This is an optimization exercise on Yosys and OpenROAD, whose aim is small area and a short achievable clock period, not a production implementation.
RTL that was checked went through simulation tests only; none was proved equivalent to the original.
Not every run is shown, and edits may drop behaviour that the tests do not exercise.
For runs 1, 2, 4, 5 and 7, only the layout was checked, not whether the RTL still works.
Power figures rest on the tool's default switching activity, not on a simulated workload.

===== flow/design.v =====
module mac_unit(
	input  logic        clk,
	input  logic        rst_n_pe,
	input  logic [7:0]  neg, one, two,
	input  logic        four7,
	input  logic [15:0] weight,
	input  logic [3:0]  conv_prev,
	input  logic        load_product,
	input  logic        add,
	input  logic        fold,
	input  logic        relu,
	input  logic        out_valid,
	output logic [15:0] output_feature
);
	logic [31:0] acc, addend_s, addend_c, sum, product_s, product_c;
	logic        zero;    
	booth_mul mul(.neg(neg), .one(one), .two(two), .four7(four7), .w(weight),
	              .ps(product_s), .pc(product_c));
	add3 adder(.a(acc), .b(addend_s), .c(addend_c), .s(sum));
	always_ff @(posedge clk) begin
		if (!rst_n_pe) begin
			acc      <= '0;
			addend_s <= '0;
			addend_c <= '0;
			zero     <= 1'b0;
		end else begin
			if (load_product) begin
				addend_s <= product_s;
				addend_c <= product_c;
			end
			if (add || fold)
				acc <= sum;
			if (fold)
				zero <= relu & sum[31];
		end
	end
	always_comb begin
		case (conv_prev)
			4'd0, 4'd1:              output_feature = acc[31:16];
			4'd2, 4'd3, 4'd6, 4'd15: output_feature = acc[30:15];
			4'd4, 4'd5, 4'd12:       output_feature = acc[29:14];
			4'd13:                   output_feature = acc[25:10];
			4'd14:                   output_feature = acc[27:12];
			default:                 output_feature = acc[28:13];
		endcase
		if (!out_valid || zero) output_feature = '0;
	end
endmodule
module add3(input logic [31:0] a, input logic [31:0] b, input logic [31:0] c,
            output logic [31:0] s);
	logic [31:0] x, y, p, g;
	logic [32:0] cy;
	always_comb begin
		x = a ^ b ^ c;
		y = {(a[30:0] & b[30:0]) | (a[30:0] & c[30:0]) | (b[30:0] & c[30:0]), 1'b0};
		p = x ^ y;
		g = x & y;
		cy[0] = 1'b0;
		for (int k = 0; k < 32; k += 4) begin
			cy[k+1] = g[k] | (p[k] & cy[k]);
			cy[k+2] = g[k+1] | (p[k+1] & g[k]) | (p[k+1] & p[k] & cy[k]);
			cy[k+3] = g[k+2] | (p[k+2] & g[k+1]) | (p[k+2] & p[k+1] & g[k])
			        | (p[k+2] & p[k+1] & p[k] & cy[k]);
			cy[k+4] = g[k+3] | (p[k+3] & g[k+2]) | (p[k+3] & p[k+2] & g[k+1])
			        | (p[k+3] & p[k+2] & p[k+1] & g[k]) | (p[k+3] & p[k+2] & p[k+1] & p[k] & cy[k]);
		end
		s = p ^ cy[31:0];
	end
endmodule
module booth_mul(input [7:0] neg, input [7:0] one, input [7:0] two, input four7, input [15:0] w, output [31:0] ps, output [31:0] pc);
  wire m1;
  assign m1 = (one[0] & w[0]) | (two[0] & 1'b0);
  wire pp2;
  assign pp2 = m1 ^ neg[0];
  wire m3;
  assign m3 = (one[0] & w[1]) | (two[0] & w[0]);
  wire pp4;
  assign pp4 = m3 ^ neg[0];
  wire m5;
  assign m5 = (one[0] & w[2]) | (two[0] & w[1]);
  wire pp6;
  assign pp6 = m5 ^ neg[0];
  wire m7;
  assign m7 = (one[0] & w[3]) | (two[0] & w[2]);
  wire pp8;
  assign pp8 = m7 ^ neg[0];
  wire m9;
  assign m9 = (one[0] & w[4]) | (two[0] & w[3]);
  wire pp10;
  assign pp10 = m9 ^ neg[0];
  wire m11;
  assign m11 = (one[0] & w[5]) | (two[0] & w[4]);
  wire pp12;
  assign pp12 = m11 ^ neg[0];
  wire m13;
  assign m13 = (one[0] & w[6]) | (two[0] & w[5]);
  wire pp14;
  assign pp14 = m13 ^ neg[0];
  wire m15;
  assign m15 = (one[0] & w[7]) | (two[0] & w[6]);
  wire pp16;
  assign pp16 = m15 ^ neg[0];
  wire m17;
  assign m17 = (one[0] & w[8]) | (two[0] & w[7]);
  wire pp18;
  assign pp18 = m17 ^ neg[0];
  wire m19;
  assign m19 = (one[0] & w[9]) | (two[0] & w[8]);
  wire pp20;
  assign pp20 = m19 ^ neg[0];
  wire m21;
  assign m21 = (one[0] & w[10]) | (two[0] & w[9]);
  wire pp22;
  assign pp22 = m21 ^ neg[0];
  wire m23;
  assign m23 = (one[0] & w[11]) | (two[0] & w[10]);
  wire pp24;
  assign pp24 = m23 ^ neg[0];
  wire m25;
  assign m25 = (one[0] & w[12]) | (two[0] & w[11]);
  wire pp26;
  assign pp26 = m25 ^ neg[0];
  wire m27;
  assign m27 = (one[0] & w[13]) | (two[0] & w[12]);
  wire pp28;
  assign pp28 = m27 ^ neg[0];
  wire m29;
  assign m29 = (one[0] & w[14]) | (two[0] & w[13]);
  wire pp30;
  assign pp30 = m29 ^ neg[0];
  wire m31;
  assign m31 = (one[0] & w[15]) | (two[0] & w[14]);
  wire pp32;
  assign pp32 = m31 ^ neg[0];
  wire m33;
  assign m33 = (one[0] & w[15]) | (two[0] & w[15]);
  wire ps34;
  assign ps34 = ~(m33 ^ neg[0]);
  wire m35;
  assign m35 = (one[1] & w[0]) | (two[1] & 1'b0);
  wire pp36;
  assign pp36 = m35 ^ neg[1];
  wire m37;
  assign m37 = (one[1] & w[1]) | (two[1] & w[0]);
  wire pp38;
  assign pp38 = m37 ^ neg[1];
  wire m39;
  assign m39 = (one[1] & w[2]) | (two[1] & w[1]);
  wire pp40;
  assign pp40 = m39 ^ neg[1];
  wire m41;
  assign m41 = (one[1] & w[3]) | (two[1] & w[2]);
  wire pp42;
  assign pp42 = m41 ^ neg[1];
  wire m43;
  assign m43 = (one[1] & w[4]) | (two[1] & w[3]);
  wire pp44;
  assign pp44 = m43 ^ neg[1];
  wire m45;
  assign m45 = (one[1] & w[5]) | (two[1] & w[4]);
  wire pp46;
  assign pp46 = m45 ^ neg[1];
  wire m47;
  assign m47 = (one[1] & w[6]) | (two[1] & w[5]);
  wire pp48;
  assign pp48 = m47 ^ neg[1];
  wire m49;
  assign m49 = (one[1] & w[7]) | (two[1] & w[6]);
  wire pp50;
  assign pp50 = m49 ^ neg[1];
  wire m51;
  assign m51 = (one[1] & w[8]) | (two[1] & w[7]);
  wire pp52;
  assign pp52 = m51 ^ neg[1];
  wire m53;
  assign m53 = (one[1] & w[9]) | (two[1] & w[8]);
  wire pp54;
  assign pp54 = m53 ^ neg[1];
  wire m55;
  assign m55 = (one[1] & w[10]) | (two[1] & w[9]);
  wire pp56;
  assign pp56 = m55 ^ neg[1];
  wire m57;
  assign m57 = (one[1] & w[11]) | (two[1] & w[10]);
  wire pp58;
  assign pp58 = m57 ^ neg[1];
  wire m59;
  assign m59 = (one[1] & w[12]) | (two[1] & w[11]);
  wire pp60;
  assign pp60 = m59 ^ neg[1];
  wire m61;
  assign m61 = (one[1] & w[13]) | (two[1] & w[12]);
  wire pp62;
  assign pp62 = m61 ^ neg[1];
  wire m63;
  assign m63 = (one[1] & w[14]) | (two[1] & w[13]);
  wire pp64;
  assign pp64 = m63 ^ neg[1];
  wire m65;
  assign m65 = (one[1] & w[15]) | (two[1] & w[14]);
  wire pp66;
  assign pp66 = m65 ^ neg[1];
  wire m67;
  assign m67 = (one[1] & w[15]) | (two[1] & w[15]);
  wire ps68;
  assign ps68 = ~(m67 ^ neg[1]);
  wire m69;
  assign m69 = (one[2] & w[0]) | (two[2] & 1'b0);
  wire pp70;
  assign pp70 = m69 ^ neg[2];
  wire m71;
  assign m71 = (one[2] & w[1]) | (two[2] & w[0]);
  wire pp72;
  assign pp72 = m71 ^ neg[2];
  wire m73;
  assign m73 = (one[2] & w[2]) | (two[2] & w[1]);
  wire pp74;
  assign pp74 = m73 ^ neg[2];
  wire m75;
  assign m75 = (one[2] & w[3]) | (two[2] & w[2]);
  wire pp76;
  assign pp76 = m75 ^ neg[2];
  wire m77;
  assign m77 = (one[2] & w[4]) | (two[2] & w[3]);
  wire pp78;
  assign pp78 = m77 ^ neg[2];
  wire m79;
  assign m79 = (one[2] & w[5]) | (two[2] & w[4]);
  wire pp80;
  assign pp80 = m79 ^ neg[2];
  wire m81;
  assign m81 = (one[2] & w[6]) | (two[2] & w[5]);
  wire pp82;
  assign pp82 = m81 ^ neg[2];
  wire m83;
  assign m83 = (one[2] & w[7]) | (two[2] & w[6]);
  wire pp84;
  assign pp84 = m83 ^ neg[2];
  wire m85;
  assign m85 = (one[2] & w[8]) | (two[2] & w[7]);
  wire pp86;
  assign pp86 = m85 ^ neg[2];
  wire m87;
  assign m87 = (one[2] & w[9]) | (two[2] & w[8]);
  wire pp88;
  assign pp88 = m87 ^ neg[2];
  wire m89;
  assign m89 = (one[2] & w[10]) | (two[2] & w[9]);
  wire pp90;
  assign pp90 = m89 ^ neg[2];
  wire m91;
  assign m91 = (one[2] & w[11]) | (two[2] & w[10]);
  wire pp92;
  assign pp92 = m91 ^ neg[2];
  wire m93;
  assign m93 = (one[2] & w[12]) | (two[2] & w[11]);
  wire pp94;
  assign pp94 = m93 ^ neg[2];
  wire m95;
  assign m95 = (one[2] & w[13]) | (two[2] & w[12]);
  wire pp96;
  assign pp96 = m95 ^ neg[2];
  wire m97;
  assign m97 = (one[2] & w[14]) | (two[2] & w[13]);
  wire pp98;
  assign pp98 = m97 ^ neg[2];
  wire m99;
  assign m99 = (one[2] & w[15]) | (two[2] & w[14]);
  wire pp100;
  assign pp100 = m99 ^ neg[2];
  wire m101;
  assign m101 = (one[2] & w[15]) | (two[2] & w[15]);
  wire ps102;
  assign ps102 = ~(m101 ^ neg[2]);
  wire m103;
  assign m103 = (one[3] & w[0]) | (two[3] & 1'b0);
  wire pp104;
  assign pp104 = m103 ^ neg[3];
  wire m105;
  assign m105 = (one[3] & w[1]) | (two[3] & w[0]);
  wire pp106;
  assign pp106 = m105 ^ neg[3];
  wire m107;
  assign m107 = (one[3] & w[2]) | (two[3] & w[1]);
  wire pp108;
  assign pp108 = m107 ^ neg[3];
  wire m109;
  assign m109 = (one[3] & w[3]) | (two[3] & w[2]);
  wire pp110;
  assign pp110 = m109 ^ neg[3];
  wire m111;
  assign m111 = (one[3] & w[4]) | (two[3] & w[3]);
  wire pp112;
  assign pp112 = m111 ^ neg[3];
  wire m113;
  assign m113 = (one[3] & w[5]) | (two[3] & w[4]);
  wire pp114;
  assign pp114 = m113 ^ neg[3];
  wire m115;
  assign m115 = (one[3] & w[6]) | (two[3] & w[5]);
  wire pp116;
  assign pp116 = m115 ^ neg[3];
  wire m117;
  assign m117 = (one[3] & w[7]) | (two[3] & w[6]);
  wire pp118;
  assign pp118 = m117 ^ neg[3];
  wire m119;
  assign m119 = (one[3] & w[8]) | (two[3] & w[7]);
  wire pp120;
  assign pp120 = m119 ^ neg[3];
  wire m121;
  assign m121 = (one[3] & w[9]) | (two[3] & w[8]);
  wire pp122;
  assign pp122 = m121 ^ neg[3];
  wire m123;
  assign m123 = (one[3] & w[10]) | (two[3] & w[9]);
  wire pp124;
  assign pp124 = m123 ^ neg[3];
  wire m125;
  assign m125 = (one[3] & w[11]) | (two[3] & w[10]);
  wire pp126;
  assign pp126 = m125 ^ neg[3];
  wire m127;
  assign m127 = (one[3] & w[12]) | (two[3] & w[11]);
  wire pp128;
  assign pp128 = m127 ^ neg[3];
  wire m129;
  assign m129 = (one[3] & w[13]) | (two[3] & w[12]);
  wire pp130;
  assign pp130 = m129 ^ neg[3];
  wire m131;
  assign m131 = (one[3] & w[14]) | (two[3] & w[13]);
  wire pp132;
  assign pp132 = m131 ^ neg[3];
  wire m133;
  assign m133 = (one[3] & w[15]) | (two[3] & w[14]);
  wire pp134;
  assign pp134 = m133 ^ neg[3];
  wire m135;
  assign m135 = (one[3] & w[15]) | (two[3] & w[15]);
  wire ps136;
  assign ps136 = ~(m135 ^ neg[3]);
  wire m137;
  assign m137 = (one[4] & w[0]) | (two[4] & 1'b0);
  wire pp138;
  assign pp138 = m137 ^ neg[4];
  wire m139;
  assign m139 = (one[4] & w[1]) | (two[4] & w[0]);
  wire pp140;
  assign pp140 = m139 ^ neg[4];
  wire m141;
  assign m141 = (one[4] & w[2]) | (two[4] & w[1]);
  wire pp142;
  assign pp142 = m141 ^ neg[4];
  wire m143;
  assign m143 = (one[4] & w[3]) | (two[4] & w[2]);
  wire pp144;
  assign pp144 = m143 ^ neg[4];
  wire m145;
  assign m145 = (one[4] & w[4]) | (two[4] & w[3]);
  wire pp146;
  assign pp146 = m145 ^ neg[4];
  wire m147;
  assign m147 = (one[4] & w[5]) | (two[4] & w[4]);
  wire pp148;
  assign pp148 = m147 ^ neg[4];
  wire m149;
  assign m149 = (one[4] & w[6]) | (two[4] & w[5]);
  wire pp150;
  assign pp150 = m149 ^ neg[4];
  wire m151;
  assign m151 = (one[4] & w[7]) | (two[4] & w[6]);
  wire pp152;
  assign pp152 = m151 ^ neg[4];
  wire m153;
  assign m153 = (one[4] & w[8]) | (two[4] & w[7]);
  wire pp154;
  assign pp154 = m153 ^ neg[4];
  wire m155;
  assign m155 = (one[4] & w[9]) | (two[4] & w[8]);
  wire pp156;
  assign pp156 = m155 ^ neg[4];
  wire m157;
  assign m157 = (one[4] & w[10]) | (two[4] & w[9]);
  wire pp158;
  assign pp158 = m157 ^ neg[4];
  wire m159;
  assign m159 = (one[4] & w[11]) | (two[4] & w[10]);
  wire pp160;
  assign pp160 = m159 ^ neg[4];
  wire m161;
  assign m161 = (one[4] & w[12]) | (two[4] & w[11]);
  wire pp162;
  assign pp162 = m161 ^ neg[4];
  wire m163;
  assign m163 = (one[4] & w[13]) | (two[4] & w[12]);
  wire pp164;
  assign pp164 = m163 ^ neg[4];
  wire m165;
  assign m165 = (one[4] & w[14]) | (two[4] & w[13]);
  wire pp166;
  assign pp166 = m165 ^ neg[4];
  wire m167;
  assign m167 = (one[4] & w[15]) | (two[4] & w[14]);
  wire pp168;
  assign pp168 = m167 ^ neg[4];
  wire m169;
  assign m169 = (one[4] & w[15]) | (two[4] & w[15]);
  wire ps170;
  assign ps170 = ~(m169 ^ neg[4]);
  wire m171;
  assign m171 = (one[5] & w[0]) | (two[5] & 1'b0);
  wire pp172;
  assign pp172 = m171 ^ neg[5];
  wire m173;
  assign m173 = (one[5] & w[1]) | (two[5] & w[0]);
  wire pp174;
  assign pp174 = m173 ^ neg[5];
  wire m175;
  assign m175 = (one[5] & w[2]) | (two[5] & w[1]);
  wire pp176;
  assign pp176 = m175 ^ neg[5];
  wire m177;
  assign m177 = (one[5] & w[3]) | (two[5] & w[2]);
  wire pp178;
  assign pp178 = m177 ^ neg[5];
  wire m179;
  assign m179 = (one[5] & w[4]) | (two[5] & w[3]);
  wire pp180;
  assign pp180 = m179 ^ neg[5];
  wire m181;
  assign m181 = (one[5] & w[5]) | (two[5] & w[4]);
  wire pp182;
  assign pp182 = m181 ^ neg[5];
  wire m183;
  assign m183 = (one[5] & w[6]) | (two[5] & w[5]);
  wire pp184;
  assign pp184 = m183 ^ neg[5];
  wire m185;
  assign m185 = (one[5] & w[7]) | (two[5] & w[6]);
  wire pp186;
  assign pp186 = m185 ^ neg[5];
  wire m187;
  assign m187 = (one[5] & w[8]) | (two[5] & w[7]);
  wire pp188;
  assign pp188 = m187 ^ neg[5];
  wire m189;
  assign m189 = (one[5] & w[9]) | (two[5] & w[8]);
  wire pp190;
  assign pp190 = m189 ^ neg[5];
  wire m191;
  assign m191 = (one[5] & w[10]) | (two[5] & w[9]);
  wire pp192;
  assign pp192 = m191 ^ neg[5];
  wire m193;
  assign m193 = (one[5] & w[11]) | (two[5] & w[10]);
  wire pp194;
  assign pp194 = m193 ^ neg[5];
  wire m195;
  assign m195 = (one[5] & w[12]) | (two[5] & w[11]);
  wire pp196;
  assign pp196 = m195 ^ neg[5];
  wire m197;
  assign m197 = (one[5] & w[13]) | (two[5] & w[12]);
  wire pp198;
  assign pp198 = m197 ^ neg[5];
  wire m199;
  assign m199 = (one[5] & w[14]) | (two[5] & w[13]);
  wire pp200;
  assign pp200 = m199 ^ neg[5];
  wire m201;
  assign m201 = (one[5] & w[15]) | (two[5] & w[14]);
  wire pp202;
  assign pp202 = m201 ^ neg[5];
  wire m203;
  assign m203 = (one[5] & w[15]) | (two[5] & w[15]);
  wire ps204;
  assign ps204 = ~(m203 ^ neg[5]);
  wire m205;
  assign m205 = (one[6] & w[0]) | (two[6] & 1'b0);
  wire pp206;
  assign pp206 = m205 ^ neg[6];
  wire m207;
  assign m207 = (one[6] & w[1]) | (two[6] & w[0]);
  wire pp208;
  assign pp208 = m207 ^ neg[6];
  wire m209;
  assign m209 = (one[6] & w[2]) | (two[6] & w[1]);
  wire pp210;
  assign pp210 = m209 ^ neg[6];
  wire m211;
  assign m211 = (one[6] & w[3]) | (two[6] & w[2]);
  wire pp212;
  assign pp212 = m211 ^ neg[6];
  wire m213;
  assign m213 = (one[6] & w[4]) | (two[6] & w[3]);
  wire pp214;
  assign pp214 = m213 ^ neg[6];
  wire m215;
  assign m215 = (one[6] & w[5]) | (two[6] & w[4]);
  wire pp216;
  assign pp216 = m215 ^ neg[6];
  wire m217;
  assign m217 = (one[6] & w[6]) | (two[6] & w[5]);
  wire pp218;
  assign pp218 = m217 ^ neg[6];
  wire m219;
  assign m219 = (one[6] & w[7]) | (two[6] & w[6]);
  wire pp220;
  assign pp220 = m219 ^ neg[6];
  wire m221;
  assign m221 = (one[6] & w[8]) | (two[6] & w[7]);
  wire pp222;
  assign pp222 = m221 ^ neg[6];
  wire m223;
  assign m223 = (one[6] & w[9]) | (two[6] & w[8]);
  wire pp224;
  assign pp224 = m223 ^ neg[6];
  wire m225;
  assign m225 = (one[6] & w[10]) | (two[6] & w[9]);
  wire pp226;
  assign pp226 = m225 ^ neg[6];
  wire m227;
  assign m227 = (one[6] & w[11]) | (two[6] & w[10]);
  wire pp228;
  assign pp228 = m227 ^ neg[6];
  wire m229;
  assign m229 = (one[6] & w[12]) | (two[6] & w[11]);
  wire pp230;
  assign pp230 = m229 ^ neg[6];
  wire m231;
  assign m231 = (one[6] & w[13]) | (two[6] & w[12]);
  wire pp232;
  assign pp232 = m231 ^ neg[6];
  wire m233;
  assign m233 = (one[6] & w[14]) | (two[6] & w[13]);
  wire pp234;
  assign pp234 = m233 ^ neg[6];
  wire m235;
  assign m235 = (one[6] & w[15]) | (two[6] & w[14]);
  wire pp236;
  assign pp236 = m235 ^ neg[6];
  wire m237;
  assign m237 = (one[6] & w[15]) | (two[6] & w[15]);
  wire ps238;
  assign ps238 = ~(m237 ^ neg[6]);
  wire m239;
  assign m239 = (one[7] & w[0]) | (two[7] & 1'b0) | (four7 & 1'b0);
  wire pp240;
  assign pp240 = m239 ^ neg[7];
  wire m241;
  assign m241 = (one[7] & w[1]) | (two[7] & w[0]) | (four7 & 1'b0);
  wire pp242;
  assign pp242 = m241 ^ neg[7];
  wire m243;
  assign m243 = (one[7] & w[2]) | (two[7] & w[1]) | (four7 & w[0]);
  wire pp244;
  assign pp244 = m243 ^ neg[7];
  wire m245;
  assign m245 = (one[7] & w[3]) | (two[7] & w[2]) | (four7 & w[1]);
  wire pp246;
  assign pp246 = m245 ^ neg[7];
  wire m247;
  assign m247 = (one[7] & w[4]) | (two[7] & w[3]) | (four7 & w[2]);
  wire pp248;
  assign pp248 = m247 ^ neg[7];
  wire m249;
  assign m249 = (one[7] & w[5]) | (two[7] & w[4]) | (four7 & w[3]);
  wire pp250;
  assign pp250 = m249 ^ neg[7];
  wire m251;
  assign m251 = (one[7] & w[6]) | (two[7] & w[5]) | (four7 & w[4]);
  wire pp252;
  assign pp252 = m251 ^ neg[7];
  wire m253;
  assign m253 = (one[7] & w[7]) | (two[7] & w[6]) | (four7 & w[5]);
  wire pp254;
  assign pp254 = m253 ^ neg[7];
  wire m255;
  assign m255 = (one[7] & w[8]) | (two[7] & w[7]) | (four7 & w[6]);
  wire pp256;
  assign pp256 = m255 ^ neg[7];
  wire m257;
  assign m257 = (one[7] & w[9]) | (two[7] & w[8]) | (four7 & w[7]);
  wire pp258;
  assign pp258 = m257 ^ neg[7];
  wire m259;
  assign m259 = (one[7] & w[10]) | (two[7] & w[9]) | (four7 & w[8]);
  wire pp260;
  assign pp260 = m259 ^ neg[7];
  wire m261;
  assign m261 = (one[7] & w[11]) | (two[7] & w[10]) | (four7 & w[9]);
  wire pp262;
  assign pp262 = m261 ^ neg[7];
  wire m263;
  assign m263 = (one[7] & w[12]) | (two[7] & w[11]) | (four7 & w[10]);
  wire pp264;
  assign pp264 = m263 ^ neg[7];
  wire m265;
  assign m265 = (one[7] & w[13]) | (two[7] & w[12]) | (four7 & w[11]);
  wire pp266;
  assign pp266 = m265 ^ neg[7];
  wire m267;
  assign m267 = (one[7] & w[14]) | (two[7] & w[13]) | (four7 & w[12]);
  wire pp268;
  assign pp268 = m267 ^ neg[7];
  wire m269;
  assign m269 = (one[7] & w[15]) | (two[7] & w[14]) | (four7 & w[13]);
  wire pp270;
  assign pp270 = m269 ^ neg[7];
  wire m271;
  assign m271 = (one[7] & w[15]) | (two[7] & w[15]) | (four7 & w[14]);
  wire pp272;
  assign pp272 = m271 ^ neg[7];
  wire m273;
  assign m273 = (one[7] & w[15]) | (two[7] & w[15]) | (four7 & w[15]);
  wire pp274;
  assign pp274 = m273 ^ neg[7];
  wire s275;
  wire c276;
  assign s275 = pp22 ^ pp52;
  assign c276 = pp22 & pp52;
  wire s277;
  wire c278;
  assign s277 = pp24 ^ pp54;
  assign c278 = pp24 & pp54;
  wire s279;
  wire c280;
  assign s279 = pp26 ^ pp56 ^ pp86;
  assign c280 = (pp26 & pp56) | (pp26 & pp86) | (pp56 & pp86);
  wire s281;
  wire c282;
  assign s281 = pp116 ^ pp146;
  assign c282 = pp116 & pp146;
  wire s283;
  wire c284;
  assign s283 = pp28 ^ pp58 ^ pp88;
  assign c284 = (pp28 & pp58) | (pp28 & pp88) | (pp58 & pp88);
  wire s285;
  wire c286;
  assign s285 = pp118 ^ pp148;
  assign c286 = pp118 & pp148;
  wire s287;
  wire c288;
  assign s287 = pp30 ^ pp60 ^ pp90;
  assign c288 = (pp30 & pp60) | (pp30 & pp90) | (pp60 & pp90);
  wire s289;
  wire c290;
  assign s289 = pp120 ^ pp150 ^ pp180;
  assign c290 = (pp120 & pp150) | (pp120 & pp180) | (pp150 & pp180);
  wire s291;
  wire c292;
  assign s291 = pp210 ^ pp240;
  assign c292 = pp210 & pp240;
  wire s293;
  wire c294;
  assign s293 = pp32 ^ pp62 ^ pp92;
  assign c294 = (pp32 & pp62) | (pp32 & pp92) | (pp62 & pp92);
  wire s295;
  wire c296;
  assign s295 = pp122 ^ pp152 ^ pp182;
  assign c296 = (pp122 & pp152) | (pp122 & pp182) | (pp152 & pp182);
  wire s297;
  wire c298;
  assign s297 = pp212 ^ pp242;
  assign c298 = pp212 & pp242;
  wire s299;
  wire c300;
  assign s299 = ps34 ^ pp64 ^ pp94;
  assign c300 = (ps34 & pp64) | (ps34 & pp94) | (pp64 & pp94);
  wire s301;
  wire c302;
  assign s301 = pp124 ^ pp154 ^ pp184;
  assign c302 = (pp124 & pp154) | (pp124 & pp184) | (pp154 & pp184);
  wire s303;
  wire c304;
  assign s303 = pp214 ^ pp244 ^ 1'b1;
  assign c304 = (pp214 & pp244) | (pp214 & 1'b1) | (pp244 & 1'b1);
  wire s305;
  wire c306;
  assign s305 = pp66 ^ pp96 ^ pp126;
  assign c306 = (pp66 & pp96) | (pp66 & pp126) | (pp96 & pp126);
  wire s307;
  wire c308;
  assign s307 = pp156 ^ pp186 ^ pp216;
  assign c308 = (pp156 & pp186) | (pp156 & pp216) | (pp186 & pp216);
  wire s309;
  wire c310;
  assign s309 = pp246 ^ 1'b1;
  assign c310 = pp246 & 1'b1;
  wire s311;
  wire c312;
  assign s311 = ps68 ^ pp98 ^ pp128;
  assign c312 = (ps68 & pp98) | (ps68 & pp128) | (pp98 & pp128);
  wire s313;
  wire c314;
  assign s313 = pp158 ^ pp188 ^ pp218;
  assign c314 = (pp158 & pp188) | (pp158 & pp218) | (pp188 & pp218);
  wire s315;
  wire c316;
  assign s315 = pp100 ^ pp130 ^ pp160;
  assign c316 = (pp100 & pp130) | (pp100 & pp160) | (pp130 & pp160);
  wire s317;
  wire c318;
  assign s317 = pp190 ^ pp220;
  assign c318 = pp190 & pp220;
  wire s319;
  wire c320;
  assign s319 = ps102 ^ pp132 ^ pp162;
  assign c320 = (ps102 & pp132) | (ps102 & pp162) | (pp132 & pp162);
  wire s321;
  wire c322;
  assign s321 = pp134 ^ pp164;
  assign c322 = pp134 & pp164;
  wire s323;
  wire c324;
  assign s323 = pp14 ^ pp44;
  assign c324 = pp14 & pp44;
  wire s325;
  wire c326;
  assign s325 = pp16 ^ pp46;
  assign c326 = pp16 & pp46;
  wire s327;
  wire c328;
  assign s327 = pp18 ^ pp48 ^ pp78;
  assign c328 = (pp18 & pp48) | (pp18 & pp78) | (pp48 & pp78);
  wire s329;
  wire c330;
  assign s329 = pp108 ^ pp138;
  assign c330 = pp108 & pp138;
  wire s331;
  wire c332;
  assign s331 = pp20 ^ pp50 ^ pp80;
  assign c332 = (pp20 & pp50) | (pp20 & pp80) | (pp50 & pp80);
  wire s333;
  wire c334;
  assign s333 = pp110 ^ pp140;
  assign c334 = pp110 & pp140;
  wire s335;
  wire c336;
  assign s335 = s275 ^ pp82 ^ pp112;
  assign c336 = (s275 & pp82) | (s275 & pp112) | (pp82 & pp112);
  wire s337;
  wire c338;
  assign s337 = pp142 ^ pp172 ^ neg[5];
  assign c338 = (pp142 & pp172) | (pp142 & neg[5]) | (pp172 & neg[5]);
  wire s339;
  wire c340;
  assign s339 = c276 ^ s277 ^ pp84;
  assign c340 = (c276 & s277) | (c276 & pp84) | (s277 & pp84);
  wire s341;
  wire c342;
  assign s341 = pp114 ^ pp144 ^ pp174;
  assign c342 = (pp114 & pp144) | (pp114 & pp174) | (pp144 & pp174);
  wire s343;
  wire c344;
  assign s343 = c278 ^ s279 ^ s281;
  assign c344 = (c278 & s279) | (c278 & s281) | (s279 & s281);
  wire s345;
  wire c346;
  assign s345 = pp176 ^ pp206 ^ neg[6];
  assign c346 = (pp176 & pp206) | (pp176 & neg[6]) | (pp206 & neg[6]);
  wire s347;
  wire c348;
  assign s347 = c280 ^ c282 ^ s283;
  assign c348 = (c280 & c282) | (c280 & s283) | (c282 & s283);
  wire s349;
  wire c350;
  assign s349 = s285 ^ pp178 ^ pp208;
  assign c350 = (s285 & pp178) | (s285 & pp208) | (pp178 & pp208);
  wire s351;
  wire c352;
  assign s351 = c284 ^ c286 ^ s287;
  assign c352 = (c284 & c286) | (c284 & s287) | (c286 & s287);
  wire s353;
  wire c354;
  assign s353 = s289 ^ s291 ^ neg[7];
  assign c354 = (s289 & s291) | (s289 & neg[7]) | (s291 & neg[7]);
  wire s355;
  wire c356;
  assign s355 = c288 ^ c290 ^ c292;
  assign c356 = (c288 & c290) | (c288 & c292) | (c290 & c292);
  wire s357;
  wire c358;
  assign s357 = s293 ^ s295 ^ s297;
  assign c358 = (s293 & s295) | (s293 & s297) | (s295 & s297);
  wire s359;
  wire c360;
  assign s359 = c294 ^ c296 ^ c298;
  assign c360 = (c294 & c296) | (c294 & c298) | (c296 & c298);
  wire s361;
  wire c362;
  assign s361 = s299 ^ s301 ^ s303;
  assign c362 = (s299 & s301) | (s299 & s303) | (s301 & s303);
  wire s363;
  wire c364;
  assign s363 = c300 ^ c302 ^ c304;
  assign c364 = (c300 & c302) | (c300 & c304) | (c302 & c304);
  wire s365;
  wire c366;
  assign s365 = s305 ^ s307 ^ s309;
  assign c366 = (s305 & s307) | (s305 & s309) | (s307 & s309);
  wire s367;
  wire c368;
  assign s367 = c306 ^ c308 ^ c310;
  assign c368 = (c306 & c308) | (c306 & c310) | (c308 & c310);
  wire s369;
  wire c370;
  assign s369 = s311 ^ s313 ^ pp248;
  assign c370 = (s311 & s313) | (s311 & pp248) | (s313 & pp248);
  wire s371;
  wire c372;
  assign s371 = c312 ^ c314 ^ s315;
  assign c372 = (c312 & c314) | (c312 & s315) | (c314 & s315);
  wire s373;
  wire c374;
  assign s373 = s317 ^ pp250 ^ 1'b1;
  assign c374 = (s317 & pp250) | (s317 & 1'b1) | (pp250 & 1'b1);
  wire s375;
  wire c376;
  assign s375 = c316 ^ c318 ^ s319;
  assign c376 = (c316 & c318) | (c316 & s319) | (c318 & s319);
  wire s377;
  wire c378;
  assign s377 = pp192 ^ pp222 ^ pp252;
  assign c378 = (pp192 & pp222) | (pp192 & pp252) | (pp222 & pp252);
  wire s379;
  wire c380;
  assign s379 = c320 ^ s321 ^ pp194;
  assign c380 = (c320 & s321) | (c320 & pp194) | (s321 & pp194);
  wire s381;
  wire c382;
  assign s381 = pp224 ^ pp254 ^ 1'b1;
  assign c382 = (pp224 & pp254) | (pp224 & 1'b1) | (pp254 & 1'b1);
  wire s383;
  wire c384;
  assign s383 = c322 ^ ps136 ^ pp166;
  assign c384 = (c322 & ps136) | (c322 & pp166) | (ps136 & pp166);
  wire s385;
  wire c386;
  assign s385 = pp196 ^ pp226 ^ pp256;
  assign c386 = (pp196 & pp226) | (pp196 & pp256) | (pp226 & pp256);
  wire s387;
  wire c388;
  assign s387 = pp168 ^ pp198 ^ pp228;
  assign c388 = (pp168 & pp198) | (pp168 & pp228) | (pp198 & pp228);
  wire s389;
  wire c390;
  assign s389 = pp258 ^ 1'b1;
  assign c390 = pp258 & 1'b1;
  wire s391;
  wire c392;
  assign s391 = ps170 ^ pp200 ^ pp230;
  assign c392 = (ps170 & pp200) | (ps170 & pp230) | (pp200 & pp230);
  wire s393;
  wire c394;
  assign s393 = pp202 ^ pp232;
  assign c394 = pp202 & pp232;
  wire s395;
  wire c396;
  assign s395 = pp10 ^ pp40;
  assign c396 = pp10 & pp40;
  wire s397;
  wire c398;
  assign s397 = pp12 ^ pp42;
  assign c398 = pp12 & pp42;
  wire s399;
  wire c400;
  assign s399 = s323 ^ pp74 ^ pp104;
  assign c400 = (s323 & pp74) | (s323 & pp104) | (pp74 & pp104);
  wire s401;
  wire c402;
  assign s401 = c324 ^ s325 ^ pp76;
  assign c402 = (c324 & s325) | (c324 & pp76) | (s325 & pp76);
  wire s403;
  wire c404;
  assign s403 = c326 ^ s327 ^ s329;
  assign c404 = (c326 & s327) | (c326 & s329) | (s327 & s329);
  wire s405;
  wire c406;
  assign s405 = c328 ^ c330 ^ s331;
  assign c406 = (c328 & c330) | (c328 & s331) | (c330 & s331);
  wire s407;
  wire c408;
  assign s407 = c332 ^ c334 ^ s335;
  assign c408 = (c332 & c334) | (c332 & s335) | (c334 & s335);
  wire s409;
  wire c410;
  assign s409 = c336 ^ c338 ^ s339;
  assign c410 = (c336 & c338) | (c336 & s339) | (c338 & s339);
  wire s411;
  wire c412;
  assign s411 = c340 ^ c342 ^ s343;
  assign c412 = (c340 & c342) | (c340 & s343) | (c342 & s343);
  wire s413;
  wire c414;
  assign s413 = c344 ^ c346 ^ s347;
  assign c414 = (c344 & c346) | (c344 & s347) | (c346 & s347);
  wire s415;
  wire c416;
  assign s415 = c348 ^ c350 ^ s351;
  assign c416 = (c348 & c350) | (c348 & s351) | (c350 & s351);
  wire s417;
  wire c418;
  assign s417 = c352 ^ c354 ^ s355;
  assign c418 = (c352 & c354) | (c352 & s355) | (c354 & s355);
  wire s419;
  wire c420;
  assign s419 = c356 ^ c358 ^ s359;
  assign c420 = (c356 & c358) | (c356 & s359) | (c358 & s359);
  wire s421;
  wire c422;
  assign s421 = c360 ^ c362 ^ s363;
  assign c422 = (c360 & c362) | (c360 & s363) | (c362 & s363);
  wire s423;
  wire c424;
  assign s423 = c364 ^ c366 ^ s367;
  assign c424 = (c364 & c366) | (c364 & s367) | (c366 & s367);
  wire s425;
  wire c426;
  assign s425 = c368 ^ c370 ^ s371;
  assign c426 = (c368 & c370) | (c368 & s371) | (c370 & s371);
  wire s427;
  wire c428;
  assign s427 = c372 ^ c374 ^ s375;
  assign c428 = (c372 & c374) | (c372 & s375) | (c374 & s375);
  wire s429;
  wire c430;
  assign s429 = c376 ^ c378 ^ s379;
  assign c430 = (c376 & c378) | (c376 & s379) | (c378 & s379);
  wire s431;
  wire c432;
  assign s431 = c380 ^ c382 ^ s383;
  assign c432 = (c380 & c382) | (c380 & s383) | (c382 & s383);
  wire s433;
  wire c434;
  assign s433 = c384 ^ c386 ^ s387;
  assign c434 = (c384 & c386) | (c384 & s387) | (c386 & s387);
  wire s435;
  wire c436;
  assign s435 = c388 ^ c390 ^ s391;
  assign c436 = (c388 & c390) | (c388 & s391) | (c390 & s391);
  wire s437;
  wire c438;
  assign s437 = c392 ^ s393 ^ pp262;
  assign c438 = (c392 & s393) | (c392 & pp262) | (s393 & pp262);
  wire s439;
  wire c440;
  assign s439 = c394 ^ ps204 ^ pp234;
  assign c440 = (c394 & ps204) | (c394 & pp234) | (ps204 & pp234);
  wire s441;
  wire c442;
  assign s441 = pp236 ^ pp266;
  assign c442 = pp236 & pp266;
  wire s443;
  wire c444;
  assign s443 = pp6 ^ pp36;
  assign c444 = pp6 & pp36;
  wire s445;
  wire c446;
  assign s445 = pp8 ^ pp38;
  assign c446 = pp8 & pp38;
  wire s447;
  wire c448;
  assign s447 = s395 ^ pp70 ^ neg[2];
  assign c448 = (s395 & pp70) | (s395 & neg[2]) | (pp70 & neg[2]);
  wire s449;
  wire c450;
  assign s449 = c396 ^ s397 ^ pp72;
  assign c450 = (c396 & s397) | (c396 & pp72) | (s397 & pp72);
  wire s451;
  wire c452;
  assign s451 = c398 ^ s399 ^ neg[3];
  assign c452 = (c398 & s399) | (c398 & neg[3]) | (s399 & neg[3]);
  wire s453;
  wire c454;
  assign s453 = c400 ^ s401 ^ pp106;
  assign c454 = (c400 & s401) | (c400 & pp106) | (s401 & pp106);
  wire s455;
  wire c456;
  assign s455 = c402 ^ s403 ^ neg[4];
  assign c456 = (c402 & s403) | (c402 & neg[4]) | (s403 & neg[4]);
  wire s457;
  wire c458;
  assign s457 = c404 ^ s405 ^ s333;
  assign c458 = (c404 & s405) | (c404 & s333) | (s405 & s333);
  wire s459;
  wire c460;
  assign s459 = c406 ^ s407 ^ s337;
  assign c460 = (c406 & s407) | (c406 & s337) | (s407 & s337);
  wire s461;
  wire c462;
  assign s461 = c408 ^ s409 ^ s341;
  assign c462 = (c408 & s409) | (c408 & s341) | (s409 & s341);
  wire s463;
  wire c464;
  assign s463 = c410 ^ s411 ^ s345;
  assign c464 = (c410 & s411) | (c410 & s345) | (s411 & s345);
  wire s465;
  wire c466;
  assign s465 = c412 ^ s413 ^ s349;
  assign c466 = (c412 & s413) | (c412 & s349) | (s413 & s349);
  wire s467;
  wire c468;
  assign s467 = c414 ^ s415 ^ s353;
  assign c468 = (c414 & s415) | (c414 & s353) | (s415 & s353);
  wire s469;
  wire c470;
  assign s469 = c416 ^ s417 ^ s357;
  assign c470 = (c416 & s417) | (c416 & s357) | (s417 & s357);
  wire s471;
  wire c472;
  assign s471 = c418 ^ s419 ^ s361;
  assign c472 = (c418 & s419) | (c418 & s361) | (s419 & s361);
  wire s473;
  wire c474;
  assign s473 = c420 ^ s421 ^ s365;
  assign c474 = (c420 & s421) | (c420 & s365) | (s421 & s365);
  wire s475;
  wire c476;
  assign s475 = c422 ^ s423 ^ s369;
  assign c476 = (c422 & s423) | (c422 & s369) | (s423 & s369);
  wire s477;
  wire c478;
  assign s477 = c424 ^ s425 ^ s373;
  assign c478 = (c424 & s425) | (c424 & s373) | (s425 & s373);
  wire s479;
  wire c480;
  assign s479 = c426 ^ s427 ^ s377;
  assign c480 = (c426 & s427) | (c426 & s377) | (s427 & s377);
  wire s481;
  wire c482;
  assign s481 = c428 ^ s429 ^ s381;
  assign c482 = (c428 & s429) | (c428 & s381) | (s429 & s381);
  wire s483;
  wire c484;
  assign s483 = c430 ^ s431 ^ s385;
  assign c484 = (c430 & s431) | (c430 & s385) | (s431 & s385);
  wire s485;
  wire c486;
  assign s485 = c432 ^ s433 ^ s389;
  assign c486 = (c432 & s433) | (c432 & s389) | (s433 & s389);
  wire s487;
  wire c488;
  assign s487 = c434 ^ s435 ^ pp260;
  assign c488 = (c434 & s435) | (c434 & pp260) | (s435 & pp260);
  wire s489;
  wire c490;
  assign s489 = c436 ^ s437 ^ 1'b1;
  assign c490 = (c436 & s437) | (c436 & 1'b1) | (s437 & 1'b1);
  wire s491;
  wire c492;
  assign s491 = c438 ^ s439 ^ pp264;
  assign c492 = (c438 & s439) | (c438 & pp264) | (s439 & pp264);
  wire s493;
  wire c494;
  assign s493 = c440 ^ s441 ^ 1'b1;
  assign c494 = (c440 & s441) | (c440 & 1'b1) | (s441 & 1'b1);
  wire s495;
  wire c496;
  assign s495 = c442 ^ ps238 ^ pp268;
  assign c496 = (c442 & ps238) | (c442 & pp268) | (ps238 & pp268);
  wire s497;
  wire c498;
  assign s497 = pp270 ^ 1'b1;
  assign c498 = pp270 & 1'b1;
  wire s499;
  wire c500;
  assign s499 = pp272 ^ 1'b1;
  assign c500 = pp272 & 1'b1;
  wire s501;
  wire c502;
  assign s501 = pp274 ^ 1'b1;
  assign c502 = pp274 & 1'b1;
  assign ps = {c500, c498, c496, c494, c492, c490, c488, c486, c484, c482, c480, c478, c476, c474, c472, c470, c468, c466, c464, c462, c460, c458, c456, c454, c452, c450, c448, c446, c444, s443, pp4, pp2};
  assign pc = {s501, s499, s497, s495, s493, s491, s489, s487, s485, s483, s481, s479, s477, s475, s473, s471, s469, s467, s465, s463, s461, s459, s457, s455, s453, s451, s449, s447, s445, neg[1], 1'b0, neg[0]};
endmodule
module pe_array #(parameter NPE = 4)(
	input  logic              clk,
	input  logic              rst_n_pe,
	input  logic              weight_valid,
	input  logic              feature_valid,
	input  logic [15:0]       feature_in,      
	input  logic [NPE*16-1:0] weight_in,       
	input  logic [3:0]        conv_num,
	output logic [NPE*16-1:0] output_feature,
	input  logic              relu_en,
	input  logic              partial_en
);
	localparam logic [1:0] IDLE = 2'd0, BIAS = 2'd1, FOLD = 2'd2, OUT = 2'd3;
	logic [1:0] state;
	logic [3:0] conv_prev;
	logic       relu_prev, keep_prev;
	logic       mac_step, bias_step, bias_load;
	logic [7:0] neg, one, two;
	logic       four7;
	logic [7:0] f_neg, f_one, f_two, b_one, b_two;
	logic       b_four7, keep;
	logic [NPE*16-1:0] weight;
	assign mac_step  = (state == IDLE) & feature_valid & weight_valid;
	assign bias_step = (state == IDLE) & ~feature_valid & weight_valid;
	assign bias_load = bias_step & rst_n_pe;
	booth_enc enc(.f(feature_in), .neg(f_neg), .one(f_one), .two(f_two));
	always_comb begin
		logic [4:0] sh;
		logic       zero;
		keep = 1'b0;
		zero = 1'b0;
		sh = 5'd0;
		if (partial_en) begin
			case (conv_num)
				4'd0, 4'd1:                     sh = 5'd16;
				4'd2, 4'd3, 4'd6:               sh = 5'd15;
				4'd4, 4'd5, 4'd12:              sh = 5'd14;
				4'd7, 4'd8, 4'd9, 4'd10, 4'd11: sh = 5'd13;
				default:                        keep = 1'b1;
			endcase
		end else begin
			case (conv_num)
				4'd0, 4'd12:                    sh = 5'd9;
				4'd1:                           sh = 5'd6;
				4'd2, 4'd10:                    sh = 5'd3;
				4'd3, 4'd9:                     sh = 5'd2;
				4'd4, 4'd5, 4'd6, 4'd8:         sh = 5'd1;
				4'd7:                           zero = 1'b1;
				4'd11:                          sh = 5'd4;
				default:                        sh = 5'd0;
			endcase
		end
		for (int j = 0; j < 8; j++) begin
			b_one[j] = ~zero & ~keep & (sh == 5'(2 * j));
			b_two[j] = ~zero & ~keep & (sh == 5'(2 * j + 1));
		end
		b_four7 = ~keep & (sh == 5'd16);
	end
	always_ff @(posedge clk) begin
		conv_prev <= conv_num;
		relu_prev <= relu_en;
		keep_prev <= keep;
		if (bias_load) begin
			neg <= '0; one <= b_one; two <= b_two; four7 <= b_four7;
		end else begin
			neg <= f_neg; one <= f_one; two <= f_two; four7 <= 1'b0;
			weight <= weight_in;
		end
		if (!rst_n_pe)
			state <= IDLE;
		else case (state)
			IDLE: if (bias_step) state <= BIAS;
			BIAS: state <= FOLD;
			default: state <= OUT;
		endcase
	end
	for (genvar i = 0; i < NPE; i++) begin : mac
		mac_unit u(
			.clk(clk),
			.rst_n_pe(rst_n_pe),
			.neg(neg), .one(one), .two(two), .four7(four7),
			.weight(weight[i*16 +: 16]),
			.conv_prev(conv_prev),
			.load_product(mac_step | (state == BIAS && !keep_prev)),
			.add(mac_step | bias_step),
			.fold(state == FOLD),
			.relu(relu_prev),
			.out_valid(state == OUT),
			.output_feature(output_feature[i*16 +: 16])
		);
	end
endmodule
module booth_enc(input logic [15:0] f, output logic [7:0] neg, output logic [7:0] one,
                 output logic [7:0] two);
	logic [16:0] fx;
	assign fx = {f, 1'b0};
	always_comb
		for (int j = 0; j < 8; j++) begin
			neg[j] = fx[2*j+2] & ~(fx[2*j+1] & fx[2*j]);
			one[j] = fx[2*j+1] ^ fx[2*j];
			two[j] = (fx[2*j+2] & ~fx[2*j+1] & ~fx[2*j]) | (~fx[2*j+2] & fx[2*j+1] & fx[2*j]);
		end
endmodule
module onchip_read_master_weight #(parameter NPE = 4)(
	input  logic        clk,
	input  logic        rst_n,
	output logic [16:0] addr_read,
	output logic [NPE*2-1:0] byteenable,
	output logic        read,
	input  logic        wait_request,
	input  logic        readdatavalid,
	output logic        chipselect,
	input  logic [16:0] addr_read_input,
	input  logic        read_en_input,
	output logic        data_valid,
	output logic        readdatavalid_out
);
	logic state;         
	logic read_en_reg;
	logic xfer;
	assign byteenable = {(NPE*2){1'b1}};
	assign readdatavalid_out = readdatavalid;
	assign xfer = readdatavalid & ~wait_request;
	always_ff @(posedge clk) begin
		if (rst_n) addr_read <= addr_read_input;
	end
	always_ff @(posedge clk) begin
		if (!rst_n) begin
			state       <= 1'b0;
			data_valid  <= 1'b0;
			read        <= 1'b0;
			chipselect  <= 1'b0;
			read_en_reg <= 1'b0;
		end else begin
			read_en_reg <= read_en_input;
			data_valid  <= state & xfer;
			chipselect  <= read_en_reg & (~state | xfer);
			if (!state && read_en_reg) read <= 1'b1;
			if (!state) state <= read_en_reg;
			else if (xfer && !read_en_reg) state <= 1'b0;
		end
	end
endmodule
module onchip_read_master_input(
	input  logic        clk,
	input  logic        rst_n,
	output logic [16:0] addr_read,
	output logic [1:0]  byteenable,
	output logic        read,
	input  logic        wait_request,
	input  logic        readdatavalid,
	output logic        chipselect,
	input  logic [16:0] addr_read_input,
	input  logic        read_en_input,
	output logic        data_valid,
	output logic        readdatavalid_out
);
	logic state;         
	logic read_en_reg;
	logic xfer;
	assign byteenable = 2'b11;
	assign readdatavalid_out = readdatavalid;
	assign xfer = readdatavalid & ~wait_request;
	always_ff @(posedge clk) begin
		if (rst_n) addr_read <= addr_read_input;
	end
	always_ff @(posedge clk) begin
		if (!rst_n) begin
			state       <= 1'b0;
			data_valid  <= 1'b0;
			read        <= 1'b0;
			chipselect  <= 1'b0;
			read_en_reg <= 1'b0;
		end else begin
			read_en_reg <= read_en_input;
			data_valid  <= state & xfer;
			chipselect  <= read_en_reg & (~state | xfer);
			if (!state && read_en_reg) read <= 1'b1;
			if (!state) state <= read_en_reg;
			else if (xfer && !read_en_reg) state <= 1'b0;
		end
	end
endmodule
module p1024_to_s16 #(parameter NPE = 4)(
	input  logic            clk,
	input  logic            rst_n,
	input  logic [NPE*16-1:0] datain_pe,
	input  logic            input_en_control,
	input  logic [14:0]     addr_in_control,
	input  logic            pool_en,
	input  logic            output_en,
	output logic [15:0]     writedata_output,
	output logic [14:0]     address_output,
	output logic            write_output,
	input  logic            waitrequest_output,
	output logic [1:0]      byteenable_output,
	output logic            chipselect
);
	localparam logic [2:0] IDLE = 3'd0, POOL_INIT = 3'd1, POOL = 3'd2, OUT0 = 3'd3;
	localparam logic [2:0] OUTN = OUT0 + NPE;
	logic [2:0]  state;
	logic [NPE*16-1:0] buffer, buffer_out;
	logic [14:0] address_output_in;
	assign byteenable_output = 2'b11;
	assign write_output = 1'b1;
	assign chipselect = 1'b0;
	always_ff @(posedge clk) begin
		if (state == IDLE && input_en_control) begin
			buffer <= datain_pe;
			address_output_in <= addr_in_control;
		end else if (state >= OUT0 && state != OUTN && output_en && !waitrequest_output)
			address_output_in <= address_output_in + 15'd2;
	end
	always_ff @(posedge clk) begin
		if (!rst_n) begin
			state <= IDLE;
			buffer_out <= '0;
			address_output <= '0;
			writedata_output <= '0;
		end else begin
			case (state)
				IDLE: if (input_en_control) state <= POOL_INIT;
				POOL_INIT: state <= POOL;
				POOL: begin
					for (int k = 0; k < NPE; k++)
						if (!pool_en || $signed(buffer[k*16 +: 16]) > $signed(buffer_out[k*16 +: 16]))
							buffer_out[k*16 +: 16] <= buffer[k*16 +: 16];
					state <= OUT0;
				end
				default: begin
					if (!output_en)
						state <= IDLE;
					else if (!waitrequest_output) begin
						if (state == OUTN)
							state <= IDLE;
						else begin
							address_output   <= address_output_in;
							writedata_output <= buffer_out[15:0];
							buffer_out       <= buffer_out >> 16;
							state            <= state + 3'd1;
						end
					end
				end
			endcase
		end
	end
endmodule
module pe_array_top #(parameter NPE = 4)
                   (input logic clk,
                    input logic rst_n,
                    input logic rst_n_pe,
                    input logic [3:0] conv_num,
                    input logic partial_en_control,
                    input logic [NPE*16-1:0]data_readw_weight,
                    input logic [15:0]data_readi_input,
                    output logic [15:0]data_write_output,
                    output logic [16:0]addr_readi_input,
                    output logic [16:0]addr_readw_weight,
                    output logic [14:0]addr_write_output,
                    output logic [1:0]byteenable_readi_input,
                    output logic [NPE*2-1:0]byteenable_readw_weight,
		            output logic [1:0]byteenable_write_output,
                    input logic [16:0]addr_readi_control,
                    input logic [16:0]addr_readw_control,
                    input logic [14:0]addr_write_control,
                    input logic pool_en_control,
                    input logic relu_en_control,
                    input logic output_en_control,
		            input logic waitrequest_output,
		            input logic waitrequest_input,
		            input logic waitrequest_weight,
                    input logic en_write_control,
                    input logic en_readi_control,
                    input logic en_readw_control,
                    input logic readdatavalid_input,
                    input logic readdatavalid_weight,
                    output logic write_output,
                    output logic read_readw_weight,
                    output logic read_readi_input,
                    output logic chipselect_input,
                    output logic chipselect_weight,
                    output logic chipselect_output,
                    output logic readdatavalid_out_input,
                    output logic readdatavalid_out_weight
                    );
logic[NPE*16-1:0]data_write_pe;
logic data_valid_readi_pe;
logic data_valid_readw_pe;
p1024_to_s16 #(.NPE(NPE)) pts(.clk(clk),
			 	.rst_n(rst_n),
				.datain_pe(data_write_pe),
				.input_en_control(en_write_control),
				.addr_in_control(addr_write_control),
				.writedata_output(data_write_output),
				.address_output(addr_write_output),
				.write_output(write_output),
				.waitrequest_output(waitrequest_output),
				.byteenable_output(byteenable_write_output),
				.chipselect(chipselect_output),
				.pool_en(pool_en_control),
				.output_en(output_en_control)
                );
onchip_read_master_weight #(.NPE(NPE)) master_to_weight_bias(.clk(clk),
                                         .addr_read(addr_readw_weight),
                                         .byteenable(byteenable_readw_weight),
                                         .read(read_readw_weight),
					                     .wait_request(waitrequest_weight),
                                         .addr_read_input(addr_readw_control),
                                         .read_en_input(en_readw_control),
                                         .rst_n(rst_n),
                                         .readdatavalid(readdatavalid_weight),
                                         .data_valid(data_valid_readw_pe),
                                         .chipselect(chipselect_weight),
                                         .readdatavalid_out(readdatavalid_out_weight)
                                         );
onchip_read_master_input master_to_input(.clk(clk),
                                   .addr_read(addr_readi_input),
                                   .byteenable(byteenable_readi_input),
                                   .read(read_readi_input),
				   				   .wait_request(waitrequest_input),
                                   .addr_read_input(addr_readi_control),
                                   .read_en_input(en_readi_control),
                                   .rst_n(rst_n),
                                   .readdatavalid(readdatavalid_input),
                                   .data_valid(data_valid_readi_pe),
                                   .chipselect(chipselect_input),
                                   .readdatavalid_out(readdatavalid_out_input)
                                   );
pe_array #(.NPE(NPE)) array(.clk(clk),
               .rst_n_pe(rst_n_pe),
               .feature_valid(data_valid_readi_pe),
	       	   .weight_valid(data_valid_readw_pe),
               .feature_in(data_readi_input),
               .conv_num(conv_num),
               .output_feature(data_write_pe),
               .weight_in(data_readw_weight),
               .relu_en(relu_en_control),
               .partial_en(partial_en_control));
endmodule 

===== flow/flow/run.sh =====
#!/bin/bash
# Standard synthesis unchanged, then the standard layout steps with port
# buffers of sky130_fd_sc_hd__buf_2 and a setup margin for timing repair.
set -eo pipefail
bash standard.sh synth > synth.log 2>&1
bash standard.sh BUFFER_PORTS_ARGS="-buffer_cell sky130_fd_sc_hd__buf_2" SETUP_SLACK_MARGIN=5.6 finish > layout.log 2>&1

===== flow/constraint.sdc =====
create_clock -name core_clock -period 10.0 [get_ports {clk}]
set_input_delay 2.0000 -clock core_clock [delete_from_list [all_inputs] [get_ports {clk}]]
set_output_delay 2.0000 -clock core_clock [all_outputs]
set_load 0.01 [all_outputs]

===== flow/standard.sh =====
#!/bin/bash
# synth_recipe.tcl (not shown) runs the flow's synth.tcl, then flattens the netlist and writes it again
# the make line also repeats each setting of config.mk as NAME=value (left out here)
make -C /OpenROAD-flow-scripts/flow DESIGN_CONFIG=/design/flow/config.mk WORK_HOME=/design/flow/orfs CLKGATE_MAP_FILE= SYNTH_SCRIPT=/design/flow/synth_recipe.tcl "${@:-finish}"

===== flow/config.mk =====
export PLATFORM = sky130hd
export DESIGN_NAME = pe_array_top
export DESIGN_NICKNAME = pe_array_top
export VERILOG_FILES = /design/flow/design.v
export SDC_FILE = /design/flow/constraint.sdc
export NUM_CORES = 8
export LEC_CHECK = 0
export CAP_MARGIN = 20
export CORE_MARGIN = 2
export CORE_UTILIZATION = 40
export SLEW_MARGIN = 20

### Port wiring, run 1

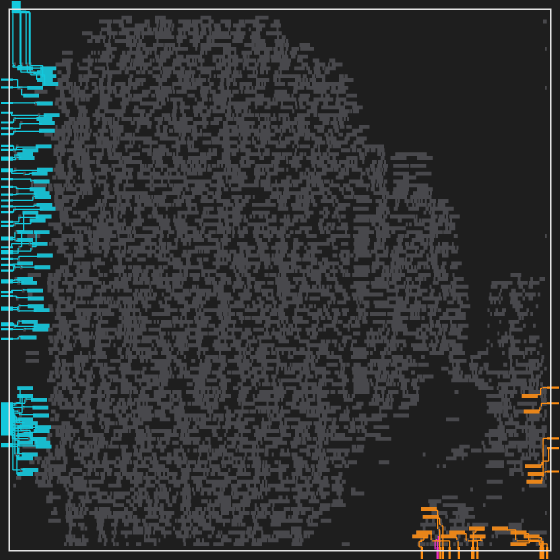
[`data_readw_weight`] cyan | bits: 64 | direction: input | edge: 58 west, 6 north | end cells: 64 | buffers: 64 | wire: 1,440 µm
[`readdatavalid_out_input`] magenta | bits: 1 | direction: output | edge: south | end cells: 0 | buffers: 2 | wire: 19.0 µm
[`addr_readi_input`] orange | bits: 17 | direction: output | edge: 12 south, 5 east | end cells: 17 | buffers: 17 | wire: 321 µm
I/O pins: 233
# port buffers: 218

### Sequential cells coloured by instance or generate block, run 1

Other sequential cells in the stronger grey, the rest of the logic in the fainter grey.
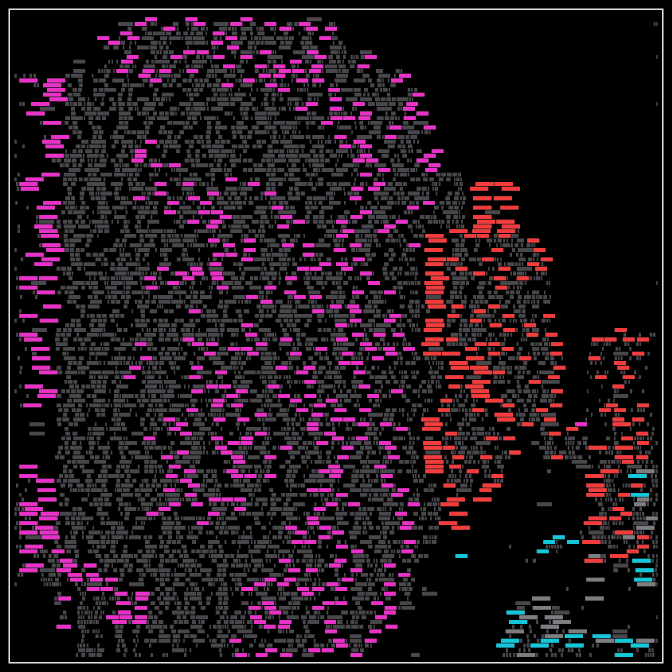
[`master_to_input`] cyan | sequential cells: 22 | where: south-east
[`array`] magenta | sequential cells: 475
[`pts`] red | sequential cells: 177
not coloured: 22
die area: 142,000 µm²
Final Core Density: 43.9%

==> results.yml, run 1 <==
run_status:
  status: "finished clean"
clock_network:
  ctsLongestPathBuffers: 3
  cts_sinks: 696
  ctsRootBufferMaster: "clkbuf_16"
  cts_tree: "yes"
  clk_latency_ns: 0.69
  clk_pin_slew_ns: 0.06
  cts_buffers: 88
  h-tree-depth: 3
  cts_hold_buf: 0
  post_cts.repair.setup_buffers: 0
sta:
  hold_violations: 0
  relSlewSlack_pct: 26.7
  worst_slew_pin_slew_ns: 1.10
  fin_crit_ns: 4.28
  rsz0062_at_grt: "false"
  finClkSkew_ns: 0.0358
  post-route-period-util_pct: 42.8
  tns_ns: 0
  finalSetupViolations: 0
  drv_slew: 0
  max_freq_mhz: 233
routing:
  vias: 43100
  first_iter_violations: 4417
  drt_first_pass_iters: 9
  wl_per_cell_um: 21.2
  drcViolationCount: 0
  vias_per_cell: 5.63
  wl_mm: 162
  postRouteAntennaNets: 0
synth:
  ys_seq_area_share_pct: 28.3
  yosysMostFrequentCell: "nand2_1"
  yosysTopAreaCell: "dfxtp_1"
  synth-edff-count: 177
  ys_top_cells_by_count: "907 x nand2_1, 519 x dfxtp_1, 484 x fa_1"
  synth_area_um2: 55500
  synthDistinctLibCells: 78
  syn_avg_cell_area_um2: 9.30
  synthArstFlopShare_pct: 0
  synth_area_leaders: "dfxtp_1 19%, fa_1 17%, edfxtp_1 9.6%"
  ys.flop_type: "dfxtp_1"
  synth_top_area_share_pct: 18.7
  ys_ff_latch: 696
  yosysWarnings: 7
  syn_inst: 5971
placement:
  placed_cells: 7496
  dpl.hpwl_mm: 110
  dpl_cell_area_um2: 57300
  place_congestion: 0.846
grt:
  gr-total-overflow: 0
  grt_pass1_wl_mm: 255
  grt_pass1_vias: 43000
  track_usage_pct: 22.6
  antenna_found_initial: 2
  grt_max_degree: 108
die:
  dieWidth_um: 377
  core_um2: 138000
  start_util_pct: 40.3
  die_h_um: 377
  rows: 136
final_layout:
  fillers: 13200
  layout-drive-gt1-share_pct: 8.43
  area_growth_syn_to_layout_pct: 8.77
  final_area_um2: 60400
  fin_cells: 7657
  diodes: 0
  nets: 6722
  top_regs: "array.mac.u.acc: 128 flops, array.mac.u.addend_s: 128 flops, array.mac.u.addend_c: 118 flops"
worst_setup_path:
  path_max_fanout: 56
  critPathLaunch: "array.one[4]"
  cp-end-kind: "flop"
  timing.critical_path.required_ns: 10.61
  crit_arrival_ns: 4.89
  r2r_start: "array.one[4]"
  worstSetupStartpointType: "flop"
  path_class: "flop to flop"
power_and_ir_drop:
  power_mw: 12.7
  p_per_area_nw_per_um2: 211
  vdd_drop_max_mv: 0.140
  leakage_nw: 24.9
run:
  max_cap_viol_count: 0
worst_hold_path:
  hold_path_class: "flop to flop"
  hp-start: "array.mac[2].u.zero"
### Close-up of the layout, run 1

Region (82, 82) to (107, 107) µm. Cells in grey, sequential cells in the stronger grey; small squares are vias.
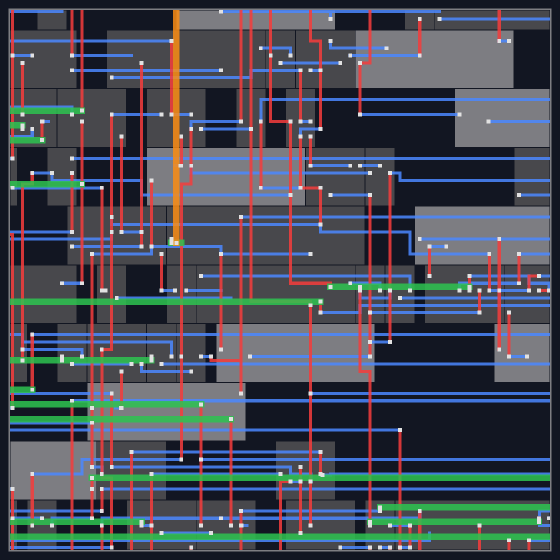
[metal 1] blue
[metal 4] orange
[metal 2] red
[metal 3] green
sequential cells in the window: 7
cells with their middle in the window: 41
netlist names of flops here include: `array.mac.u.addend_c` (5)
most frequent: nand2_1 (12), dfxtp_1 (7), a21boi_0 (4)

## run 1: power by group
part	total [mW]	switching [mW]	internal, mW
clock network	3.39	1.34	2.05
logic	5.57	3.29	2.28
registers	3.78	0.492	3.29
total	12.7	5.12	7.62
## run 1: worst paths after layout
path	to	slack (ns)	depth (start not counted)
worst min register to register	array.mac[2].u.zero	0.44	2
worst max-delay path	array.mac[3].u.addend_c[21]	5.72	11
worst min-delay path	array.mac[2].u.zero	0.44	2
worst max register to register	array.mac[3].u.addend_c[21]	5.72	11
## run 1: metal layers
| metal | up-vias | track usage [%] | share of wire, % |
|---|---|---|---|
| met4 | 2 | 6.06 | 2.5 |
| met5 | - | 0 | 0.0074 |
| met3 | 261 | 4.75 | 8.8 |
| met1 | 20900 | 33.3 | 47 |
| met2 | 1882 | 33.3 | 42 |
| li1 | 20100 | - | - |
## run 1: worst max-delay path, stage by stage (launching register included)
cell,delay [ns]
dfxtp_2,0.57
buf_4,0.75
a22oi_1,0.23
xnor2_1,0.20
fa_1,0.44
fa_1,0.54
inv_1,0.05
fa_1,0.47
inv_1,0.05
fa_1,0.64
nand2_1,0.09
a21boi_0,0.17
## run 1: layout make-up
class | instances | area [µm²] | share of cell area, %
flip-flops and latches | 696 | 15800 | 26.1
repair buffers | 272 | 1530 | 2.53
inverters | 464 | 1740 | 2.89
multi-input cells | 4270 | 36100 | 59.7
well taps | 1794 | 2240 | 3.72
clock buffers | 118 | 2500 | 4.14
clock inverters | 43 | 563 | 0.932
## run 1: placed cells by master (no fill, tap or decap), types with 27 or more instances in the layout
cell       netlist  layout
a222oi_1        56      56
nand3_1         51      51
and2_1          35      33
buf_4           18      48
xor2_1         218     218
a221oi_1        64      64
o21ai_0        132     131
a21boi_0       231     231
clkbuf_16        0      91
xnor2_1        438     438
a21o_1          57      57
o211a_1         70      70
nor2_1         122     121
buf_2            5     217
a21oi_1        161     160
edfxtp_1       177     177
a22oi_1        428     428
ha_1           298     298
a211oi_1        90      89
a22o_1          64      64
nand2b_1        27      27
a31oi_1         74      74
nand2_1        907     904
fa_1           484     484
dfxtp_1        519     494
inv_1          463     461
## run 1: cell families (layout without fill, tap and decap cells)
kind of cell / count (synthesis) / in the layout / synth area share (%)
mux: 14 / 14 / 0.255
simple gates: 1281 / 1281 / 9.75
fa+ha+maj: 782 / 782 / 24.2
compound gates: 1523 / 1523 / 20.2
buf+inv: 1017 / 897 / 7.01
xor+xnor: 656 / 656 / 10.3
other cells: 2 / 14 / 0.0135
flops: 696 / 696 / 28.3
## run 1: stage by stage
step	setup slack [ns]	hold slack, ns
finish	5.72	0.444
global route	5.61	0.460
CTS	5.69	0.446
detailed placement	5.43	0.438
global placement	5.41	0.432
floorplan	5.88	0.417
## run 1: timing repair
action / in CTS / in global routing
setup endpoints to repair: 0 / 24
resized for setup: 0 / 8
endpoints found under the hold margin: 0 / 0
### Cell outlines without signal wires, run 1

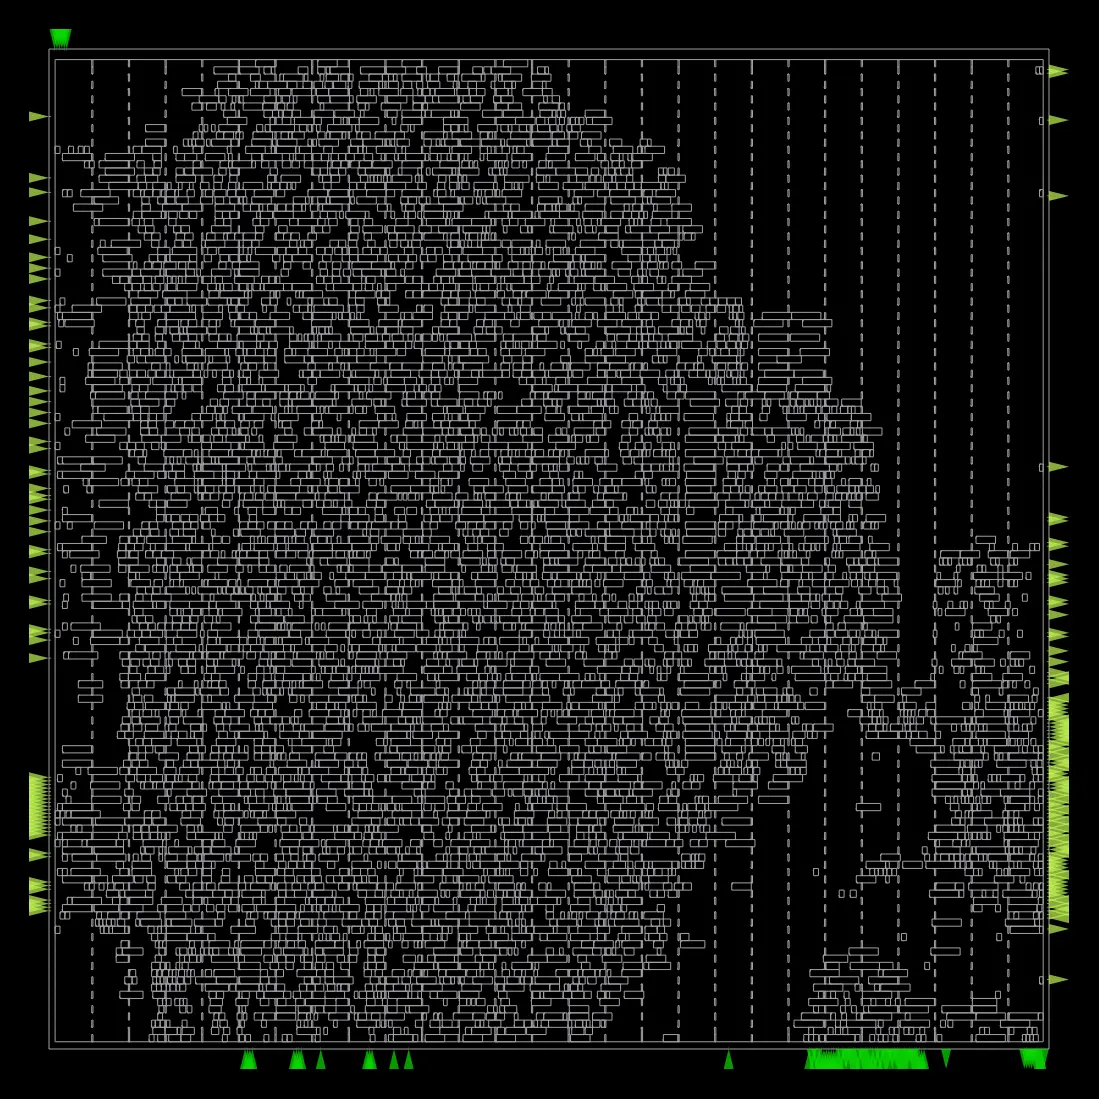

==> inputs of run 2 (changes only) <==
==> flow/flow/run.sh (replaced) <==
#!/bin/bash
# Standard synthesis unchanged, then the standard layout steps with other settings.
set -eo pipefail
bash standard.sh synth > synth.log 2>&1
bash standard.sh BUFFER_PORTS_ARGS="-buffer_cell sky130_fd_sc_hd__buf_1" SETUP_SLACK_MARGIN=5.8 CTS_ARGS="-sink_clustering_enable -repair_clock_nets -dont_use_dummy_load" finish > layout.log 2>&1
### Cell outlines without signal wires, run 2

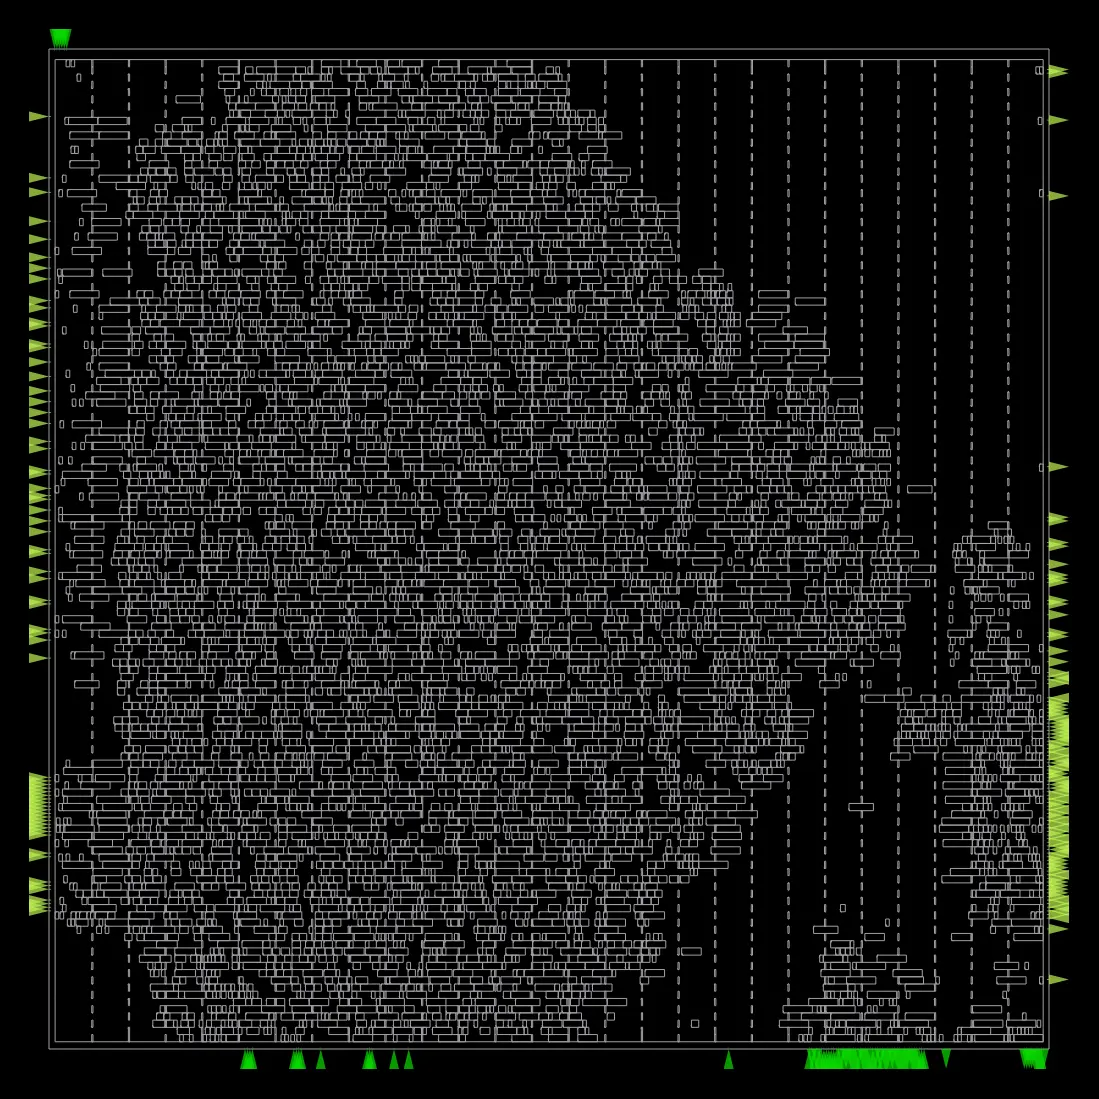
Tapcells: 1,794
core box area: 138,000 µm²
register share of the cell area: 26.5%

### Port wiring, run 2

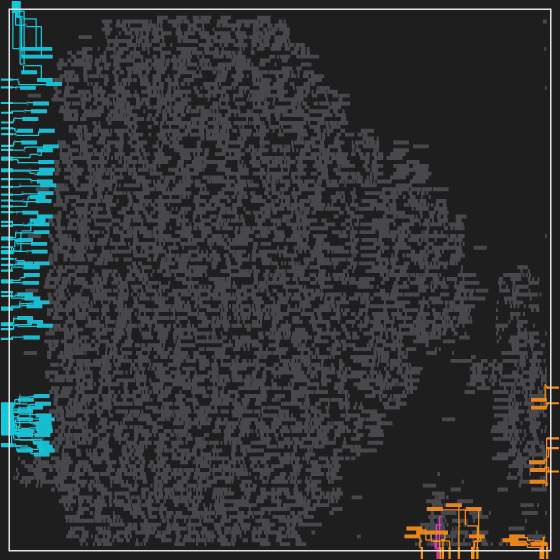

==> run 2 against run 1 <==
Still clean on timing, DRC and antenna. Fmax increased by 1.9%. Critical path depth fell by 9. Hold slack better by 0.0024 ns. Via count shrank 0.75%. Clock skew rose by 0.058 ns. Sequential cell count unchanged. Cell count down 0.90%. Worst setup slack improved by 0.078 ns. Power decreased by 5.2%. Critical path type is now primary input to primary output. Critical endpoint is now readdatavalid_out_input.
==> results.yml, run 2 <==
synth:
  syn_inst: 5971
  ys_top_cells_by_count: "907 x nand2_1, 519 x dfxtp_1, 484 x fa_1"
  synth_top_area_share_pct: 18.7
  synth_area_leaders: "dfxtp_1 19%, fa_1 17%, edfxtp_1 9.6%"
  synth-edff-count: 177
  synth_area_um2: 55500
  syn_avg_cell_area_um2: 9.30
  synthArstFlopShare_pct: 0
  yosysTopAreaCell: "dfxtp_1"
  yosysWarnings: 7
  ys_seq_area_share_pct: 28.3
  yosysMostFrequentCell: "nand2_1"
  synthDistinctLibCells: 78
  ys_ff_latch: 696
  ys.flop_type: "dfxtp_1"
final_layout:
  area_growth_syn_to_layout_pct: 7.01
  layout-drive-gt1-share_pct: 4.06
  fillers: 13300
  final_cell_mix: "905 x nand2_1, 493 x dfxtp_1, 484 x fa_1"
  fin_cells: 7588
  top_regs: "array.mac.u.acc: 128 flops, array.mac.u.addend_s: 128 flops, array.mac.u.addend_c: 118 flops"
  nets: 6726
  diodes: 0
  multi_input_area_um2: 36100
  seq_area_um2: 15800
  final_common_cell: "nand2_1"
placement:
  dpl.hpwl_mm: 109
  portBuffers: 218
  place_congestion: 0.860
  placed_cells: 7493
worst_hold_path:
  hold_path_class: "flop to flop"
  hold_depth: 2
power_and_ir_drop:
  leakage_nw: 23.9
  vdd_drop_max_mv: 0.130
  power_mw: 12.1
  p_per_area_nw_per_um2: 203
die:
  rows: 136
  io_pins: 233
  die_h_um: 377
  start_util_pct: 40.3
  dieWidth_um: 377
  die_area_um2: 142000
sta:
  max_freq_mhz: 238
  post-route-period-util_pct: 42.1
  relSlewSlack_pct: 26.0
  fin_crit_ns: 4.21
  worst_slew_pin_slew_ns: 1.11
  rsz0062_at_grt: "true"
  hold_violations: 0
  finClkSkew_ns: 0.0933
  finalSetupViolations: 0
  drv_slew: 0
  tns_ns: 0
worst_setup_path:
  timing.critical_path.required_ns: 8.00
  crit_top_cell: "buf_6"
  worstSetupStartpointType: "primary input"
  slowest_delay_ns: 0.11
  crit_family: "buffers and inverters"
  path_buf_inv: 2
  path_max_fanout: 2
  cp-end-kind: "primary output"
  path_depth: 2
  worstPathCellList: "buf_6 > buf_6"
  crit_arrival_ns: 2.21
  critPathSlowestCell: "buf_6"
  path_class: "primary input to primary output"
  reg2reg_depth: 11
clock_network:
  clk_latency_ns: 0.70
  cts_tree: "yes"
  cts_buffers: 87
  h-tree-depth: 3
  clk_pin_slew_ns: 0.05
  cts_hold_buf: 0
  ctsRootBufferMaster: "clkbuf_16"
  ctsLongestPathBuffers: 3
  cts_sinks: 696
grt:
  gr-total-overflow: 0
  grt_pass1_vias: 42600
  antenna_found_initial: 2
  grt_max_degree: 227
  grt_pass1_wl_mm: 252
routing:
  drcViolationCount: 0
  first_iter_violations: 4295
  wl_mm: 160
  drt_first_pass_iters: 10
  postRouteAntennaNets: 0
  vias_per_cell: 5.64
run_status:
  status: "finished clean"
run:
  max_cap_viol_count: 0
### Signal routing as the flow saved it, run 2

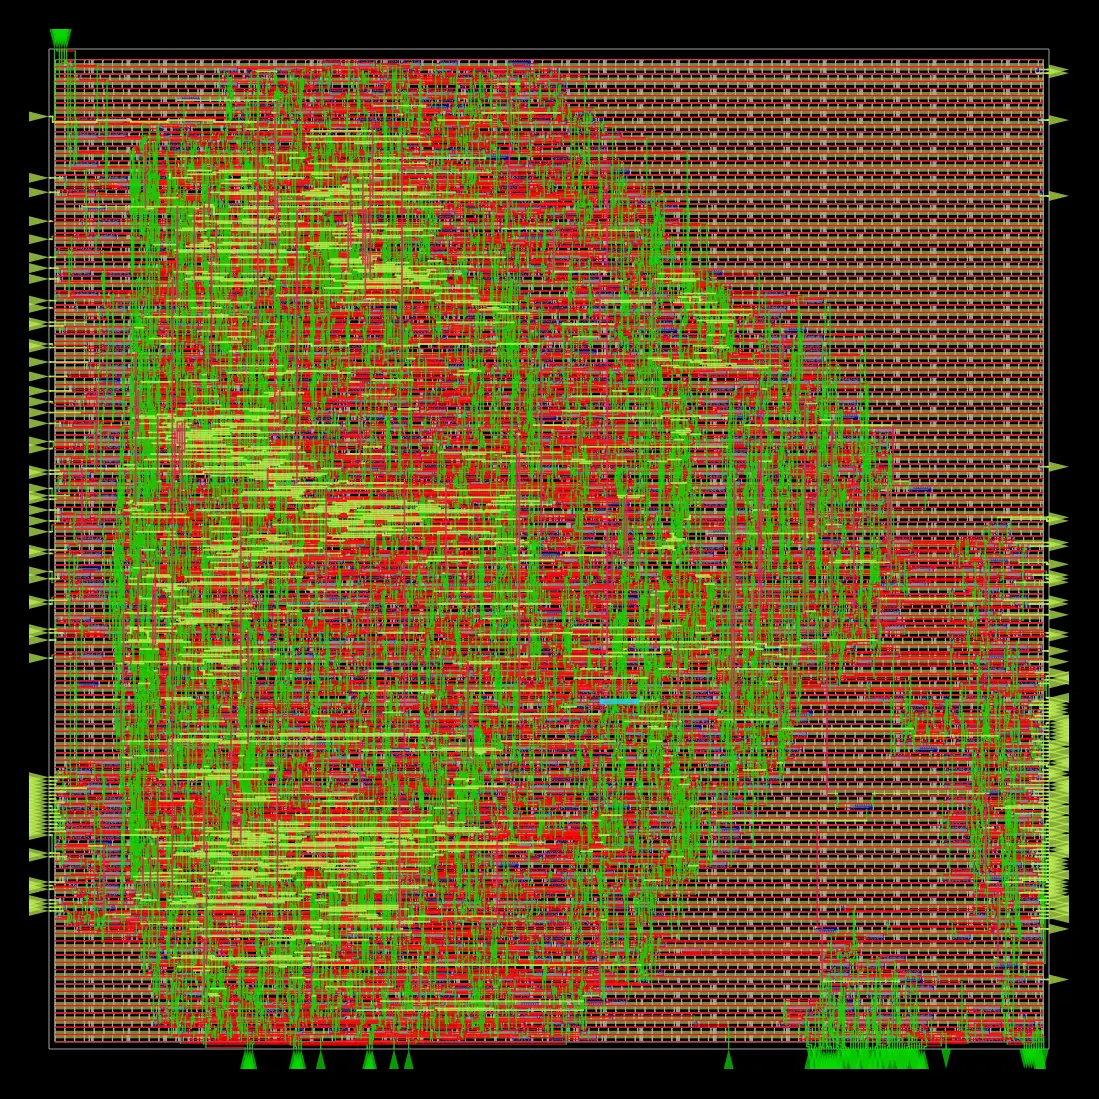
wire length on met2: 66.5 mm
M1 WL: 75.9 mm
Vias: 42,800
gr usage total: 22.4%
post-DR wirelength/cell: 21.1 µm

run 2: cell count changes in the layout (fill, tap and decap cells not counted), moves of 3 or more:
cell       before  now
clkbuf_16      91   87
clkinv_4        3    0
inv_6           6    0
bufinv_16      11    0
clkbuf_8       12    0
buf_2         217    0
buf_1           0  212
buf_6           6   21
clkinv_2       10    1
buf_8           1    4
clkinv_1        8    0
clkbuf_1       14    0
buf_4          48   34
run 2: what timing repair did:
action                     in CTS  in global routing
gates cloned                    0                  1
setup endpoints to repair      20                 53
resized for setup              11                 28
setup buffers                   4                  1
run 2: per-stage QoR:
stage / utilization (%) / hold WS, ns / cell area [µm²] / setup WS [ns]
2_1_floorplan: - / 0.417 / 55600 / 5.88
5_1_grt: 43.2 / 0.458 / 59400 / 5.75
6_report: 43.2 / 0.447 / 59400 / 5.79
4_1_cts: 43.1 / 0.448 / 59300 / 5.79
3_5_place_dp: 41.4 / 0.438 / 57000 / 5.57
3_3_place_gp: 41.4 / 0.427 / 57000 / 5.60
run 2: power by group:
part | switching [mW] | leakage, nW | internal, mW | total, mW
Combinational | 3.32 | 16.8 | 2.29 | 5.61
Clock | 1.17 | 1.07 | 1.51 | 2.69
Sequential | 0.489 | 6.00 | 3.29 | 3.78
Total | 4.98 | 23.9 | 7.09 | 12.1
run 2: area by class of cell:
type	count	share of cell area, %
flip-flops and latches	696	26.5
well taps	1794	3.78
inverters	464	2.94
clock buffers	87	3.66
repair buffers	276	2.40
multi-input cells	4271	60.7
run 2: cells by family (layout without fill, tap and decap cells):
| logic type | after synthesis | after routing | share of synthesized area, % |
|---|---|---|---|
| AO/OA/AOI/OAI | 1523 | 1523 | 20.2 |
| XOR/XNOR | 656 | 656 | 10.3 |
| adder cells (fa/ha/maj) | 782 | 782 | 24.2 |
| buffers and inverters | 1017 | 827 | 7.01 |
| flip-flops | 696 | 696 | 28.3 |
| multiplexers | 14 | 14 | 0.255 |
| other | 2 | 14 | 0.0135 |
| AND/OR/NAND/NOR | 1281 | 1282 | 9.75 |
run 2: path summary, 6_finish.rpt:
kind,start,end,slack [ns]
worst max-delay path,readdatavalid_input,readdatavalid_out_input,5.79
worst min-delay path,array.mac[3].u.zero,array.mac[3].u.zero,0.45
worst max register to register,array.two[2],array.mac[1].u.addend_c[21],5.93
worst min register to register,array.mac[3].u.zero,array.mac[3].u.zero,0.45
run 2: per-layer routing:
metal	global-route usage [%]	part of all wire, %	up-vias
met5	0	0.0075	-
met3	4.56	8.8	261
li1	-	-	20000
met4	6.57	2.4	2
met2	32.6	41	1783
met1	33.2	47	20800
### Sequential cells coloured by instance or generate block, run 2

Other sequential cells in the stronger grey, the rest of the logic in the fainter grey.
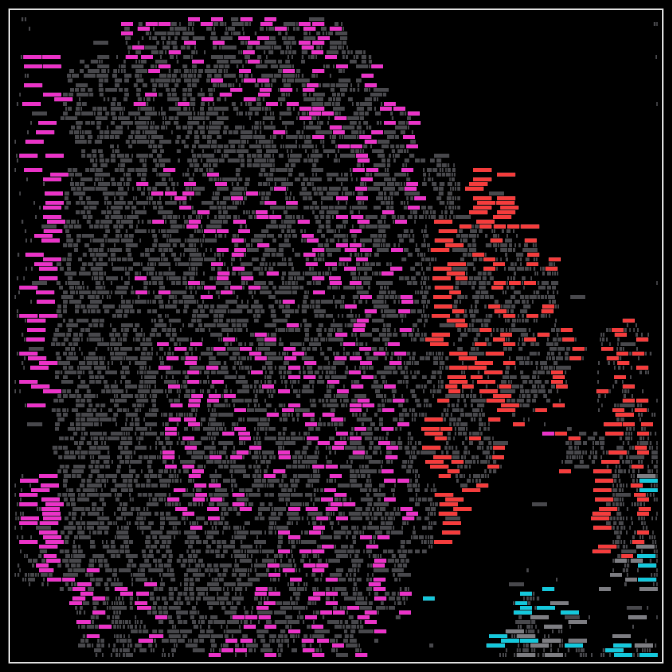

==> inputs of run 3 (changes only) <==
--- a/flow/design.v
+++ b/flow/design.v
@@ -1300,7 +1300,7 @@
 				POOL_INIT: state <= POOL;
 				POOL: begin
 					for (int k = 0; k < NPE; k++)
-						if (!pool_en || $signed(buffer[k*16 +: 16]) > $signed(buffer_out[k*16 +: 16]))
+						if (!pool_en || {~buffer[k*16+15], buffer[k*16 +: 15]} > {~buffer_out[k*16+15], buffer_out[k*16 +: 15]})
 							buffer_out[k*16 +: 16] <= buffer[k*16 +: 16];
 					state <= OUT0;
 				end
### Sequential cells coloured by instance or generate block, run 3

Other sequential cells in the stronger grey, the rest of the logic in the fainter grey.
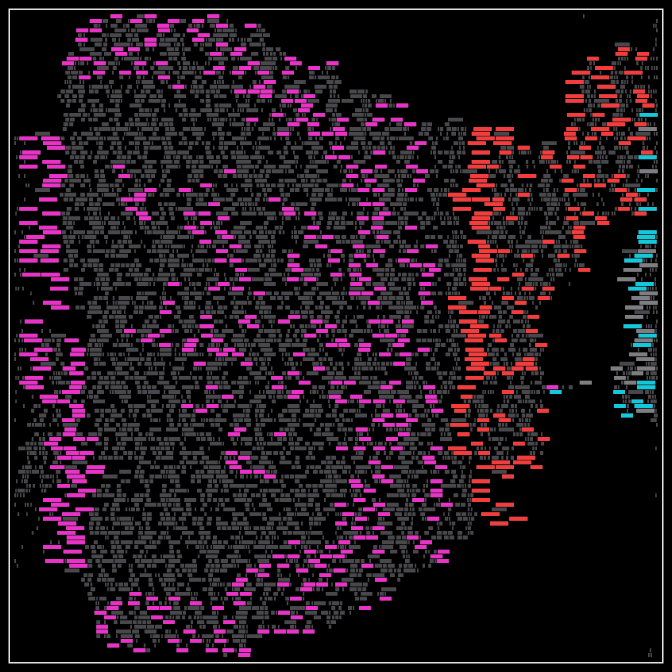
die area: 143,000 µm²
Final Core Density: 43.0%

### Port wiring, run 3

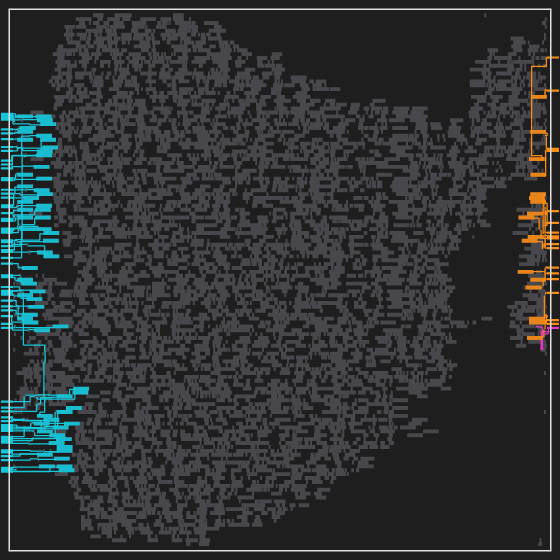

==> run 3 against run 2 <==
Synthesized cell count increased by 1.2%. Largest power group unchanged. First-iteration DRC count increased by 0.63%. Largest cell class unchanged. Die area increased by 0.54%. Still clean on timing, DRC and antenna. Sequential cell count unchanged.
==> results.yml, run 3 <==
run_status:
  status: "finished clean"
worst_setup_path:
  worstSetupStartpointType: "primary input"
  cp-end-kind: "primary output"
  crit_top_cell: "buf_6"
  path_depth: 2
  worstPathCellList: "buf_6 > buf_6"
  critPathSlowestCell: "buf_6"
  path_buf_inv: 2
  path_max_fanout: 2
  crit_arrival_ns: 2.20
  reg2reg_depth: 11
  path_class: "primary input to primary output"
  timing.critical_path.required_ns: 8.00
  slowest_delay_ns: 0.11
  crit_family: "buffers and inverters"
synth:
  synth_top_area_share_pct: 18.6
  ys_seq_area_share_pct: 28.1
  synthArstFlopShare_pct: 0
  ys_top_cells_by_count: "986 x nand2_1, 519 x dfxtp_1, 484 x fa_1"
  yosysWarnings: 7
  yosysMostFrequentCell: "nand2_1"
  synthDistinctLibCells: 79
  synth_area_leaders: "dfxtp_1 19%, fa_1 17%, edfxtp_1 9.5%"
  synth-edff-count: 177
  yosysTopAreaCell: "dfxtp_1"
  syn_inst: 6044
  synth_area_um2: 55800
  syn_avg_cell_area_um2: 9.24
  ys_ff_latch: 696
  ys.flop_type: "dfxtp_1"
final_layout:
  layout-drive-gt1-share_pct: 3.87
  fin_cells: 7745
  fillers: 13500
  final_cell_mix: "985 x nand2_1, 493 x dfxtp_1, 484 x fa_1"
  top_regs: "array.mac.u.acc: 128 flops, array.mac.u.addend_s: 128 flops, array.mac.u.addend_c: 118 flops"
  nets: 6800
  final_common_cell: "nand2_1"
  area_growth_syn_to_layout_pct: 7.05
  seq_area_um2: 15800
  final_area_um2: 59800
  multi_input_area_um2: 36400
placement:
  placed_cells: 7655
  place_congestion: 0.864
  dpl_cell_area_um2: 57500
  dpl.hpwl_mm: 111
  portBuffers: 218
die:
  rows: 137
  dieWidth_um: 378
  start_util_pct: 40.2
  die_h_um: 378
  core_um2: 139000
  io_pins: 233
clock_network:
  h-tree-depth: 3
  cts_tree: "yes"
  clk_pin_slew_ns: 0.05
  cts_sinks: 696
  ctsRootBufferMaster: "clkbuf_16"
  cts_buffers: 84
  clk_latency_ns: 0.69
  ctsLongestPathBuffers: 3
sta:
  tns_ns: 0
  hold_violations: 0
  max_freq_mhz: 238
  finClkSkew_ns: 0.0589
  fin_crit_ns: 4.20
  finalSetupViolations: 0
  post-route-period-util_pct: 42.0
  drv_slew: 0
  rsz0062_at_grt: "true"
  holdWs_ns: 0.447
  relSlewSlack_pct: 29.4
  worst_slew_pin_slew_ns: 1.06
power_and_ir_drop:
  p_per_area_nw_per_um2: 200
  vdd_drop_max_mv: 0.116
  leakage_nw: 24.2
grt:
  grt_pass1_vias: 43600
  antenna_found_initial: 2
  track_usage_pct: 22.9
  grt_max_degree: 214
  gr-total-overflow: 0
  grt_pass1_wl_mm: 257
routing:
  wl_mm: 164
  vias: 43800
  first_iter_violations: 4322
  vias_per_cell: 5.65
  drcViolationCount: 0
  drt_first_pass_iters: 9
  postRouteAntennaNets: 0
  wl_per_cell_um: 21.2
worst_hold_path:
  hold_path_class: "flop to flop"
  hold_depth: 2
run:
  max_cap_viol_count: 0
### Close-up of the layout, run 3

Region (82, 82) to (107, 107) µm. Cells in grey, sequential cells in the stronger grey; small squares are vias.
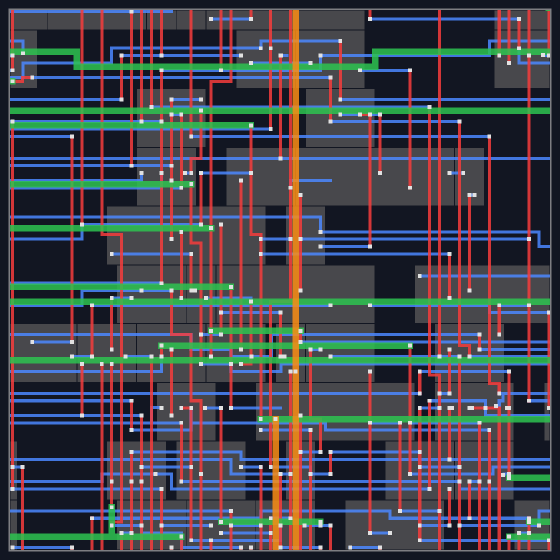
[metal 4] orange
[metal 2] red
[metal 1] blue
[metal 3] green
cells with their middle in the window: 34
sequential cells in the window: 0
most frequent: a22oi_1 (9), xor2_1 (7), xnor2_1 (6)

-- run 3: cell count changes after synthesis, sizes merged, moves of 7 or more --
cell	previous run	this run
a211oi	92	24
a21oi	170	157
and2	35	27
mux2i	13	48
nand2	907	986
nand3	51	66
nand4	21	28
nor2	122	95
nor3	21	12
o21a	18	25
o21ai	144	166
or3	8	15
xnor2	438	427
-- run 3: cell families (layout without fill, tap and decap cells) --
family	after synthesis	count (layout)	share of synthesized area [%]
DFF	696	696	28.1
muxes	52	52	0.941
xor gates and xnor gates	645	645	10.1
buffers and inverters	1021	833	6.99
AOI/OAI and AO/OA	1499	1499	19.6
other	2	15	0.0134
adders and majority gates	782	782	24.0
and+or+nand+nor	1347	1347	10.2
-- run 3: final timing paths --
path	end	from	slack, ns
hold / removal	array.mac[1].u.zero	array.mac[1].u.zero	0.45
setup / recovery	readdatavalid_out_input	readdatavalid_input	5.80
hold reg to reg	array.mac[1].u.zero	array.mac[1].u.zero	0.45
setup reg to reg	array.mac[3].u.addend_c[20]	array.one[3]	5.94
-- run 3: stage by stage --
stage	total power, mW	setup slack [ns]
after global placement	9.22	5.30
final	12.0	5.80
after global routing	12.9	5.79
after CTS	12.0	5.77
after detailed placement	9.32	5.29
after floorplan	7.54	5.88
-- run 3: power by group --
part | leakage, nW | switching, mW | internal (mW)
Clock | 1.04 | 1.15 | 1.46
Sequential | 6.00 | 0.508 | 3.27
Combinational | 17.1 | 3.29 | 2.28
Total | 24.2 | 4.95 | 7.01
-- run 3: layer usage --
metal / vias up / wire, µm / GRT usage, %
met5: - / 12 / 0
met4: 2 / 5150 / 7.36
met3: 308 / 15600 / 4.91
met2: 1993 / 68800 / 33.8
met1: 21300 / 74800 / 33.0
li1: 20200 / - / -
-- run 3: what timing repair did --
action,4_1_cts,5_1_grt
hold buffers,0,0
setup buffers,3,2
endpoints found under the setup margin,53,50
hold endpoints to repair,0,0
pin swaps,0,0
gates resized for setup,10,23
-- run 3: layout make-up --
class	count	area share, %
well taps	1876	3.93
repair buffers	279	2.32
clock buffers	84	3.52
multi-input cells	4339	60.9
diodes	1	0.00419
inverters	470	2.96
flip-flops and latches	696	26.4
==> inputs of run 4 (changes only) <==
--- a/flow/design.v
+++ b/flow/design.v
@@ -1300,7 +1300,7 @@
 				POOL_INIT: state <= POOL;
 				POOL: begin
 					for (int k = 0; k < NPE; k++)
-						if (!pool_en || {~buffer[k*16+15], buffer[k*16 +: 15]} > {~buffer_out[k*16+15], buffer_out[k*16 +: 15]})
+						if (!pool_en || $signed(buffer[k*16 +: 16]) > $signed(buffer_out[k*16 +: 16]))
 							buffer_out[k*16 +: 16] <= buffer[k*16 +: 16];
 					state <= OUT0;
 				end
==> flow/flow/run.sh (replaced) <==
#!/bin/bash
# Standard synthesis unchanged, then the standard layout steps with other settings.
set -eo pipefail
bash standard.sh synth > synth.log 2>&1
bash standard.sh BUFFER_PORTS_ARGS="-buffer_cell sky130_fd_sc_hd__buf_1" SETUP_SLACK_MARGIN=5.8 CTS_ARGS="-sink_clustering_enable -repair_clock_nets -dont_use_dummy_load -buf_list sky130_fd_sc_hd__clkbuf_4 sky130_fd_sc_hd__clkbuf_8" finish > layout.log 2>&1
==> run 4 against run 3 <==
The flow now stops in clock tree synthesis. Synthesized cell count down 1.2%. Synthesized area down 0.55%.
==> results.yml, run 4 <==
run_status:
  status: "stopped before the end"
  haltStage: "clock tree synthesis"
  error_line: "[ERROR STA-0564] clock_tree_synthesis positional arguments not supported."
synth:
  synthDistinctLibCells: 78
  syn_avg_cell_area_um2: 9.30
  ys_top_cells_by_count: "907 x nand2_1, 519 x dfxtp_1, 484 x fa_1"
  synth_area_leaders: "dfxtp_1 19%, fa_1 17%, edfxtp_1 9.6%"
  synthArstFlopShare_pct: 0
  synth-edff-count: 177
  ys_seq_area_share_pct: 28.3
  yosysTopAreaCell: "dfxtp_1"
  syn_inst: 5971
  synth_top_area_share_pct: 18.7
  ys.flop_type: "dfxtp_1"
  ys_ff_latch: 696
  yosysWarnings: 7
  yosysMostFrequentCell: "nand2_1"
  synth_area_um2: 55500
die:
  dieWidth_um: 377
  die_h_um: 377
  start_util_pct: 40.3
  rows: 136
  io_pins: 233
placement:
  dpl.hpwl_mm: 109
  post-place-ws_ns: 5.57
  dpl_cell_area_um2: 57000
  place_congestion: 0.860
  portBuffers: 218
-- run 4: power by group through the flow --
stage / registers, mW / logic (mW) / clock network [mW]
2_1_floorplan: 3.56 / 4.05 / 0
3_3_place_gp: 3.82 / 5.42 / 0
3_5_place_dp: 3.83 / 5.50 / 0
-- run 4: cells by family after synthesis --
group,synth area share [%]
flops,28.3
xor+xnor,10.3
simple gates,9.75
fa+ha+maj,24.2
buf+inv,7.01
mux,0.255
compound gates,20.2
other cells,0.0135
-- run 4: per-stage QoR --
step / power, mW / cells / utilization, %
2_1_floorplan: 7.60 / 5983 / -
3_3_place_gp: 9.24 / 7493 / 41.4
3_5_place_dp: 9.32 / 7493 / 41.4
-- run 4: how the worst max path moves through the flow --
stage	startpoint	to	slack, ns	depth (start not counted)
2_1_floorplan	readdatavalid_input	readdatavalid_out_input	5.88	1
3_3_place_gp	rst_n_pe	array.mac[2].u.acc[23]	5.60	5
3_5_place_dp	waitrequest_output	pts.buffer_out[63]	5.57	8
--- run 5 (changed files replaced; the others as in run 4) ---
==> flow/design.v <==
module mac_unit(
	input  logic        clk,
	input  logic [7:0]  neg, one, two,
	input  logic        four7,
	input  logic [15:0] weight,
	input  logic        load_product,
	input  logic        acc_zero,
	input  logic        add,
	input  logic        fold,
	input  logic        relu,
	output logic        zero,           
	input  logic [3:0]  sel,
	input  logic        valid,
	output logic [15:0] output_feature
);
	logic [31:0] acc, acc_in, addend_s, addend_c, sum, product_s, product_c;
	booth_mul mul(.neg(neg), .one(one), .two(two), .four7(four7), .w(weight),
	              .ps(product_s), .pc(product_c));
	assign acc_in = acc_zero ? '0 : acc;
	add3 adder(.a(acc_in), .b(addend_s), .c(addend_c), .s(sum));
	always_ff @(posedge clk) begin
		if (load_product) begin
			addend_s <= product_s;
			addend_c <= product_c;
		end
		if (add)
			acc <= sum;
		if (fold)
			zero <= relu & sum[31];
	end
	always_comb begin
		case (sel)
			4'd0, 4'd1:              output_feature = acc[31:16];
			4'd2, 4'd3, 4'd6, 4'd15: output_feature = acc[30:15];
			4'd4, 4'd5, 4'd12:       output_feature = acc[29:14];
			4'd13:                   output_feature = acc[25:10];
			4'd14:                   output_feature = acc[27:12];
			default:                 output_feature = acc[28:13];
		endcase
		if (!valid) output_feature = '0;
	end
endmodule
module add3(input logic [31:0] a, input logic [31:0] b, input logic [31:0] c,
            output logic [31:0] s);
	logic [31:0] x, y, p, g;
	logic [32:0] cy;
	always_comb begin
		x = a ^ b ^ c;
		y = {(a[30:0] & b[30:0]) | (a[30:0] & c[30:0]) | (b[30:0] & c[30:0]), 1'b0};
		p = x ^ y;
		g = x & y;
		cy[0] = 1'b0;
		for (int k = 0; k < 32; k += 4) begin
			cy[k+1] = g[k] | (p[k] & cy[k]);
			cy[k+2] = g[k+1] | (p[k+1] & g[k]) | (p[k+1] & p[k] & cy[k]);
			cy[k+3] = g[k+2] | (p[k+2] & g[k+1]) | (p[k+2] & p[k+1] & g[k])
			        | (p[k+2] & p[k+1] & p[k] & cy[k]);
			cy[k+4] = g[k+3] | (p[k+3] & g[k+2]) | (p[k+3] & p[k+2] & g[k+1])
			        | (p[k+3] & p[k+2] & p[k+1] & g[k]) | (p[k+3] & p[k+2] & p[k+1] & p[k] & cy[k]);
		end
		s = p ^ cy[31:0];
	end
endmodule
module booth_mul(input [7:0] neg, input [7:0] one, input [7:0] two, input four7, input [15:0] w, output [31:0] ps, output [31:0] pc);
  wire m1;
  assign m1 = (one[0] & w[0]) | (two[0] & 1'b0);
  wire pp2;
  assign pp2 = ~(m1 ^ neg[0]);
  wire m3;
  assign m3 = (one[0] & w[1]) | (two[0] & w[0]);
  wire pp4;
  assign pp4 = ~(m3 ^ neg[0]);
  wire m5;
  assign m5 = (one[0] & w[2]) | (two[0] & w[1]);
  wire pp6;
  assign pp6 = ~(m5 ^ neg[0]);
  wire m7;
  assign m7 = (one[0] & w[3]) | (two[0] & w[2]);
  wire pp8;
  assign pp8 = ~(m7 ^ neg[0]);
  wire m9;
  assign m9 = (one[0] & w[4]) | (two[0] & w[3]);
  wire pp10;
  assign pp10 = ~(m9 ^ neg[0]);
  wire m11;
  assign m11 = (one[0] & w[5]) | (two[0] & w[4]);
  wire pp12;
  assign pp12 = ~(m11 ^ neg[0]);
  wire m13;
  assign m13 = (one[0] & w[6]) | (two[0] & w[5]);
  wire pp14;
  assign pp14 = ~(m13 ^ neg[0]);
  wire m15;
  assign m15 = (one[0] & w[7]) | (two[0] & w[6]);
  wire pp16;
  assign pp16 = ~(m15 ^ neg[0]);
  wire m17;
  assign m17 = (one[0] & w[8]) | (two[0] & w[7]);
  wire pp18;
  assign pp18 = ~(m17 ^ neg[0]);
  wire m19;
  assign m19 = (one[0] & w[9]) | (two[0] & w[8]);
  wire pp20;
  assign pp20 = ~(m19 ^ neg[0]);
  wire m21;
  assign m21 = (one[0] & w[10]) | (two[0] & w[9]);
  wire pp22;
  assign pp22 = ~(m21 ^ neg[0]);
  wire m23;
  assign m23 = (one[0] & w[11]) | (two[0] & w[10]);
  wire pp24;
  assign pp24 = ~(m23 ^ neg[0]);
  wire m25;
  assign m25 = (one[0] & w[12]) | (two[0] & w[11]);
  wire pp26;
  assign pp26 = ~(m25 ^ neg[0]);
  wire m27;
  assign m27 = (one[0] & w[13]) | (two[0] & w[12]);
  wire pp28;
  assign pp28 = ~(m27 ^ neg[0]);
  wire m29;
  assign m29 = (one[0] & w[14]) | (two[0] & w[13]);
  wire pp30;
  assign pp30 = ~(m29 ^ neg[0]);
  wire m31;
  assign m31 = (one[0] & w[15]) | (two[0] & w[14]);
  wire pp32;
  assign pp32 = ~(m31 ^ neg[0]);
  wire m33;
  assign m33 = (one[0] & w[15]) | (two[0] & w[15]);
  wire ps34;
  assign ps34 = (m33 ^ neg[0]);
  wire n35;
  assign n35 = ~neg[0];
  wire m36;
  assign m36 = (one[1] & w[0]) | (two[1] & 1'b0);
  wire pp37;
  assign pp37 = ~(m36 ^ neg[1]);
  wire m38;
  assign m38 = (one[1] & w[1]) | (two[1] & w[0]);
  wire pp39;
  assign pp39 = ~(m38 ^ neg[1]);
  wire m40;
  assign m40 = (one[1] & w[2]) | (two[1] & w[1]);
  wire pp41;
  assign pp41 = ~(m40 ^ neg[1]);
  wire m42;
  assign m42 = (one[1] & w[3]) | (two[1] & w[2]);
  wire pp43;
  assign pp43 = ~(m42 ^ neg[1]);
  wire m44;
  assign m44 = (one[1] & w[4]) | (two[1] & w[3]);
  wire pp45;
  assign pp45 = ~(m44 ^ neg[1]);
  wire m46;
  assign m46 = (one[1] & w[5]) | (two[1] & w[4]);
  wire pp47;
  assign pp47 = ~(m46 ^ neg[1]);
  wire m48;
  assign m48 = (one[1] & w[6]) | (two[1] & w[5]);
  wire pp49;
  assign pp49 = ~(m48 ^ neg[1]);
  wire m50;
  assign m50 = (one[1] & w[7]) | (two[1] & w[6]);
  wire pp51;
  assign pp51 = ~(m50 ^ neg[1]);
  wire m52;
  assign m52 = (one[1] & w[8]) | (two[1] & w[7]);
  wire pp53;
  assign pp53 = ~(m52 ^ neg[1]);
  wire m54;
  assign m54 = (one[1] & w[9]) | (two[1] & w[8]);
  wire pp55;
  assign pp55 = ~(m54 ^ neg[1]);
  wire m56;
  assign m56 = (one[1] & w[10]) | (two[1] & w[9]);
  wire pp57;
  assign pp57 = ~(m56 ^ neg[1]);
  wire m58;
  assign m58 = (one[1] & w[11]) | (two[1] & w[10]);
  wire pp59;
  assign pp59 = ~(m58 ^ neg[1]);
  wire m60;
  assign m60 = (one[1] & w[12]) | (two[1] & w[11]);
  wire pp61;
  assign pp61 = ~(m60 ^ neg[1]);
  wire m62;
  assign m62 = (one[1] & w[13]) | (two[1] & w[12]);
  wire pp63;
  assign pp63 = ~(m62 ^ neg[1]);
  wire m64;
  assign m64 = (one[1] & w[14]) | (two[1] & w[13]);
  wire pp65;
  assign pp65 = ~(m64 ^ neg[1]);
  wire m66;
  assign m66 = (one[1] & w[15]) | (two[1] & w[14]);
  wire pp67;
  assign pp67 = ~(m66 ^ neg[1]);
  wire m68;
  assign m68 = (one[1] & w[15]) | (two[1] & w[15]);
  wire ps69;
  assign ps69 = (m68 ^ neg[1]);
  wire n70;
  assign n70 = ~neg[1];
  wire m71;
  assign m71 = (one[2] & w[0]) | (two[2] & 1'b0);
  wire pp72;
  assign pp72 = ~(m71 ^ neg[2]);
  wire m73;
  assign m73 = (one[2] & w[1]) | (two[2] & w[0]);
  wire pp74;
  assign pp74 = ~(m73 ^ neg[2]);
  wire m75;
  assign m75 = (one[2] & w[2]) | (two[2] & w[1]);
  wire pp76;
  assign pp76 = ~(m75 ^ neg[2]);
  wire m77;
  assign m77 = (one[2] & w[3]) | (two[2] & w[2]);
  wire pp78;
  assign pp78 = ~(m77 ^ neg[2]);
  wire m79;
  assign m79 = (one[2] & w[4]) | (two[2] & w[3]);
  wire pp80;
  assign pp80 = ~(m79 ^ neg[2]);
  wire m81;
  assign m81 = (one[2] & w[5]) | (two[2] & w[4]);
  wire pp82;
  assign pp82 = ~(m81 ^ neg[2]);
  wire m83;
  assign m83 = (one[2] & w[6]) | (two[2] & w[5]);
  wire pp84;
  assign pp84 = ~(m83 ^ neg[2]);
  wire m85;
  assign m85 = (one[2] & w[7]) | (two[2] & w[6]);
  wire pp86;
  assign pp86 = ~(m85 ^ neg[2]);
  wire m87;
  assign m87 = (one[2] & w[8]) | (two[2] & w[7]);
  wire pp88;
  assign pp88 = ~(m87 ^ neg[2]);
  wire m89;
  assign m89 = (one[2] & w[9]) | (two[2] & w[8]);
  wire pp90;
  assign pp90 = ~(m89 ^ neg[2]);
  wire m91;
  assign m91 = (one[2] & w[10]) | (two[2] & w[9]);
  wire pp92;
  assign pp92 = ~(m91 ^ neg[2]);
  wire m93;
  assign m93 = (one[2] & w[11]) | (two[2] & w[10]);
  wire pp94;
  assign pp94 = ~(m93 ^ neg[2]);
  wire m95;
  assign m95 = (one[2] & w[12]) | (two[2] & w[11]);
  wire pp96;
  assign pp96 = ~(m95 ^ neg[2]);
  wire m97;
  assign m97 = (one[2] & w[13]) | (two[2] & w[12]);
  wire pp98;
  assign pp98 = ~(m97 ^ neg[2]);
  wire m99;
  assign m99 = (one[2] & w[14]) | (two[2] & w[13]);
  wire pp100;
  assign pp100 = ~(m99 ^ neg[2]);
  wire m101;
  assign m101 = (one[2] & w[15]) | (two[2] & w[14]);
  wire pp102;
  assign pp102 = ~(m101 ^ neg[2]);
  wire m103;
  assign m103 = (one[2] & w[15]) | (two[2] & w[15]);
  wire ps104;
  assign ps104 = (m103 ^ neg[2]);
  wire n105;
  assign n105 = ~neg[2];
  wire m106;
  assign m106 = (one[3] & w[0]) | (two[3] & 1'b0);
  wire pp107;
  assign pp107 = ~(m106 ^ neg[3]);
  wire m108;
  assign m108 = (one[3] & w[1]) | (two[3] & w[0]);
  wire pp109;
  assign pp109 = ~(m108 ^ neg[3]);
  wire m110;
  assign m110 = (one[3] & w[2]) | (two[3] & w[1]);
  wire pp111;
  assign pp111 = ~(m110 ^ neg[3]);
  wire m112;
  assign m112 = (one[3] & w[3]) | (two[3] & w[2]);
  wire pp113;
  assign pp113 = ~(m112 ^ neg[3]);
  wire m114;
  assign m114 = (one[3] & w[4]) | (two[3] & w[3]);
  wire pp115;
  assign pp115 = ~(m114 ^ neg[3]);
  wire m116;
  assign m116 = (one[3] & w[5]) | (two[3] & w[4]);
  wire pp117;
  assign pp117 = ~(m116 ^ neg[3]);
  wire m118;
  assign m118 = (one[3] & w[6]) | (two[3] & w[5]);
  wire pp119;
  assign pp119 = ~(m118 ^ neg[3]);
  wire m120;
  assign m120 = (one[3] & w[7]) | (two[3] & w[6]);
  wire pp121;
  assign pp121 = ~(m120 ^ neg[3]);
  wire m122;
  assign m122 = (one[3] & w[8]) | (two[3] & w[7]);
  wire pp123;
  assign pp123 = ~(m122 ^ neg[3]);
  wire m124;
  assign m124 = (one[3] & w[9]) | (two[3] & w[8]);
  wire pp125;
  assign pp125 = ~(m124 ^ neg[3]);
  wire m126;
  assign m126 = (one[3] & w[10]) | (two[3] & w[9]);
  wire pp127;
  assign pp127 = ~(m126 ^ neg[3]);
  wire m128;
  assign m128 = (one[3] & w[11]) | (two[3] & w[10]);
  wire pp129;
  assign pp129 = ~(m128 ^ neg[3]);
  wire m130;
  assign m130 = (one[3] & w[12]) | (two[3] & w[11]);
  wire pp131;
  assign pp131 = ~(m130 ^ neg[3]);
  wire m132;
  assign m132 = (one[3] & w[13]) | (two[3] & w[12]);
  wire pp133;
  assign pp133 = ~(m132 ^ neg[3]);
  wire m134;
  assign m134 = (one[3] & w[14]) | (two[3] & w[13]);
  wire pp135;
  assign pp135 = ~(m134 ^ neg[3]);
  wire m136;
  assign m136 = (one[3] & w[15]) | (two[3] & w[14]);
  wire pp137;
  assign pp137 = ~(m136 ^ neg[3]);
  wire m138;
  assign m138 = (one[3] & w[15]) | (two[3] & w[15]);
  wire ps139;
  assign ps139 = (m138 ^ neg[3]);
  wire n140;
  assign n140 = ~neg[3];
  wire m141;
  assign m141 = (one[4] & w[0]) | (two[4] & 1'b0);
  wire pp142;
  assign pp142 = ~(m141 ^ neg[4]);
  wire m143;
  assign m143 = (one[4] & w[1]) | (two[4] & w[0]);
  wire pp144;
  assign pp144 = ~(m143 ^ neg[4]);
  wire m145;
  assign m145 = (one[4] & w[2]) | (two[4] & w[1]);
  wire pp146;
  assign pp146 = ~(m145 ^ neg[4]);
  wire m147;
  assign m147 = (one[4] & w[3]) | (two[4] & w[2]);
  wire pp148;
  assign pp148 = ~(m147 ^ neg[4]);
  wire m149;
  assign m149 = (one[4] & w[4]) | (two[4] & w[3]);
  wire pp150;
  assign pp150 = ~(m149 ^ neg[4]);
  wire m151;
  assign m151 = (one[4] & w[5]) | (two[4] & w[4]);
  wire pp152;
  assign pp152 = ~(m151 ^ neg[4]);
  wire m153;
  assign m153 = (one[4] & w[6]) | (two[4] & w[5]);
  wire pp154;
  assign pp154 = ~(m153 ^ neg[4]);
  wire m155;
  assign m155 = (one[4] & w[7]) | (two[4] & w[6]);
  wire pp156;
  assign pp156 = ~(m155 ^ neg[4]);
  wire m157;
  assign m157 = (one[4] & w[8]) | (two[4] & w[7]);
  wire pp158;
  assign pp158 = ~(m157 ^ neg[4]);
  wire m159;
  assign m159 = (one[4] & w[9]) | (two[4] & w[8]);
  wire pp160;
  assign pp160 = ~(m159 ^ neg[4]);
  wire m161;
  assign m161 = (one[4] & w[10]) | (two[4] & w[9]);
  wire pp162;
  assign pp162 = ~(m161 ^ neg[4]);
  wire m163;
  assign m163 = (one[4] & w[11]) | (two[4] & w[10]);
  wire pp164;
  assign pp164 = ~(m163 ^ neg[4]);
  wire m165;
  assign m165 = (one[4] & w[12]) | (two[4] & w[11]);
  wire pp166;
  assign pp166 = ~(m165 ^ neg[4]);
  wire m167;
  assign m167 = (one[4] & w[13]) | (two[4] & w[12]);
  wire pp168;
  assign pp168 = ~(m167 ^ neg[4]);
  wire m169;
  assign m169 = (one[4] & w[14]) | (two[4] & w[13]);
  wire pp170;
  assign pp170 = ~(m169 ^ neg[4]);
  wire m171;
  assign m171 = (one[4] & w[15]) | (two[4] & w[14]);
  wire pp172;
  assign pp172 = ~(m171 ^ neg[4]);
  wire m173;
  assign m173 = (one[4] & w[15]) | (two[4] & w[15]);
  wire ps174;
  assign ps174 = (m173 ^ neg[4]);
  wire n175;
  assign n175 = ~neg[4];
  wire m176;
  assign m176 = (one[5] & w[0]) | (two[5] & 1'b0);
  wire pp177;
  assign pp177 = ~(m176 ^ neg[5]);
  wire m178;
  assign m178 = (one[5] & w[1]) | (two[5] & w[0]);
  wire pp179;
  assign pp179 = ~(m178 ^ neg[5]);
  wire m180;
  assign m180 = (one[5] & w[2]) | (two[5] & w[1]);
  wire pp181;
  assign pp181 = ~(m180 ^ neg[5]);
  wire m182;
  assign m182 = (one[5] & w[3]) | (two[5] & w[2]);
  wire pp183;
  assign pp183 = ~(m182 ^ neg[5]);
  wire m184;
  assign m184 = (one[5] & w[4]) | (two[5] & w[3]);
  wire pp185;
  assign pp185 = ~(m184 ^ neg[5]);
  wire m186;
  assign m186 = (one[5] & w[5]) | (two[5] & w[4]);
  wire pp187;
  assign pp187 = ~(m186 ^ neg[5]);
  wire m188;
  assign m188 = (one[5] & w[6]) | (two[5] & w[5]);
  wire pp189;
  assign pp189 = ~(m188 ^ neg[5]);
  wire m190;
  assign m190 = (one[5] & w[7]) | (two[5] & w[6]);
  wire pp191;
  assign pp191 = ~(m190 ^ neg[5]);
  wire m192;
  assign m192 = (one[5] & w[8]) | (two[5] & w[7]);
  wire pp193;
  assign pp193 = ~(m192 ^ neg[5]);
  wire m194;
  assign m194 = (one[5] & w[9]) | (two[5] & w[8]);
  wire pp195;
  assign pp195 = ~(m194 ^ neg[5]);
  wire m196;
  assign m196 = (one[5] & w[10]) | (two[5] & w[9]);
  wire pp197;
  assign pp197 = ~(m196 ^ neg[5]);
  wire m198;
  assign m198 = (one[5] & w[11]) | (two[5] & w[10]);
  wire pp199;
  assign pp199 = ~(m198 ^ neg[5]);
  wire m200;
  assign m200 = (one[5] & w[12]) | (two[5] & w[11]);
  wire pp201;
  assign pp201 = ~(m200 ^ neg[5]);
  wire m202;
  assign m202 = (one[5] & w[13]) | (two[5] & w[12]);
  wire pp203;
  assign pp203 = ~(m202 ^ neg[5]);
  wire m204;
  assign m204 = (one[5] & w[14]) | (two[5] & w[13]);
  wire pp205;
  assign pp205 = ~(m204 ^ neg[5]);
  wire m206;
  assign m206 = (one[5] & w[15]) | (two[5] & w[14]);
  wire pp207;
  assign pp207 = ~(m206 ^ neg[5]);
  wire m208;
  assign m208 = (one[5] & w[15]) | (two[5] & w[15]);
  wire ps209;
  assign ps209 = (m208 ^ neg[5]);
  wire n210;
  assign n210 = ~neg[5];
  wire m211;
  assign m211 = (one[6] & w[0]) | (two[6] & 1'b0);
  wire pp212;
  assign pp212 = ~(m211 ^ neg[6]);
  wire m213;
  assign m213 = (one[6] & w[1]) | (two[6] & w[0]);
  wire pp214;
  assign pp214 = ~(m213 ^ neg[6]);
  wire m215;
  assign m215 = (one[6] & w[2]) | (two[6] & w[1]);
  wire pp216;
  assign pp216 = ~(m215 ^ neg[6]);
  wire m217;
  assign m217 = (one[6] & w[3]) | (two[6] & w[2]);
  wire pp218;
  assign pp218 = ~(m217 ^ neg[6]);
  wire m219;
  assign m219 = (one[6] & w[4]) | (two[6] & w[3]);
  wire pp220;
  assign pp220 = ~(m219 ^ neg[6]);
  wire m221;
  assign m221 = (one[6] & w[5]) | (two[6] & w[4]);
  wire pp222;
  assign pp222 = ~(m221 ^ neg[6]);
  wire m223;
  assign m223 = (one[6] & w[6]) | (two[6] & w[5]);
  wire pp224;
  assign pp224 = ~(m223 ^ neg[6]);
  wire m225;
  assign m225 = (one[6] & w[7]) | (two[6] & w[6]);
  wire pp226;
  assign pp226 = ~(m225 ^ neg[6]);
  wire m227;
  assign m227 = (one[6] & w[8]) | (two[6] & w[7]);
  wire pp228;
  assign pp228 = ~(m227 ^ neg[6]);
  wire m229;
  assign m229 = (one[6] & w[9]) | (two[6] & w[8]);
  wire pp230;
  assign pp230 = ~(m229 ^ neg[6]);
  wire m231;
  assign m231 = (one[6] & w[10]) | (two[6] & w[9]);
  wire pp232;
  assign pp232 = ~(m231 ^ neg[6]);
  wire m233;
  assign m233 = (one[6] & w[11]) | (two[6] & w[10]);
  wire pp234;
  assign pp234 = ~(m233 ^ neg[6]);
  wire m235;
  assign m235 = (one[6] & w[12]) | (two[6] & w[11]);
  wire pp236;
  assign pp236 = ~(m235 ^ neg[6]);
  wire m237;
  assign m237 = (one[6] & w[13]) | (two[6] & w[12]);
  wire pp238;
  assign pp238 = ~(m237 ^ neg[6]);
  wire m239;
  assign m239 = (one[6] & w[14]) | (two[6] & w[13]);
  wire pp240;
  assign pp240 = ~(m239 ^ neg[6]);
  wire m241;
  assign m241 = (one[6] & w[15]) | (two[6] & w[14]);
  wire pp242;
  assign pp242 = ~(m241 ^ neg[6]);
  wire m243;
  assign m243 = (one[6] & w[15]) | (two[6] & w[15]);
  wire ps244;
  assign ps244 = (m243 ^ neg[6]);
  wire n245;
  assign n245 = ~neg[6];
  wire m246;
  assign m246 = (one[7] & w[0]) | (two[7] & 1'b0) | (four7 & 1'b0);
  wire pp247;
  assign pp247 = ~(m246 ^ neg[7]);
  wire m248;
  assign m248 = (one[7] & w[1]) | (two[7] & w[0]) | (four7 & 1'b0);
  wire pp249;
  assign pp249 = ~(m248 ^ neg[7]);
  wire m250;
  assign m250 = (one[7] & w[2]) | (two[7] & w[1]) | (four7 & w[0]);
  wire pp251;
  assign pp251 = ~(m250 ^ neg[7]);
  wire m252;
  assign m252 = (one[7] & w[3]) | (two[7] & w[2]) | (four7 & w[1]);
  wire pp253;
  assign pp253 = ~(m252 ^ neg[7]);
  wire m254;
  assign m254 = (one[7] & w[4]) | (two[7] & w[3]) | (four7 & w[2]);
  wire pp255;
  assign pp255 = ~(m254 ^ neg[7]);
  wire m256;
  assign m256 = (one[7] & w[5]) | (two[7] & w[4]) | (four7 & w[3]);
  wire pp257;
  assign pp257 = ~(m256 ^ neg[7]);
  wire m258;
  assign m258 = (one[7] & w[6]) | (two[7] & w[5]) | (four7 & w[4]);
  wire pp259;
  assign pp259 = ~(m258 ^ neg[7]);
  wire m260;
  assign m260 = (one[7] & w[7]) | (two[7] & w[6]) | (four7 & w[5]);
  wire pp261;
  assign pp261 = ~(m260 ^ neg[7]);
  wire m262;
  assign m262 = (one[7] & w[8]) | (two[7] & w[7]) | (four7 & w[6]);
  wire pp263;
  assign pp263 = ~(m262 ^ neg[7]);
  wire m264;
  assign m264 = (one[7] & w[9]) | (two[7] & w[8]) | (four7 & w[7]);
  wire pp265;
  assign pp265 = ~(m264 ^ neg[7]);
  wire m266;
  assign m266 = (one[7] & w[10]) | (two[7] & w[9]) | (four7 & w[8]);
  wire pp267;
  assign pp267 = ~(m266 ^ neg[7]);
  wire m268;
  assign m268 = (one[7] & w[11]) | (two[7] & w[10]) | (four7 & w[9]);
  wire pp269;
  assign pp269 = ~(m268 ^ neg[7]);
  wire m270;
  assign m270 = (one[7] & w[12]) | (two[7] & w[11]) | (four7 & w[10]);
  wire pp271;
  assign pp271 = ~(m270 ^ neg[7]);
  wire m272;
  assign m272 = (one[7] & w[13]) | (two[7] & w[12]) | (four7 & w[11]);
  wire pp273;
  assign pp273 = ~(m272 ^ neg[7]);
  wire m274;
  assign m274 = (one[7] & w[14]) | (two[7] & w[13]) | (four7 & w[12]);
  wire pp275;
  assign pp275 = ~(m274 ^ neg[7]);
  wire m276;
  assign m276 = (one[7] & w[15]) | (two[7] & w[14]) | (four7 & w[13]);
  wire pp277;
  assign pp277 = ~(m276 ^ neg[7]);
  wire m278;
  assign m278 = (one[7] & w[15]) | (two[7] & w[15]) | (four7 & w[14]);
  wire pp279;
  assign pp279 = ~(m278 ^ neg[7]);
  wire m280;
  assign m280 = (one[7] & w[15]) | (two[7] & w[15]) | (four7 & w[15]);
  wire pp281;
  assign pp281 = ~(m280 ^ neg[7]);
  wire n282;
  assign n282 = ~neg[7];
  wire s283;
  wire c284;
  assign s283 = ~(pp22 ^ pp53);
  assign c284 = pp22 | pp53;
  wire s285;
  wire c286;
  assign s285 = ~(pp24 ^ pp55);
  assign c286 = pp24 | pp55;
  wire s287;
  wire c288;
  assign {c288, s287} = pp26 + pp57 + pp88;
  wire s289;
  wire c290;
  assign s289 = ~(pp119 ^ pp150);
  assign c290 = pp119 | pp150;
  wire s291;
  wire c292;
  assign {c292, s291} = pp28 + pp59 + pp90;
  wire s293;
  wire c294;
  assign s293 = ~(pp121 ^ pp152);
  assign c294 = pp121 | pp152;
  wire s295;
  wire c296;
  assign {c296, s295} = pp30 + pp61 + pp92;
  wire s297;
  wire c298;
  assign {c298, s297} = pp123 + pp154 + pp185;
  wire s299;
  wire c300;
  assign s299 = ~(pp216 ^ pp247);
  assign c300 = pp216 | pp247;
  wire s301;
  wire c302;
  assign {c302, s301} = pp32 + pp63 + pp94;
  wire s303;
  wire c304;
  assign {c304, s303} = pp125 + pp156 + pp187;
  wire s305;
  wire c306;
  assign s305 = ~(pp218 ^ pp249);
  assign c306 = pp218 | pp249;
  wire s307;
  wire c308;
  assign {c308, s307} = ps34 + pp65 + pp96;
  wire s309;
  wire c310;
  assign {c310, s309} = pp127 + pp158 + pp189;
  wire s311;
  wire c312;
  assign {c312, s311} = pp220 + pp251 + 1'b0;
  wire s313;
  wire c314;
  assign {c314, s313} = pp67 + pp98 + pp129;
  wire s315;
  wire c316;
  assign {c316, s315} = pp160 + pp191 + pp222;
  wire s317;
  wire c318;
  assign s317 = ~(pp253 ^ 1'b0);
  assign c318 = pp253 | 1'b0;
  wire s319;
  wire c320;
  assign {c320, s319} = ps69 + pp100 + pp131;
  wire s321;
  wire c322;
  assign {c322, s321} = pp162 + pp193 + pp224;
  wire s323;
  wire c324;
  assign {c324, s323} = pp102 + pp133 + pp164;
  wire s325;
  wire c326;
  assign s325 = ~(pp195 ^ pp226);
  assign c326 = pp195 | pp226;
  wire s327;
  wire c328;
  assign {c328, s327} = ps104 + pp135 + pp166;
  wire s329;
  wire c330;
  assign s329 = ~(pp137 ^ pp168);
  assign c330 = pp137 | pp168;
  wire s331;
  wire c332;
  assign s331 = ~(pp14 ^ pp45);
  assign c332 = pp14 | pp45;
  wire s333;
  wire c334;
  assign s333 = ~(pp16 ^ pp47);
  assign c334 = pp16 | pp47;
  wire s335;
  wire c336;
  assign {c336, s335} = pp18 + pp49 + pp80;
  wire s337;
  wire c338;
  assign s337 = ~(pp111 ^ pp142);
  assign c338 = pp111 | pp142;
  wire s339;
  wire c340;
  assign {c340, s339} = pp20 + pp51 + pp82;
  wire s341;
  wire c342;
  assign s341 = ~(pp113 ^ pp144);
  assign c342 = pp113 | pp144;
  wire s343;
  wire c344;
  assign {c344, s343} = s283 + pp84 + pp115;
  wire s345;
  wire c346;
  assign {c346, s345} = pp146 + pp177 + n210;
  wire s347;
  wire c348;
  assign {c348, s347} = c284 + s285 + pp86;
  wire s349;
  wire c350;
  assign {c350, s349} = pp117 + pp148 + pp179;
  wire s351;
  wire c352;
  assign {c352, s351} = c286 + s287 + s289;
  wire s353;
  wire c354;
  assign {c354, s353} = pp181 + pp212 + n245;
  wire s355;
  wire c356;
  assign {c356, s355} = c288 + c290 + s291;
  wire s357;
  wire c358;
  assign {c358, s357} = s293 + pp183 + pp214;
  wire s359;
  wire c360;
  assign {c360, s359} = c292 + c294 + s295;
  wire s361;
  wire c362;
  assign {c362, s361} = s297 + s299 + n282;
  wire s363;
  wire c364;
  assign {c364, s363} = c296 + c298 + c300;
  wire s365;
  wire c366;
  assign {c366, s365} = s301 + s303 + s305;
  wire s367;
  wire c368;
  assign {c368, s367} = c302 + c304 + c306;
  wire s369;
  wire c370;
  assign {c370, s369} = s307 + s309 + s311;
  wire s371;
  wire c372;
  assign {c372, s371} = c308 + c310 + c312;
  wire s373;
  wire c374;
  assign {c374, s373} = s313 + s315 + s317;
  wire s375;
  wire c376;
  assign {c376, s375} = c314 + c316 + c318;
  wire s377;
  wire c378;
  assign {c378, s377} = s319 + s321 + pp255;
  wire s379;
  wire c380;
  assign {c380, s379} = c320 + c322 + s323;
  wire s381;
  wire c382;
  assign {c382, s381} = s325 + pp257 + 1'b0;
  wire s383;
  wire c384;
  assign {c384, s383} = c324 + c326 + s327;
  wire s385;
  wire c386;
  assign {c386, s385} = pp197 + pp228 + pp259;
  wire s387;
  wire c388;
  assign {c388, s387} = c328 + s329 + pp199;
  wire s389;
  wire c390;
  assign {c390, s389} = pp230 + pp261 + 1'b0;
  wire s391;
  wire c392;
  assign {c392, s391} = c330 + ps139 + pp170;
  wire s393;
  wire c394;
  assign {c394, s393} = pp201 + pp232 + pp263;
  wire s395;
  wire c396;
  assign {c396, s395} = pp172 + pp203 + pp234;
  wire s397;
  wire c398;
  assign s397 = ~(pp265 ^ 1'b0);
  assign c398 = pp265 | 1'b0;
  wire s399;
  wire c400;
  assign {c400, s399} = ps174 + pp205 + pp236;
  wire s401;
  wire c402;
  assign s401 = ~(pp207 ^ pp238);
  assign c402 = pp207 | pp238;
  wire s403;
  wire c404;
  assign s403 = ~(pp10 ^ pp41);
  assign c404 = pp10 | pp41;
  wire s405;
  wire c406;
  assign s405 = ~(pp12 ^ pp43);
  assign c406 = pp12 | pp43;
  wire s407;
  wire c408;
  assign {c408, s407} = s331 + pp76 + pp107;
  wire s409;
  wire c410;
  assign {c410, s409} = c332 + s333 + pp78;
  wire s411;
  wire c412;
  assign {c412, s411} = c334 + s335 + s337;
  wire s413;
  wire c414;
  assign {c414, s413} = c336 + c338 + s339;
  wire s415;
  wire c416;
  assign {c416, s415} = c340 + c342 + s343;
  wire s417;
  wire c418;
  assign {c418, s417} = c344 + c346 + s347;
  wire s419;
  wire c420;
  assign {c420, s419} = c348 + c350 + s351;
  wire s421;
  wire c422;
  assign {c422, s421} = c352 + c354 + s355;
  wire s423;
  wire c424;
  assign {c424, s423} = c356 + c358 + s359;
  wire s425;
  wire c426;
  assign {c426, s425} = c360 + c362 + s363;
  wire s427;
  wire c428;
  assign {c428, s427} = c364 + c366 + s367;
  wire s429;
  wire c430;
  assign {c430, s429} = c368 + c370 + s371;
  wire s431;
  wire c432;
  assign {c432, s431} = c372 + c374 + s375;
  wire s433;
  wire c434;
  assign {c434, s433} = c376 + c378 + s379;
  wire s435;
  wire c436;
  assign {c436, s435} = c380 + c382 + s383;
  wire s437;
  wire c438;
  assign {c438, s437} = c384 + c386 + s387;
  wire s439;
  wire c440;
  assign {c440, s439} = c388 + c390 + s391;
  wire s441;
  wire c442;
  assign {c442, s441} = c392 + c394 + s395;
  wire s443;
  wire c444;
  assign {c444, s443} = c396 + c398 + s399;
  wire s445;
  wire c446;
  assign {c446, s445} = c400 + s401 + pp269;
  wire s447;
  wire c448;
  assign {c448, s447} = c402 + ps209 + pp240;
  wire s449;
  wire c450;
  assign s449 = ~(pp242 ^ pp273);
  assign c450 = pp242 | pp273;
  wire s451;
  wire c452;
  assign s451 = ~(pp6 ^ pp37);
  assign c452 = pp6 | pp37;
  wire s453;
  wire c454;
  assign s453 = ~(pp8 ^ pp39);
  assign c454 = pp8 | pp39;
  wire s455;
  wire c456;
  assign {c456, s455} = s403 + pp72 + n105;
  wire s457;
  wire c458;
  assign {c458, s457} = c404 + s405 + pp74;
  wire s459;
  wire c460;
  assign {c460, s459} = c406 + s407 + n140;
  wire s461;
  wire c462;
  assign {c462, s461} = c408 + s409 + pp109;
  wire s463;
  wire c464;
  assign {c464, s463} = c410 + s411 + n175;
  wire s465;
  wire c466;
  assign {c466, s465} = c412 + s413 + s341;
  wire s467;
  wire c468;
  assign {c468, s467} = c414 + s415 + s345;
  wire s469;
  wire c470;
  assign {c470, s469} = c416 + s417 + s349;
  wire s471;
  wire c472;
  assign {c472, s471} = c418 + s419 + s353;
  wire s473;
  wire c474;
  assign {c474, s473} = c420 + s421 + s357;
  wire s475;
  wire c476;
  assign {c476, s475} = c422 + s423 + s361;
  wire s477;
  wire c478;
  assign {c478, s477} = c424 + s425 + s365;
  wire s479;
  wire c480;
  assign {c480, s479} = c426 + s427 + s369;
  wire s481;
  wire c482;
  assign {c482, s481} = c428 + s429 + s373;
  wire s483;
  wire c484;
  assign {c484, s483} = c430 + s431 + s377;
  wire s485;
  wire c486;
  assign {c486, s485} = c432 + s433 + s381;
  wire s487;
  wire c488;
  assign {c488, s487} = c434 + s435 + s385;
  wire s489;
  wire c490;
  assign {c490, s489} = c436 + s437 + s389;
  wire s491;
  wire c492;
  assign {c492, s491} = c438 + s439 + s393;
  wire s493;
  wire c494;
  assign {c494, s493} = c440 + s441 + s397;
  wire s495;
  wire c496;
  assign {c496, s495} = c442 + s443 + pp267;
  wire s497;
  wire c498;
  assign {c498, s497} = c444 + s445 + 1'b0;
  wire s499;
  wire c500;
  assign {c500, s499} = c446 + s447 + pp271;
  wire s501;
  wire c502;
  assign {c502, s501} = c448 + s449 + 1'b0;
  wire s503;
  wire c504;
  assign {c504, s503} = c450 + ps244 + pp275;
  wire s505;
  wire c506;
  assign s505 = ~(pp277 ^ 1'b0);
  assign c506 = pp277 | 1'b0;
  wire s507;
  wire c508;
  assign s507 = ~(pp279 ^ 1'b0);
  assign c508 = pp279 | 1'b0;
  wire s509;
  wire c510;
  assign s509 = ~(pp281 ^ 1'b0);
  assign c510 = pp281 | 1'b0;
  assign ps = {~c508, ~c506, ~c504, ~c502, ~c500, ~c498, ~c496, ~c494, ~c492, ~c490, ~c488, ~c486, ~c484, ~c482, ~c480, ~c478, ~c476, ~c474, ~c472, ~c470, ~c468, ~c466, ~c464, ~c462, ~c460, ~c458, ~c456, ~c454, ~c452, ~s451, ~pp4, ~pp2};
  assign pc = {~s509, ~s507, ~s505, ~s503, ~s501, ~s499, ~s497, ~s495, ~s493, ~s491, ~s489, ~s487, ~s485, ~s483, ~s481, ~s479, ~s477, ~s475, ~s473, ~s471, ~s469, ~s467, ~s465, ~s463, ~s461, ~s459, ~s457, ~s455, ~s453, ~n70, ~1'b1, ~n35};
endmodule
module pe_array #(parameter NPE = 4)(
	input  logic              clk,
	input  logic              rst_n_pe,
	input  logic              weight_valid,
	input  logic              feature_valid,
	input  logic [15:0]       feature_in,      
	input  logic [NPE*16-1:0] weight_in,       
	input  logic [3:0]        conv_num,
	input  logic              capture,         
	output logic [NPE*16-1:0] output_feature,  
	input  logic              relu_en,
	input  logic              partial_en
);
	localparam logic [1:0] IDLE = 2'd0, BIAS = 2'd1, FOLD = 2'd2, OUT = 2'd3;
	logic [1:0] state;
	logic [3:0] conv_prev, conv_cap;
	logic       relu_prev, keep_prev;
	logic       acc_zero, have;
	logic       mac_step, bias_step, bias_load, load_product, add, fold;
	logic [NPE-1:0] zero, valid_cap;
	logic [7:0] neg, one, two;
	logic       four7;
	logic [7:0] f_neg, f_one, f_two, b_one, b_two;
	logic       b_four7, keep;
	logic [NPE*16-1:0] weight;
	assign mac_step     = (state == IDLE) & feature_valid & weight_valid;
	assign bias_step    = (state == IDLE) & ~feature_valid & weight_valid;
	assign bias_load    = bias_step & rst_n_pe;
	assign load_product = mac_step | (state == BIAS && !keep_prev);
	assign add          = (mac_step | bias_step) & have;
	assign fold         = (state == FOLD) & have;
	booth_enc enc(.f(feature_in), .neg(f_neg), .one(f_one), .two(f_two));
	always_comb begin
		logic [4:0] sh;
		logic       zero_bias;
		keep = 1'b0;
		zero_bias = 1'b0;
		sh = 5'd0;
		if (partial_en) begin
			case (conv_num)
				4'd0, 4'd1:                     sh = 5'd16;
				4'd2, 4'd3, 4'd6:               sh = 5'd15;
				4'd4, 4'd5, 4'd12:              sh = 5'd14;
				4'd7, 4'd8, 4'd9, 4'd10, 4'd11: sh = 5'd13;
				default:                        keep = 1'b1;
			endcase
		end else begin
			case (conv_num)
				4'd0, 4'd12:                    sh = 5'd9;
				4'd1:                           sh = 5'd6;
				4'd2, 4'd10:                    sh = 5'd3;
				4'd3, 4'd9:                     sh = 5'd2;
				4'd4, 4'd5, 4'd6, 4'd8:         sh = 5'd1;
				4'd7:                           zero_bias = 1'b1;
				4'd11:                          sh = 5'd4;
				default:                        sh = 5'd0;
			endcase
		end
		for (int j = 0; j < 8; j++) begin
			b_one[j] = ~zero_bias & ~keep & (sh == 5'(2 * j));
			b_two[j] = ~zero_bias & ~keep & (sh == 5'(2 * j + 1));
		end
		b_four7 = ~keep & (sh == 5'd16);
	end
	always_ff @(posedge clk) begin
		conv_prev <= conv_num;
		relu_prev <= relu_en;
		keep_prev <= keep;
		if (capture) begin
			conv_cap  <= conv_prev;
			valid_cap <= {NPE{state == OUT && !acc_zero}} & ~zero;
		end
		if (bias_load) begin
			neg <= '0; one <= b_one; two <= b_two; four7 <= b_four7;
		end else begin
			neg <= f_neg; one <= f_one; two <= f_two; four7 <= 1'b0;
			weight <= weight_in;
		end
		if (!rst_n_pe) begin
			state    <= IDLE;
			acc_zero <= 1'b1;
			have     <= 1'b0;
		end else begin
			case (state)
				IDLE: if (bias_step) state <= BIAS;
				BIAS: state <= FOLD;
				default: state <= OUT;
			endcase
			if (load_product) have <= 1'b1;
			if (add || fold) acc_zero <= 1'b0;
		end
	end
	for (genvar i = 0; i < NPE; i++) begin : mac
		mac_unit u(
			.clk(clk),
			.neg(neg), .one(one), .two(two), .four7(four7),
			.weight(weight[i*16 +: 16]),
			.load_product(load_product),
			.acc_zero(acc_zero),
			.add(add | fold),
			.fold(state == FOLD),
			.relu(relu_prev & have),
			.zero(zero[i]),
			.sel(conv_cap),
			.valid(valid_cap[i]),
			.output_feature(output_feature[i*16 +: 16])
		);
	end
endmodule
module booth_enc(input logic [15:0] f, output logic [7:0] neg, output logic [7:0] one,
                 output logic [7:0] two);
	logic [16:0] fx;
	assign fx = {f, 1'b0};
	always_comb
		for (int j = 0; j < 8; j++) begin
			neg[j] = fx[2*j+2] & ~(fx[2*j+1] & fx[2*j]);
			one[j] = fx[2*j+1] ^ fx[2*j];
			two[j] = (fx[2*j+2] & ~fx[2*j+1] & ~fx[2*j]) | (~fx[2*j+2] & fx[2*j+1] & fx[2*j]);
		end
endmodule
module onchip_read_master_weight #(parameter NPE = 4)(
	input  logic        clk,
	input  logic        rst_n,
	output logic [16:0] addr_read,
	output logic [NPE*2-1:0] byteenable,
	output logic        read,
	input  logic        wait_request,
	input  logic        readdatavalid,
	output logic        chipselect,
	input  logic [16:0] addr_read_input,
	input  logic        read_en_input,
	output logic        data_valid,
	output logic        readdatavalid_out
);
	logic state;         
	logic read_en_reg;
	logic xfer;
	assign byteenable = {(NPE*2){1'b1}};
	assign readdatavalid_out = readdatavalid;
	assign xfer = readdatavalid & ~wait_request;
	always_ff @(posedge clk) begin
		if (rst_n) addr_read <= addr_read_input;
	end
	always_ff @(posedge clk) begin
		if (!rst_n) begin
			state       <= 1'b0;
			data_valid  <= 1'b0;
			read        <= 1'b0;
			chipselect  <= 1'b0;
			read_en_reg <= 1'b0;
		end else begin
			read_en_reg <= read_en_input;
			data_valid  <= state & xfer;
			chipselect  <= read_en_reg & (~state | xfer);
			if (!state && read_en_reg) read <= 1'b1;
			if (!state) state <= read_en_reg;
			else if (xfer && !read_en_reg) state <= 1'b0;
		end
	end
endmodule
module onchip_read_master_input(
	input  logic        clk,
	input  logic        rst_n,
	output logic [16:0] addr_read,
	output logic [1:0]  byteenable,
	output logic        read,
	input  logic        wait_request,
	input  logic        readdatavalid,
	output logic        chipselect,
	input  logic [16:0] addr_read_input,
	input  logic        read_en_input,
	output logic        data_valid,
	output logic        readdatavalid_out
);
	logic state;         
	logic read_en_reg;
	logic xfer;
	assign byteenable = 2'b11;
	assign readdatavalid_out = readdatavalid;
	assign xfer = readdatavalid & ~wait_request;
	always_ff @(posedge clk) begin
		if (rst_n) addr_read <= addr_read_input;
	end
	always_ff @(posedge clk) begin
		if (!rst_n) begin
			state       <= 1'b0;
			data_valid  <= 1'b0;
			read        <= 1'b0;
			chipselect  <= 1'b0;
			read_en_reg <= 1'b0;
		end else begin
			read_en_reg <= read_en_input;
			data_valid  <= state & xfer;
			chipselect  <= read_en_reg & (~state | xfer);
			if (!state && read_en_reg) read <= 1'b1;
			if (!state) state <= read_en_reg;
			else if (xfer && !read_en_reg) state <= 1'b0;
		end
	end
endmodule
module p1024_to_s16 #(parameter NPE = 4)(
	input  logic              clk,
	input  logic              rst_n,
	input  logic [NPE*16-1:0] datain_pe,
	input  logic              input_en_control,
	output logic              capture,
	input  logic [14:0]       addr_in_control,
	input  logic              pool_en,
	input  logic              output_en,
	output logic [15:0]       writedata_output,
	output logic [14:0]       address_output,
	output logic              write_output,
	input  logic              waitrequest_output,
	output logic [1:0]        byteenable_output,
	output logic              chipselect
);
	localparam logic [2:0] IDLE = 3'd0, POOL_INIT = 3'd1, POOL = 3'd2, OUT0 = 3'd3;
	localparam logic [2:0] OUTN = OUT0 + NPE;
	logic [2:0]  state;
	logic [NPE*16-1:0] buffer_out;
	logic [14:0] address_output_in;
	assign byteenable_output = 2'b11;
	assign write_output = 1'b1;
	assign chipselect = 1'b0;
	assign capture = (state == IDLE) & input_en_control;
	always_ff @(posedge clk) begin
		if (capture)
			address_output_in <= addr_in_control;
		else if (state >= OUT0 && state != OUTN && output_en && !waitrequest_output)
			address_output_in <= address_output_in + 15'd2;
	end
	always_ff @(posedge clk) begin
		if (!rst_n) begin
			state <= IDLE;
			buffer_out <= '0;
			address_output <= '0;
			writedata_output <= '0;
		end else begin
			case (state)
				IDLE: if (input_en_control) state <= POOL_INIT;
				POOL_INIT: state <= POOL;
				POOL: begin
					for (int k = 0; k < NPE; k++)
						if (!pool_en || $signed(datain_pe[k*16 +: 16]) > $signed(buffer_out[k*16 +: 16]))
							buffer_out[k*16 +: 16] <= datain_pe[k*16 +: 16];
					state <= OUT0;
				end
				default: begin
					if (!output_en)
						state <= IDLE;
					else if (!waitrequest_output) begin
						if (state == OUTN)
							state <= IDLE;
						else begin
							address_output   <= address_output_in;
							writedata_output <= buffer_out[15:0];
							buffer_out       <= buffer_out >> 16;
							state            <= state + 3'd1;
						end
					end
				end
			endcase
		end
	end
endmodule
module pe_array_top #(parameter NPE = 4)
                   (input logic clk,
                    input logic rst_n,
                    input logic rst_n_pe,
                    input logic [3:0] conv_num,
                    input logic partial_en_control,
                    input logic [NPE*16-1:0]data_readw_weight,
                    input logic [15:0]data_readi_input,
                    output logic [15:0]data_write_output,
                    output logic [16:0]addr_readi_input,
                    output logic [16:0]addr_readw_weight,
                    output logic [14:0]addr_write_output,
                    output logic [1:0]byteenable_readi_input,
                    output logic [NPE*2-1:0]byteenable_readw_weight,
		            output logic [1:0]byteenable_write_output,
                    input logic [16:0]addr_readi_control,
                    input logic [16:0]addr_readw_control,
                    input logic [14:0]addr_write_control,
                    input logic pool_en_control,
                    input logic relu_en_control,
                    input logic output_en_control,
		            input logic waitrequest_output,
		            input logic waitrequest_input,
		            input logic waitrequest_weight,
                    input logic en_write_control,
                    input logic en_readi_control,
                    input logic en_readw_control,
                    input logic readdatavalid_input,
                    input logic readdatavalid_weight,
                    output logic write_output,
                    output logic read_readw_weight,
                    output logic read_readi_input,
                    output logic chipselect_input,
                    output logic chipselect_weight,
                    output logic chipselect_output,
                    output logic readdatavalid_out_input,
                    output logic readdatavalid_out_weight
                    );
logic[NPE*16-1:0]data_write_pe;
logic data_valid_readi_pe;
logic data_valid_readw_pe;
logic capture;
p1024_to_s16 #(.NPE(NPE)) pts(.clk(clk),
			 	.rst_n(rst_n),
				.datain_pe(data_write_pe),
				.input_en_control(en_write_control),
				.capture(capture),
				.addr_in_control(addr_write_control),
				.writedata_output(data_write_output),
				.address_output(addr_write_output),
				.write_output(write_output),
				.waitrequest_output(waitrequest_output),
				.byteenable_output(byteenable_write_output),
				.chipselect(chipselect_output),
				.pool_en(pool_en_control),
				.output_en(output_en_control)
                );
onchip_read_master_weight #(.NPE(NPE)) master_to_weight_bias(.clk(clk),
                                         .addr_read(addr_readw_weight),
                                         .byteenable(byteenable_readw_weight),
                                         .read(read_readw_weight),
					                     .wait_request(waitrequest_weight),
                                         .addr_read_input(addr_readw_control),
                                         .read_en_input(en_readw_control),
                                         .rst_n(rst_n),
                                         .readdatavalid(readdatavalid_weight),
                                         .data_valid(data_valid_readw_pe),
                                         .chipselect(chipselect_weight),
                                         .readdatavalid_out(readdatavalid_out_weight)
                                         );
onchip_read_master_input master_to_input(.clk(clk),
                                   .addr_read(addr_readi_input),
                                   .byteenable(byteenable_readi_input),
                                   .read(read_readi_input),
				   				   .wait_request(waitrequest_input),
                                   .addr_read_input(addr_readi_control),
                                   .read_en_input(en_readi_control),
                                   .rst_n(rst_n),
                                   .readdatavalid(readdatavalid_input),
                                   .data_valid(data_valid_readi_pe),
                                   .chipselect(chipselect_input),
                                   .readdatavalid_out(readdatavalid_out_input)
                                   );
pe_array #(.NPE(NPE)) array(.clk(clk),
               .rst_n_pe(rst_n_pe),
               .feature_valid(data_valid_readi_pe),
	       	   .weight_valid(data_valid_readw_pe),
               .feature_in(data_readi_input),
               .conv_num(conv_num),
               .capture(capture),
               .output_feature(data_write_pe),
               .weight_in(data_readw_weight),
               .relu_en(relu_en_control),
               .partial_en(partial_en_control));
endmodule 
==> flow/flow/run.sh <==
#!/bin/bash
# Standard synthesis unchanged, then the standard layout steps with other settings.
set -eo pipefail
bash standard.sh synth > synth.log 2>&1
bash standard.sh BUFFER_PORTS_ARGS="-buffer_cell sky130_fd_sc_hd__buf_1" SETUP_SLACK_MARGIN=5.8 CTS_ARGS="-sink_clustering_enable -repair_clock_nets -dont_use_dummy_load -buf_list sky130_fd_sc_hd__clkbuf_8 -sink_clustering_size 10 -sink_clustering_max_diameter 50" finish > layout.log 2>&1
==> flow/config.mk <==
export PLATFORM = sky130hd
export DESIGN_NAME = pe_array_top
export DESIGN_NICKNAME = pe_array_top
export VERILOG_FILES = /design/flow/design.v
export SDC_FILE = /design/flow/constraint.sdc
export NUM_CORES = 8
export LEC_CHECK = 0
export CAP_MARGIN = 20
export CORE_MARGIN = 2
export CORE_UTILIZATION = 55
export SLEW_MARGIN = 20
### Sequential cells coloured by instance or generate block, run 5

Other sequential cells in the stronger grey, the rest of the logic in the fainter grey.
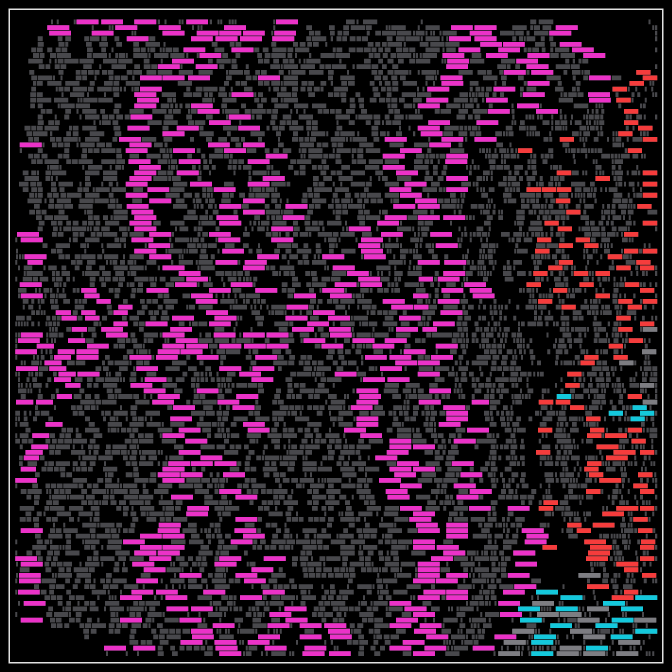
final std cells w/o fill: 6,487
die area: 101,000 µm²
Final Core Density: 59.0%

### Cell outlines without signal wires, run 5

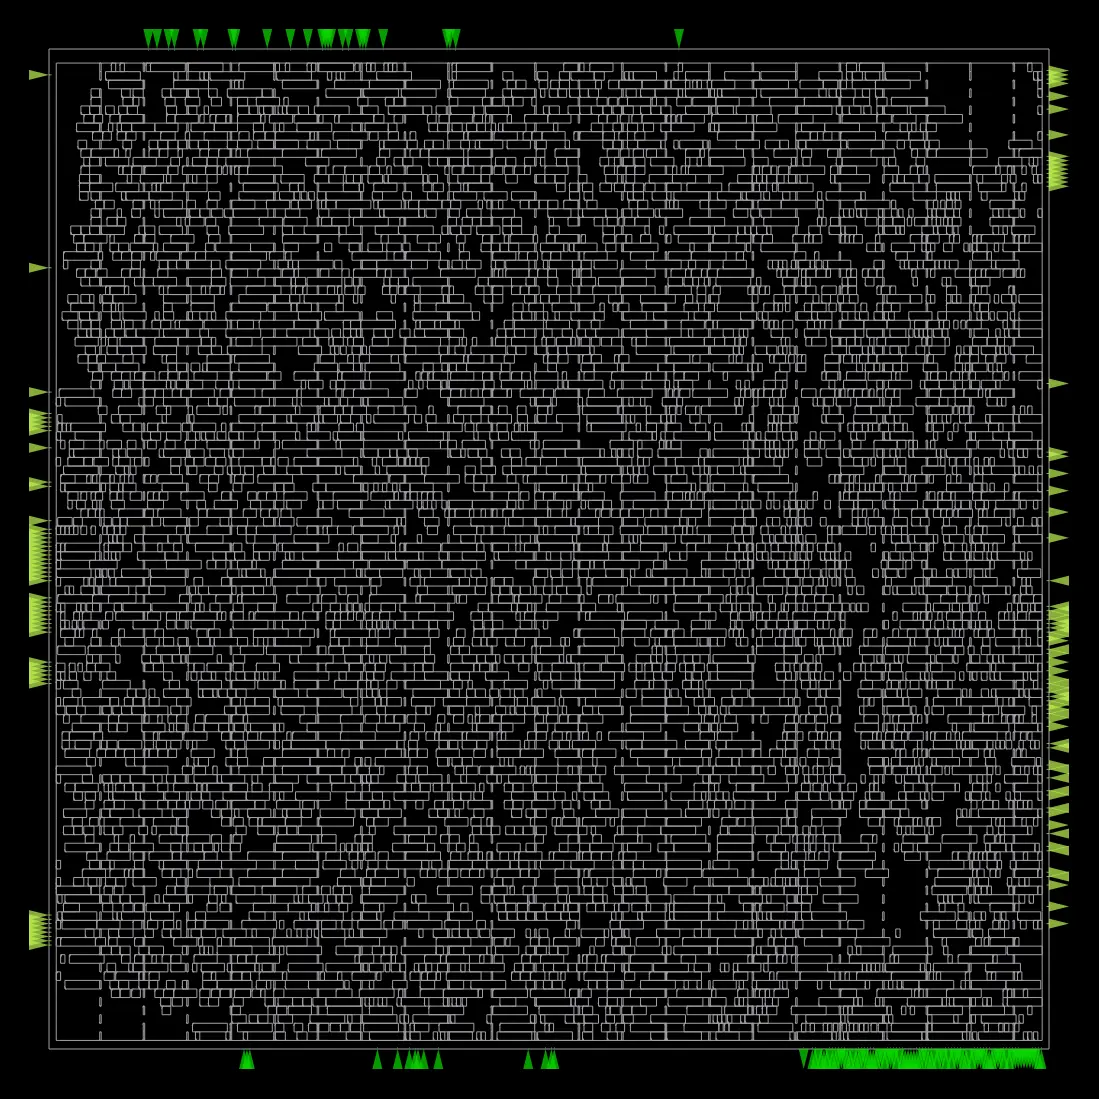
register share of the cell area: 31.3%
Seq cells: 642

### Close-up of the layout, run 5

Region (67, 67) to (92, 92) µm. Cells in grey, sequential cells in the stronger grey; small squares are vias.
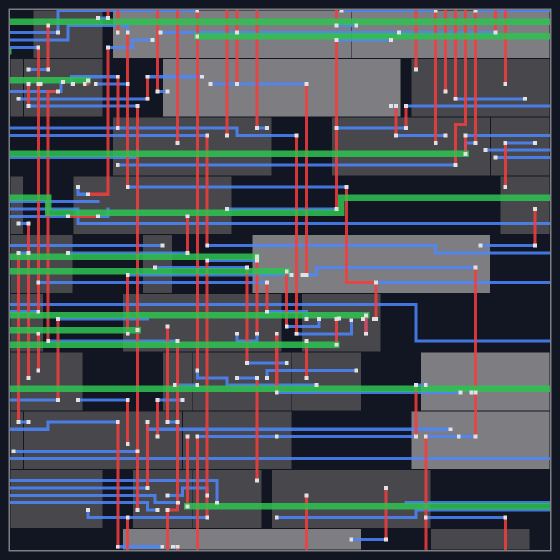
[metal 2] red
[metal 1] blue
[metal 3] green
most frequent: fa_1 (7), edfxtp_1 (6)
cells with their middle in the window: 25
sequential cells in the window: 6
netlist names of flops here include: `array.mac.u.addend_c` (3), `array.mac.u.addend_s` (3)

==> run 5 against run 4 <==
The run now finishes clean. Synthesized cell count decreased by 12%. Synthesized area is 2.8% lower.
==> results.yml, run 5 <==
routing:
  postRouteAntennaNets: 0
  drt_first_pass_iters: 9
  first_iter_violations: 4838
  drcViolationCount: 0
  wl_per_cell_um: 23.5
  vias: 39400
worst_setup_path:
  slowest_delay_ns: 0.11
  critPathLaunch: "readdatavalid_weight"
  crit_arrival_ns: 2.20
  critPathSlowestCell: "buf_6"
  timing.critical_path.required_ns: 8.00
  crit_family: "buffers and inverters"
  worstSetupStartpointType: "primary input"
  worstPathCellList: "buf_6 > buf_6"
  cp-end-kind: "primary output"
  path_buf_inv: 2
  path_max_fanout: 2
  crit_top_cell: "buf_6"
synth:
  yosysWarnings: 7
  syn_inst: 5239
  synth_area_leaders: "edfxtp_1 28%, fa_1 18%, ha_1 6.9%"
  ys.flop_type: "edfxtp_1"
  synth_area_um2: 54000
  syn_avg_cell_area_um2: 10.3
  yosysMostFrequentCell: "inv_1"
  synth-edff-count: 499
  ys_ff_latch: 642
  yosysTopAreaCell: "edfxtp_1"
  synthDistinctLibCells: 86
  synthArstFlopShare_pct: 0
  ys_top_cells_by_count: "585 x inv_1, 499 x edfxtp_1, 484 x fa_1"
  ys_seq_area_share_pct: 33.1
  synth_top_area_share_pct: 27.8
sta:
  post-route-period-util_pct: 42.0
  drv_slew: 0
  hold_violations: 0
  finalSetupViolations: 0
  finClkSkew_ns: 0.0781
  layout_setup_ws_ns: 5.80
  fin_crit_ns: 4.20
  rsz0062_at_grt: "true"
  worst_slew_pin_slew_ns: 1.25
grt:
  grt_pass1_vias: 39000
  gr-total-overflow: 0
  track_usage_pct: 30.2
  antenna_found_initial: 3
  grt_pass1_wl_mm: 234
worst_hold_path:
  hold_path_class: "flop to flop"
  hp-start: "pts.address_output[2]"
clock_network:
  ctsRootBufferMaster: "clkbuf_8"
  clk_pin_slew_ns: 0.06
  cts_tree: "yes"
  clk_latency_ns: 0.75
  cts_sinks: 642
  h-tree-depth: 3
  ctsLongestPathBuffers: 3
  cts_buffers: 94
power_and_ir_drop:
  p_per_area_nw_per_um2: 217
  pwr-share-clk_pct: 14.4
  netSwitchingFraction_pct: 40.9
  seqPwrFrac_pct: 33.1
  p_comb_share_pct: 52.5
  p_sw_mw: 5.07
final_layout:
  final_area_um2: 57200
  final_common_cell: "inv_1"
  nets: 6138
  layout-drive-gt1-share_pct: 5.82
  final_cell_mix: "581 x inv_1, 499 x edfxtp_1, 484 x fa_1"
die:
  io_pins: 233
  core_um2: 97000
  dieWidth_um: 317
  rows: 114
  die_h_um: 317
  start_util_pct: 55.6
run_status:
  status: "finished clean"
placement:
  post-place-ws_ns: 4.69
  portBuffers: 218
  dpl_cell_area_um2: 55200
  place_congestion: 0.884
  dpl.hpwl_mm: 104
-- run 5: cell types whose count changed after synthesis, sizes merged, moves of 56 or more --
cell and delta:
a22o -56, xnor2 -96, o211a -68, nor2b +94, dfxtp -376, a21boi -215, edfxtp +322, inv +123
clkbuf -99, a21oi +62, xor2 +94, a31oi -56, nand2 -445, a211oi -65
-- run 5: stage by stage --
stage,power [mW],cells
2_1_floorplan,8.64,5251
3_3_place_gp,10.3,6349
3_5_place_dp,10.5,6349
4_1_cts,12.3,6457
5_1_grt,13.5,6483
6_report,12.4,6487
-- run 5: worst min-delay path, delay by kind of cell, from the launching register on --
| family | cells | cell delay, ns |
|---|---|---|
| flip-flops | 1 | 0.31 |
| AND/OR/NAND/NOR | 1 | 0.05 |
| AO/OA/AOI/OAI | 1 | 0.05 |
-- run 5: what timing repair did --
item / CTS / global route
pin swaps: 3 / 9
gates resized for setup: 33 / 50
endpoints found under the setup margin: 189 / 102
hold buffers: 0 / 0
gates cloned: 2 / 3
buffers inserted: 12 / 21
-- run 5: cells by family after synthesis --
family,after synthesis,synth area share [%]
AO/OA/AOI/OAI,1172,15.4
XOR/XNOR,654,10.6
adder cells (fa/ha/maj),782,24.9
buffers and inverters,1050,7.53
flip-flops,642,33.1
multiplexers,41,0.835
other,2,0.0139
AND/OR/NAND/NOR,896,7.70
-- run 5: layout make-up --
| class | count | area, µm² | area share [%] |
|---|---|---|---|
| inverters | 589 | 2230 | 3.91 |
| well taps | 1276 | 1600 | 2.79 |
| clock buffers | 94 | 1290 | 2.26 |
| multi-input cells | 3562 | 32300 | 56.5 |
| flip-flops and latches | 642 | 17900 | 31.3 |
| diodes | 5 | 12.5 | 0.0219 |
| repair buffers | 319 | 1830 | 3.19 |
-- run 5: power by group through the flow --
stage / clock network [mW] / registers (mW) / logic [mW]
6_report: 1.78 / 4.11 / 6.52
5_1_grt: 1.92 / 4.14 / 7.44
4_1_cts: 1.84 / 4.10 / 6.39
3_5_place_dp: 0 / 4.16 / 6.33
3_3_place_gp: 0 / 4.16 / 6.17
2_1_floorplan: 0 / 3.96 / 4.68
-- run 5: metal layers --
layer  share of wire [%]  global-route usage, %  routed length (µm)
met4                 2.8                   8.96                4280
met1                  44                   45.0               67600
met2                  44                   45.5               66700
met5                   0                 0.0947                   0
met3                 9.0                   5.01               13600
-- run 5: worst paths after layout --
kind                            slack [ns]                          end  cells after the start
worst max-delay path                  5.80     readdatavalid_out_weight                      2
worst max register to register        5.91  array.mac[3].u.addend_c[16]                      8
worst min-delay path                  0.45        pts.address_output[2]                      2
worst min register to register        0.45        pts.address_output[2]                      2
### Port wiring, run 5

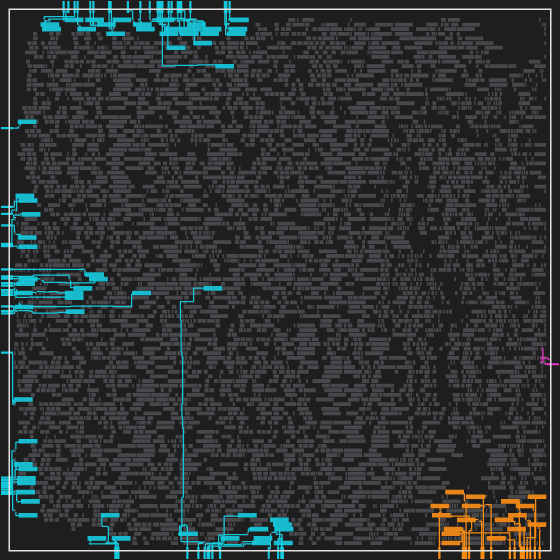

==> inputs of run 6 (changes only) <==
--- a/flow/design.v
+++ b/flow/design.v
@@ -1237,7 +1237,7 @@
 				POOL_INIT: state <= POOL;
 				POOL: begin
 					for (int k = 0; k < NPE; k++)
-						if (!pool_en || $signed(datain_pe[k*16 +: 16]) > $signed(buffer_out[k*16 +: 16]))
+						if (!pool_en || {~datain_pe[k*16+15], datain_pe[k*16 +: 15]} > {~buffer_out[k*16+15], buffer_out[k*16 +: 15]})
 							buffer_out[k*16 +: 16] <= datain_pe[k*16 +: 16];
 					state <= OUT0;
 				end
### Port wiring, run 6

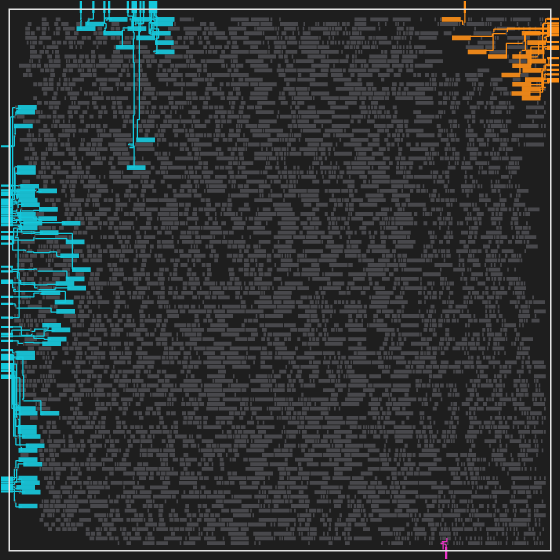
[`addr_readi_input`] orange | bits: 17 | direction: output | edge: 16 east, 1 north | end cells: 17 | buffers: 17 | wire: 370 µm
[`data_readw_weight`] cyan | bits: 64 | direction: input | edge: 49 west, 15 north | end cells: 64 | buffers: 64 | wire: 1,760 µm
[`readdatavalid_out_input`] magenta | bits: 1 | direction: output | edge: south | end cells: 0 | buffers: 2 | wire: 14.6 µm

### Cell outlines without signal wires, run 6

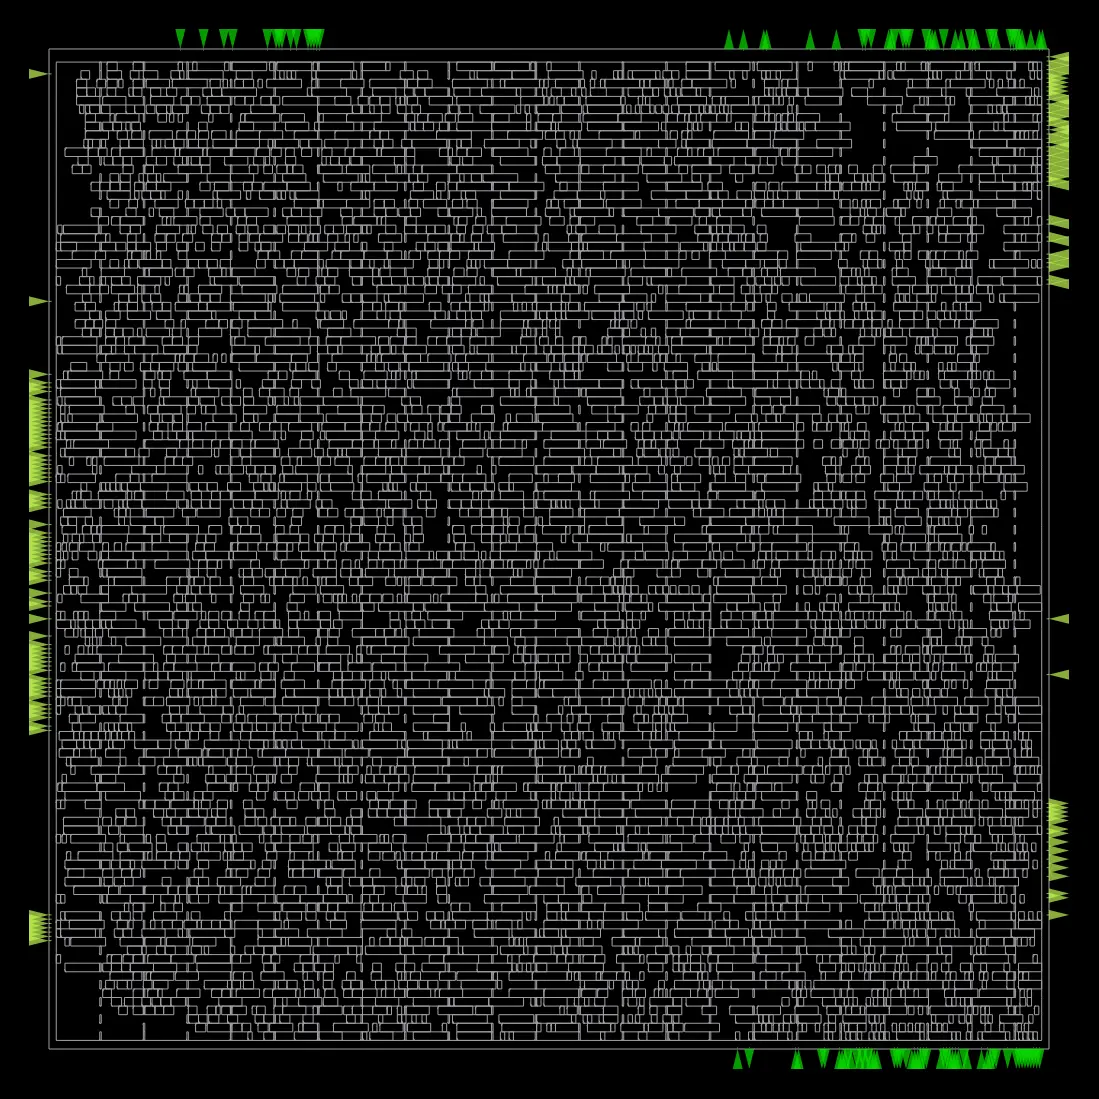
register share of the cell area: 31.4%
Tapcells: 1,276
final std cells w/o fill: 6,424
Final Core Density: 59.0%

==> run 6 against run 5 <==
Critical endpoint is now readdatavalid_out_input. Die area fell by 0.20%. Final area decreased by 0.18%. Critical path depth is the same. Utilization about the same. Via count is 0.27% higher. Sequential cell count did not move. Combinational power up 11%. Worst setup slack got worse by 0.011 ns. Fmax decreased by 0.27%. Clock skew rose by 0.016 ns. Largest cell class unchanged. Cell count decreased by 0.97%. Register-to-register slack lost 0.02 ns.
==> results.yml, run 6 <==
run_status:
  status: "finished clean"
synth:
  synth-edff-count: 499
  yosysWarnings: 7
  synth_area_leaders: "edfxtp_1 28%, fa_1 18%, a22oi_1 7.6%"
  ys_ff_latch: 642
  ys_top_cells_by_count: "627 x inv_1, 548 x a22oi_1, 499 x edfxtp_1"
  yosysTopAreaCell: "edfxtp_1"
  syn_avg_cell_area_um2: 10.4
  yosysMostFrequentCell: "inv_1"
  synthDistinctLibCells: 81
  synthArstFlopShare_pct: 0
  synth_top_area_share_pct: 27.8
  ys.flop_type: "edfxtp_1"
  synth_area_um2: 53900
  ys_seq_area_share_pct: 33.1
  syn_inst: 5190
grt:
  gr-total-overflow: 0
  track_usage_pct: 30.9
  antenna_found_initial: 10
  grt_pass1_vias: 38700
  grt_pass1_wl_mm: 237
power_and_ir_drop:
  p_sw_mw: 5.65
  seqPwrFrac_pct: 31.7
  pwr-share-clk_pct: 13.7
  p_per_area_nw_per_um2: 231
  netSwitchingFraction_pct: 42.8
  intPower_mw: 7.55
  p_comb_share_pct: 54.6
clock_network:
  cts_sinks: 642
  clk_latency_ns: 0.79
  ctsLongestPathBuffers: 3
  cts_tree: "yes"
  ctsRootBufferMaster: "clkbuf_8"
  h-tree-depth: 3
  clk_pin_slew_ns: 0.07
  cts_buffers: 95
worst_setup_path:
  reg2reg_depth: 9
  timing.critical_path.required_ns: 8.00
  crit_arrival_ns: 2.21
  critPathLaunch: "readdatavalid_input"
  slowest_delay_ns: 0.13
  cp-end-kind: "primary output"
  rrSetupSlack_ns: 5.89
  worstSetupStartpointType: "primary input"
  crit_family: "buffers and inverters"
  path_buf_inv: 2
  worstPathCellList: "buf_1 > buf_2"
  reg2reg_to: "array.mac[1].u.addend_c[20]"
  critPathSlowestCell: "buf_2"
sta:
  finalSetupViolations: 0
  fin_crit_ns: 4.21
  post-route-period-util_pct: 42.1
  worst_slew_pin_slew_ns: 1.20
  relSlewSlack_pct: 19.8
  hold_violations: 0
  drv_slew: 0
  finClkSkew_ns: 0.0938
die:
  rows: 114
  dieWidth_um: 317
  start_util_pct: 55.6
  die_area_um2: 100000
  die_h_um: 317
  io_pins: 233
  core_um2: 96900
placement:
  placed_cells: 6297
  portBuffers: 218
  dpl.hpwl_mm: 105
  place_congestion: 0.883
final_layout:
  final_area_um2: 57100
  final_common_cell: "inv_1"
  layout-drive-gt1-share_pct: 5.46
  final_cell_mix: "623 x inv_1, 548 x a22oi_1, 499 x edfxtp_1"
  nets: 6077
routing:
  drt_first_pass_iters: 12
  postRouteAntennaNets: 0
  wl_per_cell_um: 24.2
  vias: 39500
  drcViolationCount: 0
  first_iter_violations: 4532
  wl_mm: 156
worst_hold_path:
  hold_path_class: "flop to flop"
  hp-start: "master_to_weight_bias.read_en_reg"
  hold_end: "master_to_weight_bias.chipselect"
  hold_depth: 2
### Close-up of the layout, run 6

Region (67, 67) to (92, 92) µm. Cells in grey, sequential cells in the stronger grey; small squares are vias.
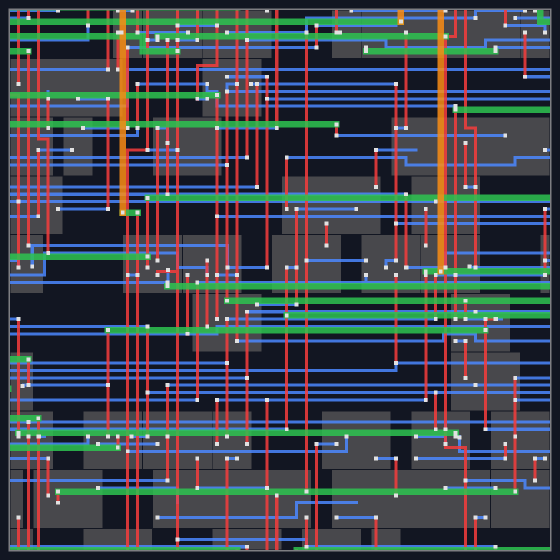

## run 6: layout make-up
class                      count  area, µm²
antenna                        3       7.51
clock buffer                  95       1310
fill                        8363      39800
inverter                     628       2370
multi-input combinational   3484      32200
sequential                   642      17900
tap                         1276       1600
timing repair buffer         296       1690
## run 6: power groups by stage
stage | registers, mW | clock network, mW | logic [mW]
floorplan | 3.98 | 0 | 4.67
global placement | 4.22 | 0 | 6.86
detailed placement | 4.23 | 0 | 6.98
CTS | 4.17 | 1.86 | 7.02
global route | 4.22 | 1.95 | 8.06
finish | 4.19 | 1.80 | 7.22
## run 6: worst max path at each step
stage | end | slack (ns) | depth (start not counted)
global route | readdatavalid_out_input | 5.74 | 2
global placement | array.mac[3].u.acc[29] | 5.00 | 13
CTS | array.mac[3].u.acc[29] | 5.75 | 15
finish | readdatavalid_out_input | 5.79 | 2
detailed placement | array.mac[3].u.acc[29] | 4.85 | 15
floorplan | array.mac[0].u.addend_c[0] | 5.37 | 4
## run 6: worst min-delay path: stages, from the launching register on
cell     delay (ns)
dfxtp_1        0.32
nand2_1        0.06
a21oi_1        0.03
## run 6: cells by family after synthesis
group                      count (synthesis)  synth area share [%]
AOI/OAI and AO/OA                       1174                  15.9
buffers and inverters                   1076                  7.65
and+or+nand+nor                          829                  7.16
adders and majority gates                782                  24.9
xor gates and xnor gates                 649                  10.6
DFF                                      642                  33.1
muxes                                     36                 0.701
other                                      2                0.0139
## run 6: per-layer routing
metal / up-vias / track usage, % / wire (µm)
li1: 17700 / - / -
met4: 0 / 7.86 / 3590
met5: - / 0 / 0
met3: 267 / 6.95 / 16500
met2: 2229 / 42.9 / 64200
met1: 19200 / 48.4 / 71400
## run 6: through the flow
| stage | utilization (%) | total power, mW | setup slack (ns) |
|---|---|---|---|
| after floorplan | - | 8.65 | 5.37 |
| after global placement | 56.9 | 11.1 | 5.00 |
| after detailed placement | 56.9 | 11.2 | 4.85 |
| after CTS | 58.5 | 13.1 | 5.75 |
| after global routing | 59.0 | 14.2 | 5.74 |
| final | 59.0 | 13.2 | 5.79 |
## run 6: timing repair
item	CTS	global route
setup buffers	9	14
gates cloned	2	3
pin swaps	2	6
setup endpoints to repair	140	76
gates resized for setup	32	49
hold buffers	0	0
### Placed cells, one colour a class, run 6

Fill, decap, tap and diode cells in grey.
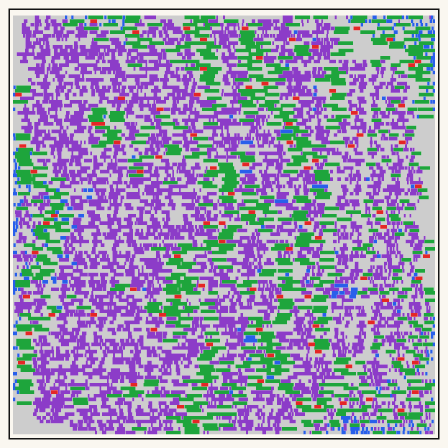

==> inputs of run 7 (changes only) <==
--- a/flow/design.v
+++ b/flow/design.v
@@ -1237,7 +1237,7 @@
 				POOL_INIT: state <= POOL;
 				POOL: begin
 					for (int k = 0; k < NPE; k++)
-						if (!pool_en || {~datain_pe[k*16+15], datain_pe[k*16 +: 15]} > {~buffer_out[k*16+15], buffer_out[k*16 +: 15]})
+						if (!pool_en || $signed(datain_pe[k*16 +: 16]) > $signed(buffer_out[k*16 +: 16]))
 							buffer_out[k*16 +: 16] <= datain_pe[k*16 +: 16];
 					state <= OUT0;
 				end
==> flow/flow/run.sh (replaced) <==
#!/bin/bash
# Standard synthesis unchanged, then the standard layout steps with other settings.
set -eo pipefail
bash standard.sh synth > synth.log 2>&1
bash standard.sh BUFFER_PORTS_ARGS="-buffer_cell sky130_fd_sc_hd__buf_1" SETUP_SLACK_MARGIN=5.8 CTS_ARGS="-sink_clustering_enable -repair_clock_nets -dont_use_dummy_load -buf_list sky130_fd_sc_hd__clkbuf_8 -sink_clustering_size 12 -sink_clustering_max_diameter 60" finish > layout.log 2>&1
--- a/flow/config.mk
+++ b/flow/config.mk
@@ -7,5 +7,5 @@
 export LEC_CHECK = 0
 export CAP_MARGIN = 20
 export CORE_MARGIN = 2
-export CORE_UTILIZATION = 55
+export CORE_UTILIZATION = 40
 export SLEW_MARGIN = 20
### Placed cells, one colour a class, run 7

Fill, decap, tap and diode cells in grey.
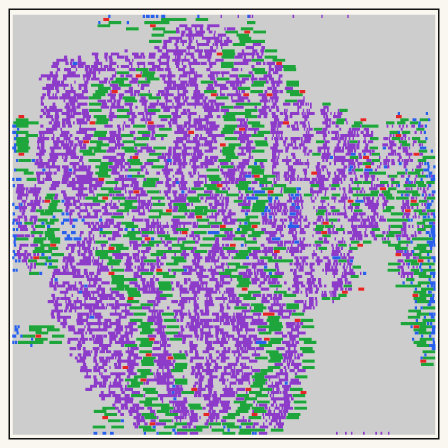
[clock drivers] red | cells: 81 | share of their area: 2.0%
[combinational and other logic] purple | cells: 4,157 | share of their area: 63%
[sequential cells] green | cells: 642 | share of their area: 32%
[remaining buffers and delay cells] blue | cells: 318 | share of their area: 3.2%
Finished Cell Area: 57,800 µm²
Final Core Density: 43.3%
Cell Rows: 134
register share of the cell area: 31.0%
core box area: 134,000 µm²

### Signal routing as the flow saved it, run 7

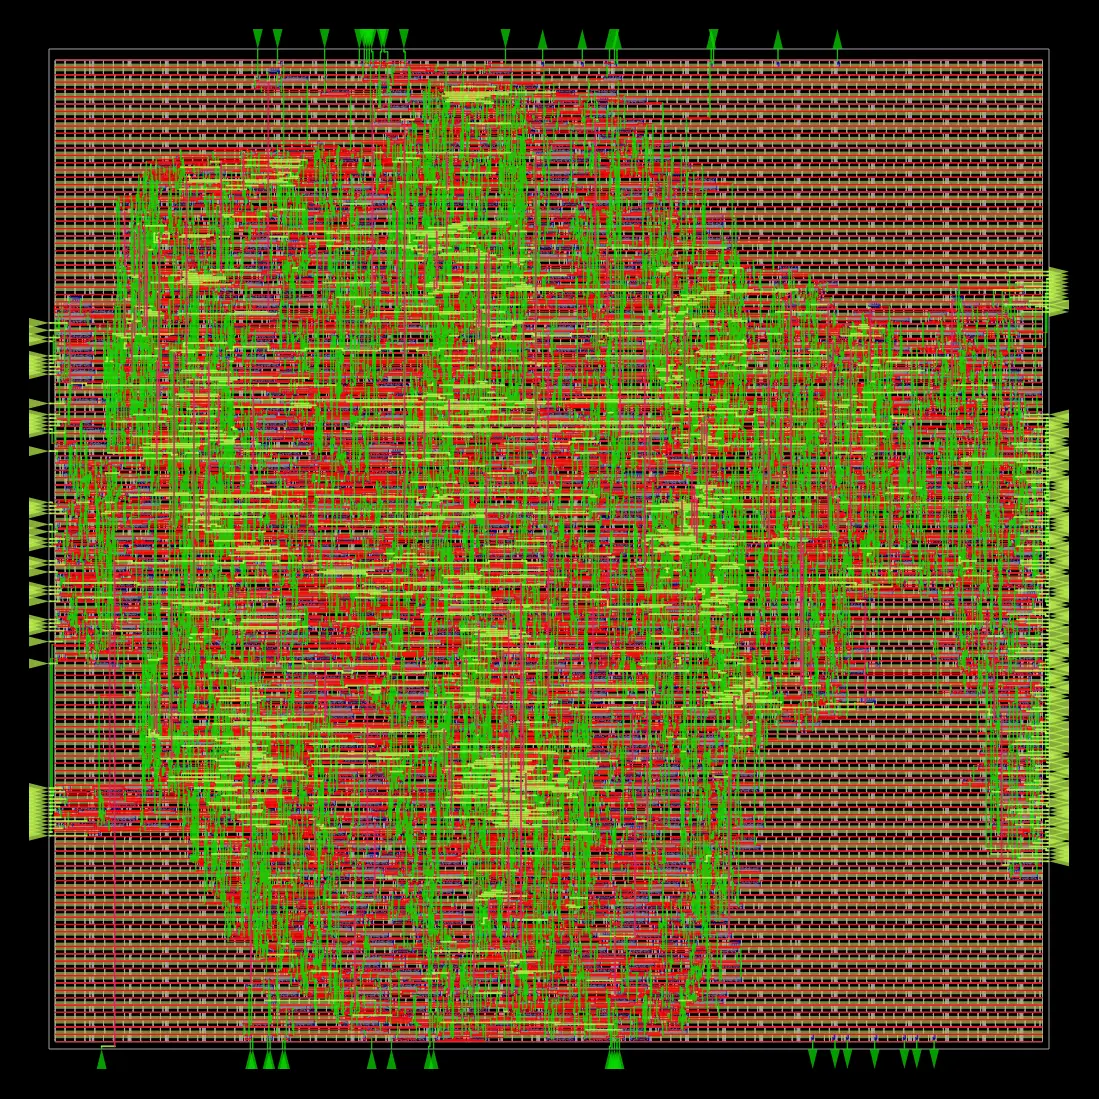
metal3 WL: 13.6 mm
gr usage total: 22.1%

==> run 7 against run 6 <==
Clock-buffer cell count decreased by 14. Non-clock buffer count is 22 higher. Utilization fell by 16 points. Clock power down 8%. Worst setup slack improved by 0.0039 ns. Synthesized area is 0.20% higher. Sequential cell count is the same. Hold slack gained 0.021 ns. Clock skew is 0.0049 ns lower. Wire length decreased by 0.39%. Die area rose by 37%. Critical path depth is the same. Largest power group unchanged.
==> results.yml, run 7 <==
run_status:
  status: "finished clean"
synth:
  syn_avg_cell_area_um2: 10.3
  syn_inst: 5239
  synthDistinctLibCells: 86
  synth-edff-count: 499
  yosysTopAreaCell: "edfxtp_1"
  ys_top_cells_by_count: "585 x inv_1, 499 x edfxtp_1, 484 x fa_1"
  ys_seq_area_share_pct: 33.1
  synthArstFlopShare_pct: 0
  ys.flop_type: "edfxtp_1"
  synth_area_leaders: "edfxtp_1 28%, fa_1 18%, ha_1 6.9%"
  synth_top_area_share_pct: 27.8
grt:
  use_met2_pct: 34.7
  grt_pass1_vias: 40100
  antenna_found_initial: 13
  use_met1_pct: 31.1
  grt-busiest-layer: "met2"
  grtUsageMet3_pct: 3.92
  grt_pass1_wl_mm: 239
worst_setup_path:
  critPathSlowestCell: "buf_6"
  path_depth: 2
  crit_arrival_ns: 2.21
  path_buf_inv: 2
  worstSetupStartpointType: "primary input"
  cp-end-kind: "primary output"
die:
  io_pins: 233
  die_h_um: 371
  start_util_pct: 40.4
  dieWidth_um: 371
clock_network:
  cts_sinks: 642
  cts_buffers: 81
  h-tree-depth: 3
  ctsLongestPathBuffers: 3
  cts_tree: "yes"
  clk_latency_ns: 0.79
  clk_pin_slew_ns: 0.06
  cts_hold_buf: 0
final_layout:
  multi_input_area_um2: 32500
  seq_area_um2: 17900
  nets: 6130
  fillers: 12600
  layout-drive-gt1-share_pct: 5.96
  final_common_cell: "inv_1"
sta:
  layout_setup_ws_ns: 5.79
  post-route-period-util_pct: 42.1
  fin_crit_ns: 4.21
  relSlewSlack_pct: 31.1
  finClkSkew_ns: 0.0890
  drv_slew: 0
  worst_slew_pin_slew_ns: 1.03
  finalSetupViolations: 0
placement:
  post-place-ws_ns: 4.90
  placed_cells: 6840
  place_congestion: 0.869
routing:
  first_iter_violations: 4549
  wl_per_cell_um: 22.3
  vias: 39700
  drt_first_pass_iters: 11
  wl_mm: 155
  drcViolationCount: 0
worst_hold_path:
  hold_depth: 2
  hold_path_class: "flop to flop"
### Sequential cells coloured by instance or generate block, run 7

Other sequential cells in the stronger grey, the rest of the logic in the fainter grey.
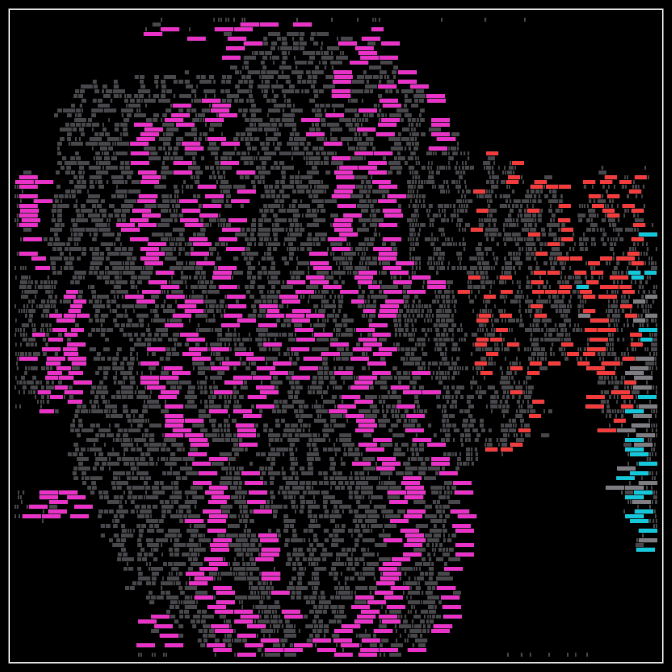
final std cells w/o fill: 6,969
die area: 138,000 µm²

## run 7: changes by cell type in the layout (fill, tap and decap cells not counted), moves of 30 or more
cell      previous run  this run
a41oi_1             53         3
a22oi_1            548       443
a21oi_1            175       224
inv_1              623       581
nand2_1            384       461
o21ai_0             81       111
a222oi_1            56       108
## run 7: metrics by stage
step	power [mW]	utilization (%)
floorplan	8.64	-
global placement	10.1	41.8
detailed placement	10.3	41.8
CTS	12.1	42.9
global route	13.3	43.3
finish	12.2	43.3
## run 7: final cells by class
cell class	instances	share of cell area, %
multi-input combinational	3567	56.2
sequential	642	31.0
inverter	589	3.86
tap	1768	3.83
timing repair buffer	318	3.12
clock buffer	81	1.93
timing repair inverter	1	0.0151
antenna	3	0.0130
## run 7: layer usage
layer	vias up	share of wire (%)
li1	17900	-
met3	296	8.8
met5	-	0
met2	1985	45
met4	0	2.9
met1	19600	44
## run 7: path summary, 6_finish.rpt
check | startpoint | endpoint | slack, ns
worst min-delay path | pts.writedata_output[3] | pts.writedata_output[3] | 0.45
worst max register to register | array.acc_zero | array.mac[0].u.acc[29] | 5.94
worst max-delay path | readdatavalid_input | readdatavalid_out_input | 5.79
worst min register to register | pts.writedata_output[3] | pts.writedata_output[3] | 0.45
## run 7: power breakdown
group	internal [mW]	switching (mW)	leakage [nW]
clock network	0.713	0.948	0.582
logic	2.71	3.67	16.4
registers	3.75	0.371	5.83
total	7.17	4.99	22.8
## run 7: worst register-to-register path, stage by stage (launching register included)
cell and delay, ns:
dfxtp_4 0.42, inv_12 0.11, buf_4 0.16, clkbuf_16 0.17, buf_4 0.14, nand2_1 0.08
fa_1 0.56, inv_1 0.04, ha_1 0.33, and3_1 0.23, and2_1 0.19, a31oi_4 0.22
o22ai_4 0.13, a21bo_2 0.25, nand4_1 0.10, nand2_1 0.08, fa_1 0.42, xor2_1 0.15
## run 7: timing repair
action | 4_1_cts | 5_1_grt
endpoints found under the setup margin | 159 | 122
resized for setup | 43 | 63
cloned | 4 | 7
pin swaps | 3 | 14
buffers inserted | 16 | 16
## run 7: cells by family (layout without fill, tap and decap cells)
family,count (synthesis),count (layout),synth area share (%)
mux,41,42,0.835
flops,642,642,33.1
other cells,2,17,0.0139
xor+xnor,654,654,10.6
buf+inv,1050,989,7.53
fa+ha+maj,782,782,24.9
simple gates,896,900,7.70
compound gates,1172,1175,15.4
### Close-up of the layout, run 7

Region (80, 80) to (105, 105) µm. Cells in grey, sequential cells in the stronger grey; small squares are vias.
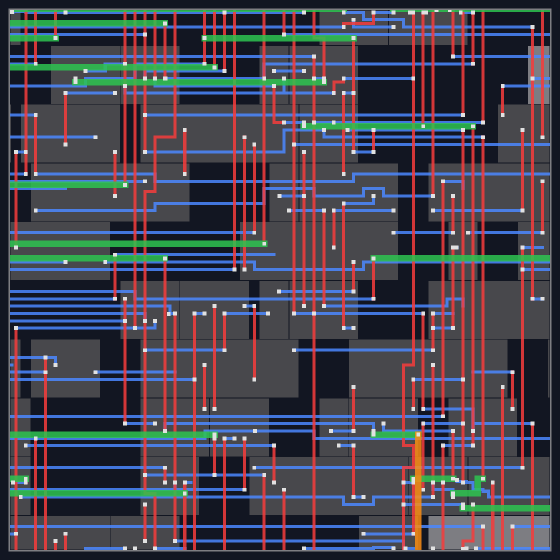

==> inputs of run 8 (changes only) <==
--- a/flow/design.v
+++ b/flow/design.v
@@ -1213,12 +1213,25 @@
 	localparam logic [2:0] IDLE = 3'd0, POOL_INIT = 3'd1, POOL = 3'd2, OUT0 = 3'd3;
 	localparam logic [2:0] OUTN = OUT0 + NPE;
 	logic [2:0]  state;
-	logic [NPE*16-1:0] buffer_out;
+	logic [NPE*16-1:0] buffer_out_n;    
 	logic [14:0] address_output_in;
 	assign byteenable_output = 2'b11;
 	assign write_output = 1'b1;
 	assign chipselect = 1'b0;
 	assign capture = (state == IDLE) & input_en_control;
+	function automatic logic greater(input logic [15:0] x, input logic [15:0] y);
+		logic [15:0] a, b, g, e;
+		a = {~x[15], x[14:0]};
+		b = {~y[15], y[14:0]};
+		g = a & ~b;
+		e = ~(a ^ b);
+		for (int w = 1; w < 16; w = w * 2)
+			for (int i = 0; i < 16; i += 2 * w) begin
+				g[i] = g[i + w] | (e[i + w] & g[i]);
+				e[i] = e[i + w] & e[i];
+			end
+		greater = g[0];
+	endfunction
 	always_ff @(posedge clk) begin
 		if (capture)
 			address_output_in <= addr_in_control;
@@ -1228,7 +1241,7 @@
 	always_ff @(posedge clk) begin
 		if (!rst_n) begin
 			state <= IDLE;
-			buffer_out <= '0;
+			buffer_out_n <= '1;
 			address_output <= '0;
 			writedata_output <= '0;
 		end else begin
@@ -1237,8 +1250,8 @@
 				POOL_INIT: state <= POOL;
 				POOL: begin
 					for (int k = 0; k < NPE; k++)
-						if (!pool_en || $signed(datain_pe[k*16 +: 16]) > $signed(buffer_out[k*16 +: 16]))
-							buffer_out[k*16 +: 16] <= datain_pe[k*16 +: 16];
+						if (!pool_en || greater(datain_pe[k*16 +: 16], ~buffer_out_n[k*16 +: 16]))
+							buffer_out_n[k*16 +: 16] <= ~datain_pe[k*16 +: 16];
 					state <= OUT0;
 				end
 				default: begin
@@ -1249,8 +1262,8 @@
 							state <= IDLE;
 						else begin
 							address_output   <= address_output_in;
-							writedata_output <= buffer_out[15:0];
-							buffer_out       <= buffer_out >> 16;
+							writedata_output <= ~buffer_out_n[15:0];
+							buffer_out_n     <= {16'hffff, buffer_out_n[NPE*16-1:16]};
 							state            <= state + 3'd1;
 						end
 					end
==> flow/flow/run.sh (replaced) <==
#!/bin/bash
# Standard synthesis unchanged, then the standard layout steps with other settings.
set -eo pipefail
bash standard.sh synth > synth.log 2>&1
bash standard.sh BUFFER_PORTS_ARGS="-buffer_cell sky130_fd_sc_hd__buf_1" SETUP_SLACK_MARGIN=5.8 CTS_ARGS="-sink_clustering_enable -repair_clock_nets -dont_use_dummy_load -buf_list sky130_fd_sc_hd__clkbuf_8 -sink_clustering_size 10 -sink_clustering_max_diameter 50" finish > layout.log 2>&1
--- a/flow/config.mk
+++ b/flow/config.mk
@@ -7,5 +7,5 @@
 export LEC_CHECK = 0
 export CAP_MARGIN = 20
 export CORE_MARGIN = 2
-export CORE_UTILIZATION = 40
+export CORE_UTILIZATION = 55
 export SLEW_MARGIN = 20
### Close-up of the layout, run 8

Region (66, 66) to (91, 91) µm. Cells in grey, sequential cells in the stronger grey; small squares are vias.
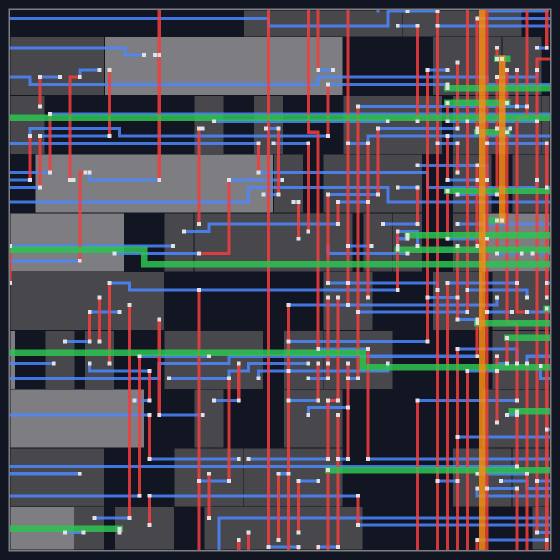

### Signal routing as the flow saved it, run 8

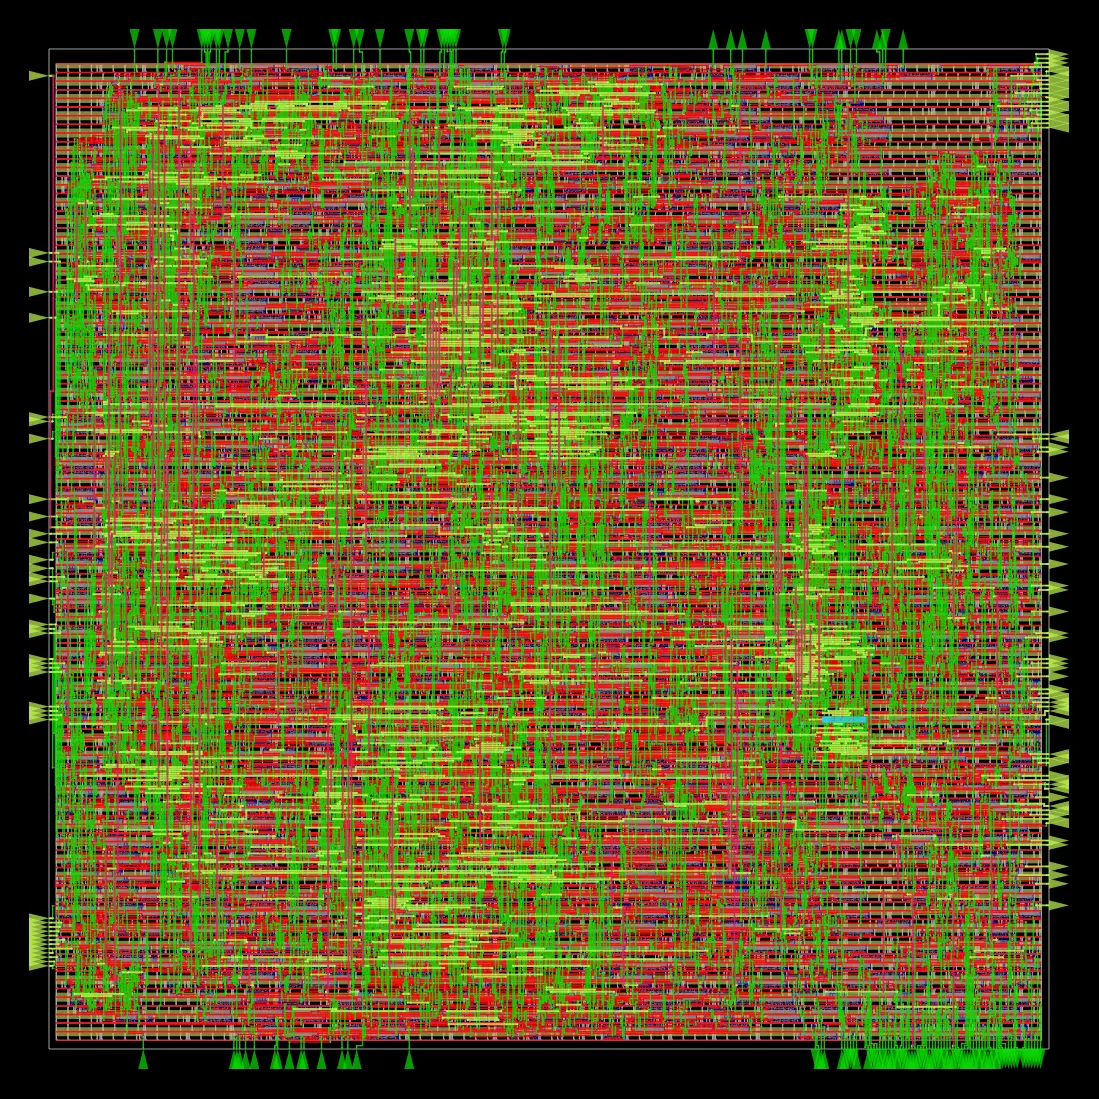
gr usage total: 30.5%
post-DR wirelength/cell: 24.5 µm
Vias: 38,700
Post-Route WL: 153 mm
M1 WL: 65.6 mm

### Cell outlines without signal wires, run 8

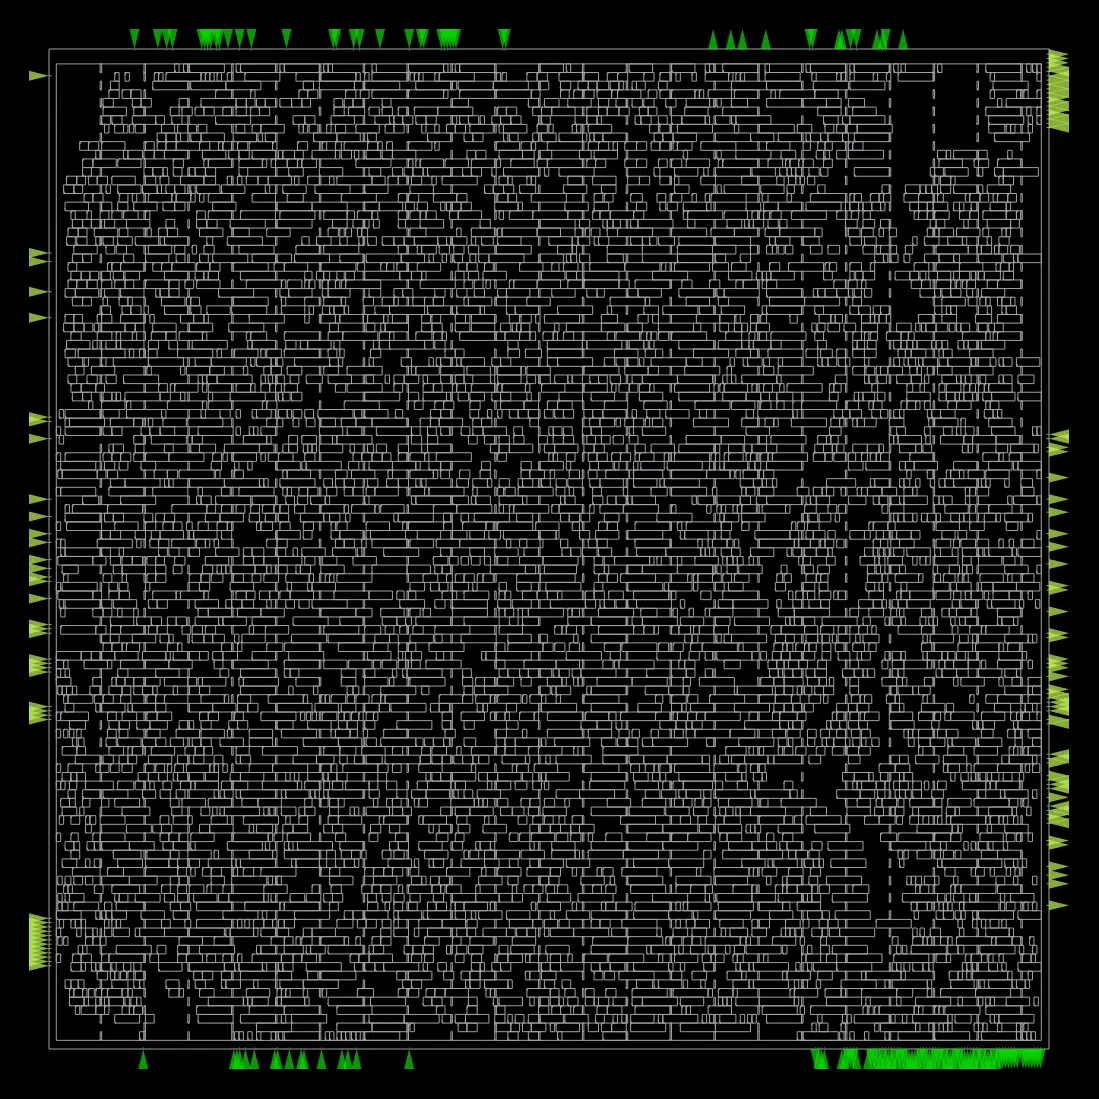
final std cells w/o fill: 6,259
register share of the cell area: 31.7%
Fillers: 8,156
core box area: 95,300 µm²

==> run 8 against run 7 <==
Sequential cell count stayed put. Still clean. Wire length is 1.2% lower. Final area is 2.2% lower. Clock skew is 0.012 ns lower. Register-to-register slack worse by 0.04 ns. Critical path type unchanged.
==> results.yml, run 8 <==
synth:
  synth_top_area_share_pct: 28.2
  synth_area_leaders: "edfxtp_1 28%, fa_1 18%, a22oi_1 7.2%"
  yosysMostFrequentCell: "inv_1"
  ys_top_cells_by_count: "560 x inv_1, 508 x a22oi_1, 499 x edfxtp_1"
  yosysWarnings: 7
  syn_avg_cell_area_um2: 10.6
  synth-edff-count: 499
  ys_seq_area_share_pct: 33.6
  ys.flop_type: "edfxtp_1"
  synthArstFlopShare_pct: 0
  synthDistinctLibCells: 79
  syn_inst: 5009
  yosysTopAreaCell: "edfxtp_1"
clock_network:
  cts_hold_buf: 0
  ctsRootBufferMaster: "clkbuf_8"
  ctsLongestPathBuffers: 3
  cts_buffers: 96
  clk_pin_slew_ns: 0.07
  cts_sinks: 642
  clk_latency_ns: 0.78
  h-tree-depth: 3
  cts_tree: "yes"
final_layout:
  multi_input_area_um2: 31700
  seq_area_um2: 17900
  final_common_cell: "inv_1"
  nets: 5918
  final_cell_mix: "556 x inv_1, 504 x a22oi_1, 499 x edfxtp_1"
  final_area_um2: 56600
  area_growth_syn_to_layout_pct: 6.50
  layout-drive-gt1-share_pct: 6.29
power_and_ir_drop:
  p_per_area_nw_per_um2: 223
  power_mw: 12.6
  p_sw_mw: 5.16
  seqPwrFrac_pct: 33.7
  vdd_drop_max_mv: 0.121
  p_comb_share_pct: 52.0
  intPower_mw: 7.47
  pwr-share-clk_pct: 14.3
  netSwitchingFraction_pct: 40.8
sta:
  rsz0062_at_grt: "true"
  finClkSkew_ns: 0.0765
  fin_crit_ns: 4.20
  drv_slew: 0
  worst_slew_pin_slew_ns: 1.14
  relSlewSlack_pct: 24.1
  finalSetupViolations: 0
  post-route-period-util_pct: 42.0
routing:
  drt_first_pass_iters: 13
  postRouteAntennaNets: 0
  vias_per_cell: 6.19
  first_iter_violations: 5385
  drcViolationCount: 0
worst_setup_path:
  crit_arrival_ns: 2.20
  worstSetupStartpointType: "primary input"
  crit_top_cell: "buf_6"
  crit_family: "buffers and inverters"
  path_buf_inv: 2
  slowest_delay_ns: 0.11
  worstPathCellList: "buf_6 > buf_6"
  cp-end-kind: "primary output"
  critPathSlowestCell: "buf_6"
die:
  start_util_pct: 55.7
  dieWidth_um: 315
  die_area_um2: 99100
  io_pins: 233
  rows: 113
  die_h_um: 315
run_status:
  status: "finished clean"
grt:
  grt_pass1_wl_mm: 233
  antenna_found_initial: 4
  grt_max_degree: 83
  grt_pass1_vias: 38400
placement:
  dpl_cell_area_um2: 54300
  place_congestion: 0.868
run:
  max_cap_viol_count: 0
worst_hold_path:
  hold_path_class: "flop to flop"
-- run 8: repair_timing --
action | in CTS | in global routing
endpoints found under the setup margin | 151 | 102
gates cloned | 3 | 6
setup buffers | 13 | 27
endpoints found under the hold margin | 0 | 0
pin swaps | 5 | 13
gates resized for setup | 39 | 61
-- run 8: final cells by class --
cell class,count,area share (%)
Antenna cell,3,0.0133
Clock buffer,96,2.34
Inverter,561,3.76
Multi-Input combinational cell,3368,56.0
Sequential cell,642,31.7
Tap cell,1265,2.80
Timing Repair Buffer,324,3.47
-- run 8: metrics by stage --
step | hold slack [ns] | instances | utilization (%) | setup slack [ns]
after floorplan | 0.386 | 5021 | - | 5.37
after global placement | 0.431 | 6111 | 57.0 | 5.26
after detailed placement | 0.435 | 6111 | 57.0 | 5.15
after CTS | 0.440 | 6223 | 58.7 | 5.77
after global routing | 0.488 | 6258 | 59.4 | 5.76
final | 0.446 | 6259 | 59.4 | 5.80
-- run 8: final timing paths --
path,startpoint,endpoint,slack (ns),depth (start not counted)
min,master_to_input.read_en_reg,master_to_input.chipselect,0.45,2
max reg2reg,array.one[4],array.mac[3].u.addend_c[19],5.90,8
max,readdatavalid_weight,readdatavalid_out_weight,5.80,2
min reg2reg,master_to_input.read_en_reg,master_to_input.chipselect,0.45,2
-- run 8: cell families after synthesis --
logic type,Yosys count,synth area share (%)
compound gates,1161,16.1
buf+inv,1013,7.34
fa+ha+maj,777,25.1
simple gates,730,6.40
xor+xnor,655,10.8
flops,642,33.6
mux,29,0.575
other cells,2,0.0141
-- run 8: routing by layer --
layer	part of all wire, %	global-route usage [%]	up-vias
met3	9.9	5.87	324
met4	3.6	10.5	2
met2	44	45.6	2079
met1	43	44.6	19000
met5	0.0072	0	-
li1	-	-	17300
-- run 8: power groups by stage --
stage	registers (mW)	logic, mW	clock network, mW
floorplan	4.04	4.67	0
global placement	4.31	6.20	0
detailed placement	4.31	6.35	0
CTS	4.25	6.41	1.86
global route	4.29	7.45	1.95
finish	4.25	6.56	1.81
### Sequential cells coloured by instance or generate block, run 8

Other sequential cells in the stronger grey, the rest of the logic in the fainter grey.
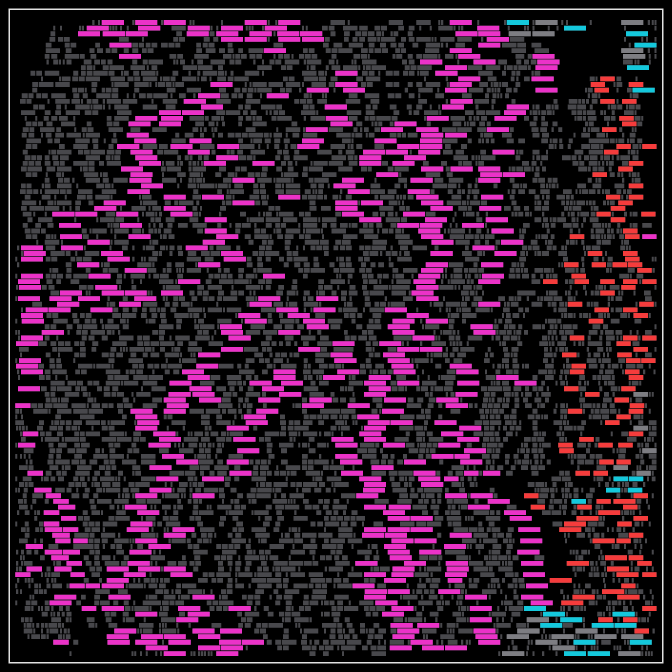

==> inputs of run 9 (changes only) <==
==> flow/flow/run.sh (replaced) <==
#!/bin/bash
# Standard synthesis unchanged, then the standard layout steps with other settings.
set -eo pipefail
bash standard.sh synth > synth.log 2>&1
bash standard.sh BUFFER_PORTS_ARGS="-buffer_cell sky130_fd_sc_hd__buf_1" SETUP_SLACK_MARGIN=5.8 CTS_ARGS="-sink_clustering_enable -repair_clock_nets -dont_use_dummy_load -buf_list sky130_fd_sc_hd__clkbuf_2 -sink_clustering_size 5 -sink_clustering_max_diameter 30" finish > layout.log 2>&1
### Sequential cells coloured by instance or generate block, run 9

Other sequential cells in the stronger grey, the rest of the logic in the fainter grey.
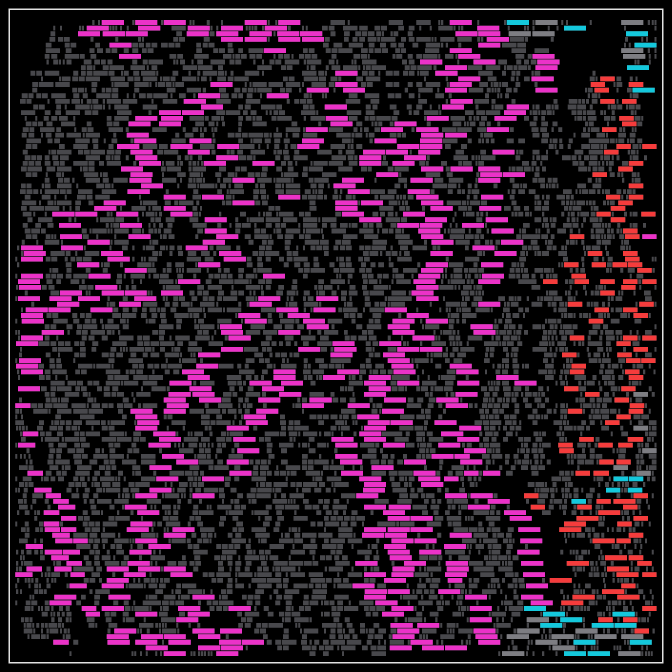
[`master_to_input`] cyan | sequential cells: 22
[`pts`] red | sequential cells: 113 | where: a column on the right
[`array`] magenta | sequential cells: 485 | where: spread over the die
not coloured: 22
Final Core Density: 59.1%
final std cells w/o fill: 6,350
die area: 99,100 µm²

### Signal routing as the flow saved it, run 9

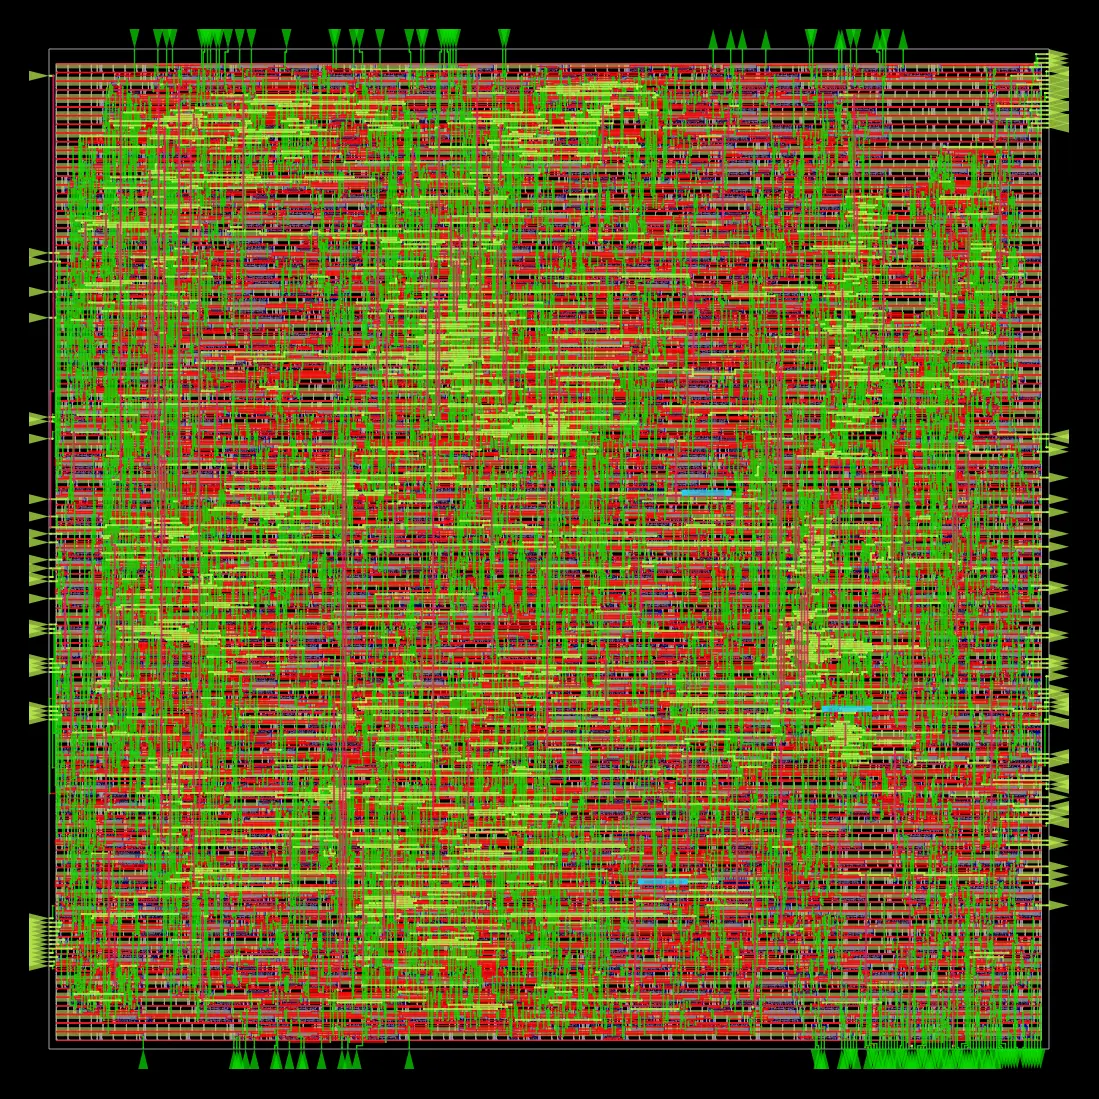
gr usage total: 31.0%
M1 WL: 65.7 mm
wire length on met2: 67.5 mm

==> run 9 against run 8 <==
Still clean. First-iteration DRC count shrank 1.7%. Sequential power is essentially flat. Synthesized cell count is the same. Utilization shrank 0.30 points. Final area shrank 0.51%. Die area is the same. Sequential share of layout area grew 0.18 points. Non-clock buffer count grew 3. Clock skew grew 0.18 ns.
==> results.yml, run 9 <==
synth:
  ys.flop_type: "edfxtp_1"
  yosysTopAreaCell: "edfxtp_1"
  syn_avg_cell_area_um2: 10.6
  syn_inst: 5009
  ys_top_cells_by_count: "560 x inv_1, 508 x a22oi_1, 499 x edfxtp_1"
  synth-edff-count: 499
  ys_seq_area_share_pct: 33.6
  synth_area_leaders: "edfxtp_1 28%, fa_1 18%, a22oi_1 7.2%"
  synth_area_um2: 53100
  ys_ff_latch: 642
  synth_top_area_share_pct: 28.2
  synthArstFlopShare_pct: 0
  yosysMostFrequentCell: "inv_1"
  yosysWarnings: 7
  synthDistinctLibCells: 79
worst_setup_path:
  rrSetupSlack_ns: 5.91
  critPathSlowestCell: "buf_6"
  endpoint: "readdatavalid_out_weight"
  cp-end-kind: "primary output"
  crit_family: "buffers and inverters"
  path_max_fanout: 2
  crit_arrival_ns: 2.20
  path_depth: 2
  path_buf_inv: 2
  worstPathCellList: "buf_6 > buf_6"
  critPathLaunch: "readdatavalid_weight"
  slowest_delay_ns: 0.11
  reg2reg_depth: 9
  reg2reg_to: "array.mac[1].u.addend_c[20]"
  path_class: "primary input to primary output"
  timing.critical_path.required_ns: 8.00
  crit_top_cell: "buf_6"
  worstSetupStartpointType: "primary input"
  r2r_start: "array.neg[3]"
sta:
  fin_crit_ns: 4.20
  relSlewSlack_pct: 27.2
  finClkSkew_ns: 0.261
  drv_slew: 0
  hold_violations: 0
  finalSetupViolations: 0
  post-route-period-util_pct: 42.0
  rsz0062_at_grt: "true"
  tns_ns: 0
  worst_slew_pin_slew_ns: 1.09
  max_freq_mhz: 238
power_and_ir_drop:
  intPower_mw: 7.10
  p_per_area_nw_per_um2: 218
  netSwitchingFraction_pct: 42.2
  pwr-share-clk_pct: 11.8
  vdd_drop_max_mv: 0.122
  seqPwrFrac_pct: 34.6
  p_sw_mw: 5.18
  leakage_nw: 23.1
  p_comb_share_pct: 53.6
placement:
  placed_cells: 6111
  portBuffers: 218
  dpl.hpwl_mm: 103
  place_congestion: 0.868
clock_network:
  clk_pin_slew_ns: 0.09
  ctsRootBufferMaster: "clkbuf_2"
  clk_latency_ns: 1.55
  h-tree-depth: 4
  cts_sinks: 642
  ctsLongestPathBuffers: 3
  cts_tree: "yes"
  cts_buffers: 179
die:
  io_pins: 233
  die_h_um: 315
  rows: 113
  dieWidth_um: 315
  core_um2: 95300
  start_util_pct: 55.7
grt:
  gr-total-overflow: 0
  antenna_found_initial: 7
  grt_pass1_wl_mm: 235
  grt_pass1_vias: 39200
  grt_max_degree: 83
routing:
  vias: 39200
  postRouteAntennaNets: 0
  first_iter_violations: 5294
  drt_first_pass_iters: 13
  drcViolationCount: 0
  wl_per_cell_um: 24.2
  wl_mm: 154
  vias_per_cell: 6.18
worst_hold_path:
  hold_path_class: "flop to flop"
  hp-start: "master_to_weight_bias.read_en_reg"
  hold_depth: 2
final_layout:
  area_growth_syn_to_layout_pct: 5.96
  seq_area_um2: 17900
  nets: 6005
  multi_input_area_um2: 31700
  final_cell_mix: "557 x inv_1, 504 x a22oi_1, 499 x edfxtp_1"
  layout-drive-gt1-share_pct: 8.09
  top_regs: "array.mac.u.acc: 128 flops, array.mac.u.addend_s: 128 flops, array.mac.u.addend_c: 118 flops"
  fillers: 8261
  final_common_cell: "inv_1"
run:
  max_cap_viol_count: 0
run_status:
  status: "finished clean"
### Close-up of the layout, run 9

Region (66, 66) to (91, 91) µm. Cells in grey, sequential cells in the stronger grey; small squares are vias.
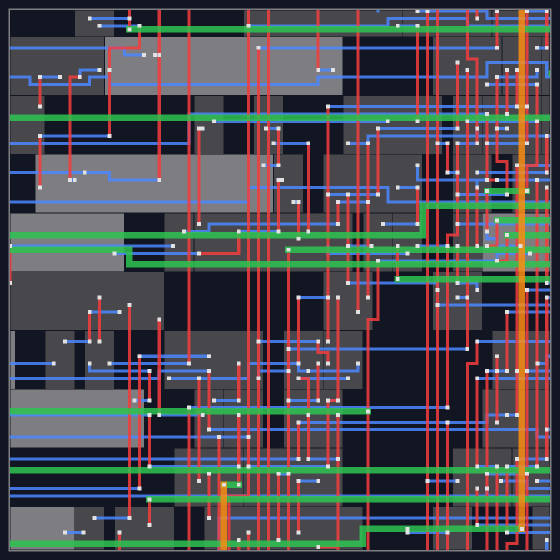
[metal 1] blue
[metal 2] red
[metal 4] orange
[metal 3] green
sequential cells in the window: 3
most frequent: inv_1 (8), fa_1 (4), ha_1 (4)
cells with their middle in the window: 41

==> run 9: cell types whose count changed in the layout (fill, tap and decap cells not counted), moves of 3 or more <==
cell / delta
buf_4: -3
clkbuf_8: -96
diode_2: +4
buf_1: -8
buf_2: +8
clkbuf_2: +180
==> run 9: per-stage QoR <==
step	total power, mW	area (µm²)	hold slack (ns)	setup slack (ns)	utilization [%]
floorplan	8.71	53200	0.386	5.37	-
global placement	10.5	54300	0.431	5.26	57.0
detailed placement	10.7	54300	0.435	5.15	57.0
CTS	12.2	55700	0.435	5.75	58.4
global route	13.4	56300	0.471	5.73	59.1
finish	12.3	56300	0.437	5.80	59.1
==> run 9: power groups by stage <==
| stage | clock network, mW | logic, mW | registers (mW) |
|---|---|---|---|
| 2_1_floorplan | 0 | 4.67 | 4.04 |
| 3_3_place_gp | 0 | 6.20 | 4.31 |
| 3_5_place_dp | 0 | 6.35 | 4.31 |
| 4_1_cts | 1.51 | 6.44 | 4.24 |
| 5_1_grt | 1.63 | 7.49 | 4.29 |
| 6_report | 1.44 | 6.59 | 4.25 |
==> run 9: kinds of logic after synthesis <==
group	synth area share [%]
muxes	0.575
adders and majority gates	25.1
other	0.0141
and+or+nand+nor	6.40
buffers and inverters	7.34
AOI/OAI and AO/OA	16.1
DFF	33.6
xor gates and xnor gates	10.8
==> run 9: area by class of cell <==
type	instances	share of cell area (%)
Multi-Input combinational cell	3369	56.3
Sequential cell	642	31.8
Inverter	561	3.77
Timing Repair Buffer	327	3.65
Tap cell	1265	2.81
Clock buffer	179	1.59
Antenna cell	7	0.0311
==> run 9: what timing repair did <==
item                       CTS  global route
buffers inserted            18            24
hold buffers                 0             0
gates resized for setup     58            58
pin swaps                   10            13
gates cloned                 6             5
setup endpoints to repair  158            93
==> run 9: how the worst min path moves through the flow <==
stage                                                   to  slack (ns)
after floorplan                          array.conv_cap[0]        0.39
after global placement          master_to_input.chipselect        0.43
after detailed placement        master_to_input.chipselect        0.44
after CTS                 master_to_weight_bias.chipselect        0.43
after global routing      master_to_weight_bias.chipselect        0.47
final                     master_to_weight_bias.chipselect        0.44
==> run 9: metal layers <==
layer | vias to the layer above | GRT usage [%] | routed length, µm
met5 | - | 0 | 41
met4 | 6 | 11.6 | 5140
met3 | 345 | 6.82 | 15500
met2 | 2106 | 46.1 | 67500
met1 | 19200 | 44.4 | 65700
li1 | 17500 | - | -
==> run 9: worst reg2reg max path: cells and delay by family (launching register included) <==
kind,cells,cell delay (ns)
buffers and inverters,4,0.99
flip-flops,1,0.70
adder cells (fa/ha/maj),4,1.98
XOR/XNOR,1,0.22
### Cell outlines without signal wires, run 9

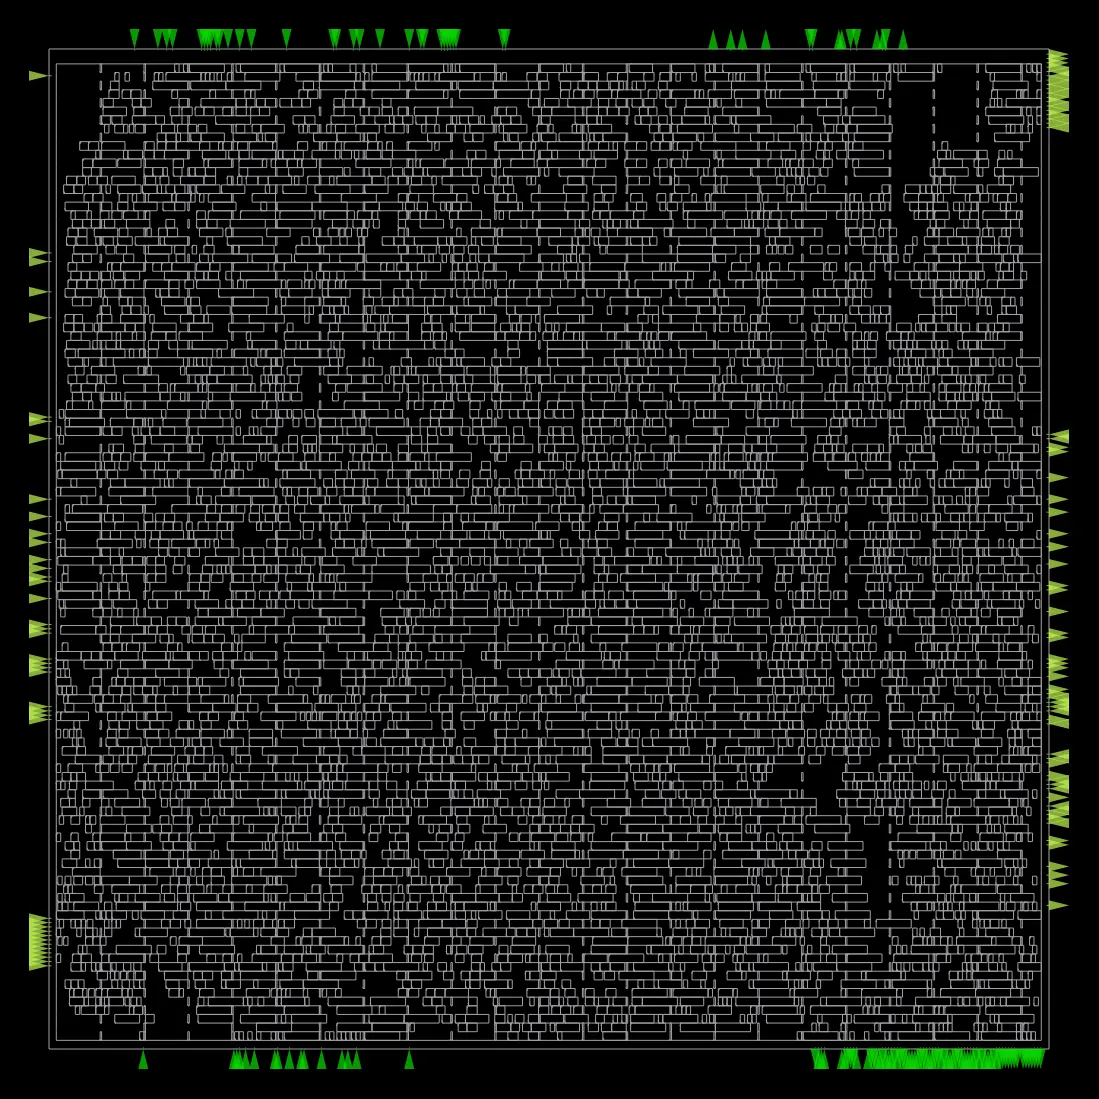

==> inputs of run 10 (changes only) <==
==> flow/flow/run.sh (replaced) <==
#!/bin/bash
# Standard synthesis unchanged, then the standard layout steps with other settings.
set -eo pipefail
bash standard.sh synth > synth.log 2>&1
bash standard.sh BUFFER_PORTS_ARGS="-buffer_cell sky130_fd_sc_hd__buf_1" SETUP_SLACK_MARGIN=5.8 CTS_ARGS="-sink_clustering_enable -repair_clock_nets -dont_use_dummy_load -buf_list sky130_fd_sc_hd__clkbuf_4 -sink_clustering_size 10 -sink_clustering_max_diameter 50" finish > layout.log 2>&1
### Cell outlines without signal wires, run 10

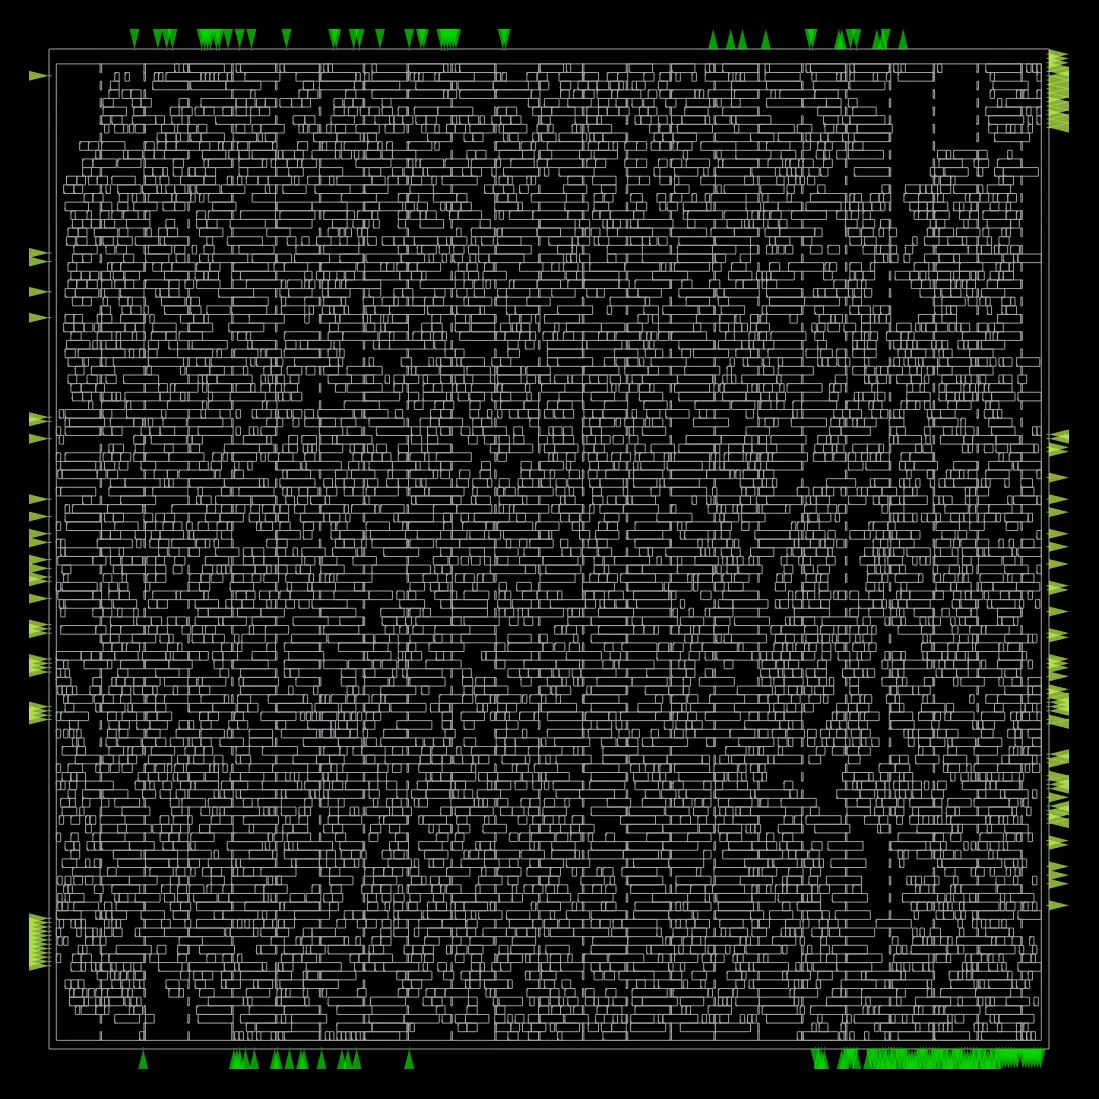
Fillers: 8,250
final std cells w/o fill: 6,257
Final Core Density: 58.7%

### Sequential cells coloured by instance or generate block, run 10

Other sequential cells in the stronger grey, the rest of the logic in the fainter grey.
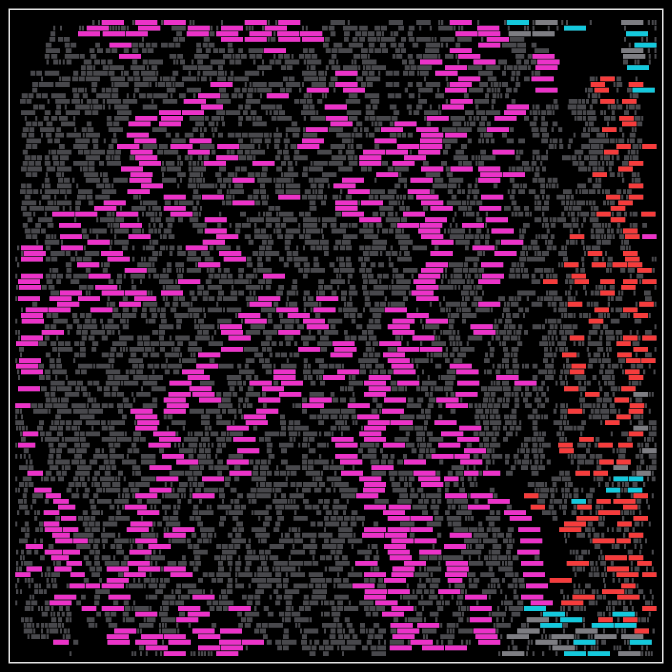
[`pts`] red | sequential cells: 113 | where: a column on the right
[`array`] magenta | sequential cells: 485 | where: spread over the die
[`master_to_input`] cyan | sequential cells: 22
not coloured: 22

==> run 10 against run 9 <==
Still clean on timing, DRC and antenna. Global-route usage fell by 0.35 points. Cell count fell by 1.5%. Sequential cell count did not move. Worst setup slack barely moved. Highest routed layer unchanged.
==> results.yml, run 10 <==
synth:
  ys.flop_type: "edfxtp_1"
  synthArstFlopShare_pct: 0
  synth_compound_area_share_pct: 16.1
  ys_top_cells_by_count: "560 x inv_1, 508 x a22oi_1, 499 x edfxtp_1"
  synth_top_area_share_pct: 28.2
  yosysMostFrequentCell: "inv_1"
  synth-edff-count: 499
  yosysTopAreaCell: "edfxtp_1"
  synthMuxAreaShare_pct: 0.575
  ys_seq_area_share_pct: 33.6
  synth_simple_gate_area_share_pct: 6.40
  syn_inst: 5009
  syn_avg_cell_area_um2: 10.6
  synth_xor_area_share_pct: 10.8
  synth_area_leaders: "edfxtp_1 28%, fa_1 18%, a22oi_1 7.2%"
  yosysWarnings: 7
  synthDistinctLibCells: 79
  synth_adder_area_share_pct: 25.1
  synth_area_um2: 53100
  ys_ff_latch: 642
die:
  core_um2: 95300
  io_pins: 233
  die_area_um2: 99100
  start_util_pct: 55.7
  die_h_um: 315
  dieWidth_um: 315
sta:
  hold_violations: 0
  worst_slew_pin_slew_ns: 1.10
  finClkSkew_ns: 0.121
  finalSetupViolations: 0
  fin_crit_ns: 4.20
  drv_slew: 0
  tns_ns: 0
  relSlewSlack_pct: 27.0
  post-route-period-util_pct: 42.0
  holdWs_ns: 0.453
clock_network:
  ctsLongestPathBuffers: 3
  cts_hold_buf: 0
  clk_pin_slew_ns: 0.10
  h-tree-depth: 3
  cts_tree: "yes"
  clk_latency_ns: 1.03
  cts_sinks: 642
  cts_buffers: 96
worst_setup_path:
  slowest_delay_ns: 0.11
  timing.critical_path.required_ns: 8.00
  critPathSlowestCell: "buf_6"
  worstPathCellList: "buf_6 > buf_6"
  crit_top_cell: "buf_6"
  path_max_fanout: 2
  path_depth: 2
  crit_arrival_ns: 2.20
  path_buf_inv: 2
  cp-end-kind: "primary output"
  reg2reg_depth: 8
  worstSetupStartpointType: "primary input"
  crit_family: "buffers and inverters"
  path_class: "primary input to primary output"
power_and_ir_drop:
  pwr-share-clk_pct: 11.0
  vdd_drop_max_mv: 0.107
  leakage_nw: 22.7
  p_per_area_nw_per_um2: 217
  p_sw_mw: 5.09
  power_mw: 12.1
  seqPwrFrac_pct: 35.0
  netSwitchingFraction_pct: 41.9
  intPower_mw: 7.06
  p_comb_share_pct: 54.0
routing:
  postRouteAntennaNets: 0
  vias_per_cell: 6.18
  wl_per_cell_um: 24.5
  wl_mm: 153
  drt_first_pass_iters: 14
  drcViolationCount: 0
  first_iter_violations: 5541
grt:
  grt_pass1_vias: 38300
  antenna_found_initial: 4
  grt_max_degree: 83
  track_usage_pct: 30.6
  gr-total-overflow: 0
  grt_pass1_wl_mm: 233
placement:
  dpl.hpwl_mm: 103
  place_congestion: 0.868
  dpl_cell_area_um2: 54300
  portBuffers: 218
worst_hold_path:
  hold_depth: 2
  hold_path_class: "flop to flop"
final_layout:
  layout-drive-gt1-share_pct: 6.24
  top_regs: "array.mac.u.acc: 128 flops, array.mac.u.addend_s: 128 flops, array.mac.u.addend_c: 118 flops"
  final_cell_mix: "556 x inv_1, 504 x a22oi_1, 499 x edfxtp_1"
  final_common_cell: "inv_1"
  nets: 5914
  final_area_um2: 55900
  multi_input_area_um2: 31700
  seq_area_um2: 17900
run_status:
  status: "finished clean"
run:
  max_cap_viol_count: 0
### Port wiring, run 10

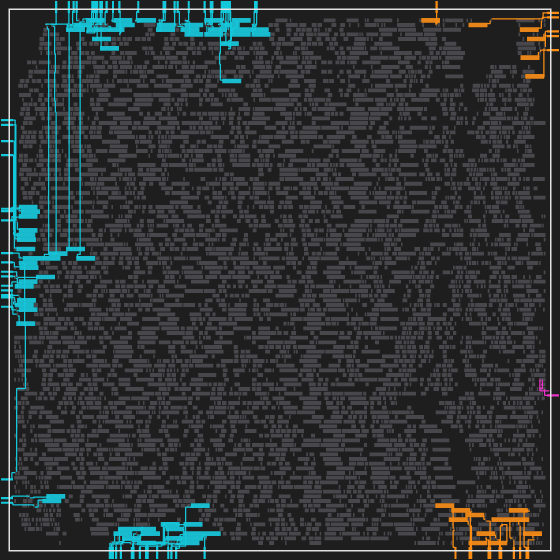
[`data_readw_weight`] cyan | bits: 64 | direction: input | edge: 30 north, 19 west, 15 south | end cells: 64 | buffers: 64 | wire: 1,970 µm
[`addr_readi_input`] orange | bits: 17 | direction: output | edge: 11 south, 5 east, 1 north | end cells: 17 | buffers: 17 | wire: 323 µm
[`readdatavalid_out_input`] magenta | bits: 1 | direction: output | edge: east | end cells: 0 | buffers: 2 | wire: 25.0 µm

run 10: cell counts after synthesis:
Identical to the previous run, type by type.
run 10: cell type report:
type                       instances  share of cell area, %
tap                             1265                   2.83
timing repair buffer             320                   3.44
sequential                       642                   32.0
multi-input combinational       3368                   56.6
antenna                            5                 0.0224
clock buffer                      96                   1.29
inverter                         561                   3.79
run 10: repair_timing:
item / 4_1_cts / 5_1_grt
setup endpoints to repair: 149 / 97
buffers inserted: 14 / 22
gates resized for setup: 40 / 64
pin swaps: 6 / 15
gates cloned: 3 / 6
run 10: power groups by stage:
| stage | logic (mW) | registers, mW | clock network (mW) |
|---|---|---|---|
| after global routing | 7.46 | 4.29 | 1.49 |
| after global placement | 6.20 | 4.31 | 0 |
| after floorplan | 4.67 | 4.04 | 0 |
| after CTS | 6.41 | 4.24 | 1.39 |
| after detailed placement | 6.35 | 4.31 | 0 |
| final | 6.56 | 4.25 | 1.34 |
run 10: metal layers:
metal	up-vias	global-route usage [%]	share of wire, %
met2	2065	45.8	44
met3	308	5.98	9.5
met4	2	10.4	3.4
met1	19000	44.7	43
met5	-	0	0.0085
li1	17300	-	-
run 10: worst paths after layout:
path | from | end | slack, ns
setup / recovery | readdatavalid_weight | readdatavalid_out_weight | 5.80
hold / removal | master_to_input.read_en_reg | master_to_input.chipselect | 0.45
setup reg to reg | array.one[4] | array.mac[3].u.addend_c[19] | 5.90
hold reg to reg | master_to_input.read_en_reg | master_to_input.chipselect | 0.45
run 10: logic make-up after synthesis:
group | after synthesis
compound gates | 1161
buf+inv | 1013
other cells | 2
simple gates | 730
xor+xnor | 655
mux | 29
flops | 642
fa+ha+maj | 777
run 10: per-stage QoR:
stage	setup slack (ns)	instances
CTS	5.75	6224
global placement	5.26	6111
finish	5.80	6257
detailed placement	5.15	6111
floorplan	5.37	5021
global route	5.72	6256
### Close-up of the layout, run 10

Region (66, 66) to (91, 91) µm. Cells in grey, sequential cells in the stronger grey; small squares are vias.
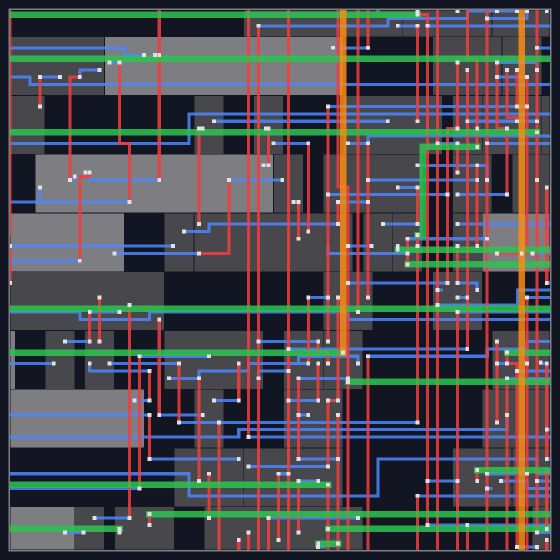

==> inputs of run 11 (changes only) <==
==> flow/flow/run.sh (replaced) <==
#!/bin/bash
# Standard synthesis unchanged, then the standard layout steps with other settings.
set -eo pipefail
bash standard.sh synth > synth.log 2>&1
bash standard.sh BUFFER_PORTS_ARGS="-buffer_cell sky130_fd_sc_hd__buf_1" SETUP_SLACK_MARGIN=5.8 CTS_ARGS="-sink_clustering_enable -repair_clock_nets -dont_use_dummy_load -buf_list sky130_fd_sc_hd__clkbuf_4 -sink_clustering_size 8 -sink_clustering_max_diameter 40" finish > layout.log 2>&1
--- a/flow/config.mk
+++ b/flow/config.mk
@@ -7,5 +7,5 @@
 export LEC_CHECK = 0
 export CAP_MARGIN = 20
 export CORE_MARGIN = 2
-export CORE_UTILIZATION = 55
+export CORE_UTILIZATION = 70
 export SLEW_MARGIN = 20
### Close-up of the layout, run 11

Region (57, 57) to (82, 82) µm. Cells in grey, sequential cells in the stronger grey; small squares are vias.
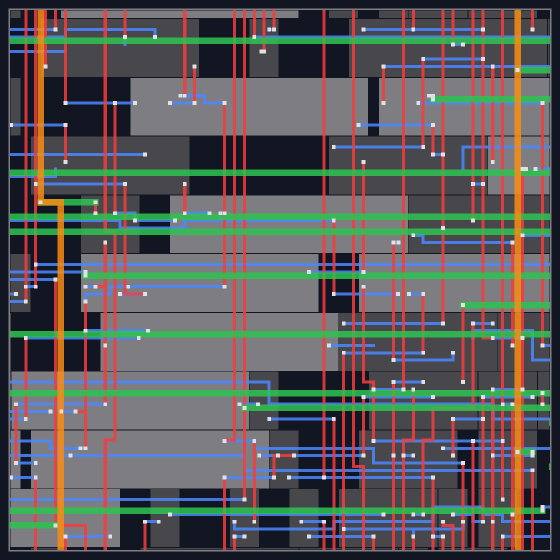
[metal 4] orange
[metal 1] blue
[metal 2] red
[metal 3] green
netlist names of flops here include: `array.mac.u.addend_c` (4), `array.mac.u.addend_s` (2)
most frequent: edfxtp_1 (8), inv_1 (5), fa_1 (5)
cells with their middle in the window: 30
sequential cells in the window: 8

### Sequential cells coloured by instance or generate block, run 11

Other sequential cells in the stronger grey, the rest of the logic in the fainter grey.
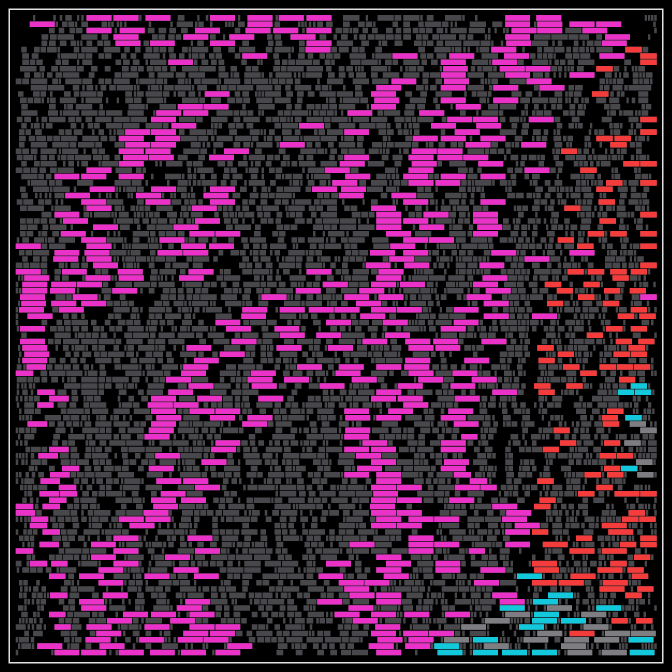
[`pts`] red | sequential cells: 113 | where: a column on the right
[`master_to_input`] cyan | sequential cells: 22
[`array`] magenta | sequential cells: 485 | where: spread over the die
die area: 78,100 µm²
final std cells w/o fill: 5,973
Final Core Density: 73.4%

==> run 11 against run 10 <==
Still clean on timing, DRC and antenna. Sequential cell count unchanged. Clock power up 8%. Wire length down 3.8%. Utilization up 15 points. Global-route usage up 7.0 points. Critical path depth unchanged. Synthesized area unchanged. Via count up 2.8%. Worst setup slack worse by 0.020 ns. Register-to-register slack worse by 0.07 ns. Synthesized cell count unchanged. Fmax down 0.48%. Largest cell class unchanged. Largest power group unchanged.
==> results.yml, run 11 <==
run_status:
  status: "finished clean"
die:
  die_h_um: 279
  dieWidth_um: 279
  start_util_pct: 70.3
  io_pins: 233
synth:
  syn_inst: 5009
  ys_seq_area_share_pct: 33.6
  synth_adder_area_share_pct: 25.1
  yosysMostFrequentCell: "inv_1"
  synth_area_um2: 53100
  synthDistinctLibCells: 79
  synth_area_leaders: "edfxtp_1 28%, fa_1 18%, a22oi_1 7.2%"
  synthArstFlopShare_pct: 0
  ys_top_cells_by_count: "560 x inv_1, 508 x a22oi_1, 499 x edfxtp_1"
  yosysWarnings: 7
  synth_simple_gate_area_share_pct: 6.40
  synth_top_area_share_pct: 28.2
  synth-edff-count: 499
placement:
  dpl.hpwl_mm: 98.4
  portBuffers: 218
  dpl_cell_area_um2: 53900
  place_congestion: 0.890
worst_setup_path:
  cp-end-kind: "primary output"
  worstSetupStartpointType: "primary input"
  path_class: "primary input to primary output"
  critPathSlowestCell: "buf_2"
  crit_family: "buffers and inverters"
  path_buf_inv: 2
  slowest_delay_ns: 0.13
  timing.critical_path.required_ns: 8.00
  crit_arrival_ns: 2.22
  path_max_fanout: 2
final_layout:
  top_regs: "array.mac.u.acc: 128 flops, array.mac.u.addend_s: 128 flops, array.mac.u.addend_c: 118 flops"
  final_cell_mix: "557 x inv_1, 505 x a22oi_1, 499 x edfxtp_1"
  final_common_cell: "inv_1"
  final_area_um2: 55500
clock_network:
  cts_tree: "yes"
  cts_buffers: 116
  ctsLongestPathBuffers: 3
  clk_pin_slew_ns: 0.09
power_and_ir_drop:
  leakage_nw: 22.7
  vdd_drop_max_mv: 0.129
sta:
  drv_slew: 0
  relSlewSlack_pct: 28.1
  worst_slew_pin_slew_ns: 1.08
  fin_crit_ns: 4.22
  finalSetupViolations: 0
  tns_ns: 0
routing:
  first_iter_violations: 5209
  drt_first_pass_iters: 14
  vias_per_cell: 6.66
  wl_mm: 147
  wl_per_cell_um: 24.7
  drcViolationCount: 0
grt:
  antenna_found_initial: 6
  grt_max_degree: 94
  grt_pass1_vias: 39900
  grt_pass1_wl_mm: 227
  track_usage_pct: 37.7
  gr-total-overflow: 0
run:
  max_cap_viol_count: 0
### Placed cells, one colour a class, run 11

Fill, decap, tap and diode cells in grey.
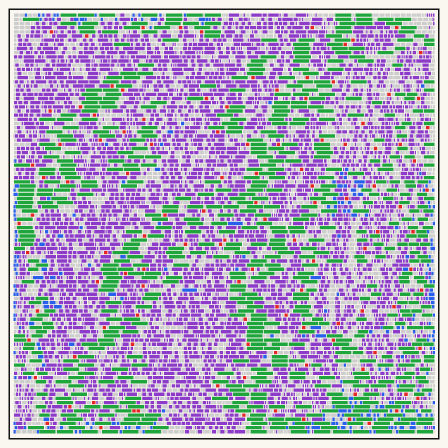
register share of the cell area: 32.3%
Cell Rows: 101
core box area: 75,600 µm²

[run 11: cell types whose count changed in the layout (fill, tap and decap cells not counted), moves of 3 or more]
cell,before,now
clkbuf_4,97,117
buf_4,66,54
clkbuf_16,4,0
buf_16,5,2
[run 11: layout make-up]
type                       count  area [µm²]
antenna                        3        7.51
clock buffer                 116         871
fill                        5469       20100
inverter                     561        2110
multi-input combinational   3370       31700
sequential                   642       17900
tap                          978        1220
timing repair buffer         303        1670
[run 11: stage by stage]
step                worst slack (ns)  instances  hold slack, ns  power (mW)  utilization (%)
floorplan                       5.37       5021           0.386        8.71                -
global placement                5.37       5822           0.438        10.3             71.4
detailed placement              5.31       5822           0.437        10.6             71.4
CTS                             5.78       5950           0.449        12.1             72.9
global route                    5.59       5971           0.493        13.2             73.4
finish                          5.78       5973           0.447        12.2             73.4
[run 11: worst paths after layout]
kind | start | end | cells after the start
hold reg to reg | master_to_input.read_en_reg | master_to_input.chipselect | 2
setup reg to reg | array.acc_zero | array.mac[2].u.acc[25] | 17
hold / removal | master_to_input.read_en_reg | master_to_input.chipselect | 2
setup / recovery | readdatavalid_input | readdatavalid_out_input | 2
[run 11: timing repair]
action | in CTS | in global routing
endpoints found under the setup margin | 107 | 113
setup buffers | 9 | 17
hold buffers | 0 | 0
gates resized for setup | 33 | 58
cloned | 3 | 3
pin swaps | 1 | 10
[run 11: cells by family (layout without fill, tap and decap cells)]
group	Yosys count	count (layout)
compound gates	1161	1162
buf+inv	1013	980
fa+ha+maj	777	777
simple gates	730	733
xor+xnor	655	655
flops	642	642
mux	29	29
other cells	2	17
[run 11: metal layers]
metal	GRT usage, %	share of wire [%]	vias up
li1	-	-	17300
met1	51.0	38	19300
met2	57.3	45	2623
met3	10.3	13	514
met4	16.7	4.3	8
met5	0	0.031	-
[run 11: power breakdown]
part / total (mW) / switching [mW] / internal [mW]
clock: 1.45 / 0.924 / 0.523
combinational: 6.55 / 3.75 / 2.80
sequential: 4.23 / 0.434 / 3.80
total: 12.2 / 5.11 / 7.12
### Port wiring, run 11

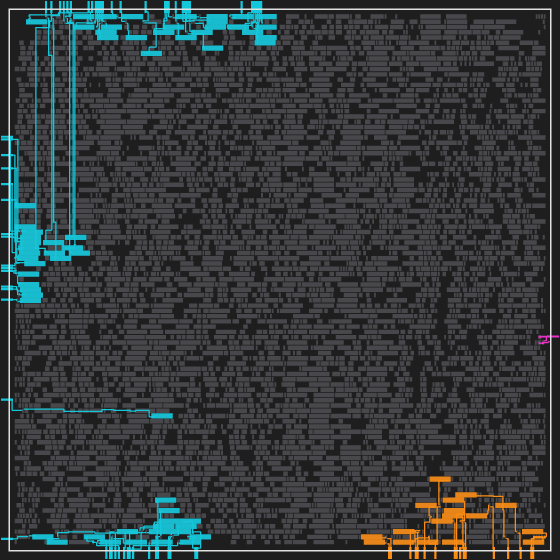

==> inputs of run 12 (changes only) <==
--- a/flow/config.mk
+++ b/flow/config.mk
@@ -5,7 +5,8 @@
 export SDC_FILE = /design/flow/constraint.sdc
 export NUM_CORES = 8
 export LEC_CHECK = 0
+export ABC_AREA = 1
 export CAP_MARGIN = 20
 export CORE_MARGIN = 2
-export CORE_UTILIZATION = 70
+export CORE_UTILIZATION = 55
 export SLEW_MARGIN = 20
### Port wiring, run 12

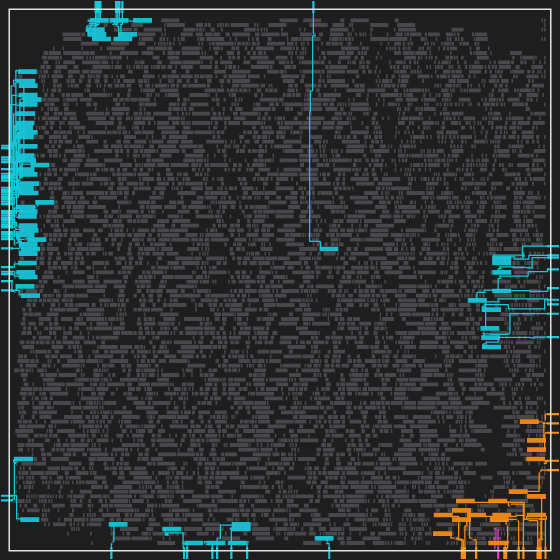
[`readdatavalid_out_input`] magenta | bits: 1 | direction: output | edge: south | end cells: 0 | buffers: 2 | wire: 27.1 µm
[`addr_readi_input`] orange | bits: 17 | direction: output | edge: 12 south, 5 east | end cells: 17 | buffers: 17 | wire: 409 µm
[`data_readw_weight`] cyan | bits: 64 | direction: input | edge: 38 west, 9 north, 9 east, 8 south | end cells: 64 | buffers: 64 | wire: 1,770 µm

### Close-up of the layout, run 12

Region (66, 66) to (91, 91) µm. Cells in grey, sequential cells in the stronger grey; small squares are vias.
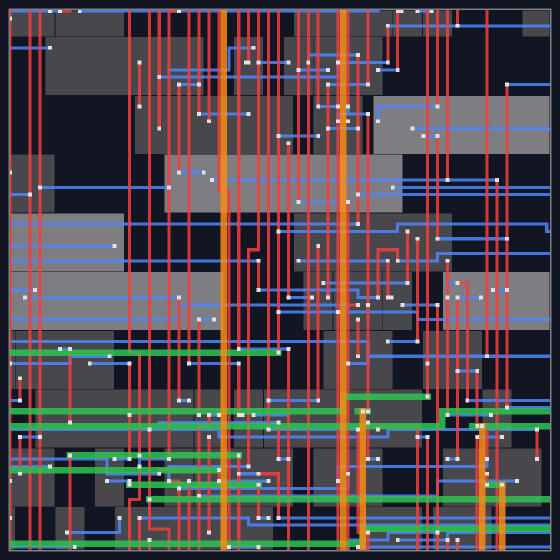

### Cell outlines without signal wires, run 12

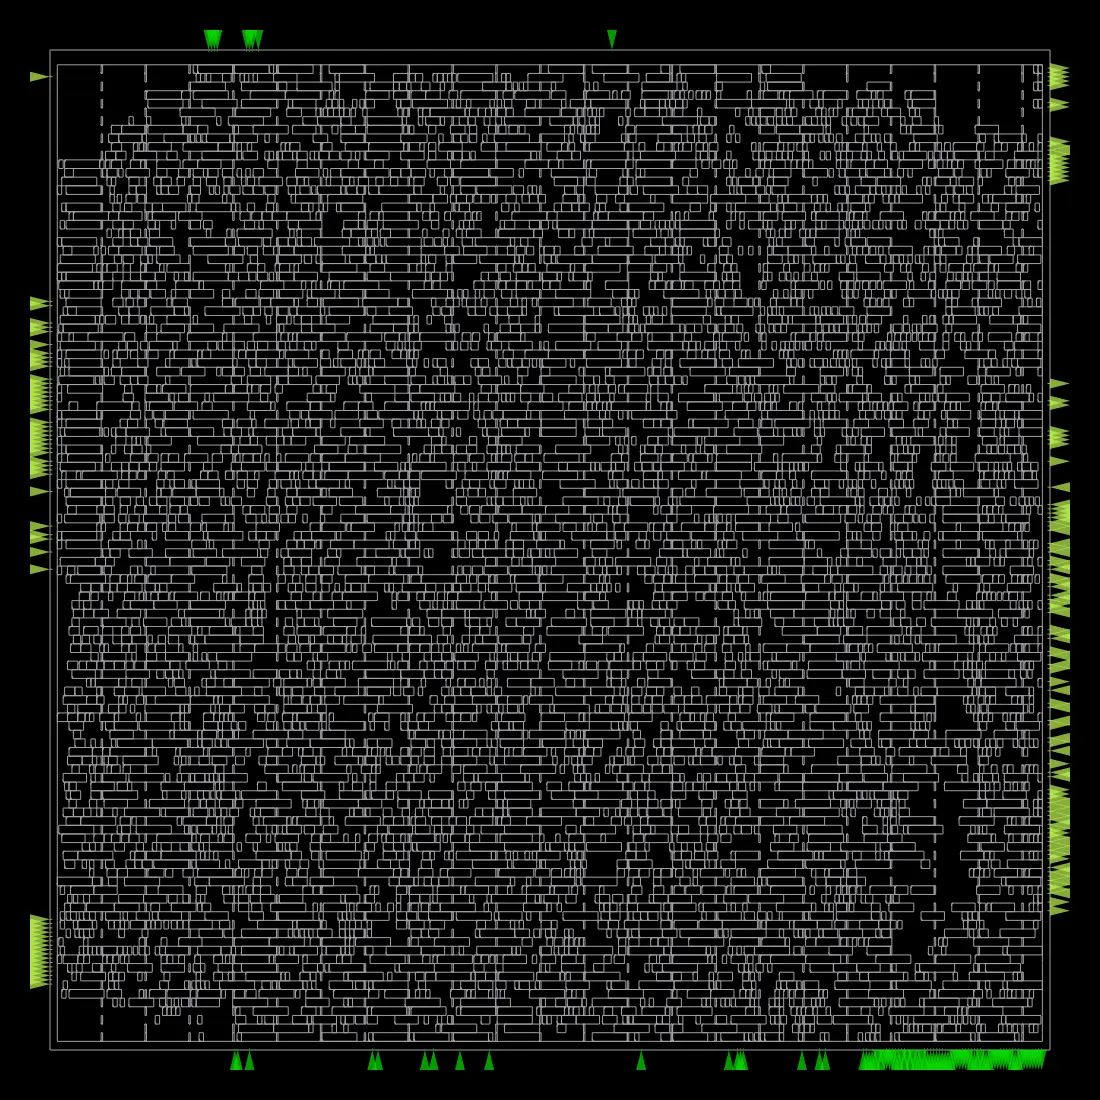
Fillers: 8,514
final std cells w/o fill: 6,896
Tapcells: 1,265
register share of the cell area: 31.9%
core box area: 95,300 µm²

==> run 12 against run 11 <==
Still clean on timing, DRC and antenna. Combinational power increased by 3%. Worst setup slack improved by 0.017 ns. Clock-buffer cell count increased by 5. Via count increased by 2.5%. Non-clock buffer count decreased by 9. Critical path depth unchanged. Critical endpoint is now readdatavalid_out_weight. Largest cell class unchanged.
==> results.yml, run 12 <==
run_status:
  status: "finished clean"
placement:
  portBuffers: 218
  place_congestion: 0.900
  dpl.hpwl_mm: 112
worst_setup_path:
  path_max_fanout: 2
  path_class: "primary input to primary output"
  timing.critical_path.required_ns: 8.00
  reg2reg_depth: 9
  endpoint: "readdatavalid_out_weight"
  reg2reg_to: "array.mac[2].u.addend_c[17]"
  worstSetupStartpointType: "primary input"
  cp-end-kind: "primary output"
  critPathLaunch: "readdatavalid_weight"
  r2r_start: "array.one[5]"
  path_buf_inv: 2
  rrSetupSlack_ns: 5.85
  crit_family: "buffers and inverters"
  critPathSlowestCell: "buf_6"
  slowest_delay_ns: 0.11
  worstPathCellList: "buf_6 > buf_6"
  path_depth: 2
  crit_top_cell: "buf_6"
  crit_arrival_ns: 2.20
synth:
  ys.flop_type: "edfxtp_1"
  yosysMostFrequentCell: "inv_1"
  synth_top_family_by_area: "adder cells"
  synth_xor_area_share_pct: 10.7
  yosysWarnings: 7
  synth_area_um2: 53100
  synth_top_area_share_pct: 28.2
  synth_simple_gate_area_share_pct: 9.65
  ys_ff_latch: 642
  yosysTopAreaCell: "edfxtp_1"
  synth_adder_area_share_pct: 25.1
  synth_compound_area_share_pct: 11.7
  ys_seq_area_share_pct: 33.6
  synth_area_leaders: "edfxtp_1 28%, fa_1 18%, xor2_1 10%"
  synthArstFlopShare_pct: 0
  synthMuxAreaShare_pct: 0
  synth-edff-count: 499
  syn_avg_cell_area_um2: 9.57
  ys_top_cells_by_count: "887 x inv_1, 654 x nand2_1, 619 x xor2_1"
  syn_inst: 5550
  synthDistinctLibCells: 50
sta:
  holdWs_ns: 0.449
  max_freq_mhz: 238
  fin_crit_ns: 4.20
  worst_slew_pin_slew_ns: 1.06
  rsz0062_at_grt: "true"
  hold_violations: 0
  tns_ns: 0
  finClkSkew_ns: 0.141
  finalSetupViolations: 0
  relSlewSlack_pct: 29.3
  post-route-period-util_pct: 42.0
  drv_slew: 0
clock_network:
  cts_buffers: 121
  clk_pin_slew_ns: 0.08
  cts_sinks: 642
  cts_hold_buf: 0
  clk_latency_ns: 1.07
  ctsRootBufferMaster: "clkbuf_4"
  ctsLongestPathBuffers: 3
  h-tree-depth: 3
  cts_tree: "yes"
die:
  dieWidth_um: 315
  start_util_pct: 55.7
  die_h_um: 315
  rows: 113
  io_pins: 233
  die_area_um2: 99100
grt:
  grt_pass1_wl_mm: 243
  grt_pass1_vias: 40800
  antenna_found_initial: 4
  grt_max_degree: 138
  gr-total-overflow: 0
  track_usage_pct: 32.4
final_layout:
  area_growth_syn_to_layout_pct: 5.56
  top_regs: "array.mac.u.acc: 128 flops, array.mac.u.addend_s: 128 flops, array.mac.u.addend_c: 118 flops"
  nets: 6551
  layout-drive-gt1-share_pct: 5.60
  final_cell_mix: "879 x inv_1, 640 x nand2_1, 619 x xor2_1"
  final_common_cell: "inv_1"
run:
  max_cap_viol_count: 0
routing:
  wl_per_cell_um: 23.2
  vias_per_cell: 5.91
  first_iter_violations: 4090
  drcViolationCount: 0
  wl_mm: 160
  vias: 40800
  postRouteAntennaNets: 0
  drt_first_pass_iters: 6
power_and_ir_drop:
  p_per_area_nw_per_um2: 221
  vdd_drop_max_mv: 0.115
  leakage_nw: 25.3
worst_hold_path:
  hold_path_class: "flop to flop"
run 12: cell types whose count changed after synthesis, moves of 126 or more:
cell,previous run,this run
o22ai_1,8,535
a22oi_1,508,0
inv_1,560,887
xnor2_1,351,28
xor2_1,304,619
nand2_1,379,654
nand3_1,36,267
nor2_1,94,220
run 12: kinds of logic after synthesis:
group | after synthesis
buffers and inverters | 1275
AND/OR/NAND/NOR | 1214
AO/OA/AOI/OAI | 993
XOR/XNOR | 647
flip-flops | 642
other | 2
adder cells (fa/ha/maj) | 777
run 12: per-stage QoR:
stage | power [mW] | util, % | instance area [µm²] | instances | setup WS (ns)
3_5_place_dp | 10.8 | 57.4 | 54700 | 6760 | 5.32
6_report | 12.4 | 58.8 | 56100 | 6896 | 5.80
4_1_cts | 12.4 | 58.5 | 55700 | 6883 | 5.77
5_1_grt | 13.6 | 58.8 | 56100 | 6894 | 5.79
3_3_place_gp | 10.6 | 57.4 | 54700 | 6760 | 5.42
2_1_floorplan | 9.04 | - | 53200 | 5562 | 5.12
run 12: worst min path at each step:
| stage | startpoint | end | slack [ns] | depth (start not counted) |
|---|---|---|---|---|
| CTS | master_to_weight_bias.state | master_to_weight_bias.chipselect | 0.45 | 1 |
| detailed placement | master_to_weight_bias.state | master_to_weight_bias.chipselect | 0.44 | 1 |
| finish | master_to_weight_bias.state | master_to_weight_bias.chipselect | 0.45 | 1 |
| global placement | pts.buffer_out_n[47] | pts.buffer_out_n[47] | 0.44 | 2 |
| floorplan | array.conv_prev[0] | array.conv_cap[0] | 0.39 | 0 |
| global route | pts.address_output[6] | pts.address_output[6] | 0.48 | 2 |
run 12: power by group:
part,switching [mW],leakage [nW],internal (mW)
Clock,0.951,0.557,0.544
Combinational,4.09,18.9,2.65
Sequential,0.307,5.83,3.85
run 12: cell type report:
type / instances / area [µm²] / share of cell area [%]
flip-flops and latches: 642 / 17900 / 31.9
clock buffers: 121 / 908 / 1.62
repair buffers: 294 / 1600 / 2.86
well taps: 1265 / 1580 / 2.82
inverters: 922 / 3510 / 6.27
multi-input cells: 3645 / 30600 / 54.5
diodes: 7 / 17.5 / 0.0312
run 12: what timing repair did:
action	4_1_cts	5_1_grt
pin swaps	0	5
cloned	2	1
gates resized for setup	30	74
setup endpoints to repair	174	116
buffers inserted	0	5
run 12: routing by layer:
layer	part of all wire, %	up-vias	GRT usage [%]
li1	-	18500	-
met1	41	19700	43.0
met2	46	2081	51.8
met3	9.2	508	6.76
met4	4.5	2	13.1
met5	0.0075	-	0
### Placed cells, one colour a class, run 12

Fill, decap, tap and diode cells in grey.
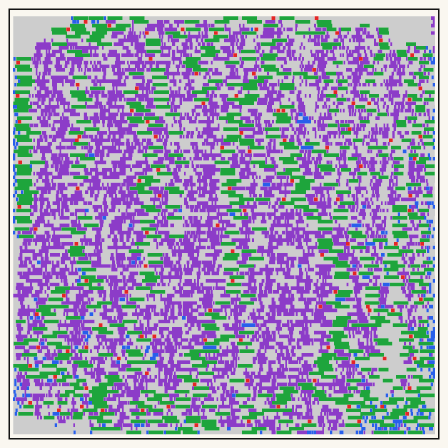

==> inputs of run 13 (changes only) <==
--- a/flow/config.mk
+++ b/flow/config.mk
@@ -5,7 +5,6 @@
 export SDC_FILE = /design/flow/constraint.sdc
 export NUM_CORES = 8
 export LEC_CHECK = 0
-export ABC_AREA = 1
 export CAP_MARGIN = 20
 export CORE_MARGIN = 2
 export CORE_UTILIZATION = 55
### Placed cells, one colour a class, run 13

Fill, decap, tap and diode cells in grey.
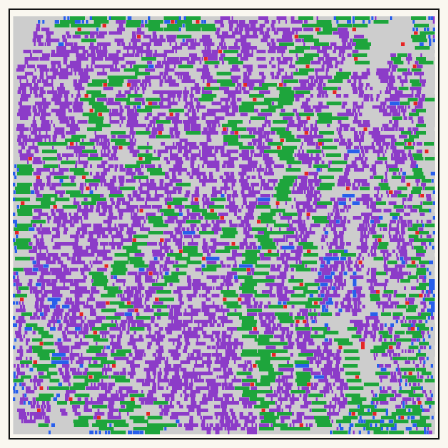
[clock drivers] red | cells: 121 | share of their area: 1.7%
[combinational and other logic] purple | cells: 3,930 | share of their area: 62%
[sequential cells] green | cells: 642 | share of their area: 33%
[remaining buffers and delay cells] blue | cells: 321 | share of their area: 3.6%
Final Core Density: 59.0%
Cell Rows: 113

### Sequential cells coloured by instance or generate block, run 13

Other sequential cells in the stronger grey, the rest of the logic in the fainter grey.
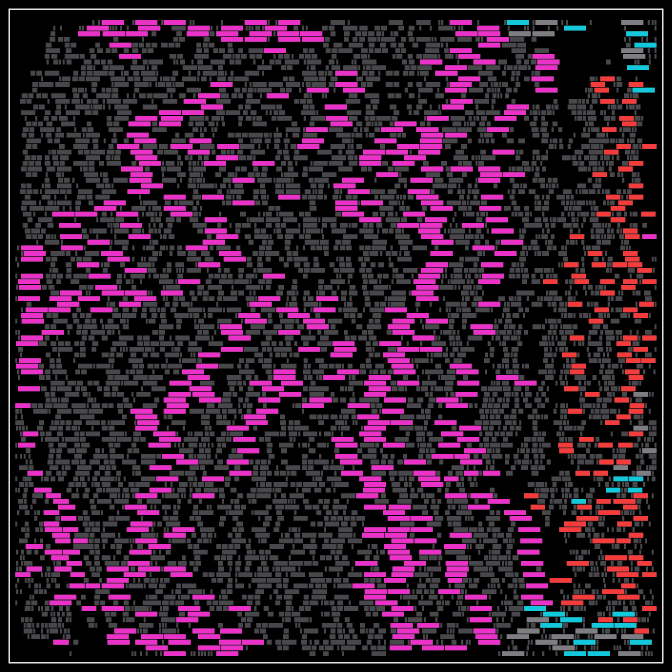
[`pts`] red | sequential cells: 113 | where: a column on the right
[`master_to_input`] cyan | sequential cells: 22
[`array`] magenta | sequential cells: 485 | where: spread over the die
not coloured: 22
final std cells w/o fill: 6,282
die area: 99,100 µm²

### Close-up of the layout, run 13

Region (66, 66) to (91, 91) µm. Cells in grey, sequential cells in the stronger grey; small squares are vias.
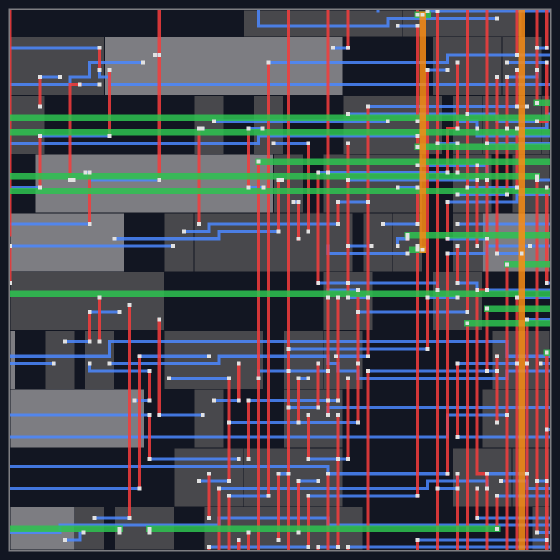
[metal 1] blue
[metal 3] green
[metal 4] orange
[metal 2] red
most frequent: inv_1 (8), fa_1 (4), ha_1 (4)
cells with their middle in the window: 39
sequential cells in the window: 3

==> run 13 against run 12 <==
Wire length fell by 4.3%. Sequential power rose by 2%. Hold slack got worse by 0.0025 ns. Register-to-register slack improved by 0.05 ns. Critical path depth did not move. Critical endpoint unchanged. Largest power group unchanged. Highest routed layer unchanged.
==> results.yml, run 13 <==
run_status:
  status: "finished clean"
worst_setup_path:
  cp-end-kind: "primary output"
  timing.critical_path.required_ns: 8.00
  crit_arrival_ns: 2.20
  worstSetupStartpointType: "primary input"
  crit_family: "buffers and inverters"
  path_class: "primary input to primary output"
  slowest_delay_ns: 0.11
  crit_top_cell: "buf_6"
  critPathSlowestCell: "buf_6"
  path_max_fanout: 2
synth:
  yosysWarnings: 7
  synthDistinctLibCells: 79
  ys_seq_area_share_pct: 33.6
  yosysTopAreaCell: "edfxtp_1"
  synth-edff-count: 499
  synth_top_area_share_pct: 28.2
  synth_area_leaders: "edfxtp_1 28%, fa_1 18%, a22oi_1 7.2%"
  syn_inst: 5009
  synth_area_um2: 53100
  ys.flop_type: "edfxtp_1"
  syn_avg_cell_area_um2: 10.6
  yosysMostFrequentCell: "inv_1"
power_and_ir_drop:
  p_per_area_nw_per_um2: 219
  leakage_nw: 22.8
  vdd_drop_max_mv: 0.111
die:
  dieWidth_um: 315
  die_h_um: 315
  core_um2: 95300
  start_util_pct: 55.7
final_layout:
  seq_area_um2: 17900
  layout-drive-gt1-share_pct: 6.76
  final_cell_mix: "557 x inv_1, 504 x a22oi_1, 499 x edfxtp_1"
  top_regs: "array.mac.u.acc: 128 flops, array.mac.u.addend_s: 128 flops, array.mac.u.addend_c: 118 flops"
  nets: 5941
sta:
  fin_crit_ns: 4.20
  layout_setup_ws_ns: 5.80
  rsz0062_at_grt: "true"
  hold_violations: 0
  tns_ns: 0
  finClkSkew_ns: 0.152
  finalSetupViolations: 0
  worst_slew_pin_slew_ns: 1.10
  post-route-period-util_pct: 42.0
  drv_slew: 0
  max_freq_mhz: 238
placement:
  dpl.hpwl_mm: 103
  portBuffers: 218
  post-place-ws_ns: 5.15
  placed_cells: 6111
  dpl_cell_area_um2: 54300
  place_congestion: 0.868
routing:
  drt_first_pass_iters: 14
  postRouteAntennaNets: 0
  first_iter_violations: 5450
  drcViolationCount: 0
  wl_mm: 153
  vias_per_cell: 6.20
clock_network:
  cts_tree: "yes"
grt:
  grt_pass1_wl_mm: 233
  grt_pass1_vias: 38400
  gr-total-overflow: 0
==> run 13: cell count changes after synthesis, sizes merged, moves of 108 or more <==
cell	before	now
nor2	222	94
a222oi	0	117
xnor2	28	351
o22ai	535	9
xor2	619	304
nor2b	0	108
a22oi	0	508
nand2	663	379
clkbuf	247	362
inv	899	561
nand3	270	36
==> run 13: kinds of logic after synthesis <==
logic type	synth area share, %
compound gates	16.1
mux	0.575
other cells	0.0141
buf+inv	7.34
xor+xnor	10.8
simple gates	6.40
flops	33.6
fa+ha+maj	25.1
==> run 13: worst paths after layout <==
kind / startpoint / to / slack (ns) / cells past startpoint
worst max-delay path: readdatavalid_weight / readdatavalid_out_weight / 5.80 / 2
worst min-delay path: master_to_input.read_en_reg / master_to_input.chipselect / 0.45 / 2
worst max register to register: array.one[2] / array.mac[3].u.addend_c[20] / 5.90 / 9
worst min register to register: master_to_input.read_en_reg / master_to_input.chipselect / 0.45 / 2
==> run 13: repair_timing <==
action	4_1_cts	5_1_grt
gates resized for setup	44	65
buffers inserted	13	23
cloned	3	8
endpoints found under the setup margin	152	91
pin swaps	6	14
==> run 13: final cells by class <==
class | instances | share of cell area [%]
Antenna cell | 3 | 0.0134
Inverter | 561 | 3.77
Sequential cell | 642 | 31.9
Tap cell | 1265 | 2.82
Clock buffer | 121 | 1.62
Timing Repair Buffer | 321 | 3.47
Multi-Input combinational cell | 3369 | 56.4
==> run 13: stage by stage <==
step	hold WS [ns]	utilization (%)	power [mW]
detailed placement	0.435	57.0	10.7
CTS	0.447	58.3	12.2
floorplan	0.386	-	8.71
global placement	0.431	57.0	10.5
finish	0.447	59.0	12.3
global route	0.492	59.0	13.4
==> run 13: where the power goes <==
part | total [mW] | switching [mW] | internal, mW
registers | 4.25 | 0.451 | 3.80
logic | 6.56 | 3.74 | 2.82
clock network | 1.47 | 0.923 | 0.544
total | 12.3 | 5.11 | 7.17
==> run 13: routing by layer <==
metal / wire length [µm] / track usage (%) / vias to the layer above
li1: - / - / 17400
met1: 65600 / 44.6 / 19100
met2: 66900 / 45.8 / 2087
met3: 15100 / 5.89 / 331
met4: 5460 / 10.3 / 2
met5: 11 / 0 / -

==> screenshots <==
Cell outlines without signal wires.
Plate I
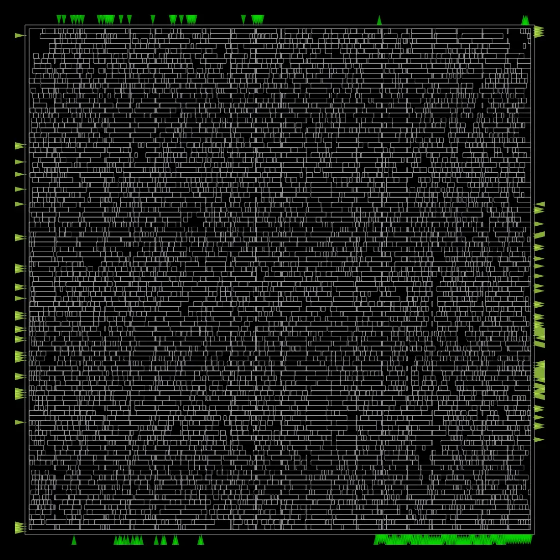
Plate II
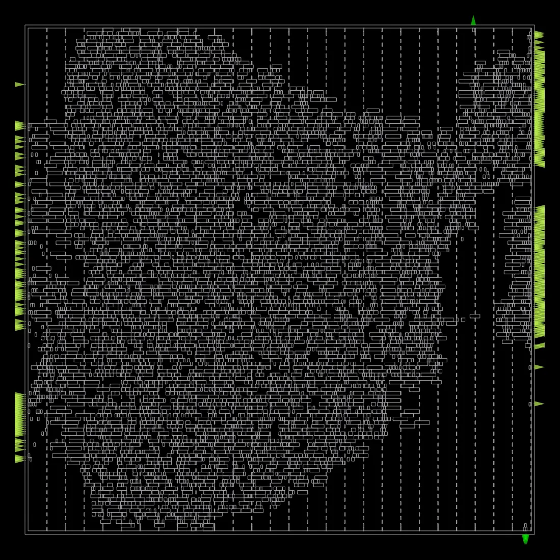
Plate III
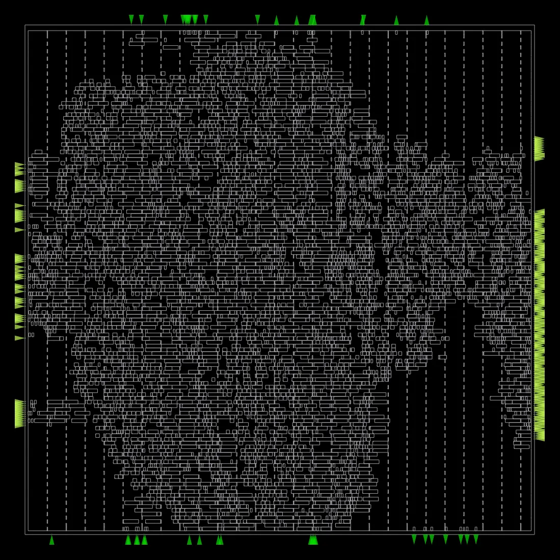
The one with the fewest cells is Plate I.
The one with the highest utilization is Plate I.
Plate I -> run 11
Plate III -> run 7
Plate II -> run 3


==> gallery <==
Port wiring.
image #1
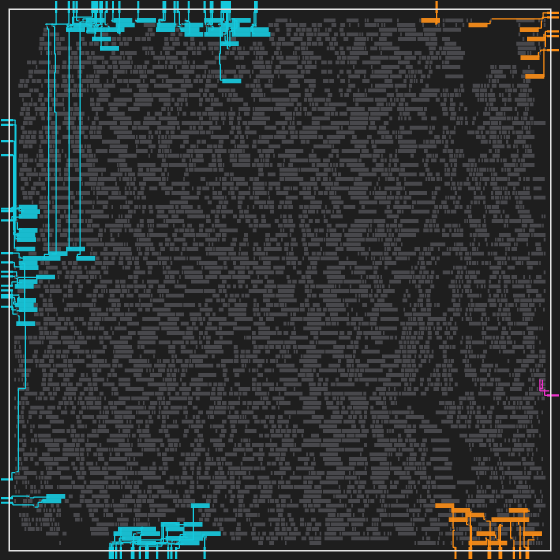
image #2
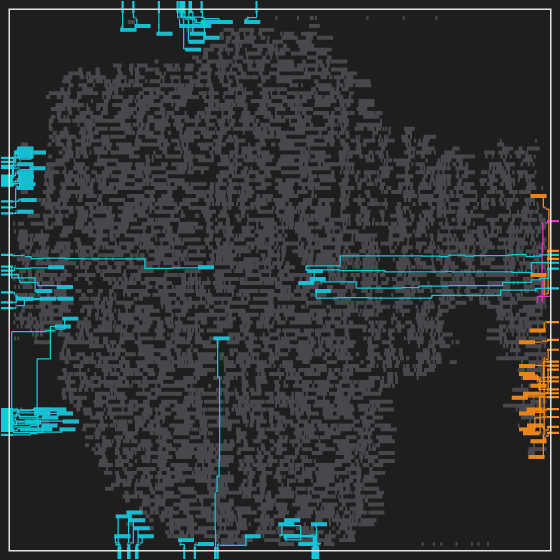
image #2 -> run 7
image #1 -> run 8

Key to image #2:
[`readdatavalid_out_input`] magenta | bits: 1 | direction: output | edge: east | end cells: 0 | buffers: 2 | wire: 71.8 µm
[`addr_readi_input`] orange | bits: 17 | direction: output | edge: east | end cells: 17 | buffers: 17 | wire: 392 µm
[`data_readw_weight`] cyan | bits: 64 | direction: input | edge: 33 west, 15 south, 12 north, 4 east | end cells: 64 | buffers: 64 | wire: 2,420 µm

## afterwards: timing with drivers on the ports
The flow's constraints put no driver on any port. The routed layouts listed below were extracted and timed again, unchanged, in two steps.
Step 1 sets driving cells, clkbuf_16 on the clock port and buf_2 on the other inputs (assumed; they add their load-dependent delay and slew).
Step 2 also shifts input and output timing later by t, the mid clock arrival at the registers, as if the neighbouring blocks saw the same clock.
Three values: no drivers, after step 1, after step 2; two values: the first two.
| run | shift t [ns] | slack for setup (ns) | slew at the worst register clock pin (ns) |
|---|---|---|---|
| run 1 | 0.754 | 5.716 / 5.716 / 5.377 | 0.07 / 0.07 |
| run 2 | 0.739 | 5.794 / 5.760 / 5.566 | 0.06 / 0.06 |
| run 3 | 0.740 | 5.796 / 5.758 / 5.187 | 0.06 / 0.06 |
| run 5 | 0.780 | 5.797 / 5.765 / 5.257 | 0.08 / 0.08 |
| run 6 | 0.809 | 5.786 / 5.758 / 5.609 | 0.07 / 0.07 |
| run 7 | 0.823 | 5.790 / 5.747 / 5.453 | 0.09 / 0.09 |
| run 8 | 0.807 | 5.799 / 5.766 / 5.611 | 0.07 / 0.07 |
| run 9 | 1.481 | 5.799 / 5.766 / 5.595 | 0.11 / 0.11 |
| run 10 | 1.036 | 5.799 / 5.766 / 5.571 | 0.12 / 0.12 |
| run 11 | 0.944 | 5.779 / 5.756 / 5.756 | 0.10 / 0.10 |
| run 12 | 1.074 | 5.796 / 5.764 / 5.764 | 0.10 / 0.10 |
| run 13 | 1.023 | 5.799 / 5.766 / 5.597 | 0.09 / 0.09 |
After both steps every run listed still meets setup and hold. For run 3, which loses most, drivers alone change the setup slack by -0.038 ns; drivers and shift together by -0.609 ns.
